This design comes from an exercise in tuning for small area on the open sky130 flow, not from production work.
The RTL was checked by simulation tests, not by an equivalence proof against the original design.
Not every run is shown, and edits may drop behaviour that the tests do not exercise.

[flow/design.v]
module reflet_sr_latch #(
    parameter default_value = 1'b0
    )(
    input clk,
    input reset,
    input set,
    output reg out
    );
    always @ (posedge clk)
        if(reset)
            out <= 0;
        else
            if(set)
                out <= 1;
endmodule
module reflet_short (
    input clk,
    input reset,
    input in,
    output out
    );
    reg mem1, mem2;
    always @ (posedge clk)
        if(!reset)
        begin
            mem1 <= 0;
            mem2 <= 0;
        end
        else
        begin
            mem1 <= in;
            mem2 <= mem1;
        end
    assign out = mem1 & !mem2;
endmodule
module reflet_rw_register #(
    parameter addr_size = 16,
    reg_addr = 0,
    default_value = 0
    )(
    input clk,
    input reset,
    input enable,
    input [addr_size-1:0] addr,
    input write_en,
    input [7:0] data_in,
    output [7:0] data_out,
    output reg [7:0] data
    );
    wire wr_en = enable && write_en && reg_addr == addr;
    wire read_en = enable && reg_addr == addr;
    always @ (posedge clk)
        if(!reset)
        begin
            data <= default_value;
        end
        else
        begin
            if(wr_en)
                data <= data_in;
        end
    assign data_out = ( read_en ? data : 0 );
endmodule
module reflet_rwe_register #(
    parameter addr_size = 16,
    reg_addr = 0,
    default_value = 0
    )(
    input clk,
    input reset,
    input enable,
    input [addr_size-1:0] addr,
    input write_en,
    input [7:0] data_in,
    output [7:0] data_out,
    input [7:0] data_override,
    input override,
    output reg [7:0] data
    );
    wire wr_en = enable && write_en && reg_addr == addr;
    wire read_en = enable && reg_addr == addr;
    always @ (posedge clk)
        if(!reset)
        begin
            data <= default_value;
        end
        else
        begin
            if(override)
                data <= data_override;
            else
            begin
                if(wr_en)
                    data <= data_in;
            end
        end
    assign data_out = ( read_en ? data : 0 );
endmodule
module reflet_ro_register #(
    parameter addr_size = 16,
    reg_addr = 0
    )(
    input enable,
    input [addr_size-1:0] addr,
    output [7:0] data_out,
    input [7:0] data
    );
    wire read_en = enable && reg_addr == addr;
    assign data_out = ( read_en ? data : 0 );
endmodule
module reflet_counter #(
    parameter size = 32
    )(
    input clk,
    input reset,
    input enable,
    input [size-1:0] max,
    output out
    );
    reg [size-1:0] counter;
    reg reached_max;
    reg reached_max_ark;
    always @ (posedge clk)
        if(!reset)
        begin
            counter <= 0;
            reached_max <= 0;    
            reached_max_ark <= 0;
        end
        else
        begin 
            if(enable)  
            begin
                if(counter == max - 1)
                begin
                    counter <= 0;
                    reached_max <= 1;
                end
                else
                begin
                    counter <= counter + 1;
                    reached_max <= 0;
                end
            end
            reached_max_ark <= reached_max;
        end
        assign out = ( max == 0 ? 0 :
                        ( max == 1 ? enable :
                           reached_max & !reached_max_ark));
endmodule
module reflet_hardware_info #(
    parameter wordsize = 16,
    base_addr_size = 16,
    base_addr = 16'hFF00,
    enable_interrupt_mux = 1,
    enable_gpio = 1,
    enable_timer = 1,
    enable_timer2 = 1,
    enable_uart = 1,
    enable_pwm = 1,
    enable_segments = 1,
    enable_power_manager = 1,
    enable_synth = 1,
    enable_ext_io = 1,
    clk_freq=1000000
    )(
    input enable,
    input [base_addr_size-1:0] addr,
    output [7:0] data_out
    );
    wire using_hwi = enable && addr >= base_addr && addr < base_addr + 4;
    wire [1:0] offset = addr - base_addr;
    localparam integer clk_freq_MHz = clk_freq/1000000;
    wire [7:0] clk_freq_lsb = clk_freq_MHz & 32'h000000FF;
    wire [7:0] clk_freq_msb = (clk_freq_MHz & 32'h0000FF00) >> 8;
    wire [2:0] wordsize_info = ( wordsize == 8 ? 1 :
                               ( wordsize == 16 ? 2 : 
                               ( wordsize == 32 ? 3 :
                               ( wordsize == 64 ? 4 :
                               ( wordsize == 128 ? 5 :
                               0)))));
    wire [7:0] dout_clk1;
    wire [7:0] dout_clk2;
    wire [7:0] dout_info1;
    wire [7:0] dout_info2;
    assign data_out = dout_clk1 | dout_clk2 | dout_info1 | dout_info2;
    reflet_ro_register #(.addr_size(2), .reg_addr(0)) reg_clk_lsb (
       .enable(using_hwi),
       .addr(offset),
       .data_out(dout_clk1),
       .data(clk_freq_lsb));
   reflet_ro_register #(.addr_size(2), .reg_addr(1)) reg_clk_msb (
       .enable(using_hwi),
       .addr(offset),
       .data_out(dout_clk2),
       .data(clk_freq_msb));
   reflet_ro_register #(.addr_size(2), .reg_addr(2)) reg_info1 (
       .enable(using_hwi),
       .addr(offset),
       .data_out(dout_info1),
       .data({|enable_uart, |enable_timer2, |enable_timer, |enable_gpio, |enable_interrupt_mux, wordsize_info }));
   reflet_ro_register #(.addr_size(2), .reg_addr(3)) reg_info2 (
       .enable(using_hwi),
       .addr(offset),
       .data_out(dout_info2),
       .data({3'h0, |enable_ext_io, |enable_synth, |enable_power_manager, |enable_segments, |enable_pwm}));
endmodule
module reflet_interrupt_mux #(
    parameter base_addr_size = 16,
    base_addr = 16'hFF04
    )(
    input clk,
    input reset,
    input enable,
    input [base_addr_size-1:0] addr,
    input write_en,
    input [7:0] data_in,
    output [7:0] data_out,
    output [3:0] cpu_int,
    input gpio_int_in,
    input uart_int_in,
    input timer_int_in,
    input timer_2_int_in
    );
    wire using_interrupt_mux = enable && addr >= base_addr && addr < base_addr + 4;
    wire [1:0] offset = addr - base_addr;
    wire gpio_int, uart_int, timer_int, timer_2_int;
    wire gpio_int_en;
    wire [1:0] gpio_int_level;
    wire [3:0] gpio_int_interrupt_mux;
    reflet_int_mapper gpio_mapper(.enable(gpio_int_en & gpio_int), .level(gpio_int_level), .out(gpio_int_interrupt_mux));
    wire uart_int_en;
    wire [1:0] uart_int_level;
    wire [3:0] uart_int_interrupt_mux;
    reflet_int_mapper uart_mapper(.enable(uart_int_en & uart_int), .level(uart_int_level), .out(uart_int_interrupt_mux));
    wire timer_int_en;
    wire [1:0] timer_int_level;
    wire [3:0] timer_int_interrupt_mux;
    reflet_int_mapper timer_mapper(.enable(timer_int_en & timer_int), .level(timer_int_level), .out(timer_int_interrupt_mux));
    wire [1:0] timer_2_int_level;
    wire [3:0] timer_2_int_interrupt_mux;
    wire timer_2_int_en;
    reflet_int_mapper timer_2_mapper(.enable(timer_2_int_en & timer_2_int), .level(timer_2_int_level), .out(timer_2_int_interrupt_mux));
    assign cpu_int = gpio_int_interrupt_mux | uart_int_interrupt_mux | timer_int_interrupt_mux | timer_2_int_interrupt_mux;
    wire [7:0] int_list = {4'h0, timer_2_int_in & timer_2_int_en, timer_int_in & timer_int_en, uart_int_in & uart_int_en, gpio_int_in & gpio_int_en};
    wire int_updating = |int_list;
    wire [7:0] status_register;
    assign gpio_int = status_register[0];
    assign uart_int = status_register[1];
    assign timer_int = status_register[2];
    assign timer_2_int = status_register[3];
    wire [7:0] dout_enable;
    wire [7:0] dout_level;
    wire [7:0] dout_reserved;
    wire [7:0] dout_status;
    wire [7:0] int_en;
    wire [7:0] int_level;
    assign data_out = dout_enable | dout_status | dout_reserved | dout_level;
    reflet_rw_register #(.addr_size(2), .reg_addr(0), .default_value(0)) reg_en(
        .clk(clk),
        .reset(reset),
        .enable(using_interrupt_mux),
        .addr(offset),
        .write_en(write_en),
        .data_in(data_in[7:0]),
        .data_out(dout_enable),
        .data(int_en));
    reflet_rw_register #(.addr_size(2), .reg_addr(1), .default_value(0)) reg_level(
        .clk(clk),
        .reset(reset),
        .enable(using_interrupt_mux),
        .addr(offset),
        .write_en(write_en),
        .data_in(data_in[7:0]),
        .data_out(dout_level),
        .data(int_level));
    reflet_ro_register #(.addr_size(2), .reg_addr(2)) reg_reserved (
        .enable(using_interrupt_mux),
        .addr(offset),
        .data_out(dout_reserved),
        .data(8'h0));
    reflet_rwe_register #(.addr_size(2), .reg_addr(3), .default_value(0)) reg_status(
        .clk(clk),
        .reset(reset),
        .enable(using_interrupt_mux),
        .addr(offset),
        .write_en(write_en),
        .data_in(data_in[7:0]),
        .data_out(dout_status),
        .data(status_register),
        .data_override(status_register | int_list),
        .override(int_updating));
    assign gpio_int_en = int_en[0];
    assign gpio_int_level = int_level[1:0];
    assign uart_int_en = int_en[1];
    assign uart_int_level = int_level[3:2];
    assign timer_int_en = int_en[2];
    assign timer_int_level = int_level[5:4];
    assign timer_2_int_en = int_en[3];
    assign timer_2_int_level = int_level[7:6];
endmodule
module reflet_int_mapper(
    input enable,
    input [1:0] level,
    output [3:0] out
    );
    wire [3:0] map = ( level == 0 ? 4'b0001 :
                ( level == 1 ? 4'b0010 :
                 ( level == 2 ? 4'b0100 :
                  4'b1000 )));
    assign out = ( enable ? map : 4'b0000 );
endmodule
module reflet_gpio #(
    parameter base_addr_size = 16,
    base_addr = 16'hFF08
    )(
    input clk,
    input reset,
    input enable,
    output interrupt,
    input [base_addr_size-1:0] addr,
    input write_en,
    input [7:0] data_in,
    output [7:0] data_out,
    input [15:0] gpi,
    output [15:0] gpo
    );
    wire using_gpio = enable && addr >= base_addr && addr < base_addr + 8;
    wire [2:0] offset = addr - base_addr;
    wire [15:0] intmap_rising;
    wire [15:0] intmap_falling;
    reg [15:0] prev_gpi;
    wire [15:0] rising_edge_gpi = gpi & ~prev_gpi;
    wire [15:0] falling_edge_gpi = ~gpi & prev_gpi;
    assign interrupt = |(rising_edge_gpi & intmap_rising) | |(falling_edge_gpi & intmap_falling);
    always @ (posedge clk)
        if(!reset)
            prev_gpi <= 0;
        else
            prev_gpi <= gpi;
    wire [7:0] dout_gpo1;
    wire [7:0] dout_gpo2;
    wire [7:0] dout_gpi1;
    wire [7:0] dout_gpi2;
    wire [7:0] dout_intmap_r1;
    wire [7:0] dout_intmap_r2;
    wire [7:0] dout_intmap_f1;
    wire [7:0] dout_intmap_f2;
    reflet_rw_register #(.addr_size(3), .reg_addr(0), .default_value(0)) reg_pgo1(
        .clk(clk),
        .reset(reset),
        .enable(using_gpio),
        .addr(offset),
        .write_en(write_en),
        .data_in(data_in[7:0]),
        .data_out(dout_gpo1),
        .data(gpo[7:0]));
    reflet_rw_register #(.addr_size(3), .reg_addr(1), .default_value(0)) reg_pgo2(
        .clk(clk),
        .reset(reset),
        .enable(using_gpio),
        .addr(offset),
        .write_en(write_en),
        .data_in(data_in[7:0]),
        .data_out(dout_gpo2),
        .data(gpo[15:8]));
    reflet_ro_register #(.addr_size(3), .reg_addr(2)) reg_pgi1(
        .enable(using_gpio),
        .addr(offset),
        .data_out(dout_gpi1),
        .data(gpi[7:0]));
    reflet_ro_register #(.addr_size(3), .reg_addr(3)) reg_pgi2(
        .enable(using_gpio),
        .addr(offset),
        .data_out(dout_gpi2),
        .data(gpi[15:8]));
    reflet_rw_register #(.addr_size(3), .reg_addr(4), .default_value(0)) reg_intmap_r1(
        .clk(clk),
        .reset(reset),
        .enable(using_gpio),
        .addr(offset),
        .write_en(write_en),
        .data_in(data_in[7:0]),
        .data_out(dout_intmap_r1),
        .data(intmap_rising[7:0]));
    reflet_rw_register #(.addr_size(3), .reg_addr(5), .default_value(0)) reg_intmap_r2(
        .clk(clk),
        .reset(reset),
        .enable(using_gpio),
        .addr(offset),
        .write_en(write_en),
        .data_in(data_in[7:0]),
        .data_out(dout_intmap_r2),
        .data(intmap_rising[15:8]));
    reflet_rw_register #(.addr_size(3), .reg_addr(6), .default_value(0)) reg_intmap_f1(
        .clk(clk),
        .reset(reset),
        .enable(using_gpio),
        .addr(offset),
        .write_en(write_en),
        .data_in(data_in[7:0]),
        .data_out(dout_intmap_f1),
        .data(intmap_falling[7:0]));
    reflet_rw_register #(.addr_size(3), .reg_addr(7), .default_value(0)) reg_intmap_f2(
        .clk(clk),
        .reset(reset),
        .enable(using_gpio),
        .addr(offset),
        .write_en(write_en),
        .data_in(data_in[7:0]),
        .data_out(dout_intmap_f2),
        .data(intmap_falling[15:8]));
    assign data_out = dout_gpi1 | dout_gpi2 | dout_gpo1 | dout_gpo2 | dout_intmap_r1 | dout_intmap_r2 | dout_intmap_f1 | dout_intmap_f2;
endmodule
module reflet_timer #(
    parameter base_addr_size = 16,
    base_addr = 16'hFF10
    )(
    input clk,
    input reset,
    input enable,
    output interrupt,
    input [base_addr_size-1:0] addr,
    input write_en,
    input [7:0] data_in,
    output [7:0] data_out
    );
    wire using_timer = enable && addr >= base_addr && addr < base_addr + 3;
    wire [1:0] offset = addr - base_addr;
    wire [7:0] dout_pre1;
    wire [7:0] dout_pre2;
    wire [7:0] dout_mcnt;
    assign data_out = dout_mcnt | dout_pre1 | dout_pre2;
    wire [7:0] pre1;
    wire [7:0] pre2;
    wire [7:0] mcnt;
    reflet_rw_register #(.addr_size(2), .reg_addr(0), .default_value(0)) reg_pre1(
        .clk(clk),
        .reset(reset),
        .enable(using_timer),
        .addr(offset),
        .write_en(write_en),
        .data_in(data_in),
        .data_out(dout_pre1),
        .data(pre1));
    reflet_rw_register #(.addr_size(2), .reg_addr(1), .default_value(0)) reg_pre2(
        .clk(clk),
        .reset(reset),
        .enable(using_timer),
        .addr(offset),
        .write_en(write_en),
        .data_in(data_in),
        .data_out(dout_pre2),
        .data(pre2));
    reflet_rw_register #(.addr_size(2), .reg_addr(2), .default_value(0)) reg_mcnt(
        .clk(clk),
        .reset(reset),
        .enable(using_timer),
        .addr(offset),
        .write_en(write_en),
        .data_in(data_in),
        .data_out(dout_mcnt),
        .data(mcnt));
    wire timer_active = mcnt != 8'h0;
    wire [8:0] pre1_max = pre1+1;
    wire [8:0] pre2_max = pre2+1;
    wire [7:0] mcnt_max = mcnt;
    wire pre1_out, pre2_out;
    reflet_counter #(.size(9)) pre1_cnt(
        .clk(clk),
        .reset(reset & timer_active),
        .enable(1'b1),
        .max(pre1_max),
        .out(pre1_out));
    reflet_counter #(.size(9)) pre2_cnt(
        .clk(clk),
        .reset(reset & timer_active),
        .enable(pre1_out),
        .max(pre2_max),
        .out(pre2_out));
    reflet_counter #(.size(8)) mcnt_cnt(
        .clk(clk),
        .reset(reset & timer_active),
        .enable(pre2_out),
        .max(mcnt_max),
        .out(interrupt));
endmodule
module reflet_timer_2 #(
    parameter base_addr_size = 16,
    base_addr = 16'hFF13
    )(
    input clk,
    input reset,
    input enable,
    output interrupt,
    input [base_addr_size-1:0] addr,
    input write_en,
    input [7:0] data_in,
    output [7:0] data_out,
    input timer_input
    );
    wire using_timer = enable && addr >= base_addr && addr < base_addr + 3;
    wire [1:0] offset = addr - base_addr;
    wire [7:0] dout_pre1;
    wire [7:0] dout_pre2;
    wire [7:0] dout_mcnt;
    assign data_out = dout_mcnt | dout_pre1 | dout_pre2;
    wire using_external_input;
    wire [6:0] pre1;
    wire [7:0] pre2;
    wire [7:0] mcnt;
    reflet_rw_register #(.addr_size(2), .reg_addr(0), .default_value(0)) reg_pre1(
        .clk(clk),
        .reset(reset),
        .enable(using_timer),
        .addr(offset),
        .write_en(write_en),
        .data_in(data_in),
        .data_out(dout_pre1),
        .data({pre1, using_external_input}));
    reflet_rw_register #(.addr_size(2), .reg_addr(1), .default_value(0)) reg_pre2(
        .clk(clk),
        .reset(reset),
        .enable(using_timer),
        .addr(offset),
        .write_en(write_en),
        .data_in(data_in),
        .data_out(dout_pre2),
        .data(pre2));
    reflet_rw_register #(.addr_size(2), .reg_addr(2), .default_value(0)) reg_mcnt(
        .clk(clk),
        .reset(reset),
        .enable(using_timer),
        .addr(offset),
        .write_en(write_en),
        .data_in(data_in),
        .data_out(dout_mcnt),
        .data(mcnt));
    wire timer_active = mcnt != 8'h0;
    wire [7:0] pre1_max = pre1+1;
    wire [8:0] pre2_max = pre2+1;
    wire [7:0] mcnt_max = mcnt;
    wire pre1_out, pre2_out;
    reflet_counter #(.size(8)) pre1_cnt(
        .clk(clk),
        .reset(reset & timer_active),
        .enable(using_external_input ? timer_input : 1'b1),
        .max(pre1_max),
        .out(pre1_out));
    reflet_counter #(.size(9)) pre2_cnt(
        .clk(clk),
        .reset(reset & timer_active),
        .enable(pre1_out),
        .max(pre2_max),
        .out(pre2_out));
    reflet_counter #(.size(8)) mcnt_cnt(
        .clk(clk),
        .reset(reset & timer_active),
        .enable(pre2_out),
        .max(mcnt_max),
        .out(interrupt));
endmodule
module reflet_uart #(
    parameter base_addr_size = 16,
    base_addr = 16'hFF16,
    clk_freq = 1000000
    )(
    input clk,
    input reset,
    input enable,
    output interrupt,
    input [base_addr_size-1:0] addr,
    input write_en,
    input [7:0] data_in,
    output [7:0] data_out,
    input rx,
    output tx
    );
    wire using_uart = enable && addr >= base_addr && addr < base_addr + 4;
    wire [1:0] offset = addr - base_addr;
    wire receive_done, end_transmit;
    wire [7:0] dout_tx_cmd;
    wire [7:0] dout_tx_data;
    wire [7:0] dout_rx_cmd;
    wire [7:0] dout_rx_data;
    wire [7:0] tx_cmd;
    wire [7:0] tx_data;
    wire [7:0] rx_cmd;
    wire [7:0] rx_data;
    reflet_rw_register #(.addr_size(2), .reg_addr(0), .default_value(1)) reg_tx_cmd(
        .clk(clk),
        .reset(reset & !end_transmit),
        .enable(using_uart),
        .addr(offset),
        .write_en(write_en),
        .data_in(data_in[7:0]),
        .data_out(dout_tx_cmd),
        .data(tx_cmd));
    reflet_rw_register #(.addr_size(2), .reg_addr(1), .default_value(0)) reg_tx_data(
        .clk(clk),
        .reset(reset),
        .enable(using_uart),
        .addr(offset),
        .write_en(write_en),
        .data_in(data_in[7:0]),
        .data_out(dout_tx_data),
        .data(tx_data));
    reflet_rwe_register #(.addr_size(2), .reg_addr(2), .default_value(1)) reg_rx_cmd(
        .clk(clk),
        .reset(reset),
        .enable(using_uart),
        .data_override(8'h0),
        .override(receive_done),
        .addr(offset),
        .write_en(write_en),
        .data_in(data_in[7:0]),
        .data_out(dout_rx_cmd),
        .data(rx_cmd));
    reflet_ro_register #(.addr_size(2), .reg_addr(3)) reg_rx_data(
        .enable(using_uart),
        .addr(offset),
        .data_out(dout_rx_data),
        .data(rx_data));
    assign data_out = dout_rx_cmd | dout_tx_cmd | dout_rx_data | dout_tx_data;
    reflet_uart_uart #(.clk_freq(clk_freq)) uart(
        .clk(clk),
        .reset(reset),
        .rx(rx),
        .tx(tx),
        .data_tx(tx_data),
        .data_rx(rx_data),
        .receive_done(receive_done),
        .start_transmit(!(|tx_cmd)),
        .end_transmit(end_transmit));
    reg save_receive;
    assign interrupt = receive_done & !save_receive;
    always @ (posedge clk)
        if(!reset)
            save_receive <= 0;
        else
            save_receive <= receive_done;
endmodule
module reflet_uart_uart #(
    parameter clk_freq = 1000000,
    baud_rate = 9600 
    )(
    input clk,
    input reset,
    input rx,
    output tx,
    input [7:0] data_tx,           
    output [7:0] data_rx,          
    output receive_done,           
    input start_transmit,          
    output end_transmit            
    );
    localparam integer mult = clk_freq / (baud_rate * 4);
    wire uart_en;
    reflet_counter #(.size(32)) uart_counter (
        .clk(clk), 
        .reset(reset), 
        .enable(1'b1), 
        .max(mult), 
        .out(uart_en));
    wire start_transmit_latched, end_transmit_long, receive_done_long;
    reflet_sr_latch tx_cmd_latch (  
        .clk(clk),
        .reset(!reset | end_transmit),
        .set(start_transmit),
        .out(start_transmit_latched));
    reflet_short end_tx_shortening (  
        .clk(clk),
        .reset(reset),
        .in(end_transmit_long),
        .out(end_transmit));
    reflet_short receive_done_shortening (
        .clk(clk),
        .reset(reset),
        .in(receive_done_long),
        .out(receive_done));
    reflet_uart_tx transmit (
        .clk(clk),
        .enable(uart_en),
        .reset(reset),
        .tx(tx),
        .data_tx(data_tx),
        .start_transmit(start_transmit_latched),
        .end_transmit(end_transmit_long));
    reflet_uart_rx receive (
        .clk(clk),
        .enable(uart_en),
        .reset(reset),
        .rx(rx),
        .data_rx(data_rx),
        .receive_done(receive_done_long));
endmodule
module reflet_uart_tx(
    input clk,
    input enable,  
    input reset,
    output tx,
    input [7:0] data_tx,
    input start_transmit,
    output end_transmit
    );
    reg [4:0] tx_count;
    reg tx_buzy;
    reg tx_r;
    assign tx = tx_r;
    assign end_transmit = tx_count > 7;
    reg [1:0] tx_sync;  
    always @(posedge clk)
        if(!reset)
        begin
            tx_count <= 0;
            tx_buzy <= 0;
            tx_r <= 1;
            tx_sync <= 0;
        end
        else if(enable)
        begin
            if(tx_sync == 0)
            begin
                if(tx_buzy)
                begin
                    if(tx_count > 7)  
                    begin
                        tx_r <= 1;
                        tx_count <= 0;
                        tx_buzy <= 0;
                    end    
                    else  
                    begin
                        tx_r <= data_tx[tx_count];
                        tx_count <= tx_count + 1;
                    end
                end
                else 
                    if(start_transmit)
                    begin
                        tx_buzy <= 1;
                        tx_r <= 0;  
                    end
                    else  
                        tx_r <= 1;
            end
            tx_sync <= tx_sync + 1;
        end
endmodule    
module reflet_uart_rx(
    input clk,
    input enable,  
    input reset,
    input rx,
    output reg [7:0] data_rx,
    output receive_done
    );
    reg [4:0] rx_count;
    reg rx_buzy;
    reg receive_done_r;
    reg [7:0] data_rx_r;
    assign receive_done = receive_done_r;
    reg [1:0] rx_sync;
    reg rx_sync_pass;  
    always @ (posedge clk)
        if(!reset)
        begin
            rx_buzy <= 0;
            rx_count <= 0;
            data_rx_r <= 0;
            receive_done_r <= 0;
            data_rx <= 0;
            rx_sync_pass <= 0;
            rx_sync <= 1;  
        end
        else if(enable)
        begin
            if(rx_buzy)
            begin
                if(rx_sync == 0)
                begin
                    if(rx_count < 8)  
                        data_rx_r[rx_count] <= rx;
                    else
                    begin  
                        receive_done_r <= 1;
                        rx_buzy <= 0;
                        data_rx <= data_rx_r;
                    end    
                    rx_count <= rx_count + 1;
                end
                rx_sync <= rx_sync + 1;
            end
            else
                if(rx)  
                    receive_done_r <= 0;
                else  
                begin
                    if(rx_sync_pass)
                    begin
                        receive_done_r <= 0;
                        rx_count <= 0;
                        rx_buzy <= 1;
                        rx_sync_pass <= 0;
                    end
                    else
                        rx_sync_pass <= 1;
                end
        end
endmodule
module reflet_pwm #(
    parameter base_addr_size = 16,
    base_addr= 16'hFF1A
    )(
    input clk,
    input reset,
    input enable,
    input [base_addr_size-1:0] addr,
    input [7:0] data_in,
    output [7:0] data_out,
    input write_en,
    output out
    );
    wire using_pwm = enable && addr >= base_addr && addr < base_addr + 2;
    wire offset = addr - base_addr;
    wire [7:0] dout_freq;
    wire [7:0] dout_duty;
    wire [7:0] freq;
    wire [7:0] duty;
    assign data_out = dout_duty | dout_freq;
    reflet_rw_register #(.addr_size(1), .reg_addr(0), .default_value(0)) reg_freq (
        .clk(clk),
        .reset(reset),
        .enable(using_pwm),
        .addr(offset),
        .write_en(write_en),
        .data_in(data_in),
        .data_out(dout_freq),
        .data(freq));
    reflet_rw_register #(.addr_size(1), .reg_addr(1), .default_value(0)) reg_duty (
        .clk(clk),
        .reset(reset),
        .enable(using_pwm),
        .addr(offset),
        .write_en(write_en),
        .data_in(data_in),
        .data_out(dout_duty),
        .data(duty));
    reflet_pwm_pwm #(.size(8)) pwm (
        .clk(clk),
        .reset(reset),
        .enable(1'b1),
        .duty_cycle(duty),
        .max(freq),
        .out(out));
endmodule
module reflet_pwm_pwm #(
    parameter size = 8
    )(
    input clk,
    input reset,
    input enable,
    input [size-1:0] duty_cycle,
    input [size-1:0] max,
    output out
    );
    reg out_normal;
    reg enable_later;
    wire update;
    wire using_count_off = duty_cycle > 1 && duty_cycle < max;
    wire using_count_base = using_count_off | duty_cycle == 1;
    wire base_freq, switch_off;
    wire [size-1:0] duty_cycle_late = duty_cycle - 1;  
    reflet_counter #(.size(size)) count_base (
        .clk(clk),
        .reset(reset & !update),
        .enable(using_count_base & enable),
        .max(max),
        .out(base_freq));
    reflet_counter #(.size(size)) count_off (
        .clk(clk),
        .reset(reset & !update & !base_freq),  
        .enable(using_count_off & out_normal & enable),
        .max(duty_cycle_late),  
        .out(switch_off));
    always @ (posedge clk)
        if(!reset)
        begin
            out_normal <= 0;
            enable_later <= 0;
        end
        else
        begin
            enable_later <= enable;
            if (enable_later)
            begin
                if(base_freq | update)
                    out_normal <= 1;
                else if(switch_off)
                    out_normal <= 0;
            end
        end
    reg [2 * size - 1:0] old_values;
    always @ (posedge clk)
        old_values <= {max, duty_cycle};
    assign update = |(old_values ^ {max, duty_cycle});
    assign out = ( duty_cycle == 0 ? 0 :
                    ( duty_cycle == 1 ? base_freq :
                       ( duty_cycle >= max ? 1 :
                          out_normal)));
endmodule
module reflet_seven_segments #(
    parameter base_addr_size = 16,
    base_addr = 16'hFF1C
    )(
    input clk,
    input reset,
    input enable,
    input [base_addr_size-1:0] addr,
    input [7:0] data_in,
    output [7:0] data_out,
    input write_en,
    output [6:0] segments,
    output [3:0] selection,
    output dot,
    output colon
    );
    wire using_segment = enable && addr >= base_addr && addr < base_addr + 3;
    wire [1:0] offset = addr - base_addr;
    wire [7:0] dout_ctrl;
    wire [7:0] dout_num01;
    wire [7:0] dout_num23;
    wire [7:0] ctrl;
    wire [7:0] num01;
    wire [7:0] num23;
    assign data_out = dout_ctrl | dout_num01 | dout_num23;
    reflet_rw_register #(.addr_size(2), .reg_addr(0), .default_value(0)) reg_ctrl(
        .clk(clk),
        .reset(reset),
        .enable(using_segment),
        .addr(offset),
        .write_en(write_en),
        .data_in(data_in[7:0]),
        .data_out(dout_ctrl),
        .data(ctrl));
    reflet_rw_register #(.addr_size(2), .reg_addr(1), .default_value(0)) reg_num01(
        .clk(clk),
        .reset(reset),
        .enable(using_segment),
        .addr(offset),
        .write_en(write_en),
        .data_in(data_in[7:0]),
        .data_out(dout_num01),
        .data(num01));
    reflet_rw_register #(.addr_size(2), .reg_addr(2), .default_value(0)) reg_num23(
        .clk(clk),
        .reset(reset),
        .enable(using_segment),
        .addr(offset),
        .write_en(write_en),
        .data_in(data_in[7:0]),
        .data_out(dout_num23),
        .data(num23));
    reflet_7seg seg7 (
        .clk(clk),
        .reset(reset),
        .enable(ctrl[0]),
        .using_colon(ctrl[1]),
        .dots(ctrl[7:4]),
        .num0(num01[3:0]),
        .num1(num01[7:4]),
        .num2(num23[3:0]),
        .num3(num23[7:4]),
        .segments(segments),
        .selection(selection),
        .dot(dot),
        .colon(colon));
endmodule
module reflet_7seg (
    input clk,
    input reset,
    input enable,
    input using_colon,
    input [3:0] dots,
    input [3:0] num0,
    input [3:0] num1,
    input [3:0] num2,
    input [3:0] num3,
    output [6:0] segments,
    output [3:0] selection,
    output dot,
    output colon
    );
    wire [6:0] num_segments [3:0];
    reflet_number_to_segment seg0(num0, num_segments[0]);
    reflet_number_to_segment seg1(num1, num_segments[1]);
    reflet_number_to_segment seg2(num2, num_segments[2]);
    reflet_number_to_segment seg3(num3, num_segments[3]);
    reg [10:0] cnt_r;
    wire [1:0] cnt = cnt_r[10:9];
    always @ (posedge clk)
        if(!reset)
            cnt_r <= 0;
        else
            cnt_r <= cnt_r + 1;
    assign segments = num_segments[cnt];
    assign selection = 
        ( !enable  ? 4'b0000 :
        ( cnt == 0 ? 4'b0001 :
        ( cnt == 1 ? 4'b0010 :
        ( cnt == 2 ? 4'b0100 :
                 4'b1000))));
    assign colon = !using_colon;
    assign dot = !dots[cnt];
endmodule
module reflet_number_to_segment (
    input [3:0] number,
    output [6:0] segments
    );
    assign segments =
        ( number == 4'h0 ? 7'b1000000 :
        ( number == 4'h1 ? 7'b1111001 :
        ( number == 4'h2 ? 7'b0100100 :
        ( number == 4'h3 ? 7'b0110000 :
        ( number == 4'h4 ? 7'b0011001 :
        ( number == 4'h5 ? 7'b0010010 :
        ( number == 4'h6 ? 7'b0000010 :
        ( number == 4'h7 ? 7'b1111000 :
        ( number == 4'h8 ? 7'b0000000 :
        ( number == 4'h9 ? 7'b0010000 :
        ( number == 4'hA ? 7'b0001000 :
        ( number == 4'hB ? 7'b0000011 :
        ( number == 4'hC ? 7'b1000110 :
        ( number == 4'hD ? 7'b0100001 :
        ( number == 4'hE ? 7'b0000110 :
                   7'b0001110 )))))))))))))));
endmodule
module reflet_power_manager #(
    parameter base_addr_size = 16,
    base_addr = 16'hFF1F
    )(
    input clk,
    input reset,
    input enable,
    input [base_addr_size-1:0] addr,
    input write_en,
    input [7:0] data_in,
    output [7:0] data_out,
    input [3:0] cpu_interrupts,
    output cpu_enable
    );
    wire using_pm = enable && addr >= base_addr && addr < base_addr + 2;
    wire offset = addr - base_addr;
    wire [3:0] awakening_ints;
    wire int_detected = |{awakening_ints & cpu_interrupts};
    wire [7:0] power_value;
    wire pwm_out, using_lowpower, sleeping;
    reflet_pwm_pwm #(.size(9)) power_pwm(
        .clk(clk),
        .reset(reset),
        .enable(1'b1),
        .duty_cycle(power_value + 9'h1),
        .max(9'h100),
        .out(pwm_out));
    assign cpu_enable = (sleeping ? 0 : (using_lowpower ? pwm_out : 1));
    wire [7:0] dout_sleep;
    wire [7:0] dout_lowpower;
    wire [7:0] sleep_value;
    assign data_out = dout_sleep | dout_lowpower;
    reflet_rwe_register #(.addr_size(1), .reg_addr(0), .default_value(0)) sleep_reg (
        .clk(clk),
        .reset(reset),
        .enable(using_pm),
        .addr(offset),
        .write_en(write_en),
        .data_in(data_in),
        .data_out(dout_sleep),
        .data(sleep_value),
        .data_override({sleep_value[7:1], 1'b0}),
        .override(int_detected));
    reflet_rw_register #(.addr_size(1), .reg_addr(1), .default_value(8'hFF)) power_reg (
        .clk(clk),
        .reset(reset),
        .enable(using_pm),
        .addr(offset),
        .write_en(write_en),
        .data_in(data_in),
        .data_out(dout_lowpower),
        .data(power_value));
    assign using_lowpower = sleep_value[1];
    assign sleeping = sleep_value[0];
    assign awakening_ints = sleep_value[7:4];
endmodule    
module reflet_synth #(
    parameter base_addr_size = 16,
    base_addr = 16'hFF21,
    clk_freq = 1000000
    )(
    input clk,
    input reset,
    input enable,
    input [base_addr_size-1:0] addr,
    input write_en,
    input [7:0] data_in,
    output [7:0] data_out,
    output synth_out
    );
    wire using_synth = enable && addr == base_addr;
    wire [1:0] shape;
    wire [5:0] tone;
    reflet_rw_register #(.addr_size(1), .reg_addr(0), .default_value(0)) register (
        .clk(clk),
        .reset(reset),
        .enable(using_synth),
        .addr(1'b0),
        .write_en(write_en),
        .data_in(data_in),
        .data_out(data_out),
        .data({shape, tone}));
    reflet_synth_generator #(.clk_freq(clk_freq)) synth (
        .clk(clk),
        .reset(reset),
        .shape(shape),
        .tone(tone),
        .out(synth_out));
endmodule
module reflet_synth_generator #(
    parameter clk_freq = 1000000
    )(
    input clk,
    input reset,
    input [1:0] shape,
    input [5:0] tone,
    output out
    );
    wire clk_1MHZ;
    localparam clk_freq_MHz = clk_freq / 1000000;
    wire[$clog2(clk_freq_MHz):0] _clk_freq_MHz = clk_freq_MHz;
    reflet_counter #(.size($clog2(clk_freq_MHz)+1)) mhz_gen (
        .clk(clk),
        .reset(reset),
        .enable(1'b1),
        .max(_clk_freq_MHz),
        .out(clk_1MHZ));
    wire [13:0] divisor;
    wire [13:0] duty = (shape == 2'b01 ? {3'b000, divisor[13:3]} :  
                          (shape == 2'b10 ? {2'b00, divisor[13:2]} :  
                              (shape == 2'b11 ? {1'b0, divisor[13:1]} :  
                                 0)));  
    reflet_synth_div_map map(
        .clk(clk),
        .select(tone),
        .out(divisor));
    reflet_pwm_pwm #(.size(14)) pwm (
        .clk(clk),
        .reset(reset),
        .enable(clk_1MHZ),
        .duty_cycle(duty),
        .max(divisor),
        .out(out));
endmodule
module reflet_synth_div_map (
    input clk,
    input [5:0] select,
    output [13:0] out
    );
    reg [13:0] divisor;
    assign out = divisor;
    always @ (posedge clk)
        case(select)
            00 : divisor <= 14431;  
            01 : divisor <= 13621;  
            02 : divisor <= 12856;  
            03 : divisor <= 12135;  
            04 : divisor <= 11454;  
            05 : divisor <= 10811;  
            06 : divisor <= 10204;  
            07 : divisor <= 9631;   
            08 : divisor <= 9091;   
            09 : divisor <= 8581;   
            10 : divisor <= 8099;   
            11 : divisor <= 7645;   
            12 : divisor <= 7215;   
            13 : divisor <= 6810;   
            14 : divisor <= 6428;   
            15 : divisor <= 6067;   
            16 : divisor <= 5727;   
            17 : divisor <= 5405;   
            18 : divisor <= 5102;   
            19 : divisor <= 4816;   
            20 : divisor <= 4545;   
            21 : divisor <= 4290;   
            22 : divisor <= 4050;   
            23 : divisor <= 3822;   
            24 : divisor <= 3608;   
            25 : divisor <= 3405;   
            26 : divisor <= 3214;   
            27 : divisor <= 3034;   
            28 : divisor <= 2863;   
            29 : divisor <= 2703;   
            30 : divisor <= 2551;   
            31 : divisor <= 2408;   
            32 : divisor <= 2273;   
            33 : divisor <= 2145;   
            34 : divisor <= 2025;   
            35 : divisor <= 1911;   
            36 : divisor <= 1804;   
            37 : divisor <= 1703;   
            38 : divisor <= 1607;   
            39 : divisor <= 1517;   
            40 : divisor <= 1432;   
            41 : divisor <= 1351;   
            42 : divisor <= 1276;   
            43 : divisor <= 1204;   
            44 : divisor <= 1136;   
            45 : divisor <= 1073;   
            46 : divisor <= 1012;   
            47 : divisor <= 956;    
            48 : divisor <= 902;    
            49 : divisor <= 851;    
            50 : divisor <= 804;    
            51 : divisor <= 758;    
            52 : divisor <= 716;    
            53 : divisor <= 676;    
            54 : divisor <= 638;    
            55 : divisor <= 602;    
            56 : divisor <= 568;    
            57 : divisor <= 536;    
            58 : divisor <= 506;    
            59 : divisor <= 478;    
            60 : divisor <= 451;    
            61 : divisor <= 426;    
            62 : divisor <= 402;    
            63 : divisor <= 379;    
        endcase
endmodule
module reflet_extended_io #(
    parameter base_addr_size = 16,
    base_addr = 16'hFF22,
    number_of_io = 128
    )(
    input clk,
    input reset,
    input enable,
    input [base_addr_size-1:0] addr,
    input write_en,
    input [7:0] data_in,
    output [7:0] data_out,
    input [number_of_io-1:0] gpi,
    output [number_of_io-1:0] gpo
    );
    wire using_extio = addr >= base_addr && addr < base_addr + 2 && enable;
    wire offset = addr - base_addr;
    wire [7:0] dout_addr;
    wire [7:0] dout_ctrl;
    wire [7:0] io_addr;
    wire [7:0] io_ctrl;
    wire gpi_read, gpo_read, gpo_write, edit_gpo, update_ctrl;
    assign data_out = dout_addr | dout_ctrl;
    reflet_rw_register #(.addr_size(1), .reg_addr(0), .default_value(0)) reg_addr (
        .clk(clk),
        .reset(reset),
        .enable(using_extio),
        .addr(offset),
        .write_en(write_en),
        .data_in(data_in),
        .data_out(dout_addr),
        .data(io_addr));
    reflet_rwe_register #(.addr_size(1), .reg_addr(1), .default_value(0)) reg_ctrl (
        .clk(clk),
        .reset(reset),
        .enable(using_extio),
        .addr(offset),
        .write_en(write_en),
        .data_in(data_in),
        .data_out(dout_ctrl),
        .data(io_ctrl),
        .data_override({5'h0, gpo_write, gpo_read, gpi_read}),
        .override(edit_gpo | update_ctrl));
    assign gpo_write = io_ctrl[2];
    assign edit_gpo = io_ctrl[3];
    reflet_addressable_io #(.number_of_io(number_of_io), .addr_size(8)) io (
        .clk(clk),
        .reset(reset),
        .addr(io_addr),
        .gpi_read(gpi_read),
        .gpo_read(gpo_read),
        .gpo_write(gpo_write),
        .edit_gpo(edit_gpo),
        .gpi(gpi),
        .gpo(gpo));
    reg [7:0] io_addr_old;
    wire update_addr = io_addr_old != io_addr;
    reg update_delay;  
    always @ (posedge clk)
        if(!reset)
        begin
            io_addr_old <= 7'h1;  
            update_delay <= 1;
        end
        else
        begin
            io_addr_old <= io_addr;
            update_delay <= edit_gpo;
        end
    assign update_ctrl = update_addr | update_delay;
endmodule
module reflet_addressable_io #(
    parameter number_of_io = 128,
    addr_size = 8
    )(
    input clk,
    input reset,
    input [addr_size-1:0] addr,
    output gpi_read,
    output gpo_read,
    input gpo_write,
    input edit_gpo,
    input [number_of_io-1:0] gpi,
    output reg [number_of_io-1:0] gpo
    );
    integer i;
    assign gpi_read = gpi[addr];
    assign gpo_read = gpo[addr];
    always @ (posedge clk)
        if(!reset)
            gpo <= 0;
        else
            if(edit_gpo)
                gpo[addr] <= gpo_write;
endmodule
module reflet_peripheral #(
    parameter wordsize = 16,
    base_addr_size = 16,
    base_addr = 16'hFF00,
    clk_freq = 1000000,
    mem_resetable = 0,
    enable_interrupt_mux = 1,
    enable_gpio = 1,
    enable_timer = 1,
    enable_timer2 = 1,
    enable_uart = 1,
    enable_pwm = 1,
    enable_segments = 1,
    enable_power_manager = 1,
    enable_synth = 1,
    enable_ext_io = 1,
    enable_vga = 1,
    ext_io_size = 128
    )(
    input clk,
    input reset,
    input enable,
    output [3:0] interrupt_request,
    output cpu_enable,
    input [base_addr_size-1:0] addr,
    input [7:0] data_in,
    output [7:0] data_out,
    input write_en,
    input [15:0] gpi,
    output [15:0] gpo,
    input rx,
    output tx,
    output pwm,
    output [6:0] segments,
    output [3:0] seg_select,
    output seg_dot,
    output seg_colon,
    output synth_out,
    input [ext_io_size-1:0] ext_io_in,
    output [ext_io_size-1:0] ext_io_out,
    output h_sync,
    output v_sync,
    output [1:0] R_out,
    output [1:0] G_out,
    output [1:0] B_out
    );
    wire [7:0] dout_hwi;
    wire [7:0] dout_interrupt_mux;
    wire [7:0] dout_gpio;
    wire [7:0] dout_timer;
    wire [7:0] dout_timer2;
    wire [7:0] dout_uart;
    wire [7:0] dout_pwm;
    wire [7:0] dout_segments;
    wire [7:0] dout_power;
    wire [7:0] dout_synth;
    wire [7:0] dout_extio;
    wire [7:0] dout_vga;
    assign data_out = dout_hwi | dout_interrupt_mux | dout_gpio | dout_timer | dout_timer2 | dout_uart | dout_pwm | dout_segments | dout_power | dout_synth | dout_extio | dout_vga;
    wire int_gpio, int_timer, int_uart, int_timer2;
    wire using_peripherals = enable && addr >= base_addr && addr < base_addr + (4 + 4 + 8 + 3 + 4 + 2 + 3 + 3 + 2 + 1 + 2 + 5);
    wire [($clog2((4 + 4 + 8 + 3 + 4 + 2 + 3 + 3 + 2 + 1 + 2 + 5)))-1:0] offset = addr - base_addr;
    reflet_hardware_info #(
        .wordsize(wordsize),
        .base_addr_size(($clog2((4 + 4 + 8 + 3 + 4 + 2 + 3 + 3 + 2 + 1 + 2 + 5)))), 
        .base_addr(0), 
        .clk_freq(clk_freq),
        .enable_interrupt_mux(enable_interrupt_mux),
        .enable_gpio(enable_gpio),
        .enable_timer(enable_timer),
        .enable_timer2(enable_timer2),
        .enable_uart(enable_uart),
        .enable_pwm(enable_pwm),
        .enable_segments(enable_segments),
        .enable_power_manager(enable_power_manager),
        .enable_synth(enable_synth),
        .enable_ext_io(enable_ext_io))
    hwi (
        .enable(using_peripherals),
        .addr(offset),
        .data_out(dout_hwi)); 
    generate
        if(enable_interrupt_mux)
            reflet_interrupt_mux #(.base_addr_size(($clog2((4 + 4 + 8 + 3 + 4 + 2 + 3 + 3 + 2 + 1 + 2 + 5)))), .base_addr((0   + 4))) interrupt_mux (
                .clk(clk),
                .reset(reset),
                .enable(using_peripherals),
                .addr(offset),
                .data_in(data_in[7:0]),
                .data_out(dout_interrupt_mux),
                .write_en(write_en),
                .cpu_int(interrupt_request),
                .gpio_int_in(int_gpio),
                .uart_int_in(int_uart),
                .timer_int_in(int_timer),
                .timer_2_int_in(int_timer2));
        else
        begin
            assign dout_interrupt_mux = 0;
            assign interrupt_request = 0;
        end
    endgenerate
    generate
        if(enable_gpio)
            reflet_gpio #(.base_addr_size(($clog2((4 + 4 + 8 + 3 + 4 + 2 + 3 + 3 + 2 + 1 + 2 + 5)))), .base_addr(((0   + 4)  + 4))) gpio (
                .clk(clk),
                .reset(reset),
                .enable(using_peripherals),
                .interrupt(int_gpio),
                .addr(offset),
                .data_in(data_in[7:0]),
                .data_out(dout_gpio),
                .write_en(write_en),
                .gpi(gpi),
                .gpo(gpo));
        else
        begin
            assign dout_gpio = 0;
            assign int_gpio = 0;
            assign gpo = 0;
        end
    endgenerate
    generate
        if(enable_timer)
            reflet_timer #(.base_addr_size(($clog2((4 + 4 + 8 + 3 + 4 + 2 + 3 + 3 + 2 + 1 + 2 + 5)))), .base_addr((((0   + 4)  + 4)  + 8))) timer (
                .clk(clk),
                .reset(reset),
                .enable(using_peripherals),
                .interrupt(int_timer),
                .addr(offset),
                .data_in(data_in[7:0]),
                .data_out(dout_timer),
                .write_en(write_en));
        else
        begin
            assign dout_timer = 0;
            assign int_timer = 0;
        end
    endgenerate
    generate
        if(enable_timer2)
            reflet_timer_2 #(.base_addr_size(($clog2((4 + 4 + 8 + 3 + 4 + 2 + 3 + 3 + 2 + 1 + 2 + 5)))), .base_addr(((((0   + 4)  + 4)  + 8) + 3))) timer2 (
                .clk(clk),
                .reset(reset),
                .enable(using_peripherals),
                .interrupt(int_timer2),
                .addr(offset),
                .data_in(data_in[7:0]),
                .data_out(dout_timer2),
                .write_en(write_en),
                .timer_input(int_timer));
        else
        begin
            assign dout_timer2 = 0;
            assign int_timer2 = 0;
        end
    endgenerate
    generate
        if(enable_uart)
            reflet_uart #(.base_addr_size(($clog2((4 + 4 + 8 + 3 + 4 + 2 + 3 + 3 + 2 + 1 + 2 + 5)))), .base_addr((((((0   + 4)  + 4)  + 8) + 3) + 3)), .clk_freq(clk_freq)) uart (
                .clk(clk),
                .reset(reset),
                .enable(using_peripherals),
                .interrupt(int_uart),
                .addr(offset),
                .data_in(data_in[7:0]),
                .data_out(dout_uart),
                .write_en(write_en),
                .rx(rx),
                .tx(tx));
        else
        begin
            assign dout_uart = 0;
            assign int_uart = 0;
        end
    endgenerate
    generate
        if(enable_pwm)
            reflet_pwm #(.base_addr_size(($clog2((4 + 4 + 8 + 3 + 4 + 2 + 3 + 3 + 2 + 1 + 2 + 5)))), .base_addr(((((((0   + 4)  + 4)  + 8) + 3) + 3)  + 4))) pwm_generator (
                .clk(clk),
                .reset(reset),
                .enable(using_peripherals),
                .addr(offset),
                .data_in(data_in[7:0]),
                .data_out(dout_pwm),
                .write_en(write_en),
                .out(pwm));
        else
        begin
            assign dout_pwm = 0;
            assign pwm = 0;
        end
    endgenerate
    generate
        if(enable_segments)
            reflet_seven_segments #(.base_addr_size(($clog2((4 + 4 + 8 + 3 + 4 + 2 + 3 + 3 + 2 + 1 + 2 + 5)))), .base_addr((((((((0   + 4)  + 4)  + 8) + 3) + 3)  + 4)   + 2))) seg7 (
                .clk(clk),
                .reset(reset),
                .enable(using_peripherals),
                .addr(offset),
                .data_in(data_in[7:0]),
                .data_out(dout_segments),
                .write_en(write_en),
                .segments(segments),
                .selection(seg_select),
                .dot(seg_dot),
                .colon(seg_colon));
        else
        begin
            assign segments = 0;
            assign seg_select = 0;
            assign seg_dot = 0;
            assign seg_colon = 0;
            assign dout_segments = 0;
        end
    endgenerate
    generate
        if(enable_power_manager)
            reflet_power_manager #(.base_addr_size(($clog2((4 + 4 + 8 + 3 + 4 + 2 + 3 + 3 + 2 + 1 + 2 + 5)))), .base_addr(((((((((0   + 4)  + 4)  + 8) + 3) + 3)  + 4)   + 2)   + 3))) power_manager (
                .clk(clk),
                .reset(reset),
                .enable(using_peripherals),
                .addr(offset),
                .data_in(data_in[7:0]),
                .data_out(dout_power),
                .write_en(write_en),
                .cpu_enable(cpu_enable),
                .cpu_interrupts(interrupt_request));
        else
        begin
            assign cpu_enable = 1;
            assign dout_power = 0;
        end
    endgenerate
    generate 
        if(enable_synth)
            reflet_synth #(.base_addr_size(($clog2((4 + 4 + 8 + 3 + 4 + 2 + 3 + 3 + 2 + 1 + 2 + 5)))), .base_addr((((((((((0   + 4)  + 4)  + 8) + 3) + 3)  + 4)   + 2)   + 3) + 2)), .clk_freq(clk_freq)) synth (
                .clk(clk),
                .reset(reset),
                .enable(using_peripherals),
                .addr(offset),
                .write_en(write_en),
                .data_in(data_in[7:0]),
                .data_out(dout_synth),
                .synth_out(synth_out));
        else
        begin
            assign synth_out = 0;
            assign dout_synth = 0;
        end
    endgenerate
    generate
        if(enable_ext_io)
            reflet_extended_io #(.base_addr_size(($clog2((4 + 4 + 8 + 3 + 4 + 2 + 3 + 3 + 2 + 1 + 2 + 5)))), .base_addr(((((((((((0   + 4)  + 4)  + 8) + 3) + 3)  + 4)   + 2)   + 3) + 2) + 1)), .number_of_io(ext_io_size)) ext_io (
                .clk(clk),
                .reset(reset),
                .enable(using_peripherals),
                .addr(offset),
                .data_in(data_in),
                .data_out(dout_extio),
                .write_en(write_en),
                .gpi(ext_io_in),
                .gpo(ext_io_out));
        else
        begin
            assign dout_extio = 0;
            assign ext_io_out = 0;
        end
    endgenerate
    assign h_sync   = 1'b0;
    assign v_sync   = 1'b0;
    assign R_out    = 2'b0;
    assign G_out    = 2'b0;
    assign B_out    = 2'b0;
    assign dout_vga = 8'b0;
endmodule
module reflet_periph16 (
    input clk,
    input reset,
    input enable,
    output [3:0] interrupt_request,
    output cpu_enable,
    input [14:0] addr,
    input [7:0] data_in,
    output [7:0] data_out,
    input write_en,
    input [15:0] gpi,
    output [15:0] gpo,
    input rx,
    output tx,
    output pwm,
    output [6:0] segments,
    output [3:0] seg_select,
    output seg_dot,
    output seg_colon,
    output synth_out,
    input [127:0] ext_io_in,
    output [127:0] ext_io_out
    );
    wire h_sync, v_sync;
    wire [1:0] R_out, G_out, B_out;
    reflet_peripheral #(
        .wordsize(16),
        .base_addr_size(15),
        .base_addr(15'h7F00),
        .clk_freq(1000000),
        .mem_resetable(0),
        .enable_interrupt_mux(1),
        .enable_gpio(1),
        .enable_timer(1),
        .enable_timer2(1),
        .enable_uart(1),
        .enable_pwm(1),
        .enable_segments(1),
        .enable_power_manager(1),
        .enable_synth(1),
        .enable_ext_io(1),
        .enable_vga(0),
        .ext_io_size(128))
    periph (
        .clk(clk),
        .reset(reset),
        .enable(enable),
        .interrupt_request(interrupt_request),
        .cpu_enable(cpu_enable),
        .addr(addr),
        .data_in(data_in),
        .data_out(data_out),
        .write_en(write_en),
        .gpi(gpi),
        .gpo(gpo),
        .rx(rx),
        .tx(tx),
        .pwm(pwm),
        .segments(segments),
        .seg_select(seg_select),
        .seg_dot(seg_dot),
        .seg_colon(seg_colon),
        .synth_out(synth_out),
        .ext_io_in(ext_io_in),
        .ext_io_out(ext_io_out),
        .h_sync(h_sync),
        .v_sync(v_sync),
        .R_out(R_out),
        .G_out(G_out),
        .B_out(B_out));
endmodule
[flow/run.sh]
#!/bin/bash
# synth_recipe.tcl (not shown) runs the flow's synth.tcl, then flattens the netlist and writes it again
# the make line also repeats each setting of config.mk as NAME=value (left out here)
make -C /OpenROAD-flow-scripts/flow DESIGN_CONFIG=/design/flow/config.mk WORK_HOME=/design/flow/orfs CLKGATE_MAP_FILE= SYNTH_SCRIPT=/design/flow/synth_recipe.tcl finish
[flow/config.mk]
export PLATFORM = sky130hd
export DESIGN_NAME = reflet_periph16
export DESIGN_NICKNAME = reflet_periph16
export VERILOG_FILES = /design/flow/design.v
export SDC_FILE = /design/flow/constraint.sdc
export NUM_CORES = 4
export LEC_CHECK = 0
export CAP_MARGIN = 20
export CORE_MARGIN = 2
export CORE_UTILIZATION = 40
export SLEW_MARGIN = 20
[flow/constraint.sdc]
create_clock -name core_clock -period 10.0 [get_ports {clk}]
set_input_delay 2.0000 -clock core_clock [delete_from_list [all_inputs] [get_ports {clk}]]
set_output_delay 2.0000 -clock core_clock [all_outputs]
set_load 0.01 [all_outputs]
Run 1, port wiring:
Drawn at 1.5 px/um.
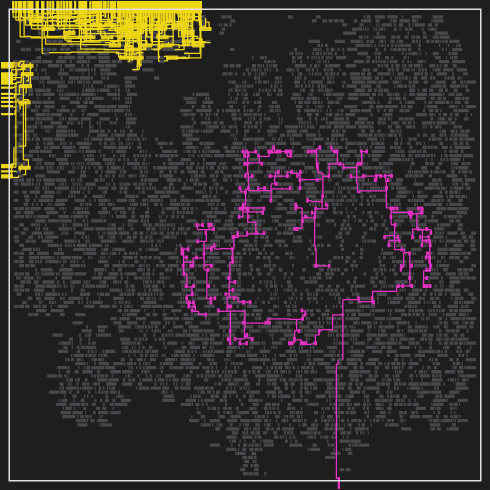
Key: magenta = `write_en` [bits 1, direction input, edge south, end cells 208, wire 1,620 um]; yellow = `ext_io_in` [bits 128, direction input, edge 108 north, 20 west, end cells 32, wire 4,020 um]

Run 1, routed metal per tile:
Drawn at 1 px/um. The die is cut into 31 by 31 equal tiles; dark blue is low, red is high, scaled to the fullest tile. Values are wire area over tile area, all layers added.
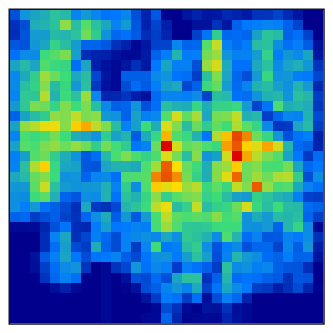
The densest ninth of the die: centre. The mean over all tiles is 0.22. The fullest tile reaches 0.73. 18% of the tiles are over half the peak. 13% of the tiles are nearly empty. The emptiest ninth of the die: south-west.

==> impl_results.md, run 1 <==
* Status: timing/DRC/antenna clean
* Die height at 313 um
* Syn Inst Count at 4,756
* Port buffer count at about 340
* #MultiIn Comb at 3,654
* Crit path max-delay cell type: clkdlybuf4s50_1
* Final Hold Viols at 0
* Gr usage total at 25.8%
* Most used DFF post-synth: dfxtp_1
* Non-clock buffer share at 8.39%
* Initial antenna violation count at 9
* RD Place Congestion at 0.980
* Worst min path class: reg -> reg
* DRC viols at 0
* Crit-path cells: clkdlybuf4s50_1 -> nand2b_1 -> nand2b_1 -> nor2_1 -> buf_4 -> a222oi_1 -> nand3_1 -> nor3_1 -> nand4_1 -> clkdlybuf4s50_1
* Largest net degree at the start of global routing at 189
* Post-Syn Area at 38,300 um2
* Number of flops mapped to enable cells by yosys at 0
* Multi-input logic area at 23,200 um2
* CP Data Arrival Time at 5.94 ns
* Multiplexer share of the synthesized area at 8.10%
* Die ar. at between 90,000 and 100,000 um2
* Unrepaired setup endpoints after global routing: no
* FF-to-FF setup slack at about 4.6 ns
* Seq/total area at between 20% and 30%
* Number of library cell types mapped by synthesis at between 90 and 100
Run 1, clock wiring as the flow saved it:
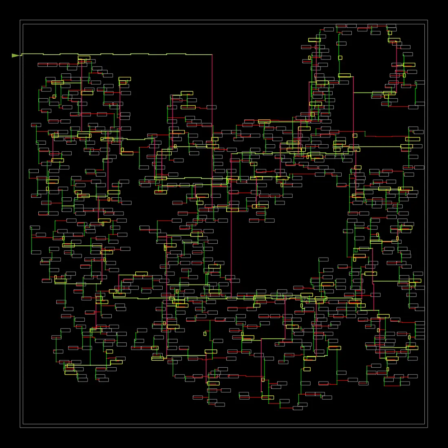
CLK BUF: 115
clock latency (worst-skew pair): 0.66 ns
CTS Buf Count: 77

run 1: flip-flops by register name, summed over array words and instances (netlist names), 9 cells and up, named ones only:
register,flops
periph.genblk4.timer2.pre2_cnt.counter,9
periph.genblk9.synth.synth.map.divisor,14
periph.genblk9.synth.synth.pwm.old_values,27
periph.genblk5.uart.uart.uart_counter.counter,32
periph.genblk10.ext_io.io.gpo,128
periph.genblk8.power_manager.power_pwm.count_off.counter,9
periph.genblk2.gpio.prev_gpi,16
periph.genblk7.seg7.seg7.cnt_r,11
periph.genblk9.synth.synth.pwm.count_off.counter,14
periph.genblk8.power_manager.power_pwm.old_values,9
periph.genblk6.pwm_generator.pwm.old_values,16
periph.genblk3.timer.pre1_cnt.counter,9
periph.genblk9.synth.synth.pwm.count_base.counter,14
periph.genblk8.power_manager.power_pwm.count_base.counter,9
periph.genblk3.timer.pre2_cnt.counter,9
run 1: routing by layer:
| metal | vias up | share of wire, % | routed length (um) |
|---|---|---|---|
| li1 | 17200 | - | - |
| met1 | 17200 | 43 | 56900 |
| met2 | 1485 | 45 | 59100 |
| met3 | 259 | 8.1 | 10600 |
| met4 | 16 | 3.2 | 4170 |
| met5 | - | 0.079 | 104 |
run 1: synth_stat cells, types with 37 or more instances:
| master | instances | area, um2 |
|---|---|---|
| xnor2_1 | 178 | 1560 |
| and3_1 | 64 | 400 |
| nor3_1 | 92 | 460 |
| nand2_1 | 660 | 2480 |
| and2_1 | 55 | 344 |
| inv_1 | 110 | 413 |
| nand3_1 | 314 | 1570 |
| mux4_2 | 94 | 2120 |
| nor4_1 | 50 | 313 |
| mux2i_1 | 82 | 821 |
| o21ai_0 | 233 | 1170 |
| a21oi_1 | 437 | 2190 |
| ha_1 | 91 | 1140 |
| a22oi_1 | 72 | 541 |
| nand4_1 | 82 | 513 |
| clkbuf_1 | 274 | 1030 |
| xor2_1 | 191 | 1670 |
| dfxtp_1 | 670 | 13400 |
| nor2b_1 | 37 | 231 |
| nor2_1 | 416 | 1560 |
| nand2b_1 | 45 | 282 |
run 1: worst max-delay path, delay by kind of cell:
kind,cells,cell delay [ns]
and+or+nand+nor,6,1.56
AOI/OAI and AO/OA,1,0.35
buffers and inverters,3,1.99
==> run 2: a larger rewrite; changed files in full <==
removed: flow/run.sh
==> flow/design.v <==
module reflet_counter #(
    parameter size = 8,
    inc_cmp = 0   
    )(
    input clk,
    input clear,
    input enable,
    input [size-1:0] last,
    output pulse
    );
    reg [size-1:0] counter;
    reg reached_max;
    reg reached_max_ark;
    wire [size:0] counter_inc = {1'b0, counter} + 1'b1;
    wire hit = inc_cmp ? (counter_inc == {1'b0, last}) : (counter == last);
    always @ (posedge clk)
        if(clear)
        begin
            counter <= 0;
            reached_max <= 0;
            reached_max_ark <= 0;
        end
        else
        begin
            if(enable)
            begin
                counter <= hit ? {size{1'b0}} : counter_inc[size-1:0];
                reached_max <= hit;
            end
            reached_max_ark <= reached_max;
        end
    assign pulse = reached_max & !reached_max_ark;
endmodule
module reflet_timer #(
    parameter pre1_size = 8
    )(
    input clk,
    input reset,
    input count_en,             
    input [pre1_size-1:0] pre1,
    input [7:0] pre2,
    input [7:0] mcnt,
    output interrupt
    );
    wire clear = !reset | (mcnt == 8'h0);
    wire p1_pulse, p2_pulse, m_pulse;
    wire pre1_out = (pre1 == 0) ? count_en : p1_pulse;
    wire pre2_out = (pre2 == 0) ? pre1_out : p2_pulse;
    reflet_counter #(.size(pre1_size+1), .inc_cmp(0)) pre1_cnt(
        .clk(clk),
        .clear(clear),
        .enable(count_en),
        .last({1'b0, pre1}),
        .pulse(p1_pulse));
    reflet_counter #(.size(9), .inc_cmp(0)) pre2_cnt(
        .clk(clk),
        .clear(clear),
        .enable(pre1_out),
        .last({1'b0, pre2}),
        .pulse(p2_pulse));
    reflet_counter #(.size(8), .inc_cmp(1)) mcnt_cnt(
        .clk(clk),
        .clear(clear),
        .enable(pre2_out),
        .last(mcnt),
        .pulse(m_pulse));
    assign interrupt = (mcnt == 8'h0) ? 1'b0 :
                       (mcnt == 8'h1) ? pre2_out : m_pulse;
endmodule
module reflet_uart (
    input clk,
    input reset,
    input [7:0] tx_data,
    input start_transmit,       
    output end_transmit,        
    output receive_done,        
    output reg [7:0] rx_data,
    input rx,
    output reg tx
    );
    reg [4:0] div;
    wire uart_en = div == 5'd0;
    always @ (posedge clk)
        if(!reset)
            div <= 5'd26;
        else if(div == 5'd25)
            div <= 5'd0;
        else if(div == 5'd26)
            div <= 5'd1;
        else
            div <= div + 1'b1;
    reg start_latched;
    reg [3:0] tx_state;
    reg [1:0] tx_sync;
    wire tx_end_long = tx_state == 4'd8;
    assign end_transmit = tx_end_long & (tx_sync == 2'd1) & (div == 5'd2);
    always @ (posedge clk)
        if(!reset | end_transmit)
            start_latched <= 0;
        else if(start_transmit)
            start_latched <= 1;
    always @ (posedge clk)
        if(!reset)
        begin
            tx_state <= 4'd9;
            tx <= 1;
            tx_sync <= 0;
        end
        else if(uart_en)
        begin
            if(tx_sync == 0)
            begin
                if(tx_state == 4'd9)
                begin
                    if(start_latched)
                    begin
                        tx_state <= 4'd0;
                        tx <= 0;
                    end
                    else
                        tx <= 1;
                end
                else
                begin
                    tx <= tx_state[3] | tx_data[tx_state[2:0]];
                    tx_state <= tx_state + 1'b1;
                end
            end
            tx_sync <= tx_sync + 1'b1;
        end
    reg [3:0] rx_count;
    reg [1:0] rx_sync;
    reg rx_sync_pass;
    reg [7:0] rx_shift;
    wire rx_busy = !(rx_count[3] & (rx_count[1] | rx_count[0]));
    assign receive_done = (rx_count == 4'd9) & (div == 5'd2);
    always @ (posedge clk)
        if(uart_en & rx_busy & (rx_sync == 0) & !rx_count[3])
            rx_shift <= {rx, rx_shift[7:1]};
    always @ (posedge clk)
        if(!reset)
        begin
            rx_count <= 4'd10;
            rx_data <= 0;
            rx_sync_pass <= 0;
            rx_sync <= 1;
        end
        else if(uart_en)
        begin
            if(rx_busy)
            begin
                if(rx_sync == 0)
                begin
                    if(rx_count[3])
                        rx_data <= rx_shift;
                    rx_count <= rx_count + 1'b1;
                end
                rx_sync <= rx_sync + 1'b1;
            end
            else
            begin
                if(!rx & rx_sync_pass)
                begin
                    rx_count <= 4'd0;
                    rx_sync_pass <= 0;
                end
                else
                begin
                    rx_count <= 4'd10;
                    if(!rx)
                        rx_sync_pass <= 1;
                end
            end
        end
endmodule
module reflet_pwm (
    input clk,
    input reset,
    input update,
    input restart_n,
    input [7:0] duty_cycle,
    input [7:0] max,
    output out
    );
    wire dc_zero = duty_cycle == 8'h0;
    wire dc_one  = duty_cycle == 8'h1;
    wire dc_ge   = duty_cycle >= max;
    wire using_count_off = !dc_zero & !dc_one & !dc_ge;
    wire using_count_base = using_count_off | dc_one;
    reg [7:0] cnt;
    reg reached_max, reached_max_ark;
    wire [8:0] cnt_inc = {1'b0, cnt} + 1'b1;
    wire hit = cnt_inc == {1'b0, max};
    always @ (posedge clk)
    begin
        if(update)
            cnt <= 0;
        else if(using_count_base)
            cnt <= hit ? 8'h0 : cnt_inc[7:0];
        if(!reset | update)
        begin
            reached_max <= 0;
            reached_max_ark <= 0;
        end
        else
        begin
            if(using_count_base)
                reached_max <= hit;
            reached_max_ark <= reached_max;
        end
    end
    wire base_freq = (max == 8'h0) ? 1'b0 :
                     (max == 8'h1) ? using_count_base :
                     reached_max & !reached_max_ark;
    reg out_normal, first;
    wire switch_off = using_count_off & ((duty_cycle == 8'h2) |
        (first ? (cnt_inc[7:0] == duty_cycle) : (cnt == duty_cycle)));
    always @ (posedge clk)
    begin
        if(!reset)
            out_normal <= 0;
        else if(restart_n)
        begin
            if(base_freq | update)
                out_normal <= 1;
            else if(switch_off)
                out_normal <= 0;
        end
        if(update)
            first <= 1;
        else if(base_freq)
            first <= 0;
    end
    assign out = dc_zero ? 1'b0 :
                 (dc_one ? base_freq :
                 (dc_ge ? 1'b1 : out_normal));
endmodule
module reflet_7seg (
    input clk,
    input reset,
    input [7:0] ctrl,
    input [7:0] num01,
    input [7:0] num23,
    output reg [6:0] segments,
    output [3:0] selection,
    output dot,
    output colon
    );
    reg [10:0] cnt_r;
    wire [1:0] cnt = cnt_r[10:9];
    always @ (posedge clk)
        if(!reset)
            cnt_r <= 0;
        else
            cnt_r <= cnt_r + 1'b1;
    wire [3:0] number = cnt[1] ? (cnt[0] ? num23[7:4] : num23[3:0]) :
                                 (cnt[0] ? num01[7:4] : num01[3:0]);
    always @ (*)
        case(number)
            4'h0: segments = 7'b1000000;
            4'h1: segments = 7'b1111001;
            4'h2: segments = 7'b0100100;
            4'h3: segments = 7'b0110000;
            4'h4: segments = 7'b0011001;
            4'h5: segments = 7'b0010010;
            4'h6: segments = 7'b0000010;
            4'h7: segments = 7'b1111000;
            4'h8: segments = 7'b0000000;
            4'h9: segments = 7'b0010000;
            4'hA: segments = 7'b0001000;
            4'hB: segments = 7'b0000011;
            4'hC: segments = 7'b1000110;
            4'hD: segments = 7'b0100001;
            4'hE: segments = 7'b0000110;
            default: segments = 7'b0001110;
        endcase
    assign selection = {4{ctrl[0]}} & (4'b0001 << cnt);
    assign colon = !ctrl[1];
    assign dot = !ctrl[4 + cnt];
endmodule
module reflet_power_pwm (
    input clk,
    input reset,
    input update,
    input restart_n,
    input [7:0] power,
    output out
    );
    wire p_zero = power == 8'h00;
    wire p_full = power == 8'hFF;
    wire using_count_off = !p_zero & !p_full;
    wire using_count_base = !p_full;
    reg [7:0] cnt;
    reg reached_max, reached_max_ark;
    wire hit = cnt == 8'hFF;
    always @ (posedge clk)
    begin
        if(update)
            cnt <= 0;
        else if(using_count_base)
            cnt <= cnt + 1'b1;
        if(!reset | update)
        begin
            reached_max <= 0;
            reached_max_ark <= 0;
        end
        else
        begin
            if(using_count_base)
                reached_max <= hit;
            reached_max_ark <= reached_max;
        end
    end
    wire base_freq = reached_max & !reached_max_ark;
    reg out_normal, first;
    wire switch_off = using_count_off & ((power == 8'h1) |
        (first ? (cnt == power) : (cnt == power + 1'b1)));
    always @ (posedge clk)
    begin
        if(!reset)
            out_normal <= 0;
        else if(restart_n)
        begin
            if(base_freq | update)
                out_normal <= 1;
            else if(switch_off)
                out_normal <= 0;
        end
        if(update)
            first <= 1;
        else if(base_freq)
            first <= 0;
    end
    assign out = p_zero ? base_freq : (p_full ? 1'b1 : out_normal);
endmodule
module reflet_synth (
    input clk,
    input reset,
    input restart_n,
    input [1:0] shape,
    input [5:0] tone,
    input shape_changed,    
    output synth_out
    );
    reg [5:0] tone_late;
    reg tone_changed;
    always @ (posedge clk)
    begin
        tone_late <= tone;
        tone_changed <= tone != tone_late;
    end
    wire update = tone_changed | shape_changed;
    reg [13:0] divisor;
    always @ (*)
        case(tone_late)
            6'd0: divisor = 14'd14431;
            6'd1: divisor = 14'd13621;
            6'd2: divisor = 14'd12856;
            6'd3: divisor = 14'd12135;
            6'd4: divisor = 14'd11454;
            6'd5: divisor = 14'd10811;
            6'd6: divisor = 14'd10204;
            6'd7: divisor = 14'd9631;
            6'd8: divisor = 14'd9091;
            6'd9: divisor = 14'd8581;
            6'd10: divisor = 14'd8099;
            6'd11: divisor = 14'd7645;
            6'd12: divisor = 14'd7215;
            6'd13: divisor = 14'd6810;
            6'd14: divisor = 14'd6428;
            6'd15: divisor = 14'd6067;
            6'd16: divisor = 14'd5727;
            6'd17: divisor = 14'd5405;
            6'd18: divisor = 14'd5102;
            6'd19: divisor = 14'd4816;
            6'd20: divisor = 14'd4545;
            6'd21: divisor = 14'd4290;
            6'd22: divisor = 14'd4050;
            6'd23: divisor = 14'd3822;
            6'd24: divisor = 14'd3608;
            6'd25: divisor = 14'd3405;
            6'd26: divisor = 14'd3214;
            6'd27: divisor = 14'd3034;
            6'd28: divisor = 14'd2863;
            6'd29: divisor = 14'd2703;
            6'd30: divisor = 14'd2551;
            6'd31: divisor = 14'd2408;
            6'd32: divisor = 14'd2273;
            6'd33: divisor = 14'd2145;
            6'd34: divisor = 14'd2025;
            6'd35: divisor = 14'd1911;
            6'd36: divisor = 14'd1804;
            6'd37: divisor = 14'd1703;
            6'd38: divisor = 14'd1607;
            6'd39: divisor = 14'd1517;
            6'd40: divisor = 14'd1432;
            6'd41: divisor = 14'd1351;
            6'd42: divisor = 14'd1276;
            6'd43: divisor = 14'd1204;
            6'd44: divisor = 14'd1136;
            6'd45: divisor = 14'd1073;
            6'd46: divisor = 14'd1012;
            6'd47: divisor = 14'd956;
            6'd48: divisor = 14'd902;
            6'd49: divisor = 14'd851;
            6'd50: divisor = 14'd804;
            6'd51: divisor = 14'd758;
            6'd52: divisor = 14'd716;
            6'd53: divisor = 14'd676;
            6'd54: divisor = 14'd638;
            6'd55: divisor = 14'd602;
            6'd56: divisor = 14'd568;
            6'd57: divisor = 14'd536;
            6'd58: divisor = 14'd506;
            6'd59: divisor = 14'd478;
            6'd60: divisor = 14'd451;
            6'd61: divisor = 14'd426;
            6'd62: divisor = 14'd402;
            default: divisor = 14'd379;  
        endcase
    wire [13:0] duty = (shape == 2'b01 ? {3'b000, divisor[13:3]} :
                       (shape == 2'b10 ? {2'b00, divisor[13:2]} :
                                         {1'b0, divisor[13:1]}));
    wire running = shape != 2'b00;
    reg [13:0] cnt;
    reg reached_max;
    wire [13:0] cnt_inc = cnt + 1'b1;
    wire hit = cnt_inc == divisor;
    always @ (posedge clk)
    begin
        if(update)
            cnt <= 0;
        else if(running)
            cnt <= hit ? 14'h0 : cnt_inc;
        if(!reset | update)
            reached_max <= 0;
        else if(running)
            reached_max <= hit;
    end
    wire base_freq = reached_max;
    reg out_normal, first;
    wire switch_off = running & (first ? (cnt_inc == duty) : (cnt == duty));
    always @ (posedge clk)
    begin
        if(!reset)
            out_normal <= 0;
        else if(restart_n)
        begin
            if(base_freq | update)
                out_normal <= 1;
            else if(switch_off)
                out_normal <= 0;
        end
        if(update)
            first <= 1;
        else if(base_freq)
            first <= 0;
    end
    assign synth_out = running & out_normal;
endmodule
module reflet_extended_io (
    input clk,
    input reset,
    input [6:0] io_addr,
    input edit_gpo,
    input gpo_write,
    output gpi_read,
    output gpo_read,
    input [127:0] gpi,
    output reg [127:0] gpo
    );
    assign gpi_read = gpi[io_addr];
    assign gpo_read = gpo[io_addr];
    wire [7:0] sel_hi;
    wire [15:0] sel_lo;
    genvar i;
    generate
        for(i=0; i<8; i=i+1) begin : g_hi
            assign sel_hi[i] = (edit_gpo & (io_addr[6:4] == i)) | !reset;
        end
        for(i=0; i<16; i=i+1) begin : g_lo
            assign sel_lo[i] = (io_addr[3:0] == i) | !reset;
        end
    endgenerate
    wire wdata = gpo_write & reset;
    generate
        for(i=0; i<128; i=i+1) begin : g_bit
            always @ (posedge clk)
                if(sel_hi[i/16] & sel_lo[i%16])
                    gpo[i] <= wdata;
        end
    endgenerate
endmodule
module reflet_periph16 (
    input clk,
    input reset,
    input enable,
    output [3:0] interrupt_request,
    output cpu_enable,
    input [14:0] addr,
    input [7:0] data_in,
    output [7:0] data_out,
    input write_en,
    input [15:0] gpi,
    output [15:0] gpo,
    input rx,
    output tx,
    output pwm,
    output [6:0] segments,
    output [3:0] seg_select,
    output seg_dot,
    output seg_colon,
    output synth_out,
    input [127:0] ext_io_in,
    output [127:0] ext_io_out
    );
    wire rst = !reset;
    wire bus_sel = enable & (addr[14:6] == 9'b111111100);
    wire [5:0] offset = addr[5:0];
    wire bus_wr = bus_sel & write_en;
    wire [63:0] we = {63'h0, bus_wr} << offset;
    wire [7:0] din0 = data_in & {8{reset}};
    wire [7:0] din1 = {data_in[7:1] & {7{reset}}, data_in[0] | rst};
    reg [7:0] int_en, int_level;
    reg [15:0] gpo_r, rise_mask, fall_mask;
    reg [7:0] t1_pre1, t1_pre2, t1_mcnt;
    reg [7:0] t2_pre1, t2_pre2, t2_mcnt;
    reg [7:0] tx_data;
    reg [7:0] pwm_freq, pwm_duty;
    reg [7:0] seg_ctrl, seg_num01, seg_num23;
    reg [7:0] power;
    reg [7:0] synth_reg;
    reg [6:0] io_addr;
    always @ (posedge clk)
    begin
        if(we[4]  | rst) int_en <= din0;
        if(we[5]  | rst) int_level <= din0;
        if(we[8]  | rst) gpo_r[7:0] <= din0;
        if(we[9]  | rst) gpo_r[15:8] <= din0;
        if(we[12] | rst) rise_mask[7:0] <= din0;
        if(we[13] | rst) rise_mask[15:8] <= din0;
        if(we[14] | rst) fall_mask[7:0] <= din0;
        if(we[15] | rst) fall_mask[15:8] <= din0;
        if(we[16] | rst) t1_pre1 <= din0;
        if(we[17] | rst) t1_pre2 <= din0;
        if(we[18] | rst) t1_mcnt <= din0;
        if(we[19] | rst) t2_pre1 <= din0;
        if(we[20] | rst) t2_pre2 <= din0;
        if(we[21] | rst) t2_mcnt <= din0;
        if(we[23] | rst) tx_data <= din0;
        if(we[26] | rst) pwm_freq <= din0;
        if(we[27] | rst) pwm_duty <= din0;
        if(we[28] | rst) seg_ctrl <= din0;
        if(we[29] | rst) seg_num01 <= din0;
        if(we[30] | rst) seg_num23 <= din0;
        if(we[32] | rst) power <= data_in | {8{rst}};
        if(we[33] | rst) synth_reg <= din0;
        if(we[34] | rst) io_addr <= din0[6:0];
    end
    assign gpo = gpo_r;
    reg restart_n;
    always @ (posedge clk)
        restart_n <= reset;
    reg pwm_update, power_update, shape_changed;
    always @ (posedge clk)
    begin
        pwm_update <= rst ? ((pwm_freq != 8'h0) | (pwm_duty != 8'h0)) :
                      ((we[26] & (data_in != pwm_freq)) | (we[27] & (data_in != pwm_duty)));
        power_update <= rst ? (power != 8'hFF) : (we[32] & (data_in != power));
        shape_changed <= rst ? (synth_reg[7:6] != 2'b00) : (we[33] & (data_in[7:6] != synth_reg[7:6]));
    end
    reg [15:0] prev_gpi;
    always @ (posedge clk)
        prev_gpi <= gpi;
    wire int_gpio = |((gpi & ~prev_gpi & rise_mask) | (~gpi & prev_gpi & fall_mask));
    wire int_timer, int_timer2;
    reflet_timer #(.pre1_size(8)) timer (
        .clk(clk),
        .reset(reset),
        .count_en(1'b1),
        .pre1(t1_pre1),
        .pre2(t1_pre2),
        .mcnt(t1_mcnt),
        .interrupt(int_timer));
    reflet_timer #(.pre1_size(7)) timer2 (
        .clk(clk),
        .reset(reset),
        .count_en(t2_pre1[0] ? int_timer : 1'b1),
        .pre1(t2_pre1[7:1]),
        .pre2(t2_pre2),
        .mcnt(t2_mcnt),
        .interrupt(int_timer2));
    reg [7:0] tx_cmd, rx_cmd;
    wire end_transmit, receive_done;
    wire [7:0] rx_data;
    always @ (posedge clk)
    begin
        if(rst | end_transmit)
            tx_cmd <= 8'h1;
        else if(we[22])
            tx_cmd <= data_in;
        if(rst)
            rx_cmd <= 8'h1;
        else if(receive_done)
            rx_cmd <= 8'h0;
        else if(we[24])
            rx_cmd <= data_in;
    end
    reflet_uart uart (
        .clk(clk),
        .reset(reset),
        .tx_data(tx_data),
        .start_transmit(tx_cmd == 8'h0),
        .end_transmit(end_transmit),
        .receive_done(receive_done),
        .rx_data(rx_data),
        .rx(rx),
        .tx(tx));
    wire int_uart = receive_done;
    reg [7:0] status;
    wire [3:0] int_list = {int_timer2, int_timer, int_uart, int_gpio} & int_en[3:0];
    wire int_updating = |int_list;
    always @ (posedge clk)
        if(rst)
            status <= 0;
        else if(int_updating)
            status <= {status[7:4], status[3:0] | int_list};
        else if(we[7])
            status <= data_in;
    wire [3:0] int_active = status[3:0] & int_en[3:0];
    reg [3:0] cpu_int;
    integer k;
    always @ (*)
    begin
        cpu_int = 4'h0;
        for(k=0; k<4; k=k+1)
            cpu_int = cpu_int | ({3'h0, int_active[k]} << int_level[2*k +: 2]);
    end
    assign interrupt_request = cpu_int;
    reflet_pwm pwm_generator (
        .clk(clk),
        .reset(reset),
        .update(pwm_update),
        .restart_n(restart_n),
        .duty_cycle(pwm_duty),
        .max(pwm_freq),
        .out(pwm));
    reflet_7seg seg7 (
        .clk(clk),
        .reset(reset),
        .ctrl(seg_ctrl),
        .num01(seg_num01),
        .num23(seg_num23),
        .segments(segments),
        .selection(seg_select),
        .dot(seg_dot),
        .colon(seg_colon));
    reg [7:0] sleep;
    wire int_detected = |(sleep[7:4] & cpu_int);
    always @ (posedge clk)
        if(rst)
            sleep <= 0;
        else if(int_detected)
            sleep[0] <= 0;
        else if(we[31])
            sleep <= data_in;
    wire power_pwm_out;
    reflet_power_pwm power_pwm (
        .clk(clk),
        .reset(reset),
        .update(power_update),
        .restart_n(restart_n),
        .power(power),
        .out(power_pwm_out));
    assign cpu_enable = sleep[0] ? 1'b0 : (sleep[1] ? power_pwm_out : 1'b1);
    reflet_synth synth (
        .clk(clk),
        .reset(reset),
        .restart_n(restart_n),
        .shape(synth_reg[7:6]),
        .tone(synth_reg[5:0]),
        .shape_changed(shape_changed),
        .synth_out(synth_out));
    reg [7:0] io_ctrl;
    reg io_update;
    wire gpi_read, gpo_read;
    always @ (posedge clk)
    begin
        if(rst)
            io_ctrl <= 0;
        else if(io_ctrl[3] | io_update)
            io_ctrl <= {5'h0, io_ctrl[2], gpo_read, gpi_read};
        else if(we[35])
            io_ctrl <= data_in;
        io_update <= rst | (we[34] & (data_in[6:0] != io_addr)) | io_ctrl[3];
    end
    reflet_extended_io ext_io (
        .clk(clk),
        .reset(reset),
        .io_addr(io_addr),
        .edit_gpo(io_ctrl[3]),
        .gpo_write(io_ctrl[2]),
        .gpi_read(gpi_read),
        .gpo_read(gpo_read),
        .gpi(ext_io_in),
        .gpo(ext_io_out));
    reg [7:0] rdata;
    always @ (*)
        case(offset)
            6'd0:  rdata = 8'h01;
            6'd2:  rdata = 8'hFA;
            6'd3:  rdata = 8'h1F;
            6'd4:  rdata = int_en;
            6'd5:  rdata = int_level;
            6'd7:  rdata = status;
            6'd8:  rdata = gpo_r[7:0];
            6'd9:  rdata = gpo_r[15:8];
            6'd10: rdata = gpi[7:0];
            6'd11: rdata = gpi[15:8];
            6'd12: rdata = rise_mask[7:0];
            6'd13: rdata = rise_mask[15:8];
            6'd14: rdata = fall_mask[7:0];
            6'd15: rdata = fall_mask[15:8];
            6'd16: rdata = t1_pre1;
            6'd17: rdata = t1_pre2;
            6'd18: rdata = t1_mcnt;
            6'd19: rdata = t2_pre1;
            6'd20: rdata = t2_pre2;
            6'd21: rdata = t2_mcnt;
            6'd22: rdata = tx_cmd;
            6'd23: rdata = tx_data;
            6'd24: rdata = rx_cmd;
            6'd25: rdata = rx_data;
            6'd26: rdata = pwm_freq;
            6'd27: rdata = pwm_duty;
            6'd28: rdata = seg_ctrl;
            6'd29: rdata = seg_num01;
            6'd30: rdata = seg_num23;
            6'd31: rdata = sleep;
            6'd32: rdata = power;
            6'd33: rdata = synth_reg;
            6'd34: rdata = {1'b0, io_addr};
            6'd35: rdata = io_ctrl;
            default: rdata = 8'h00;
        endcase
    assign data_out = rdata & {8{bus_sel}};
endmodule
==> flow/flow/run.sh <==
#!/bin/bash
set -o pipefail
export BUFFER_PORTS_ARGS="-buffer_cell sky130_fd_sc_hd__buf_1"
export CTS_ARGS="-sink_clustering_enable -repair_clock_nets -dont_use_dummy_load"
bash standard.sh > standard.log 2>&1
==> flow/standard.sh <==
#!/bin/bash
# synth_recipe.tcl (not shown) runs the flow's synth.tcl, then flattens the netlist and writes it again
# the make line also repeats each setting of config.mk as NAME=value (left out here)
make -C /OpenROAD-flow-scripts/flow DESIGN_CONFIG=/design/flow/config.mk WORK_HOME=/design/flow/orfs CLKGATE_MAP_FILE= SYNTH_SCRIPT=/design/flow/synth_recipe.tcl "${@:-finish}"
Run 2, clock wiring as the flow saved it:
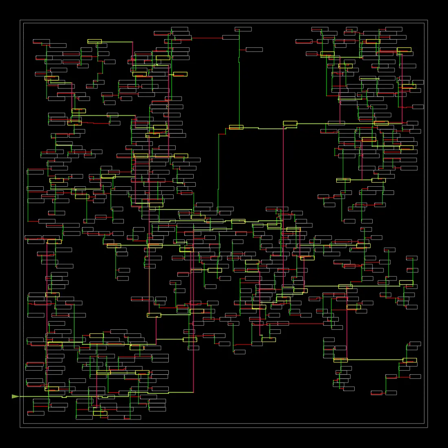
clock latency (worst-skew pair): 0.65 ns
CTS Buf Count: 59
post-route clock skew: 0.0621 ns

Run 2, sequential cells coloured by netlist name:
Drawn at 1.5 px/um. Other sequential cells in the stronger grey, the rest of the logic in the fainter grey.
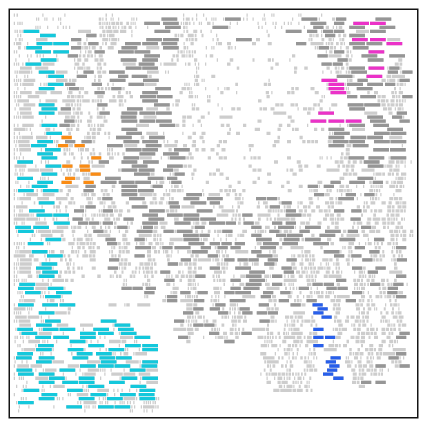
Key: orange = `seg7.cnt_r` [sequential cells 11]; blue = `synth.divisor` [sequential cells 14, where south-east]; magenta = `rise_mask` [sequential cells 16, where north-east]; cyan = `ext_io.gpo` [sequential cells 128]

==> impl_results.md, run 2 <==
* Max reg flops at 128 (unchanged)
* Port buffer count at 344 (unchanged)
* Vias in the first global route at 23,900 (was 33,400)
* Number of library cell types mapped by synthesis at 87 (was 99)
* Yosys top cell area share at 33.5% (was 35.1%)
* Fin Setup TNS at 0 ns (unchanged)
* Post-synthesis net count at 2,916 (was 5,019)
* I/O pins at 345 (unchanged)
* Ys Warns at 10 (was 35)
* Register area share after synthesis at 49.3% (was 35.1%)
* Top cells by instance count after synthesis: nor2_1, edfxtp_1, nand2_1 (was dfxtp_1, nand2_1, a21oi_1)
* Initial antenna violation count at 5 (was 9)
* Final setup viols at 0 (unchanged)
* Critical path class: in -> out (unchanged)
* Final Hold Viols at 0 (unchanged)
* Die height at 271 um (was 313 um)
* RD Place Congestion at 0.995 (was 0.980)
* Max-Cap Viols at 0 (unchanged)
* Met3 Resource Use GR at 5.25% (was 5.62%)
* Worst min path class: reg -> reg (unchanged)
* DR top layer: met5 (unchanged)
* Nets at 3,232 (was 5,172)
* Most used DFF post-synth: edfxtp_1 (was dfxtp_1)
* Reg2reg end: timer2.pre2_cnt.counter[2]
* Post-Syn Area at 28,600 um2 (was 38,300 um2)
* Number of flops mapped to enable cells by yosys at 319 (was 0)
* Worst hold path depth at 2 (was 0)
* Syn Inst Count at 2,695 (was 4,756)
* Worst hold slack at 0.435 ns (was 0.396 ns)
* CP Data Arrival Time at 4.82 ns (was 5.94 ns)
* CTS root buf: clkbuf_16 (unchanged)
* R2R depth at 8 (was 14)
* Gr usage total at 30.2% (was 25.8%)
* FF-to-FF setup slack at 6.16 ns (was 4.62 ns)
* Top cells by area, synth: edfxtp_1, dfxtp_1, mux4_2 (was dfxtp_1, nand2_1, a21oi_1)
* Largest Register: ext_io.gpo (was periph.genblk10.ext_io.io.gpo)
* Met3 wire len at 9.12 mm (was 10.6 mm)
* Met1 GRT Util at 39.3% (was 34.9%)
* Hold buffer count at CTS at 0 (unchanged)
* Status: timing/DRC/antenna clean (unchanged)
* Synth Register Bits at 544 (was 670)
* Final core utilization at 45.7% (was 47.4%)
* Met1 Wirelength at 46.0 mm (was 56.9 mm)
* Unrepaired setup endpoints after global routing: no (unchanged)
* DRT iter0 DRCs at 2,577 (was 3,632)
* Clock transition at path regs at 0.06 ns (about the same)
* DR WL met2 at 54.3 mm (was 59.1 mm)
* Most frequent cell after synthesis: nor2_1 (was dfxtp_1)
* Largest net degree at the start of global routing at 100 (was 189)
* DRC viols at 0 (unchanged)
* Die ar. at 73,600 um2 (was 98,100 um2)
* Area leader, netlist: edfxtp_1 (was dfxtp_1)
* Ys async rst share at 0% (unchanged)
* Pre-CTS WS at 3.28 ns (was 2.04 ns)
Run 2, routed metal per tile:
Drawn at 1.5 px/um. The die is cut into 27 by 27 equal tiles; dark blue is low, red is high, scaled to the fullest tile. Values are wire area over tile area, all layers added.
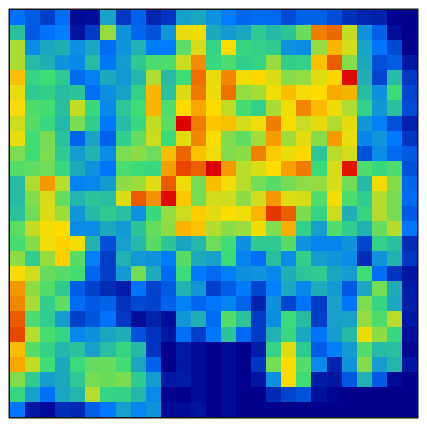
The fullest tile reaches 0.61. 5.3% of the tiles are nearly empty. The emptiest ninth of the die: south.

Run 2, wiring by layer:
Drawn at 1.5 px/um.
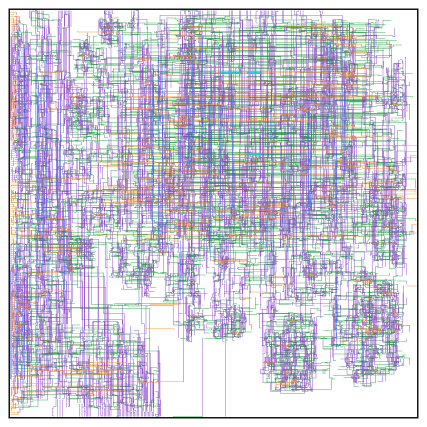
Key: orange = met3 [wire length 9,120 um]; green = met1 [wire length 46.0 mm]; cyan = met5 [wire length 30.4 um]; blue = met4 [wire length 4,890 um]; purple = met2 [wire length 54.3 mm]

[run 2: cell types whose count changed in the layout (fill, tap and decap cells not counted), sizes merged, moves of 228 or more]
| cell | delta |
|---|---|
| clkdlybuf4s50 | -334 |
| dfxtp | -445 |
| edfxtp | +319 |
| a21oi | -339 |
| nand2 | -432 |
| nand3 | -228 |
| buf | +347 |
[run 2: worst max path at each step]
stage	start	endpoint	slack, ns	cells past startpoint
finish	addr[0]	data_out[7]	3.18	10
global route	addr[0]	data_out[7]	3.05	10
CTS	addr[0]	data_out[7]	3.26	10
detailed placement	addr[2]	data_out[7]	3.28	10
global placement	addr[1]	data_out[7]	3.18	8
floorplan	addr[1]	data_out[5]	4.25	8
[run 2: cell type report]
class / instances / area [um2]
Fill cell: 6718 / 38600
Sequential cell: 544 / 14100
Timing Repair Buffer: 405 / 1750
Multi-Input combinational cell: 1944 / 13800
Clock buffer: 59 / 1480
Antenna cell: 1 / 2.50
Tap cell: 950 / 1190
Inverter: 57 / 214
[run 2: per-stage QoR]
| step | instances | instance area, um2 |
|---|---|---|
| after floorplan | 2695 | 28600 |
| after detailed placement | 3900 | 31000 |
| after global placement | 3899 | 31000 |
| after global routing | 3960 | 32500 |
| final | 3960 | 32500 |
| after CTS | 3959 | 32500 |
[run 2: worst max-delay path: stages]
cell       delay, ns
buf_1           0.30
inv_1           0.10
nand2_1         0.35
nor2_1          0.28
buf_4           0.24
a22oi_1         0.20
nand4_1         0.18
a2111oi_0       0.78
a31oi_1         0.20
buf_1           0.17
[run 2: cell families (layout without fill, tap and decap cells)]
family	Yosys count	count (layout)	synth area share, %
other	0	1	0
flip-flops	544	544	49.3
multiplexers	173	173	10.1
buffers and inverters	207	521	2.90
AO/OA/AOI/OAI	490	490	11.8
adder cells (fa/ha/maj)	49	49	2.14
XOR/XNOR	209	209	6.46
AND/OR/NAND/NOR	1023	1023	17.4
## Run 3: what changed since run 2
==> flow/flow/run.sh (replaced) <==
#!/bin/bash
set -o pipefail
export BUFFER_PORTS_ARGS="-buffer_cell sky130_fd_sc_hd__buf_1"
export CTS_ARGS="-sink_clustering_enable -repair_clock_nets -dont_use_dummy_load -buf_list sky130_fd_sc_hd__clkbuf_4"
bash standard.sh > standard.log 2>&1
--- a/flow/config.mk
+++ b/flow/config.mk
@@ -5,6 +5,7 @@
 export SDC_FILE = /design/flow/constraint.sdc
 export NUM_CORES = 4
 export LEC_CHECK = 0
+export ABC_AREA = 1
 export CAP_MARGIN = 20
 export CORE_MARGIN = 2
 export CORE_UTILIZATION = 40
Run 3, sequential cells coloured by netlist name:
Drawn at 2 px/um. Other sequential cells in the stronger grey, the rest of the logic in the fainter grey.
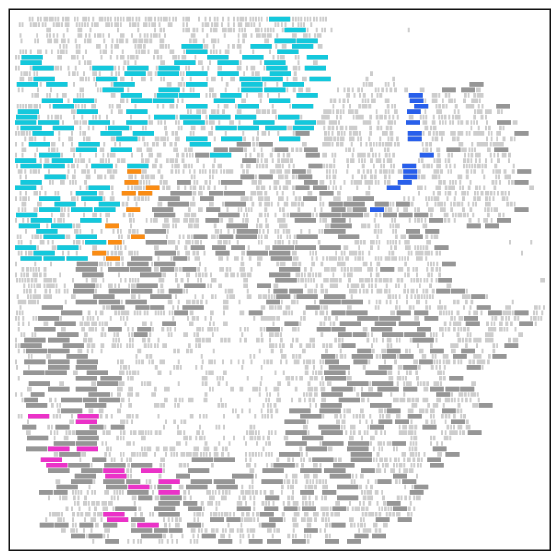
Key: blue = `synth.divisor` [sequential cells 14, where north-east]; orange = `seg7.cnt_r` [sequential cells 11]; cyan = `ext_io.gpo` [sequential cells 128]; magenta = `rise_mask` [sequential cells 16, where south-west]
Another 375 sequential cells are not coloured.

Run 3, port wiring:
Drawn at 2 px/um.
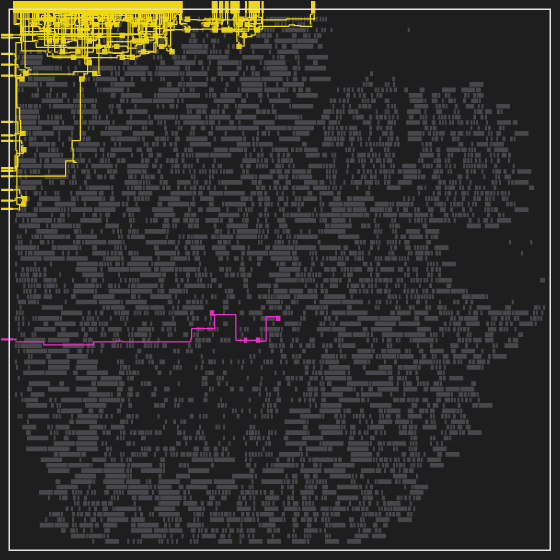
Key: magenta = `write_en` [bits 1, direction input, edge west, end cells 4, wire 178 um]; yellow = `ext_io_in` [bits 128, direction input, edge 114 north, 14 west, end cells 64, wire 3,110 um]

==> impl_results.md, run 3 <==
* Most used DFF post-synth: edfxtp_1 (unchanged)
* Fill cell count at 7,062 (was 6,718)
* Reg area at 14,100 um2 (unchanged)
* Status: timing/DRC/antenna clean (unchanged)
* Fin Setup TNS at 0 ns (unchanged)
* Final Hold Viols at 0 (unchanged)
* Clock transition at path regs at 0.06 ns (about the same)
* Yosys top cell area share at 33.9% (was 33.5%)
* Synth Register Bits at 544 (unchanged)
* Number of flops mapped to enable cells by yosys at 319 (unchanged)
* Post-synthesis net count at 3,626 (was 2,916)
* Max reg flops at 128 (unchanged)
* RD Place Congestion at 0.938 (was 0.995)
* Initial antenna violation count at 5 (unchanged)
* Top cells by instance count after synthesis: nand2_1, nor2_1, inv_1 (was nor2_1, edfxtp_1, nand2_1)
* Crit-path cells: buf_1 -> nor2_1 -> inv_1 -> nor3_1 -> a21oi_1 -> o2111ai_1 -> nor4_1 -> nand2_1 -> o21ai_0 -> inv_1 -> buf_1 (was buf_1 -> inv_1 -> nand2_1 -> nor2_1 -> buf_4 -> a22oi_1 -> nand4_1 -> a2111oi_0 -> a31oi_1 -> buf_1)
* Die height at 270 um (was 271 um)
* Pre-CTS WS at 3.56 ns (was 3.28 ns)
* Multi-input logic area at 12,200 um2 (was 13,800 um2)
* Final setup viols at 0 (unchanged)
* I/O pins at 345 (unchanged)
* Post-route clock skew at 0.116 ns (was 0.0621 ns)
* FF-to-FF setup slack at 6.87 ns (was 6.16 ns)
* Hold buffer count at CTS at 0 (unchanged)
* Worst hold path depth at 0 (was 2)
* Most frequent cell after synthesis: nand2_1 (was nor2_1)
* Crit path max-delay cell type: o21ai_0 (was a2111oi_0)
* Gr usage total at 27.1% (was 30.2%)
* Number of library cell types mapped by synthesis at 59 (was 87)
* Largest net degree at the start of global routing at 129 (was 100)
* Worst hold slack at 0.406 ns (was 0.435 ns)
* Slowest stage delay, CP at 0.62 ns (was 0.78 ns)
* CTS root buf: clkbuf_4 (was clkbuf_16)
* Unrepaired setup endpoints after global routing: no (unchanged)
* Top cells by area, synth: edfxtp_1, dfxtp_1, nand2_1 (was edfxtp_1, dfxtp_1, mux4_2)
* DRC viols at 0 (unchanged)
Run 3, clock wiring as the flow saved it:
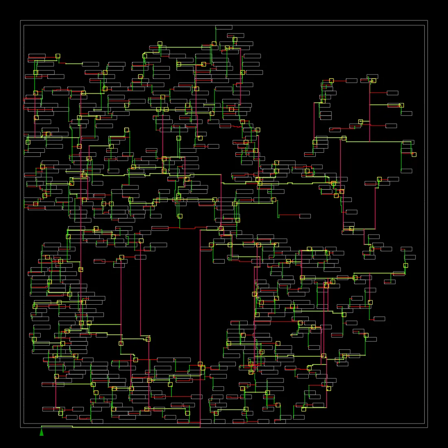
CTS Buf Count: 152
CLK BUF: 152
count of flip-flops and latches: 544
clock latency (worst-skew pair): 1.01 ns

Run 3, wiring by layer:
Drawn at 2 px/um.
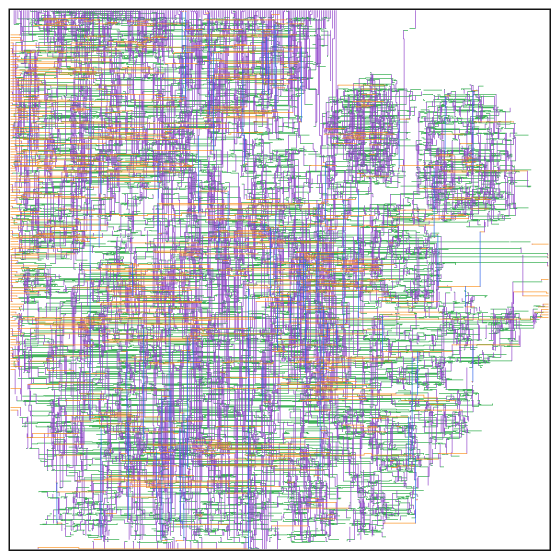
Key: purple = met2 [wire length 43.4 mm]; green = met1 [wire length 45.0 mm]; blue = met4 [wire length 2,570 um]; orange = met3 [wire length 10,800 um]

## run 3: changes by cell type in the layout (fill, tap and decap cells not counted), moves of 91 or more
| cell | delta |
|---|---|
| clkbuf_4 | +153 |
| nand2_1 | +420 |
| nor2_1 | +118 |
| inv_1 | +373 |
| mux4_2 | -91 |
| a21oi_1 | +93 |
## run 3: final timing paths
kind | start | endpoint
max reg2reg | io_addr[1] | io_ctrl[0]
min reg2reg | uart.rx_shift[7] | uart.rx_shift[6]
min | uart.rx_shift[7] | uart.rx_shift[6]
max | addr[3] | data_out[4]
## run 3: area by class of cell
class | count | area share [%]
Antenna cell | 7 | 0.0550
Multi-Input combinational cell | 2322 | 38.2
Inverter | 439 | 5.17
Clock buffer | 152 | 3.58
Timing Repair Buffer | 386 | 5.06
Sequential cell | 544 | 44.2
Tap cell | 940 | 3.69
## run 3: metal layers
layer / GRT usage, % / vias up / part of all wire, %
li1: - / 12600 / -
met1: 39.0 / 12500 / 44
met2: 39.5 / 1336 / 43
met3: 7.09 / 171 / 11
met4: 9.14 / 0 / 2.5
met5: 0 / - / 0
## run 3: critical path: cells and delay by family
kind                   cells  cell delay, ns
and+or+nand+nor            4            0.72
AOI/OAI and AO/OA          3            1.23
buffers and inverters      4            0.64
## run 3: cells by family after synthesis
kind of cell    synth area share [%]
mux                           0.0354
buf+inv                         7.30
xor+xnor                        2.82
flops                           49.8
fa+ha+maj                       2.17
simple gates                    21.5
compound gates                  16.3
## run 3: stage by stage
| step | utilization (%) | instance area (um2) | std cells |
|---|---|---|---|
| 2_1_floorplan | - | 28300 | 3405 |
| 3_3_place_gp | 43.8 | 30600 | 4629 |
| 3_5_place_dp | 43.8 | 30700 | 4630 |
| 4_1_cts | 45.4 | 31800 | 4782 |
| 5_1_grt | 45.5 | 31800 | 4789 |
| 6_report | 45.5 | 31800 | 4790 |
## Run 4: what changed since run 3
==> flow/flow/run.sh (replaced) <==
#!/bin/bash
set -o pipefail
export BUFFER_PORTS_ARGS="-buffer_cell sky130_fd_sc_hd__buf_1"
export CTS_ARGS="-sink_clustering_enable -repair_clock_nets -dont_use_dummy_load -buf_list sky130_fd_sc_hd__clkbuf_2"
bash standard.sh > standard.log 2>&1
Run 4, clock wiring as the flow saved it:
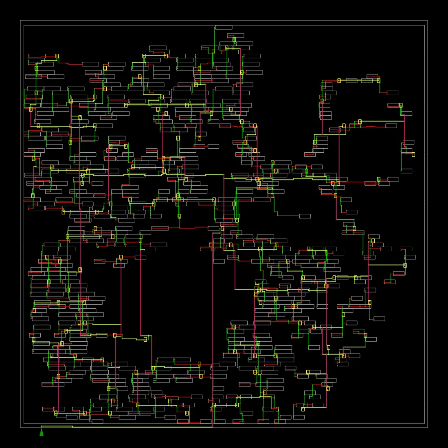
post-route clock skew: 0.158 ns
# clock sinks: 544
clock latency (worst-skew pair): 1.34 ns
CLK BUF: 150

Run 4, routed metal per tile:
Drawn at 1.5 px/um. The die is cut into 27 by 27 equal tiles; dark blue is low, red is high, scaled to the fullest tile. Values are wire area over tile area, all layers added.
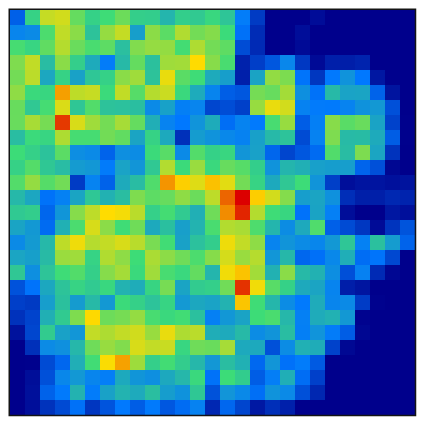
29% of the tiles are over half the peak. 13% of the tiles are nearly empty. The emptiest ninth of the die: south-east.

==> impl_results.md, run 4 <==
* Status: timing/DRC/antenna clean (unchanged)
* Pre-CTS WS at 3.56 ns (unchanged)
* Vias in the first global route at 24,900 (about the same)
* Design Area, Final at 31,500 um2 (was 31,800 um2)
* Die ar. at 72,800 um2 (unchanged)
* Dpl cells at 4,630 (unchanged)
* Clock transition at path regs at 0.08 ns (was 0.06 ns)
* Crit path max-delay cell type: o21ai_0 (unchanged)
* Crit-path cells: buf_1 -> inv_1 -> nand2_1 -> inv_1 -> nand2_1 -> nor2_1 -> a22oi_1 -> o221ai_1 -> nor4_1 -> nand2_1 -> o21ai_0 -> inv_1 -> buf_1 (was buf_1 -> nor2_1 -> inv_1 -> nor3_1 -> a21oi_1 -> o2111ai_1 -> nor4_1 -> nand2_1 -> o21ai_0 -> inv_1 -> buf_1)
* Most frequent cell after synthesis: nand2_1 (unchanged)
* DRC viols at 0 (unchanged)
* Ys async rst share at 0% (unchanged)
* Ys Warns at 10 (unchanged)
* Post-synthesis net count at 3,626 (unchanged)
* Yosys top cell area share at 33.9% (unchanged)
* Worst min path class: reg -> reg (unchanged)
* Number of flops mapped to enable cells by yosys at 319 (unchanged)
* Unrepaired setup endpoints after global routing: no (unchanged)
* Most used DFF post-synth: edfxtp_1 (unchanged)
* Buffers & Inverters on Critical Path at 5 (was 4)
* Critical path class: in -> out (unchanged)
* CP Data Arrival Time at 4.55 ns (was 4.60 ns)
* Top cells by instance count after synthesis: nand2_1, nor2_1, inv_1 (unchanged)
* CTS Buf Count at 150 (was 152)
* Syn Inst Count at 3,405 (unchanged)
* Final Hold Viols at 0 (unchanged)
* Non-Filler Instances at 4,791 (was 4,790)
* Largest net degree at the start of global routing at 129 (unchanged)
* CTS root buf: clkbuf_2 (was clkbuf_4)
* Initial antenna violation count at 5 (unchanged)
* Max reg flops at 128 (unchanged)
* Hold buffer count at CTS at 0 (unchanged)
* Number of library cell types mapped by synthesis at 59 (unchanged)
* DRT iter0 DRCs at 2,904 (was 2,699)
Run 4, wiring by layer:
Drawn at 2 px/um.
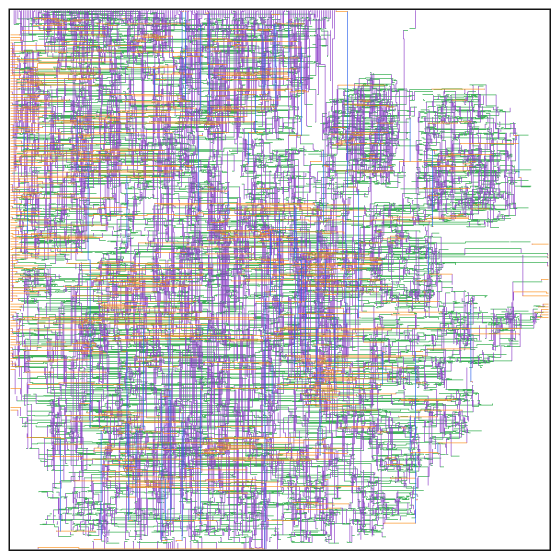
Key: purple = met2 [wire length 43.5 mm]; green = met1 [wire length 45.0 mm]; blue = met4 [wire length 2,490 um]; orange = met3 [wire length 10,800 um]

Run 4, port wiring:
Drawn at 2 px/um.
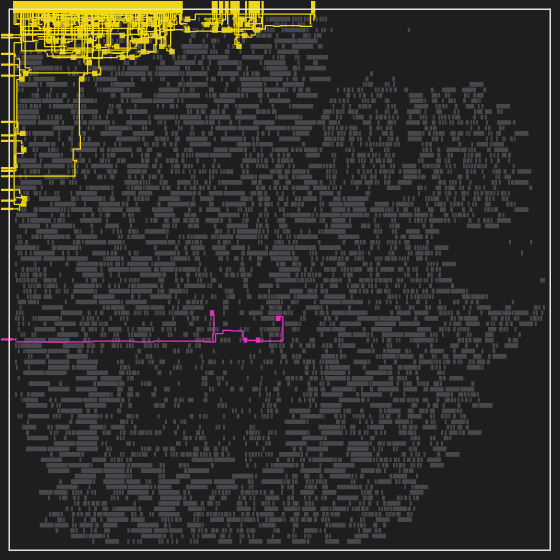
Key: magenta = `write_en` [bits 1, direction input, edge west, end cells 4, wire 178 um]; yellow = `ext_io_in` [bits 128, direction input, edge 114 north, 14 west, end cells 64, wire 3,130 um]

-- run 4: cell counts after synthesis --
Identical to the previous run, type by type.
-- run 4: worst reg2reg max path, cell delays in order (launching register included) --
cell	delay, ns
edfxtp_1	0.52
inv_1	0.17
nor2_4	0.62
buf_4	0.61
a22oi_1	0.16
a21oi_1	0.34
nor3_1	0.16
nor2_1	0.13
nor2_1	0.06
nand3_1	0.08
nand3_1	0.09
a21oi_1	0.12
-- run 4: layout make-up --
| class | instances | area (um2) |
|---|---|---|
| antenna | 10 | 25.0 |
| multi-input combinational | 2322 | 12200 |
| tap | 940 | 1180 |
| fill | 7111 | 38600 |
| inverter | 439 | 1650 |
| clock buffer | 150 | 751 |
| sequential | 544 | 14100 |
| timing repair buffer | 386 | 1610 |
-- run 4: final timing paths --
path	start	endpoint	cells past startpoint
worst min-delay path	timer.pre2_cnt.reached_max	timer.pre2_cnt.reached_max_ark	2
worst min register to register	timer.pre2_cnt.reached_max	timer.pre2_cnt.reached_max_ark	2
worst max register to register	io_addr[1]	io_ctrl[0]	11
worst max-delay path	addr[2]	data_out[4]	13
-- run 4: stage by stage --
step / hold slack [ns]
2_1_floorplan: 0.346
3_3_place_gp: 0.410
3_5_place_dp: 0.420
4_1_cts: 0.382
5_1_grt: 0.401
6_report: 0.379
-- run 4: cell families (layout without fill, tap and decap cells) --
family,Yosys count,after routing,synth area share [%]
AOI/OAI and AO/OA,738,738,16.3
adders and majority gates,49,49,2.17
muxes,1,1,0.0354
and+or+nand+nor,1444,1444,21.5
buffers and inverters,539,975,7.30
xor gates and xnor gates,90,90,2.82
DFF,544,544,49.8
other,0,10,0
-- run 4: metal layers --
layer  up-vias  share of wire [%]  routed length, um  track usage, %
li1      12600                  -                  -               -
met1     12500                 44              45000            39.0
met2      1318                 43              43500            39.5
met3       155                 11              10800            7.06
met4         0                2.4               2490            9.06
met5         -                  0                  0               0
## Run 5: what changed since run 4
==> flow/run.sh (new file) <==
#!/bin/bash
# synth_recipe.tcl (not shown) runs the flow's synth.tcl, then flattens the netlist and writes it again
# the make line also repeats each setting of config.mk as NAME=value (left out here)
make -C /OpenROAD-flow-scripts/flow DESIGN_CONFIG=/design/flow/config.mk WORK_HOME=/design/flow/orfs CLKGATE_MAP_FILE= SYNTH_SCRIPT=/design/flow/synth_recipe.tcl finish
--- a/flow/config.mk
+++ b/flow/config.mk
@@ -5,7 +5,6 @@
 export SDC_FILE = /design/flow/constraint.sdc
 export NUM_CORES = 4
 export LEC_CHECK = 0
-export ABC_AREA = 1
 export CAP_MARGIN = 20
 export CORE_MARGIN = 2
 export CORE_UTILIZATION = 40
removed: flow/flow/run.sh
removed: flow/standard.sh
Run 5, sequential cells coloured by netlist name:
Drawn at 1.5 px/um. Other sequential cells in the stronger grey, the rest of the logic in the fainter grey.
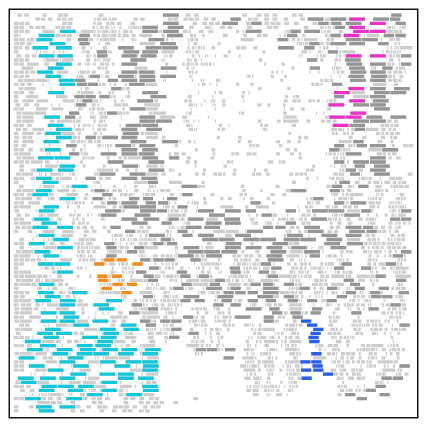
Key: magenta = `rise_mask` [sequential cells 16, where north-east]; cyan = `ext_io.gpo` [sequential cells 128, where a vertical strip on the left]; blue = `synth.divisor` [sequential cells 14, where south-east]; orange = `seg7.cnt_r` [sequential cells 11]
Another 375 sequential cells are not coloured.

Run 5, port wiring:
Drawn at 1.5 px/um.
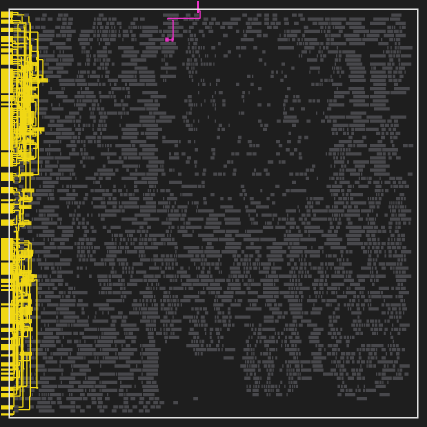
Key: yellow = `ext_io_in` [bits 128, direction input, edge west, end cells 32, wire 3,960 um]; magenta = `write_en` [bits 1, direction input, edge north, end cells 2, wire 47.4 um]

==> impl_results.md, run 5 <==
* Status: timing/DRC/antenna clean (unchanged)
* Compound-gate portion of the synthesized area at 11.8% (was 16.3%)
* Yosys top cell area share at 33.5% (was 33.9%)
* Worst hold path depth at 0 (was 2)
* Worst r2r src: t1_pre1[0] (was io_addr[1])
* Busiest layer in global routing: met2 (unchanged)
* Post-Synth Simple-Gate Area at 17.4% (was 21.5%)
* Largest Register: ext_io.gpo (unchanged)
* Largest family of logic cells by synthesized area: simple AND/OR/NAND/NOR gates (unchanged)
* Met3 Resource Use GR at 5.10% (was 7.06%)
* Top cells by instance count after synthesis: nor2_1, edfxtp_1, nand2_1 (was nand2_1, nor2_1, inv_1)
* Adder-cell area share of the yosys netlist at 2.14% (was 2.17%)
* Post-Synth XOR/XNOR Area at 6.46% (was 2.82%)
* Syn Inst Count at 2,695 (was 3,405)
* Worst min path class: reg -> reg (unchanged)
* Clock transition at path regs at 0.06 ns (was 0.08 ns)
* Cell mode on critical path: clkdlybuf4s50_1
* Unrepaired setup endpoints after global routing: no (unchanged)
* Gr usage total at 30.5% (was 27.1%)
* Post-Syn Area at 28,600 um2 (was 28,300 um2)
* Die ar. at 73,600 um2 (was 72,800 um2)
* Area leader, netlist: edfxtp_1 (unchanged)
* Crit path max-delay family: simple AND/OR/NAND/NOR gates (was compound AO/OA/AOI/OAI gates)
* RD Place Congestion at 0.972 (was 0.938)
* Number of library cell types mapped by synthesis at 87 (was 59)
* I/O pins at 345 (unchanged)
* # clock sinks at 544 (unchanged)
* Slowest stage delay, CP at 0.89 ns (was 0.57 ns)
* Ys async rst share at 0% (unchanged)
* Final Hold Viols at 0 (unchanged)
* Met1 GRT Util at 39.7% (was 39.0%)
* Most frequent cell after synthesis: nor2_1 (was nand2_1)
* Startpoint of the worst hold path: uart.rx_shift[3] (was timer.pre2_cnt.reached_max)
* Port buffer count at 344 (unchanged)
* Top cells by area, synth: edfxtp_1, dfxtp_1, mux4_2 (was edfxtp_1, dfxtp_1, nand2_1)
* Critical path class: in -> out (unchanged)
* Ys Warns at 10 (unchanged)
* Die height at 271 um (was 270 um)
* Multiplexer share of the synthesized area at 10.1% (was 0.0354%)
* Number of flops mapped to enable cells by yosys at 319 (unchanged)
* DRC viols at 0 (unchanged)
* CP Data Arrival Time at 5.58 ns (was 4.55 ns)
* Worst path depth at 9 (was 13)
* Max reg flops at 128 (unchanged)
* Buffers & Inverters on Critical Path at 2 (was 5)
* Post-synthesis net count at 2,916 (was 3,626)
* Non-Filler Instances at 4,012 (was 4,791)
* R2R depth at 8 (was 11)
* CP startpoint: addr[4] (was addr[2])
* Crit path max-delay cell type: nor2_1 (was o21ai_0)
* Most used DFF post-synth: edfxtp_1 (unchanged)
* Initial antenna violation count at 7 (was 5)
* Crit-path cells: clkdlybuf4s50_1 -> nor2b_1 -> nand2_1 -> nor2_1 -> a22o_1 -> a221oi_1 -> and4_1 -> a21oi_1 -> clkdlybuf4s50_1 (was buf_1 -> inv_1 -> nand2_1 -> inv_1 -> nand2_1 -> nor2_1 -> a22oi_1 -> o221ai_1 -> nor4_1 -> nand2_1 -> o21ai_0 -> inv_1 -> buf_1)
* Synth Register Bits at 544 (unchanged)
* Final setup viols at 0 (unchanged)
Run 5, routed metal per tile:
Drawn at 1.5 px/um. The die is cut into 27 by 27 equal tiles; dark blue is low, red is high, scaled to the fullest tile. Values are wire area over tile area, all layers added.
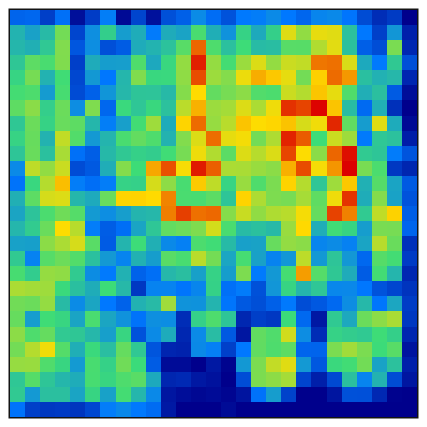
The mean over all tiles is 0.26. The fullest tile reaches 0.60. The emptiest ninth of the die: south. 3.6% of the tiles are nearly empty. 41% of the tiles are over half the peak.

Run 5, clock wiring as the flow saved it:
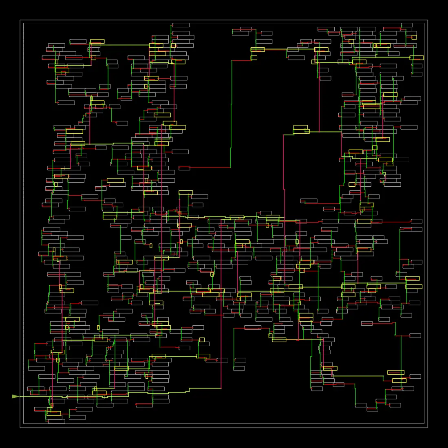
CTS Buf Count: 60
clock latency (worst-skew pair): 0.66 ns
post-route clock skew: 0.0360 ns
CLK BUF: 72

## run 5: metal layers
metal / routed length, um / vias up
met5: 24 / -
met4: 4580 / 4
met3: 9100 / 204
met2: 55200 / 1174
met1: 46600 / 12200
li1: - / 10700
## run 5: worst paths after layout
kind,endpoint,slack [ns]
max reg2reg,timer2.pre2_cnt.counter[3],5.53
max,data_out[4],2.42
min,uart.rx_shift[2],0.45
min reg2reg,uart.rx_shift[2],0.45
## run 5: area by class of cell
| type | instances | area (um2) |
|---|---|---|
| Tap cell | 950 | 1190 |
| Timing Repair Buffer | 402 | 3880 |
| Multi-Input combinational cell | 1944 | 13800 |
| Inverter | 57 | 214 |
| Antenna cell | 1 | 2.50 |
| Sequential cell | 544 | 14100 |
| Clock inverter | 42 | 548 |
| Fill cell | 6359 | 35800 |
| Clock buffer | 72 | 1640 |
## run 5: kinds of logic after synthesis
group / after synthesis
xor gates and xnor gates: 209
DFF: 544
AOI/OAI and AO/OA: 490
buffers and inverters: 207
and+or+nand+nor: 1023
muxes: 173
adders and majority gates: 49
## run 5: stage by stage
| stage | setup slack, ns | instance area, um2 | hold slack [ns] | utilization, % |
|---|---|---|---|---|
| 5_1_grt | 2.33 | 35300 | 0.467 | 49.6 |
| 6_report | 2.42 | 35300 | 0.447 | 49.6 |
| 3_5_place_dp | 2.40 | 33100 | 0.434 | 46.5 |
| 3_3_place_gp | 2.41 | 33100 | 0.425 | 46.5 |
| 2_1_floorplan | 4.25 | 28600 | 0.346 | - |
| 4_1_cts | 2.41 | 35300 | 0.451 | 49.6 |
## Run 6: what changed since run 5
--- a/flow/design.v
+++ b/flow/design.v
@@ -520,7 +520,7 @@
     wire bus_wr = bus_sel & write_en;
     wire [63:0] we = {63'h0, bus_wr} << offset;
     wire [7:0] din0 = data_in & {8{reset}};
-    wire [7:0] din1 = {data_in[7:1] & {7{reset}}, data_in[0] | rst};
+    reg [7:0] rdata;
     reg [7:0] int_en, int_level;
     reg [15:0] gpo_r, rise_mask, fall_mask;
     reg [7:0] t1_pre1, t1_pre2, t1_mcnt;
@@ -562,12 +562,13 @@
     always @ (posedge clk)
         restart_n <= reset;
     reg pwm_update, power_update, shape_changed;
+    wire [7:0] wr_diff = data_in ^ rdata;
+    wire wr_changes = |wr_diff;
     always @ (posedge clk)
     begin
-        pwm_update <= rst ? ((pwm_freq != 8'h0) | (pwm_duty != 8'h0)) :
-                      ((we[26] & (data_in != pwm_freq)) | (we[27] & (data_in != pwm_duty)));
-        power_update <= rst ? (power != 8'hFF) : (we[32] & (data_in != power));
-        shape_changed <= rst ? (synth_reg[7:6] != 2'b00) : (we[33] & (data_in[7:6] != synth_reg[7:6]));
+        pwm_update <= rst | ((we[26] | we[27]) & wr_changes);
+        power_update <= rst | (we[32] & wr_changes);
+        shape_changed <= rst | (we[33] & (|wr_diff[7:6]));
     end
     reg [15:0] prev_gpi;
     always @ (posedge clk)
@@ -692,7 +693,7 @@
             io_ctrl <= {5'h0, io_ctrl[2], gpo_read, gpi_read};
         else if(we[35])
             io_ctrl <= data_in;
-        io_update <= rst | (we[34] & (data_in[6:0] != io_addr)) | io_ctrl[3];
+        io_update <= rst | (we[34] & (|wr_diff[6:0])) | io_ctrl[3];
     end
     reflet_extended_io ext_io (
         .clk(clk),
@@ -704,44 +705,42 @@
         .gpo_read(gpo_read),
         .gpi(ext_io_in),
         .gpo(ext_io_out));
-    reg [7:0] rdata;
+    wire [63:0] rsel = 64'h1 << offset;
     always @ (*)
-        case(offset)
-            6'd0:  rdata = 8'h01;
-            6'd2:  rdata = 8'hFA;
-            6'd3:  rdata = 8'h1F;
-            6'd4:  rdata = int_en;
-            6'd5:  rdata = int_level;
-            6'd7:  rdata = status;
-            6'd8:  rdata = gpo_r[7:0];
-            6'd9:  rdata = gpo_r[15:8];
-            6'd10: rdata = gpi[7:0];
-            6'd11: rdata = gpi[15:8];
-            6'd12: rdata = rise_mask[7:0];
-            6'd13: rdata = rise_mask[15:8];
-            6'd14: rdata = fall_mask[7:0];
-            6'd15: rdata = fall_mask[15:8];
-            6'd16: rdata = t1_pre1;
-            6'd17: rdata = t1_pre2;
-            6'd18: rdata = t1_mcnt;
-            6'd19: rdata = t2_pre1;
-            6'd20: rdata = t2_pre2;
-            6'd21: rdata = t2_mcnt;
-            6'd22: rdata = tx_cmd;
-            6'd23: rdata = tx_data;
-            6'd24: rdata = rx_cmd;
-            6'd25: rdata = rx_data;
-            6'd26: rdata = pwm_freq;
-            6'd27: rdata = pwm_duty;
-            6'd28: rdata = seg_ctrl;
-            6'd29: rdata = seg_num01;
-            6'd30: rdata = seg_num23;
-            6'd31: rdata = sleep;
-            6'd32: rdata = power;
-            6'd33: rdata = synth_reg;
-            6'd34: rdata = {1'b0, io_addr};
-            6'd35: rdata = io_ctrl;
-            default: rdata = 8'h00;
-        endcase
+        rdata =
+            ({8{rsel[0]}} & 8'h01) |
+            ({8{rsel[2]}} & 8'hFA) |
+            ({8{rsel[3]}} & 8'h1F) |
+            ({8{rsel[4]}} & int_en) |
+            ({8{rsel[5]}} & int_level) |
+            ({8{rsel[7]}} & status) |
+            ({8{rsel[8]}} & gpo_r[7:0]) |
+            ({8{rsel[9]}} & gpo_r[15:8]) |
+            ({8{rsel[10]}} & gpi[7:0]) |
+            ({8{rsel[11]}} & gpi[15:8]) |
+            ({8{rsel[12]}} & rise_mask[7:0]) |
+            ({8{rsel[13]}} & rise_mask[15:8]) |
+            ({8{rsel[14]}} & fall_mask[7:0]) |
+            ({8{rsel[15]}} & fall_mask[15:8]) |
+            ({8{rsel[16]}} & t1_pre1) |
+            ({8{rsel[17]}} & t1_pre2) |
+            ({8{rsel[18]}} & t1_mcnt) |
+            ({8{rsel[19]}} & t2_pre1) |
+            ({8{rsel[20]}} & t2_pre2) |
+            ({8{rsel[21]}} & t2_mcnt) |
+            ({8{rsel[22]}} & tx_cmd) |
+            ({8{rsel[23]}} & tx_data) |
+            ({8{rsel[24]}} & rx_cmd) |
+            ({8{rsel[25]}} & rx_data) |
+            ({8{rsel[26]}} & pwm_freq) |
+            ({8{rsel[27]}} & pwm_duty) |
+            ({8{rsel[28]}} & seg_ctrl) |
+            ({8{rsel[29]}} & seg_num01) |
+            ({8{rsel[30]}} & seg_num23) |
+            ({8{rsel[31]}} & sleep) |
+            ({8{rsel[32]}} & power) |
+            ({8{rsel[33]}} & synth_reg) |
+            ({8{rsel[34]}} & {1'b0, io_addr}) |
+            ({8{rsel[35]}} & io_ctrl);
     assign data_out = rdata & {8{bus_sel}};
 endmodule
==> flow/flow/run.sh (new file) <==
#!/bin/bash
set -o pipefail
export BUFFER_PORTS_ARGS="-buffer_cell sky130_fd_sc_hd__buf_1"
export CTS_ARGS="-sink_clustering_enable -repair_clock_nets -dont_use_dummy_load -buf_list sky130_fd_sc_hd__clkbuf_8 -sink_clustering_size 14 -sink_clustering_max_diameter 70"
bash standard.sh > standard.log 2>&1
==> flow/standard.sh (new file) <==
#!/bin/bash
# synth_recipe.tcl (not shown) runs the flow's synth.tcl, then flattens the netlist and writes it again
# the make line also repeats each setting of config.mk as NAME=value (left out here)
make -C /OpenROAD-flow-scripts/flow DESIGN_CONFIG=/design/flow/config.mk WORK_HOME=/design/flow/orfs CLKGATE_MAP_FILE= SYNTH_SCRIPT=/design/flow/synth_recipe.tcl "${@:-finish}"
--- a/flow/config.mk
+++ b/flow/config.mk
@@ -5,6 +5,7 @@
 export SDC_FILE = /design/flow/constraint.sdc
 export NUM_CORES = 4
 export LEC_CHECK = 0
+export ABC_AREA = 1
 export CAP_MARGIN = 20
 export CORE_MARGIN = 2
 export CORE_UTILIZATION = 40
removed: flow/run.sh
Run 6, routed metal per tile:
Drawn at 1.5 px/um. The die is cut into 27 by 27 equal tiles; dark blue is low, red is high, scaled to the fullest tile. Values are wire area over tile area, all layers added.
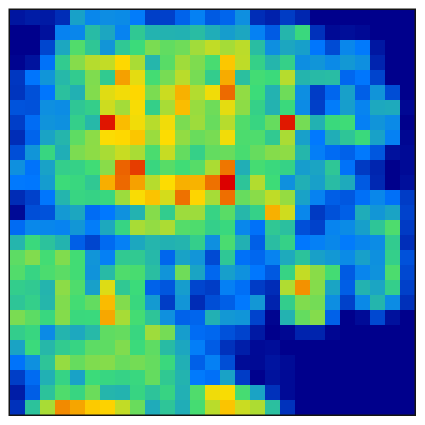
The emptiest ninth of the die: south-east. The mean over all tiles is 0.24. 29% of the tiles are over half the peak.

Run 6, wiring by layer:
Drawn at 2 px/um.
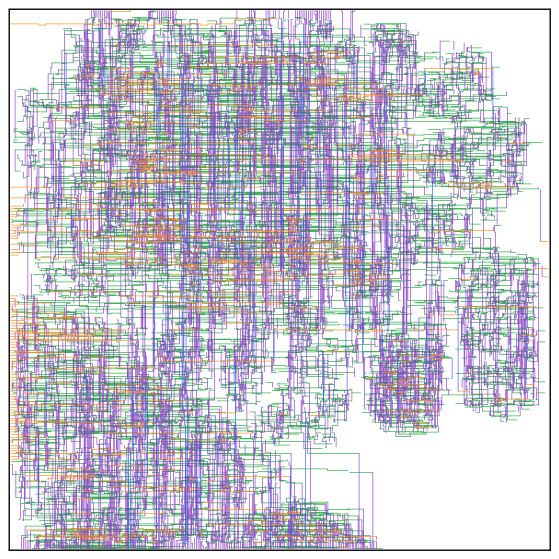
Key: blue = met4 [wire length 3,300 um]; orange = met3 [wire length 8,420 um]; purple = met2 [wire length 47.4 mm]; green = met1 [wire length 47.4 mm]

==> impl_results.md, run 6 <==
* Initial antenna violation count at 2 (was 7)
* DRT iter0 DRCs at 3,142 (was 2,634)
* Top cells by instance count after synthesis: nand2_1, nor2_1, inv_1 (was nor2_1, edfxtp_1, nand2_1)
* DR WL met2 at 47.4 mm (was 55.2 mm)
* Met1 Wirelength at 47.4 mm (was 46.6 mm)
* CP Data Arrival Time at 4.58 ns (was 5.58 ns)
* RD Place Congestion at 1.01 (was 0.972)
* Worst min path class: reg -> reg (unchanged)
* Slew Limit Headroom at 20.4% (was 18.6%)
* Placed inst area at 30,700 um2 (was 33,100 um2)
* Port buffer count at 344 (unchanged)
* CTS Buf Count at 50 (was 60)
* DR top layer: met4 (was met5)
* Number of library cell types mapped by synthesis at 54 (was 87)
* Largest net degree at the start of global routing at 129 (unchanged)
* Yosys top cell area share at 33.9% (was 33.5%)
* CTS root buf: clkbuf_8 (was clkbuf_16)
* Nets at 4,096 (was 3,230)
* Most frequent cell after synthesis: nand2_1 (was nor2_1)
* Vias in the first global route at 24,700 (was 23,600)
* I/O pins at 345 (unchanged)
* Area leader, netlist: edfxtp_1 (unchanged)
* Min Tclk post-route at 6.58 ns (was 7.58 ns)
* Die ar. at 72,800 um2 (was 73,600 um2)
* CTS H-tree lvls at 2 (unchanged)
* Largest Register: ext_io.gpo (unchanged)
* Clock Tree Buf Depth at 3 (unchanged)
* Post-Syn Area at 28,200 um2 (was 28,600 um2)
* Status: timing/DRC/antenna clean (unchanged)
* Number of flops mapped to enable cells by yosys at 319 (unchanged)
* Max reg flops at 128 (unchanged)
* DRC viols at 0 (unchanged)
* Die height at 270 um (was 271 um)
* Gr usage total at 28.3% (was 30.5%)
* Register area share after synthesis at 49.9% (was 49.3%)
* Syn Inst Count at 3,532 (was 2,695)
* Most used DFF post-synth: edfxtp_1 (unchanged)
* Clock transition at path regs at 0.09 ns (was 0.06 ns)
* Ys async rst share at 0% (unchanged)
* Hold buffer count at CTS at 0 (unchanged)
* Fin Setup TNS at 0 ns (unchanged)
* Top cells by area, synth: edfxtp_1, dfxtp_1, nand2_1 (was edfxtp_1, dfxtp_1, mux4_2)
* # clock sinks at 544 (unchanged)
* Via count at 26,500 (was 24,300)
* Final setup viols at 0 (unchanged)
* Final Hold Viols at 0 (unchanged)
* Worst hold slack at 0.425 ns (was 0.447 ns)
* Max-Cap Viols at 0 (unchanged)
Run 6, port wiring:
Drawn at 2 px/um.
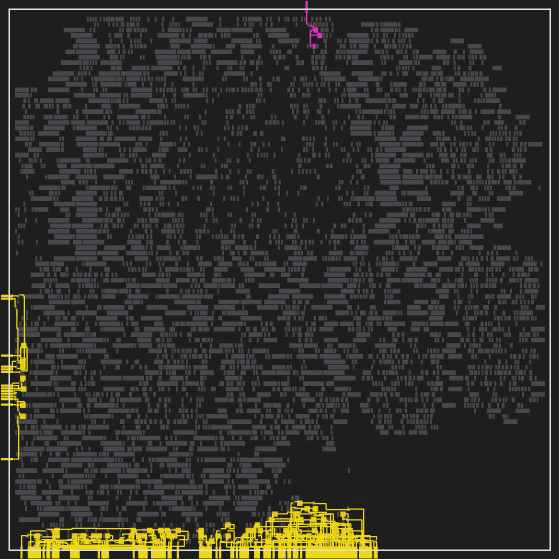
Key: magenta = `write_en` [bits 1, direction input, edge north, end cells 3, wire 25.9 um]; yellow = `ext_io_in` [bits 128, direction input, edge 114 south, 14 west, end cells 64, wire 2,850 um]

Run 6, clock wiring as the flow saved it:
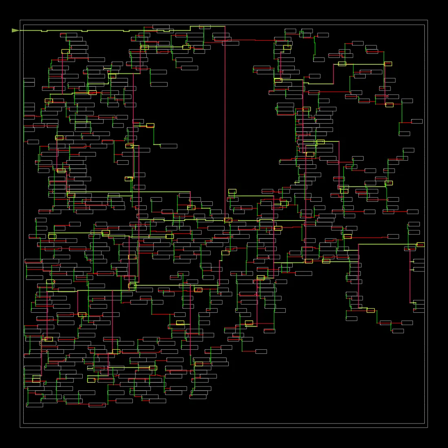
clock latency (worst-skew pair): 0.73 ns
post-route clock skew: 0.155 ns
CLK BUF: 50

-- run 6: logic make-up after synthesis --
family | share of synthesized area [%]
buffers and inverters | 6.23
DFF | 49.9
AOI/OAI and AO/OA | 13.5
xor gates and xnor gates | 2.23
adders and majority gates | 2.17
and+or+nand+nor | 26.1
-- run 6: metrics by stage --
stage / utilization, % / worst slack, ns / cells
6_report: 44.8 / 3.42 / 4814
5_1_grt: 44.8 / 3.30 / 4814
4_1_cts: 44.8 / 3.51 / 4813
3_5_place_dp: 43.8 / 3.50 / 4763
3_3_place_gp: 43.8 / 3.54 / 4763
2_1_floorplan: - / 4.71 / 3532
-- run 6: final timing paths --
kind	startpoint	end	slack (ns)	cells after the start
max	addr[4]	data_out[6]	3.42	10
min	timer.pre1_cnt.reached_max	timer.pre1_cnt.reached_max_ark	0.42	2
max reg2reg	t1_pre1[1]	status[6]	6.68	13
min reg2reg	timer.pre1_cnt.reached_max	timer.pre1_cnt.reached_max_ark	0.42	2
-- run 6: final cells by class --
cell class	instances	area, um2	area share (%)
flip-flops and latches	544	14100	44.9
multi-input cells	2526	12400	39.6
repair buffers	381	1590	5.07
inverters	372	1400	4.45
well taps	940	1180	3.75
clock buffers	50	688	2.19
diodes	1	2.50	0.00798
-- run 6: critical path, cell delays in order --
cell and delay (ns):
buf_1 0.23, nand3_1 0.57, nor2_1 0.76, nand2_1 0.10, o21ai_0 0.18, nor2_1 0.07, nand2_1 0.15, nor2_1 0.10
a21oi_1 0.22, buf_1 0.18
-- run 6: metal layers --
metal  track usage [%]  vias to the layer above
li1                  -                    12500
met5                 0                        -
met4              8.67                        0
met1              40.3                    12600
met2              44.4                     1191
met3              4.36                      199
## Run 7: what changed since run 6
==> flow/flow/run.sh (replaced) <==
#!/bin/bash
set -o pipefail
export BUFFER_PORTS_ARGS="-buffer_cell sky130_fd_sc_hd__buf_1"
export CTS_ARGS="-sink_clustering_enable -repair_clock_nets -dont_use_dummy_load -buf_list sky130_fd_sc_hd__clkbuf_4 -sink_clustering_size 8 -sink_clustering_max_diameter 50"
bash standard.sh > standard.log 2>&1
Run 7, wiring by layer:
Drawn at 2 px/um.
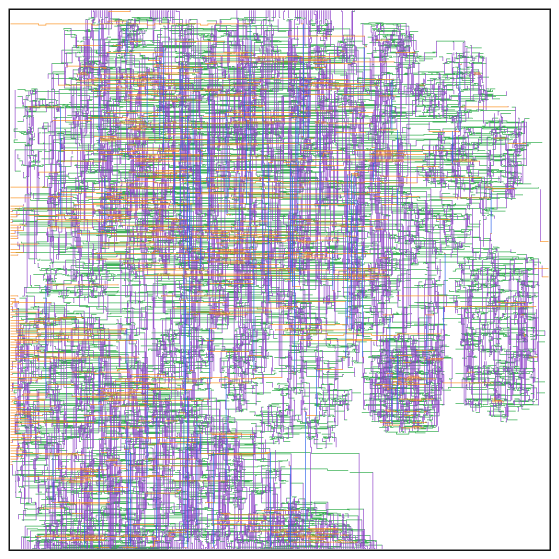
Key: orange = met3 [wire length 9,100 um]; green = met1 [wire length 47.0 mm]; blue = met4 [wire length 3,390 um]; purple = met2 [wire length 47.3 mm]

Run 7, routed metal per tile:
Drawn at 1.5 px/um. The die is cut into 27 by 27 equal tiles; dark blue is low, red is high, scaled to the fullest tile. Values are wire area over tile area, all layers added.
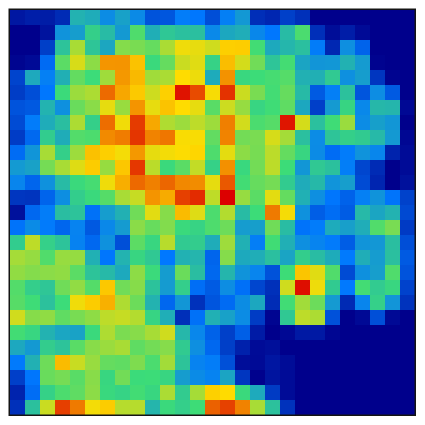
The mean over all tiles is 0.24. 12% of the tiles are nearly empty. 37% of the tiles are over half the peak. The fullest tile reaches 0.60.

==> impl_results.md, run 7 <==
* CTS H-tree lvls at 3 (was 2)
* Final setup viols at 0 (unchanged)
* Reg2reg end: status[5] (was status[6])
* Post-Syn Area at 28,200 um2 (unchanged)
* # clock sinks at 544 (unchanged)
* Vias in the first global route at 25,100 (was 24,700)
* CP Data Arrival Time at 4.54 ns (was 4.58 ns)
* Clock latency (worst-skew pair) at 0.96 ns (was 0.73 ns)
* Most frequent cell after synthesis: nand2_1 (unchanged)
* Startpoint of the worst hold path: timer.pre1_cnt.reached_max (unchanged)
* Largest net degree at the start of global routing at 129 (unchanged)
* Ys Warns at 10 (unchanged)
* Post-synthesis net count at 3,753 (unchanged)
* Port buffer count at 344 (unchanged)
* Synth Register Bits at 544 (unchanged)
* Clock Tree Buf Depth at 3 (unchanged)
* Final Hold Viols at 0 (unchanged)
* CTS root buf: clkbuf_4 (was clkbuf_8)
* Hold EP: timer.pre1_cnt.reached_max_ark (unchanged)
* Unrepaired setup endpoints after global routing: no (unchanged)
* DRT iter0 DRCs at 3,019 (was 3,142)
* Register area share after synthesis at 49.9% (unchanged)
* Status: timing/DRC/antenna clean (unchanged)
* Number of flops mapped to enable cells by yosys at 319 (unchanged)
* Fin Setup TNS at 0 ns (unchanged)
* Worst min path class: reg -> reg (unchanged)
* FF-to-FF setup slack at 6.63 ns (was 6.68 ns)
* Yosys top cell area share at 33.9% (unchanged)
* Hold buffer count at CTS at 0 (unchanged)
Run 7, port wiring:
Drawn at 2 px/um.
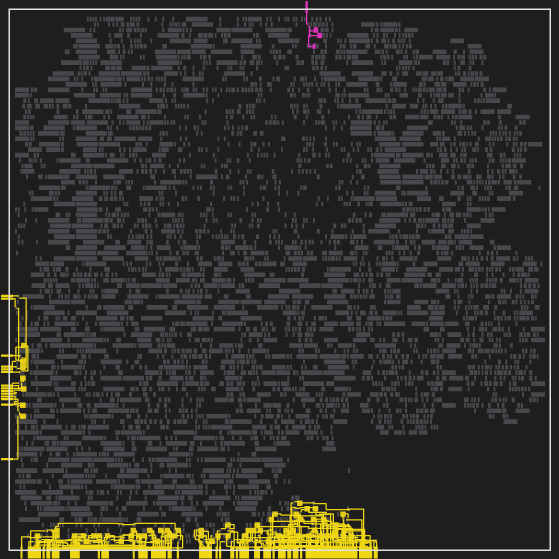
Key: magenta = `write_en` [bits 1, direction input, edge north, end cells 3, wire 28.9 um]; yellow = `ext_io_in` [bits 128, direction input, edge 114 south, 14 west, end cells 64, wire 2,860 um]

Run 7, sequential cells coloured by netlist name:
Drawn at 2 px/um. Other sequential cells in the stronger grey, the rest of the logic in the fainter grey.
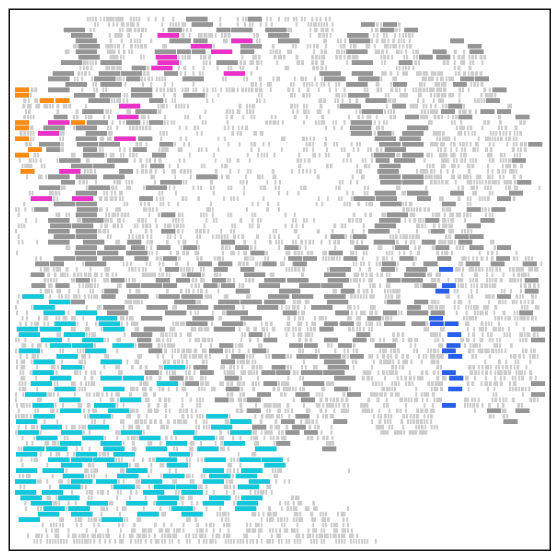
Key: magenta = `rise_mask` [sequential cells 16]; orange = `seg7.cnt_r` [sequential cells 11, where north-west]; blue = `synth.divisor` [sequential cells 14, where east]; cyan = `ext_io.gpo` [sequential cells 128, where south-west]
Another 375 sequential cells are not coloured.

==> run 7: cell counts after synthesis <==
No cell type changed its count.
==> run 7: how the worst max path moves through the flow <==
stage	depth (start not counted)	start	endpoint
final	10	addr[4]	data_out[2]
after global routing	10	addr[4]	data_out[2]
after CTS	10	addr[4]	data_out[2]
after detailed placement	10	addr[4]	data_out[2]
after global placement	10	addr[4]	data_out[2]
after floorplan	10	addr[4]	data_out[0]
==> run 7: area by class of cell <==
class / count / area, um2
multi-input combinational: 2526 / 12400
fill: 7245 / 38700
timing repair buffer: 381 / 1590
inverter: 372 / 1400
clock buffer: 88 / 661
tap: 940 / 1180
antenna: 4 / 10.0
sequential: 544 / 14100
==> run 7: kinds of logic (layout without fill, tap and decap cells) <==
family | Yosys count | after routing | share of synthesized area (%)
buffers and inverters | 462 | 841 | 6.23
other | 0 | 4 | 0
and+or+nand+nor | 1767 | 1767 | 26.1
AOI/OAI and AO/OA | 638 | 638 | 13.5
DFF | 544 | 544 | 49.9
adders and majority gates | 49 | 49 | 2.17
xor gates and xnor gates | 72 | 72 | 2.23
==> run 7: metrics by stage <==
step | util [%] | hold WS (ns) | std cells | instance area [um2]
after floorplan | - | 0.346 | 3532 | 28200
after global placement | 43.8 | 0.413 | 4763 | 30700
after detailed placement | 43.8 | 0.414 | 4763 | 30700
after CTS | 44.7 | 0.426 | 4851 | 31300
after global routing | 44.8 | 0.436 | 4855 | 31400
final | 44.8 | 0.425 | 4855 | 31400
==> run 7: worst max-delay path, stage by stage <==
cell and delay, ns:
buf_1 0.24, nand3_1 0.55, nor2_1 0.49, inv_1 0.16
o21ai_0 0.41, nor2_1 0.09, nand2_1 0.07, nor2_1 0.07
a21oi_1 0.25, buf_1 0.19
==> run 7: layer usage <==
metal / track usage (%) / wire, um
met2: 44.2 / 47300
met4: 9.36 / 3390
met5: 0 / 0
met3: 5.66 / 9100
met1: 40.0 / 47000
## Run 8: what changed since run 7
--- a/flow/config.mk
+++ b/flow/config.mk
@@ -6,7 +6,7 @@
 export NUM_CORES = 4
 export LEC_CHECK = 0
 export ABC_AREA = 1
-export CAP_MARGIN = 20
+export CAP_MARGIN = 0
 export CORE_MARGIN = 2
 export CORE_UTILIZATION = 40
-export SLEW_MARGIN = 20
+export SLEW_MARGIN = 0
Run 8, port wiring:
Drawn at 2 px/um.
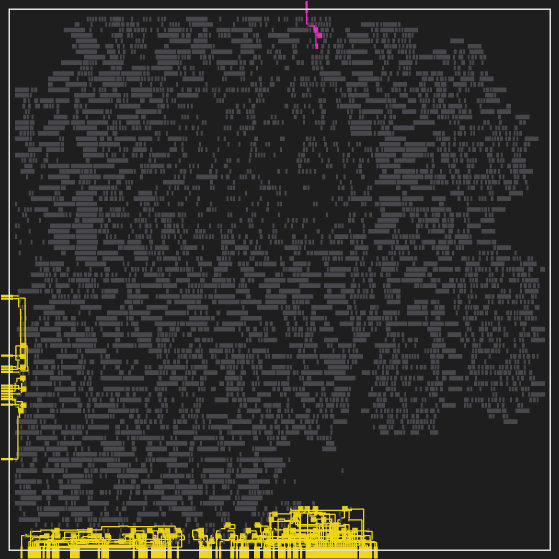
Key: yellow = `ext_io_in` [bits 128, direction input, edge 114 south, 14 west, end cells 64, wire 2,830 um]; magenta = `write_en` [bits 1, direction input, edge north, end cells 3, wire 22.2 um]

Run 8, sequential cells coloured by netlist name:
Drawn at 2 px/um. Other sequential cells in the stronger grey, the rest of the logic in the fainter grey.
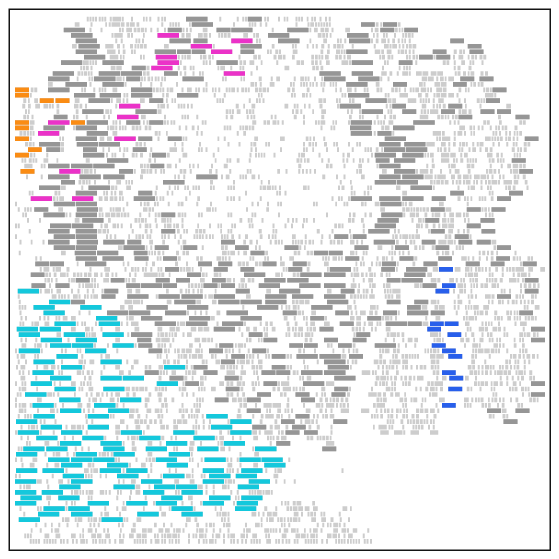
Key: orange = `seg7.cnt_r` [sequential cells 11, where north-west]; blue = `synth.divisor` [sequential cells 14, where east]; cyan = `ext_io.gpo` [sequential cells 128, where south-west]; magenta = `rise_mask` [sequential cells 16]

==> impl_results.md, run 8 <==
* Status: timing/DRC/antenna clean (unchanged)
* Vias in the first global route at 25,100 (about the same)
* Worst r2r src: t1_pre1[0] (unchanged)
* Top cells by area, synth: edfxtp_1, dfxtp_1, nand2_1 (unchanged)
* Clock transition at path regs at 0.08 ns (about the same)
* DRC viols at 0 (unchanged)
* Min Tclk post-route at 6.60 ns (was 6.54 ns)
* Gr usage total at 28.5% (was 28.6%)
* Post-Syn Area at 28,200 um2 (unchanged)
* Register area share after synthesis at 49.9% (unchanged)
* Worst min path class: reg -> reg (unchanged)
* DRT iter0 DRCs at 3,283 (was 3,019)
* # clock sinks at 544 (unchanged)
* Most frequent cell after synthesis: nand2_1 (unchanged)
* Top cells by instance count after synthesis: nand2_1, nor2_1, inv_1 (unchanged)
* Number of flops mapped to enable cells by yosys at 319 (unchanged)
* Hold buffer count at CTS at 0 (unchanged)
* Ys async rst share at 0% (unchanged)
* CP Data Arrival Time at 4.60 ns (was 4.54 ns)
* Syn Inst Count at 3,532 (unchanged)
* Post-route clock skew at 0.134 ns (was 0.174 ns)
* Unrepaired setup endpoints after global routing: no (unchanged)
* Post-Synth XOR/XNOR Area at 2.23% (unchanged)
* Most used DFF post-synth: edfxtp_1 (unchanged)
* Largest Register: ext_io.gpo (unchanged)
* Max-Cap Viols at 0 (unchanged)
* Reg2reg end: status[6] (was status[5])
* Critical path class: in -> out (unchanged)
* Clock latency (worst-skew pair) at 0.93 ns (was 0.96 ns)
* Adder-cell area share of the yosys netlist at 2.17% (unchanged)
* Max reg flops at 128 (unchanged)
* FF-to-FF setup slack at 6.65 ns (was 6.63 ns)
* Largest family of logic cells by synthesized area: simple AND/OR/NAND/NOR gates (unchanged)
* Post-Synth Simple-Gate Area at 26.1% (unchanged)
* I/O pins at 345 (unchanged)
* Worst hold slack at 0.425 ns (about the same)
* Initial antenna violation count at 3 (was 4)
* Die height at 270 um (unchanged)
* Multiplexer share of the synthesized area at 0% (unchanged)
* Via count at 26,900 (about the same)
* Startpoint of the worst hold path: timer.pre1_cnt.reached_max (unchanged)
* Clock Tree Buf Depth at 3 (unchanged)
* Number of library cell types mapped by synthesis at 54 (unchanged)
* Post-synthesis net count at 3,753 (unchanged)
* CTS H-tree lvls at 3 (unchanged)
* Final Hold Viols at 0 (unchanged)
* Port buffer count at 344 (unchanged)
* Slew Limit Headroom at 14.5% (was 23.2%)
* Die ar. at 72,800 um2 (unchanged)
* Yosys top cell area share at 33.9% (unchanged)
* Fin Setup TNS at 0 ns (unchanged)
* Worst hold path depth at 2 (unchanged)
* Nets at 4,134 (unchanged)
Run 8, wiring by layer:
Drawn at 2 px/um.
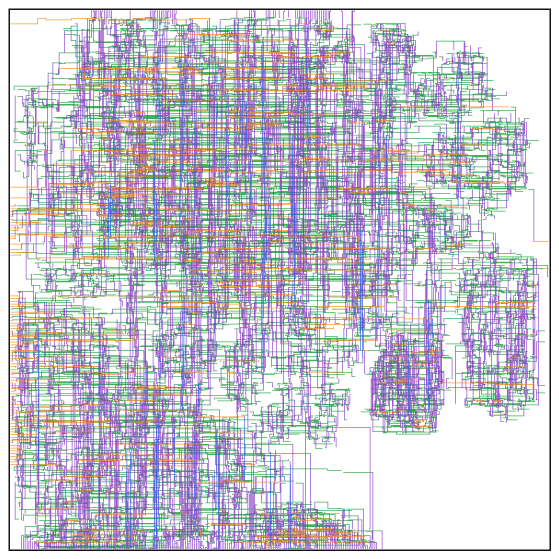
Key: green = met1 [wire length 46.9 mm]; blue = met4 [wire length 3,730 um]; purple = met2 [wire length 46.7 mm]; orange = met3 [wire length 9,420 um]

Run 8, routed metal per tile:
Drawn at 1.5 px/um. The die is cut into 27 by 27 equal tiles; dark blue is low, red is high, scaled to the fullest tile. Values are wire area over tile area, all layers added.
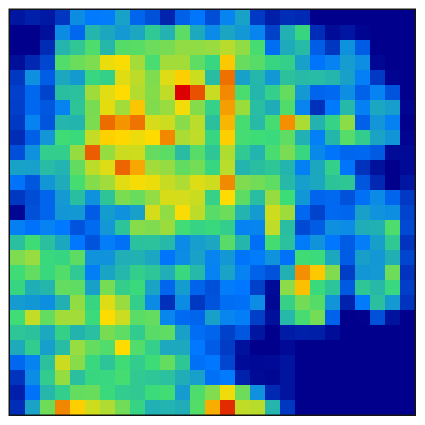
12% of the tiles are nearly empty. 29% of the tiles are over half the peak. The emptiest ninth of the die: south-east. The mean over all tiles is 0.24.

[run 8: changes by cell type in the layout (fill, tap and decap cells not counted)]
cell | previous run | this run
buf_6 | 1 | 0
a21oi_2 | 1 | 0
o21ai_1 | 9 | 6
a21oi_1 | 203 | 204
inv_2 | 7 | 4
inv_1 | 364 | 367
o21ai_0 | 181 | 184
buf_4 | 35 | 36
[run 8: final cells by class]
class                           instances  area [um2]
Antenna cell                            4        10.0
Clock buffer                           88         661
Fill cell                            7205       38700
Inverter                              372        1400
Multi-Input combinational cell       2526       12400
Sequential cell                       544       14100
Tap cell                              940        1180
Timing Repair Buffer                  381        1590
[run 8: worst max path at each step]
stage             from           to  slack (ns)
6_report       addr[4]  data_out[6]        3.40
2_1_floorplan  addr[4]  data_out[0]        4.71
4_1_cts        addr[4]  data_out[2]        3.49
3_5_place_dp   addr[4]  data_out[2]        3.49
3_3_place_gp   addr[4]  data_out[2]        3.54
5_1_grt        addr[4]  data_out[2]        3.33
[run 8: kinds of logic (layout without fill, tap and decap cells)]
family                     count (synthesis)  in the layout
DFF                                      544            544
adders and majority gates                 49             49
xor gates and xnor gates                  72             72
and+or+nand+nor                         1767           1767
AOI/OAI and AO/OA                        638            638
buffers and inverters                    462            841
other                                      0              4
[run 8: per-layer routing]
metal / wire [um] / track usage (%) / part of all wire (%)
met1: 46900 / 40.4 / 44
met4: 3730 / 9.75 / 3.5
met2: 46700 / 43.7 / 44
met3: 9420 / 5.46 / 8.8
met5: 0 / 0 / 0
[run 8: critical path, cell delays in order]
cell     delay [ns]
buf_1          0.24
nand3_1        0.57
nor2_1         0.74
nand2_1        0.11
o21ai_0        0.19
nor2_1         0.07
nand2_1        0.15
nor2_1         0.10
a21oi_1        0.22
buf_1          0.18
[run 8: per-stage QoR]
step | std cells | worst slack [ns] | area, um2 | util [%]
detailed placement | 4763 | 3.49 | 30700 | 43.8
floorplan | 3532 | 4.71 | 28200 | -
global route | 4855 | 3.33 | 31300 | 44.8
CTS | 4851 | 3.49 | 31300 | 44.7
global placement | 4763 | 3.54 | 30700 | 43.8
finish | 4855 | 3.40 | 31300 | 44.8
## Run 9: what changed since run 8
==> flow/flow/run.sh (replaced) <==
#!/bin/bash
set -euo pipefail
HERE=$(pwd)
FDIR=$HERE/flow
PLAT=${FLOW_PLATFORM:-sky130hd}
R=$HERE/orfs/results/$PLAT/reflet_periph16/base
LIB=$FLOW_HOME/platforms/$PLAT/lib/sky130_fd_sc_hd__tt_025C_1v80.lib
YOSYS=$FLOW_HOME/../tools/install/yosys/bin/yosys
[ -x "$YOSYS" ] || YOSYS=yosys

export BUFFER_PORTS_ARGS="-buffer_cell sky130_fd_sc_hd__buf_1"
export CTS_ARGS="-sink_clustering_enable -repair_clock_nets -dont_use_dummy_load -buf_list sky130_fd_sc_hd__clkbuf_4 -sink_clustering_size 8 -sink_clustering_max_diameter 50"

# 1. standard synthesis
bash standard.sh synth > standard_synth.log 2>&1
cp "$R/1_2_yosys.v" "$HERE/synth_standard.v"

# 2. area re-mapping of the combinational logic
DU=""
for c in $(cat "$FDIR/dont_use.txt"); do DU="$DU -dont_use $c"; done
"$YOSYS" -l "$HERE/remap.log" -p "
read_liberty -overwrite -ignore_miss_func $LIB
read_verilog $HERE/synth_standard.v
hierarchy -top $FLOW_TOP
blackbox sky130_fd_sc_hd__dfxtp_1 sky130_fd_sc_hd__edfxtp_1
flatten
rename -hide w:_*_.*
opt_clean -purge
opt -purge
abc -liberty $LIB $DU -script $FDIR/remap.abc
opt_clean -purge
hilomap -singleton -hicell sky130_fd_sc_hd__conb_1 HI -locell sky130_fd_sc_hd__conb_1 LO
splitnets
opt_clean -purge
insbuf -buf sky130_fd_sc_hd__buf_4 A X
read_liberty -lib -overwrite $LIB
tee -o $HERE/remap_stat.txt stat -liberty $LIB
check -assert
write_verilog -noattr -nohex -nodec $HERE/remap_raw.v
" > /dev/null
python3 "$FDIR/fixnames.py" "$HERE/synth_standard.v" "$HERE/remap_raw.v" "$HERE/remap.v" > "$HERE/fixnames.log" 2>&1
cp "$HERE/remap.v" "$R/1_2_yosys.v"
rm -f "$R/1_synth.odb" "$R/1_synth.sdc"

# 3. standard layout steps on the re-mapped netlist
bash standard.sh > standard.log 2>&1
==> flow/flow/dont_use.txt (new file) <==
sky130_fd_sc_hd__lpflow_bleeder_1
sky130_fd_sc_hd__lpflow_clkbufkapwr_1
sky130_fd_sc_hd__lpflow_clkbufkapwr_16
sky130_fd_sc_hd__lpflow_clkbufkapwr_2
sky130_fd_sc_hd__lpflow_clkbufkapwr_4
sky130_fd_sc_hd__lpflow_clkbufkapwr_8
sky130_fd_sc_hd__lpflow_clkinvkapwr_1
sky130_fd_sc_hd__lpflow_clkinvkapwr_16
sky130_fd_sc_hd__lpflow_clkinvkapwr_2
sky130_fd_sc_hd__lpflow_clkinvkapwr_4
sky130_fd_sc_hd__lpflow_clkinvkapwr_8
sky130_fd_sc_hd__lpflow_decapkapwr_12
sky130_fd_sc_hd__lpflow_decapkapwr_3
sky130_fd_sc_hd__lpflow_decapkapwr_4
sky130_fd_sc_hd__lpflow_decapkapwr_6
sky130_fd_sc_hd__lpflow_decapkapwr_8
sky130_fd_sc_hd__lpflow_inputiso0n_1
sky130_fd_sc_hd__lpflow_inputiso0p_1
sky130_fd_sc_hd__lpflow_inputiso1n_1
sky130_fd_sc_hd__lpflow_inputiso1p_1
sky130_fd_sc_hd__lpflow_inputisolatch_1
sky130_fd_sc_hd__lpflow_isobufsrc_1
sky130_fd_sc_hd__lpflow_isobufsrc_16
sky130_fd_sc_hd__lpflow_isobufsrc_2
sky130_fd_sc_hd__lpflow_isobufsrc_4
sky130_fd_sc_hd__lpflow_isobufsrc_8
sky130_fd_sc_hd__lpflow_isobufsrckapwr_16
sky130_fd_sc_hd__lpflow_lsbuf_lh_hl_isowell_tap_1
sky130_fd_sc_hd__lpflow_lsbuf_lh_hl_isowell_tap_2
sky130_fd_sc_hd__lpflow_lsbuf_lh_hl_isowell_tap_4
sky130_fd_sc_hd__lpflow_lsbuf_lh_isowell_4
sky130_fd_sc_hd__lpflow_lsbuf_lh_isowell_tap_1
sky130_fd_sc_hd__lpflow_lsbuf_lh_isowell_tap_2
sky130_fd_sc_hd__lpflow_lsbuf_lh_isowell_tap_4
sky130_fd_sc_hd__probe_p_8
sky130_fd_sc_hd__probec_p_8
==> flow/flow/fixnames.py (new file) <==
#!/usr/bin/env python3
# fixnames.py STANDARD.v REMAPPED.v OUT.v
# Gives each flip-flop's Q net in REMAPPED.v the name that net has in STANDARD.v
# (the standard synthesis), when that name is free. Instance names are untouched.
import re, sys
std, rem, out = sys.argv[1:4]
cellre = re.compile(r'(sky130_fd_sc_hd__\w+)\s+(\S+)\s*\((.*?)\);', re.S)
def flop_q(text):
    d = {}
    for t, n, body in cellre.findall(text):
        if 'dfxtp' in t or 'dfrtp' in t or 'dfstp' in t:
            m = re.search(r'\.Q\(([^()]*)\)', body)
            if m:
                d[n] = m.group(1).strip()
    return d
s_std = open(std).read()
s_rem = open(rem).read()
q_std = flop_q(s_std)
q_rem = flop_q(s_rem)
def tok(name):
    # verilog identifier as written: escaped names end with a space
    return name
def pattern(name):
    if name.startswith('\\'):
        return re.escape(name) + r'(?=\s)'
    return r'(?<![\w$\\])' + re.escape(name) + r'(?![\w$])'
renamed = 0
for inst, qs in q_std.items():
    qr = q_rem.get(inst)
    if qr is None or qr == qs:
        continue
    # only plain (non-bus-slice, non-port) nets are renamed
    if '[' in qr.replace('\\', '') and not qr.startswith('\\'):
        continue
    if re.search(pattern(qs), s_rem):
        continue  # name already used in the remapped netlist
    base_qs = qs
    if qs.startswith('\\'):
        new = qs + ' '
    else:
        new = qs
    s_rem = re.sub(pattern(qr) + (r'\s?' if qr.startswith('\\') else ''), lambda m: new, s_rem)
    renamed += 1
open(out, 'w').write(s_rem)
print('renamed', renamed, 'flip-flop output nets')
==> flow/flow/remap.abc (new file) <==
strash
&get -n
&fraig -x
&put
scorr
dc2
strash
&get -n
&dch -f
&nf -R 1000
&put
strash
dc2
&get -n
&dch -f
&nf -R 1000
&put
--- a/flow/config.mk
+++ b/flow/config.mk
@@ -6,7 +6,7 @@
 export NUM_CORES = 4
 export LEC_CHECK = 0
 export ABC_AREA = 1
-export CAP_MARGIN = 0
+export CAP_MARGIN = 20
 export CORE_MARGIN = 2
 export CORE_UTILIZATION = 40
-export SLEW_MARGIN = 0
+export SLEW_MARGIN = 20
Run 9, routed metal per tile:
Drawn at 1.5 px/um. The die is cut into 25 by 25 equal tiles; dark blue is low, red is high, scaled to the fullest tile. Values are wire area over tile area, all layers added.
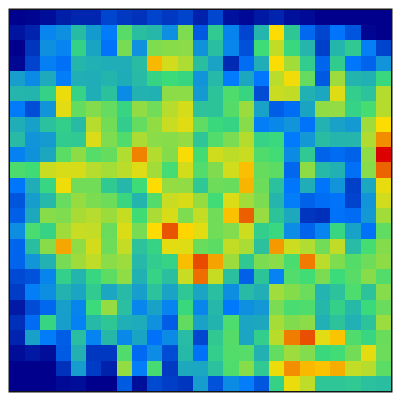
3.2% of the tiles are nearly empty. The fullest tile reaches 0.62. The emptiest ninth of the die: south-west. The densest ninth of the die: centre. 40% of the tiles are over half the peak. The mean over all tiles is 0.27.

Run 9, clock wiring as the flow saved it:
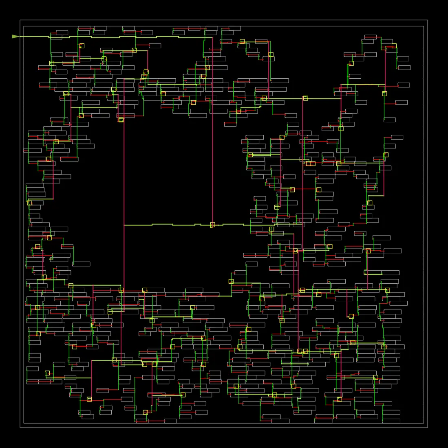
post-route clock skew: 0.105 ns
clock latency (worst-skew pair): 0.89 ns
CTS Buf Count: 83

==> impl_results.md, run 9 <==
* Placed inst area at 27,600 um2 (was 30,700 um2)
* Hold buffer count at CTS at 0 (unchanged)
* Gr usage total at 32.4% (was 28.5%)
* Final setup viols at 0 (unchanged)
* RD Place Congestion at 0.964 (was 1.01)
* Max reg flops at 128 (unchanged)
* # clock sinks at 544 (unchanged)
* Nets at 3,100 (was 4,134)
* Largest net degree at the start of global routing at 129 (unchanged)
* Port buffer count at 344 (unchanged)
* Post-Syn Area at 25,000 um2 (was 28,200 um2)
* Post-synthesis net count at 2,641 (was 3,753)
* Share of cells above drive strength 1 at 4.37% (was 4.22%)
* Initial core utilization at 40.5% (was 40.3%)
* Unrepaired setup endpoints after global routing: no (unchanged)
* Via count at 23,100 (was 26,900)
* Die ar. at 64,500 um2 (was 72,800 um2)
* Worst min path class: reg -> reg (unchanged)
* Critical path class: in -> out (unchanged)
* DRT iter0 DRCs at 2,970 (was 3,283)
* R2R depth at 16 (was 13)
* I/O pins at 345 (unchanged)
* Clock Tree Buf Depth at 3 (unchanged)
* CP Data Arrival Time at 5.08 ns (was 4.60 ns)
* Fill cell count at 6,076 (was 7,205)
* Design Area, Final at 28,300 um2 (was 31,300 um2)
* Ys Warns at 10 (unchanged)
* Largest Register: ext_io.gpo (unchanged)
* Vias in the first global route at 21,700 (was 25,100)
* Min Tclk post-route at 7.08 ns (was 6.60 ns)
* Die height at 254 um (was 270 um)
* Clock transition at path regs at 0.08 ns (about the same)
* Max-Cap Viols at 0 (unchanged)
* Final Hold Viols at 0 (unchanged)
* Status: timing/DRC/antenna clean (unchanged)
* DR pass1 iterations at 9 (was 8)
* Initial antenna violation count at 7 (was 3)
* Fin Setup TNS at 0 ns (unchanged)
* Syn Inst Count at 2,469 (was 3,532)
* DRC viols at 0 (unchanged)
* CTS H-tree lvls at 3 (unchanged)
* Worst hold path depth at 2 (unchanged)
* Layout Area Growth over Synthesis at 13.1% (was 11.0%)
* Slew Limit Headroom at 17.4% (was 14.5%)
* CTS root buf: clkbuf_4 (unchanged)
Run 9, sequential cells coloured by netlist name:
Drawn at 2 px/um. Other sequential cells in the stronger grey, the rest of the logic in the fainter grey.
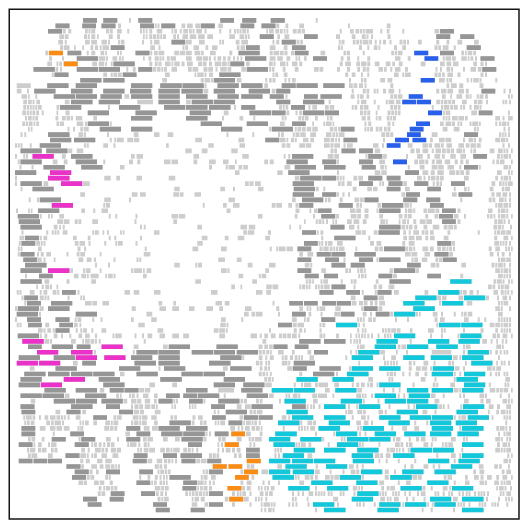
Key: magenta = `rise_mask` [sequential cells 16]; cyan = `ext_io.gpo` [sequential cells 128, where south-east]; orange = `seg7.cnt_r` [sequential cells 11]; blue = `synth.divisor` [sequential cells 14, where north-east]

Run 9, wiring by layer:
Drawn at 2 px/um.
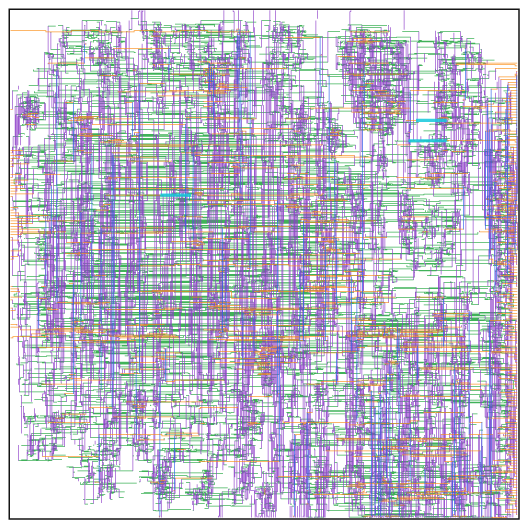
Key: cyan = met5 [wire length 45.1 um]; orange = met3 [wire length 7,940 um]; green = met1 [wire length 45.1 mm]; blue = met4 [wire length 4,030 um]; purple = met2 [wire length 50.0 mm]

run 9: final cells by class:
class	instances	area [um2]	area share, %
Antenna cell	4	10.0	0.0354
Clock buffer	83	623	2.20
Inverter	68	255	0.902
Multi-Input combinational cell	1857	10700	37.9
Sequential cell	544	14100	49.8
Tap cell	837	1050	3.70
Timing Repair Buffer	374	1550	5.49
run 9: routing by layer:
layer  GRT usage [%]  wire [um]
met4            12.7       4030
met3            5.03       7940
met2            53.4      50000
met5               0         45
met1            42.9      45100
run 9: worst paths after layout:
| path | start | to | slack [ns] |
|---|---|---|---|
| max reg2reg | t1_pre1[1] | status[1] | 4.39 |
| min reg2reg | timer.pre1_cnt.reached_max | timer.pre1_cnt.reached_max_ark | 0.42 |
| max | addr[3] | data_out[3] | 2.92 |
| min | timer.pre1_cnt.reached_max | timer.pre1_cnt.reached_max_ark | 0.42 |
run 9: per-stage QoR:
stage / setup WS [ns] / hold slack, ns / cells / utilization [%]
finish: 2.92 / 0.422 / 3767 / 45.9
detailed placement: 3.03 / 0.414 / 3679 / 44.8
global placement: 3.00 / 0.405 / 3679 / 44.8
floorplan: 4.35 / 0.400 / 2469 / -
global route: 2.90 / 0.427 / 3767 / 45.9
CTS: 3.01 / 0.425 / 3762 / 45.8
run 9: worst max-delay path: stages:
cell and delay [ns]:
buf_1 0.15, or3b_1 0.54, nor2_1 0.98, a222oi_1 0.33, nand4_1 0.26, or3_1 0.35, and2_0 0.26, buf_1 0.19
## Run 10: what changed since run 9
==> flow/flow/remap.abc (replaced) <==
strash
&get -n
&fraig -x
&put
scorr
dc2
strash
&get -n
&deepsyn -T 20
&put
strash
&get -n
&dch -f
&nf -R 1000 -C 32
&put
strash
&get -n
&deepsyn -T 20
&put
strash
&get -n
&dch -f
&nf -R 1000 -C 32
&put
Run 10, routed metal per tile:
Drawn at 1.5 px/um. The die is cut into 25 by 25 equal tiles; dark blue is low, red is high, scaled to the fullest tile. Values are wire area over tile area, all layers added.
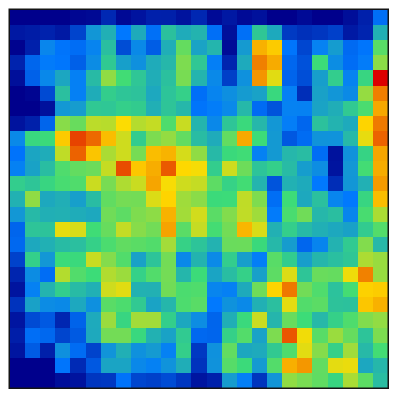
3.5% of the tiles are nearly empty. 33% of the tiles are over half the peak. The mean over all tiles is 0.27.

Run 10, wiring by layer:
Drawn at 2 px/um.
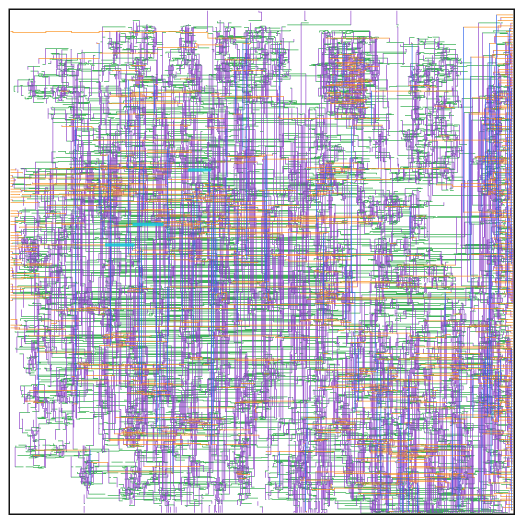
Key: green = met1 [wire length 41.8 mm]; blue = met4 [wire length 4,420 um]; purple = met2 [wire length 48.7 mm]; cyan = met5 [wire length 37.0 um]; orange = met3 [wire length 9,120 um]

==> impl_results.md, run 10 <==
* Nets at 2,968 (was 3,100)
* Port buffer count at 344 (unchanged)
* Crit path max-delay family: simple AND/OR/NAND/NOR gates (unchanged)
* CP startpoint: addr[0] (was addr[3])
* RD Place Congestion at 0.996 (was 0.964)
* CP Data Arrival Time at 5.25 ns (was 5.08 ns)
* Critical path class: in -> out (unchanged)
* Met3 Resource Use GR at 6.07% (was 5.03%)
* R2R depth at 14 (was 16)
* CTS root buf: clkbuf_4 (unchanged)
* Initial core utilization at 40.6% (was 40.5%)
* Initial antenna violation count at 14 (was 7)
* Final setup viols at 0 (unchanged)
* Max reg flops at 128 (unchanged)
* I/O pins at 345 (unchanged)
* Crit path to: data_out[0] (was data_out[3])
* Layout Area Growth over Synthesis at 13.7% (was 13.1%)
* Die height at 252 um (was 254 um)
* Post-synthesis net count at 2,495 (was 2,641)
* Status: timing/DRC/antenna clean (unchanged)
* DRC viols at 0 (unchanged)
* Pre-CTS WS at 2.92 ns (was 3.03 ns)
* CTS H-tree lvls at 3 (unchanged)
* Final Hold Viols at 0 (unchanged)
Run 10, clock wiring as the flow saved it:
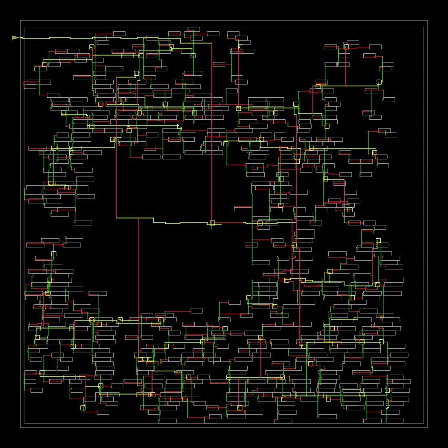
CTS Buf Count: 81
post-route clock skew: 0.0617 ns

Run 10, sequential cells coloured by netlist name:
Drawn at 2 px/um. Other sequential cells in the stronger grey, the rest of the logic in the fainter grey.
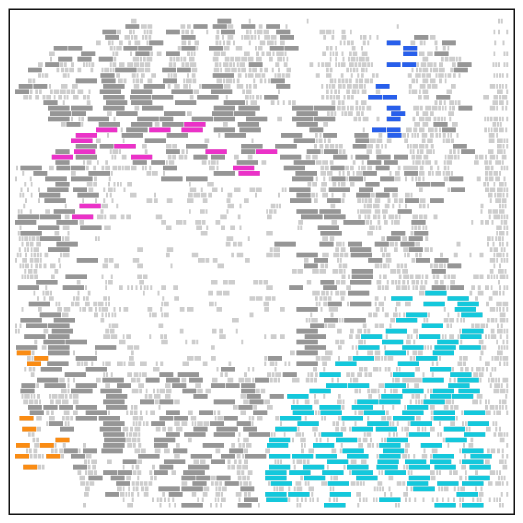
Key: orange = `seg7.cnt_r` [sequential cells 11, where south-west]; magenta = `rise_mask` [sequential cells 16]; blue = `synth.divisor` [sequential cells 14, where north-east]; cyan = `ext_io.gpo` [sequential cells 128, where south-east]
Another 375 sequential cells are not coloured.

-- run 10: how the worst min path moves through the flow --
stage                                           from  slack, ns                              to
after global routing      timer.pre1_cnt.reached_max       0.44  timer.pre1_cnt.reached_max_ark
after global placement    timer.pre1_cnt.reached_max       0.40  timer.pre1_cnt.reached_max_ark
final                     timer.pre1_cnt.reached_max       0.42  timer.pre1_cnt.reached_max_ark
after detailed placement  timer.pre1_cnt.reached_max       0.41  timer.pre1_cnt.reached_max_ark
after floorplan           timer.pre1_cnt.reached_max       0.40  timer.pre1_cnt.reached_max_ark
after CTS                 timer.pre1_cnt.reached_max       0.42  timer.pre1_cnt.reached_max_ark
-- run 10: worst min-delay path, cell delays in order (launching register included) --
cell	delay, ns
dfxtp_1	0.30
clkinv_1	0.04
nor2_1	0.04
-- run 10: cell type report --
class / instances / area, um2
Multi-Input combinational cell: 1710 / 10300
Timing Repair Buffer: 390 / 1660
Clock buffer: 81 / 608
Inverter: 69 / 259
Fill cell: 5728 / 32600
Antenna cell: 12 / 30.0
Tap cell: 782 / 978
Sequential cell: 544 / 14100
-- run 10: per-stage QoR --
| step | cell area [um2] | std cells | hold WS (ns) |
|---|---|---|---|
| 4_1_cts | 27800 | 3575 | 0.418 |
| 5_1_grt | 27900 | 3585 | 0.440 |
| 2_1_floorplan | 24500 | 2323 | 0.400 |
| 6_report | 27900 | 3588 | 0.417 |
| 3_3_place_gp | 27200 | 3494 | 0.403 |
| 3_5_place_dp | 27200 | 3494 | 0.408 |
-- run 10: layer usage --
metal	up-vias	part of all wire (%)
li1	9993	-
met1	11100	40
met2	1375	47
met4	6	4.2
met5	-	0.036
met3	216	8.8
## Run 11: what changed since run 10
--- a/flow/config.mk
+++ b/flow/config.mk
@@ -8,5 +8,5 @@
 export ABC_AREA = 1
 export CAP_MARGIN = 20
 export CORE_MARGIN = 2
-export CORE_UTILIZATION = 40
+export CORE_UTILIZATION = 55
 export SLEW_MARGIN = 20
Run 11, clock wiring as the flow saved it:
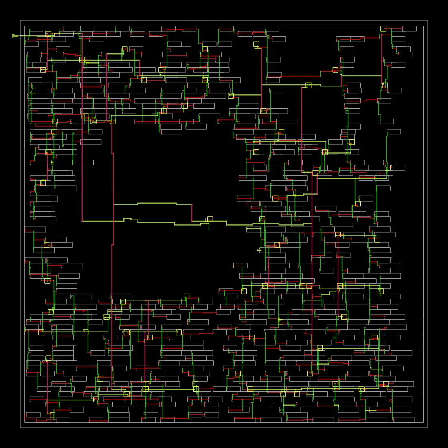
post-route clock skew: 0.0840 ns
CTS Buf Count: 79

Run 11, wiring by layer:
Drawn at 2 px/um.
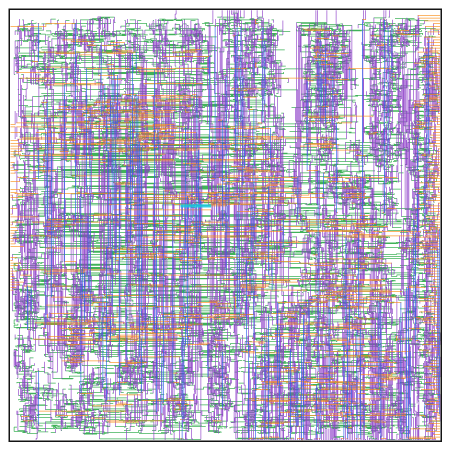
Key: green = met1 [wire length 35.6 mm]; orange = met3 [wire length 8,900 um]; cyan = met5 [wire length 13.8 um]; blue = met4 [wire length 6,630 um]; purple = met2 [wire length 44.3 mm]

==> impl_results.md, run 11 <==
* Status: timing/DRC/antenna clean (unchanged)
* I/O pins at 345 (unchanged)
* Die height at 215 um (was 252 um)
* Ys Warns at 10 (unchanged)
* Min Tclk post-route at 7.26 ns (was 7.25 ns)
* Dpl cells at 3,297 (was 3,494)
* Clock Tree Buf Depth at 3 (unchanged)
* Fill cell count at 3,630 (was 5,728)
* R2R depth at 14 (unchanged)
* Largest Register: ext_io.gpo (unchanged)
* DR pass1 iterations at 7 (was 9)
* Final Hold Viols at 0 (unchanged)
* Share of cells above drive strength 1 at 4.67% (was 5.19%)
* Max-Cap Viols at 0 (unchanged)
* Unrepaired setup endpoints after global routing: no (unchanged)
* Nets at 2,959 (was 2,968)
* Post-Syn Area at 24,500 um2 (unchanged)
* CP Data Arrival Time at 5.26 ns (was 5.25 ns)
* Final setup viols at 0 (unchanged)
* Critical path class: in -> out (unchanged)
* Largest net degree at the start of global routing at 130 (unchanged)
* Max reg flops at 128 (unchanged)
* Worst hold path depth at 2 (unchanged)
* CP Capture Type: primary output (unchanged)
* Fin Setup TNS at 0 ns (unchanged)
* Port buffer count at 344 (unchanged)
* Clock transition at path regs at 0.08 ns (was 0.07 ns)
* Placed inst area at 26,900 um2 (was 27,200 um2)
* Die ar. at 46,300 um2 (was 63,400 um2)
* RD Place Congestion at 1.06 (was 0.996)
* Design Area, Final at 27,500 um2 (was 27,900 um2)
* Initial antenna violation count at 5 (was 14)
* CTS root buf: clkbuf_4 (unchanged)
* CTS H-tree lvls at 3 (unchanged)
* DRT iter0 DRCs at 3,156 (was 2,779)
* DRC viols at 0 (unchanged)
* Post-synthesis net count at 2,495 (unchanged)
* Worst setup margin at 2.74 ns (was 2.75 ns)
* Layout Area Growth over Synthesis at 12.2% (was 13.7%)
* # clock sinks at 544 (unchanged)
* Clock latency (worst-skew pair) at 0.89 ns (was 0.84 ns)
* Syn Inst Count at 2,323 (unchanged)
Run 11, port wiring:
Drawn at 2 px/um.
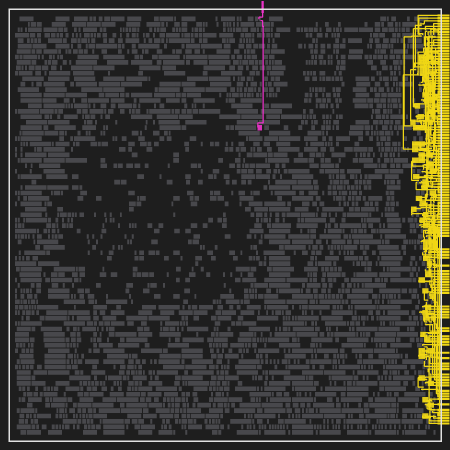
Key: magenta = `write_en` [bits 1, direction input, edge north, end cells 1, wire 63.3 um]; yellow = `ext_io_in` [bits 128, direction input, edge east, end cells 64, wire 2,970 um]

Run 11, routed metal per tile:
Drawn at 1.5 px/um. The die is cut into 22 by 22 equal tiles; dark blue is low, red is high, scaled to the fullest tile. Values are wire area over tile area, all layers added.
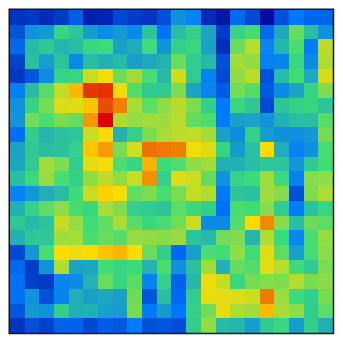
The mean over all tiles is 0.36. The fullest tile reaches 0.77. 42% of the tiles are over half the peak.

==> run 11: final timing paths <==
path,startpoint,end,slack [ns]
min,timer.pre1_cnt.reached_max,timer.pre1_cnt.reached_max_ark,0.42
max,addr[0],data_out[0],2.74
min reg2reg,timer.pre1_cnt.reached_max,timer.pre1_cnt.reached_max_ark,0.42
max reg2reg,t1_pre1[2],status[4],5.38
==> run 11: per-stage QoR <==
| stage | hold slack [ns] | util, % |
|---|---|---|
| after floorplan | 0.400 | - |
| after global placement | 0.404 | 60.9 |
| after detailed placement | 0.415 | 61.0 |
| after CTS | 0.431 | 62.3 |
| after global routing | 0.449 | 62.4 |
| final | 0.424 | 62.4 |
==> run 11: critical path, stage by stage <==
cell	delay, ns
buf_1	0.21
or2_0	0.47
nor2_1	0.37
a222oi_1	0.33
a21boi_0	0.28
nand4_1	0.19
a2111oi_0	0.60
nand4_1	0.34
and2_0	0.31
buf_1	0.15
==> run 11: metal layers <==
layer / vias to the layer above / track usage [%] / part of all wire [%]
li1: 9957 / - / -
met3: 308 / 6.44 / 9.3
met4: 2 / 25.4 / 6.9
met2: 1602 / 64.9 / 46
met5: - / 0 / 0.014
met1: 11000 / 50.9 / 37
==> run 11: cell type report <==
| class | count | area (um2) | share of cell area (%) |
|---|---|---|---|
| antenna | 4 | 10.0 | 0.0364 |
| clock buffer | 79 | 593 | 2.15 |
| inverter | 69 | 259 | 0.941 |
| multi-input combinational | 1710 | 10200 | 37.2 |
| sequential | 544 | 14100 | 51.1 |
| tap | 592 | 741 | 2.69 |
| timing repair buffer | 383 | 1610 | 5.83 |
## Run 12: what changed since run 11
--- a/flow/flow/run.sh
+++ b/flow/flow/run.sh
@@ -9,7 +9,7 @@
 [ -x "$YOSYS" ] || YOSYS=yosys
 
 export BUFFER_PORTS_ARGS="-buffer_cell sky130_fd_sc_hd__buf_1"
-export CTS_ARGS="-sink_clustering_enable -repair_clock_nets -dont_use_dummy_load -buf_list sky130_fd_sc_hd__clkbuf_4 -sink_clustering_size 8 -sink_clustering_max_diameter 50"
+export CTS_ARGS="-sink_clustering_enable -repair_clock_nets -dont_use_dummy_load -buf_list {sky130_fd_sc_hd__clkbuf_2 sky130_fd_sc_hd__clkbuf_4} -sink_clustering_size 8 -sink_clustering_max_diameter 50"
 
 # 1. standard synthesis
 bash standard.sh synth > standard_synth.log 2>&1
--- a/flow/config.mk
+++ b/flow/config.mk
@@ -8,5 +8,5 @@
 export ABC_AREA = 1
 export CAP_MARGIN = 20
 export CORE_MARGIN = 2
-export CORE_UTILIZATION = 55
+export CORE_UTILIZATION = 40
 export SLEW_MARGIN = 20
Run 12, port wiring:
Drawn at 2 px/um.
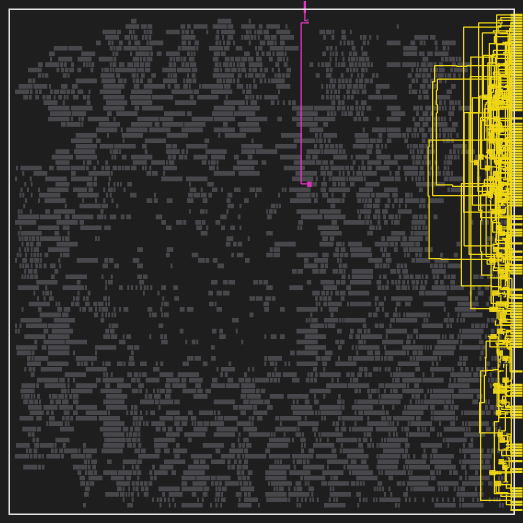
Key: yellow = `ext_io_in` [bits 128, direction input, edge east, end cells 64, wire 5,230 um]; magenta = `write_en` [bits 1, direction input, edge north, end cells 1, wire 93.3 um]

==> impl_results.md, run 12 <==
* Slowest stage delay, CP at 0.51 ns (was 0.60 ns)
* # clock sinks at 544 (unchanged)
* Gr usage total at 31.9% (was 40.3%)
* R2R depth at 14 (unchanged)
* Clock transition at path regs at 0.07 ns (was 0.08 ns)
* Vias in the first global route at 21,100 (was 21,400)
* RD Place Congestion at 0.996 (was 1.06)
* Final Hold Viols at 0 (unchanged)
* Post-synthesis net count at 2,495 (unchanged)
* Dpl cells at 3,494 (was 3,297)
* Crit path max-delay family: simple AND/OR/NAND/NOR gates (unchanged)
* Share of cells above drive strength 1 at 5.19% (was 4.67%)
* Clock Tree Buf Depth at 3 (unchanged)
* Slew Limit Headroom at 23.8% (was 17.0%)
* Buffers & Inverters on Critical Path at 3 (was 2)
* DRT iter0 DRCs at 2,779 (was 3,156)
* DRC viols at 0 (unchanged)
* CP Capture Type: primary output (unchanged)
* Syn Inst Count at 2,323 (unchanged)
* Initial antenna violation count at 14 (was 5)
* Worst r2r src: t1_pre1[6] (was t1_pre1[2])
* CP startpoint: addr[0] (unchanged)
* FF-to-FF setup slack at 5.35 ns (was 5.38 ns)
* Hold buffer count at CTS at 0 (unchanged)
* Status: timing/DRC/antenna clean (unchanged)
## run 12: worst reg2reg max path, stage by stage (launching register included)
cell	delay, ns
edfxtp_1	0.54
nor4_1	0.31
nand2_1	0.21
o21ai_0	0.35
o21ai_0	0.39
o221ai_1	0.29
buf_4	0.19
nand2_1	0.06
o21ai_0	0.31
o21ai_0	0.35
o32ai_2	0.62
nand2_1	0.19
and2_0	0.22
nor2_1	0.34
o32a_1	0.23
## run 12: worst min-delay path by stage
| stage | startpoint | endpoint | slack, ns | depth (start not counted) |
|---|---|---|---|---|
| floorplan | timer.pre1_cnt.reached_max | timer.pre1_cnt.reached_max_ark | 0.40 | 2 |
| global placement | timer.pre1_cnt.reached_max | timer.pre1_cnt.reached_max_ark | 0.40 | 2 |
| detailed placement | timer.pre1_cnt.reached_max | timer.pre1_cnt.reached_max_ark | 0.41 | 2 |
| CTS | timer.pre1_cnt.reached_max | timer.pre1_cnt.reached_max_ark | 0.42 | 2 |
| global route | timer.pre1_cnt.reached_max | timer.pre1_cnt.reached_max_ark | 0.44 | 2 |
| finish | timer.pre1_cnt.reached_max | timer.pre1_cnt.reached_max_ark | 0.42 | 2 |
## run 12: final cells by class
class	count	area, um2	area share, %
well taps	782	978	3.51
flip-flops and latches	544	14100	50.5
diodes	12	30.0	0.108
multi-input cells	1710	10300	36.9
clock buffers	81	608	2.18
inverters	69	259	0.928
repair buffers	390	1660	5.94
## run 12: metrics by stage
stage	area [um2]	utilization (%)
after floorplan	24500	-
after global placement	27200	45.0
after detailed placement	27200	45.0
after CTS	27800	46.0
after global routing	27900	46.1
final	27900	46.1
## run 12: per-layer routing
layer	part of all wire (%)	up-vias	wire length (um)	GRT usage, %
li1	-	9993	-	-
met1	40	11100	41800	41.0
met2	47	1375	48700	52.5
met3	8.8	216	9120	6.07
met4	4.2	6	4420	13.9
met5	0.036	-	37	0

==> screenshots <==
Sequential cells coloured by netlist name.
(a)
Drawn at 2 px/um. Other sequential cells in the stronger grey, the rest of the logic in the fainter grey.
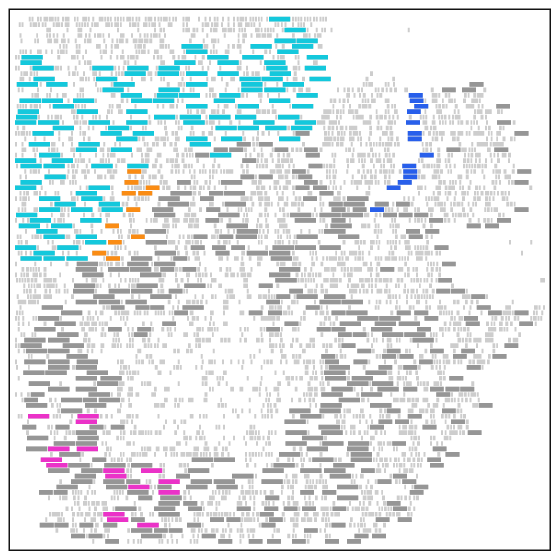
(b)
Drawn at 1.5 px/um. Other sequential cells in the stronger grey, the rest of the logic in the fainter grey.
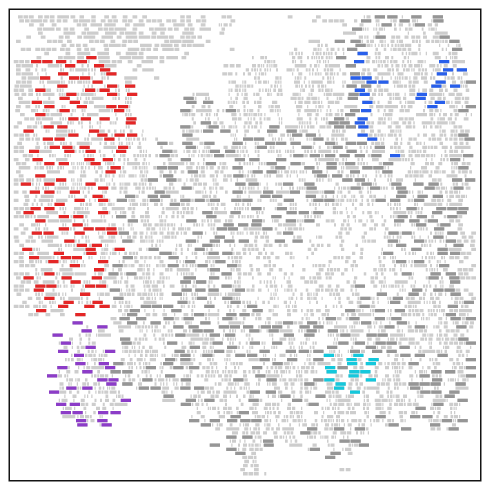
(c)
Drawn at 2 px/um. Other sequential cells in the stronger grey, the rest of the logic in the fainter grey.
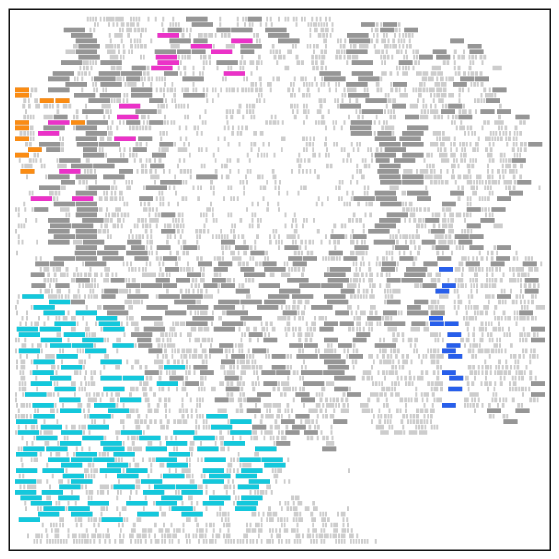
(d)
Drawn at 2 px/um. Other sequential cells in the stronger grey, the rest of the logic in the fainter grey.
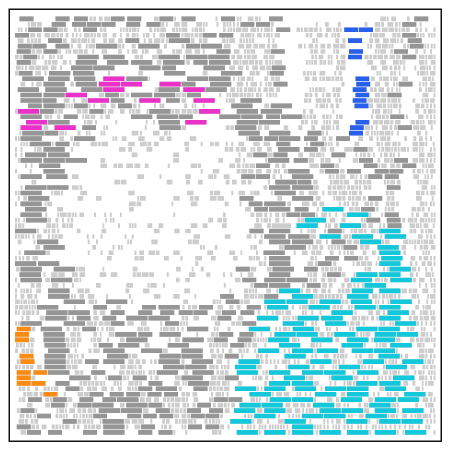
run 6: (c)
run 4: (a)
run 11: (d)
run 1: (b)
The one with the most sequential cells is (b).

Key to (b):
Key: red = `periph.genblk10.ext_io.io.gpo` [sequential cells 128]; purple = `periph.genblk5.uart.uart.uart_counter.counter` [sequential cells 32, where south-west]; cyan = `periph.genblk6.pwm_generator.pwm.old_values` [sequential cells 16, where south-east]; blue = `periph.genblk9.synth.synth.pwm.old_values` [sequential cells 27, where north-east]

## static timing again, ports no longer ideal
In the flow no input, the clock included, has a driving cell. The finished layouts below were timed again as built, in two steps.
Step 1 assumes that a clkbuf_16 drives the clock port and a buf_2 every other input.
Step 2 also shifts input and output timing later by t, the mid clock arrival at the registers, as if the neighbouring blocks saw the same clock.
Slacks: ideal ports / drivers / drivers and shift; pairs: ideal ports / drivers.
run | shift t [ns] | setup slack, ns | hold WS [ns] | worst setup path at the end
run 1 | 0.720 | 2.064 / 2.037 / 2.037 | 0.396 / 0.396 / 0.396 | input to output
run 2 | 0.682 | 3.185 / 3.151 / 3.151 | 0.435 / 0.435 / 0.435 | input to output
run 3 | 1.010 | 3.402 / 3.350 / 3.350 | 0.406 / 0.406 / 0.406 | input to output
run 4 | 1.297 | 3.451 / 3.402 / 3.402 | 0.379 / 0.379 / 0.379 | input to output
run 5 | 0.711 | 2.416 / 2.383 / 2.383 | 0.447 / 0.447 / 0.447 | input to output
run 6 | 0.722 | 3.421 / 3.388 / 3.388 | 0.425 / 0.425 / 0.425 | input to output
run 7 | 0.916 | 3.463 / 3.427 / 3.427 | 0.425 / 0.425 / 0.425 | input to output
run 8 | 0.911 | 3.402 / 3.367 / 3.367 | 0.425 / 0.425 / 0.425 | input to output
run 9 | 0.905 | 2.921 / 2.884 / 2.884 | 0.422 / 0.422 / 0.422 | input to output
run 10 | 0.883 | 2.750 / 2.708 / 2.708 | 0.417 / 0.417 / 0.417 | input to output
run 11 | 0.904 | 2.744 / 2.710 / 2.710 | 0.424 / 0.424 / 0.424 | input to output
run 12 | 0.883 | 2.750 / 2.708 / 2.708 | 0.417 / 0.417 / 0.417 | input to output
After both steps every run listed still meets setup and hold. For run 3, which loses most, drivers alone change the setup slack by -0.052 ns; drivers and shift together by -0.052 ns.
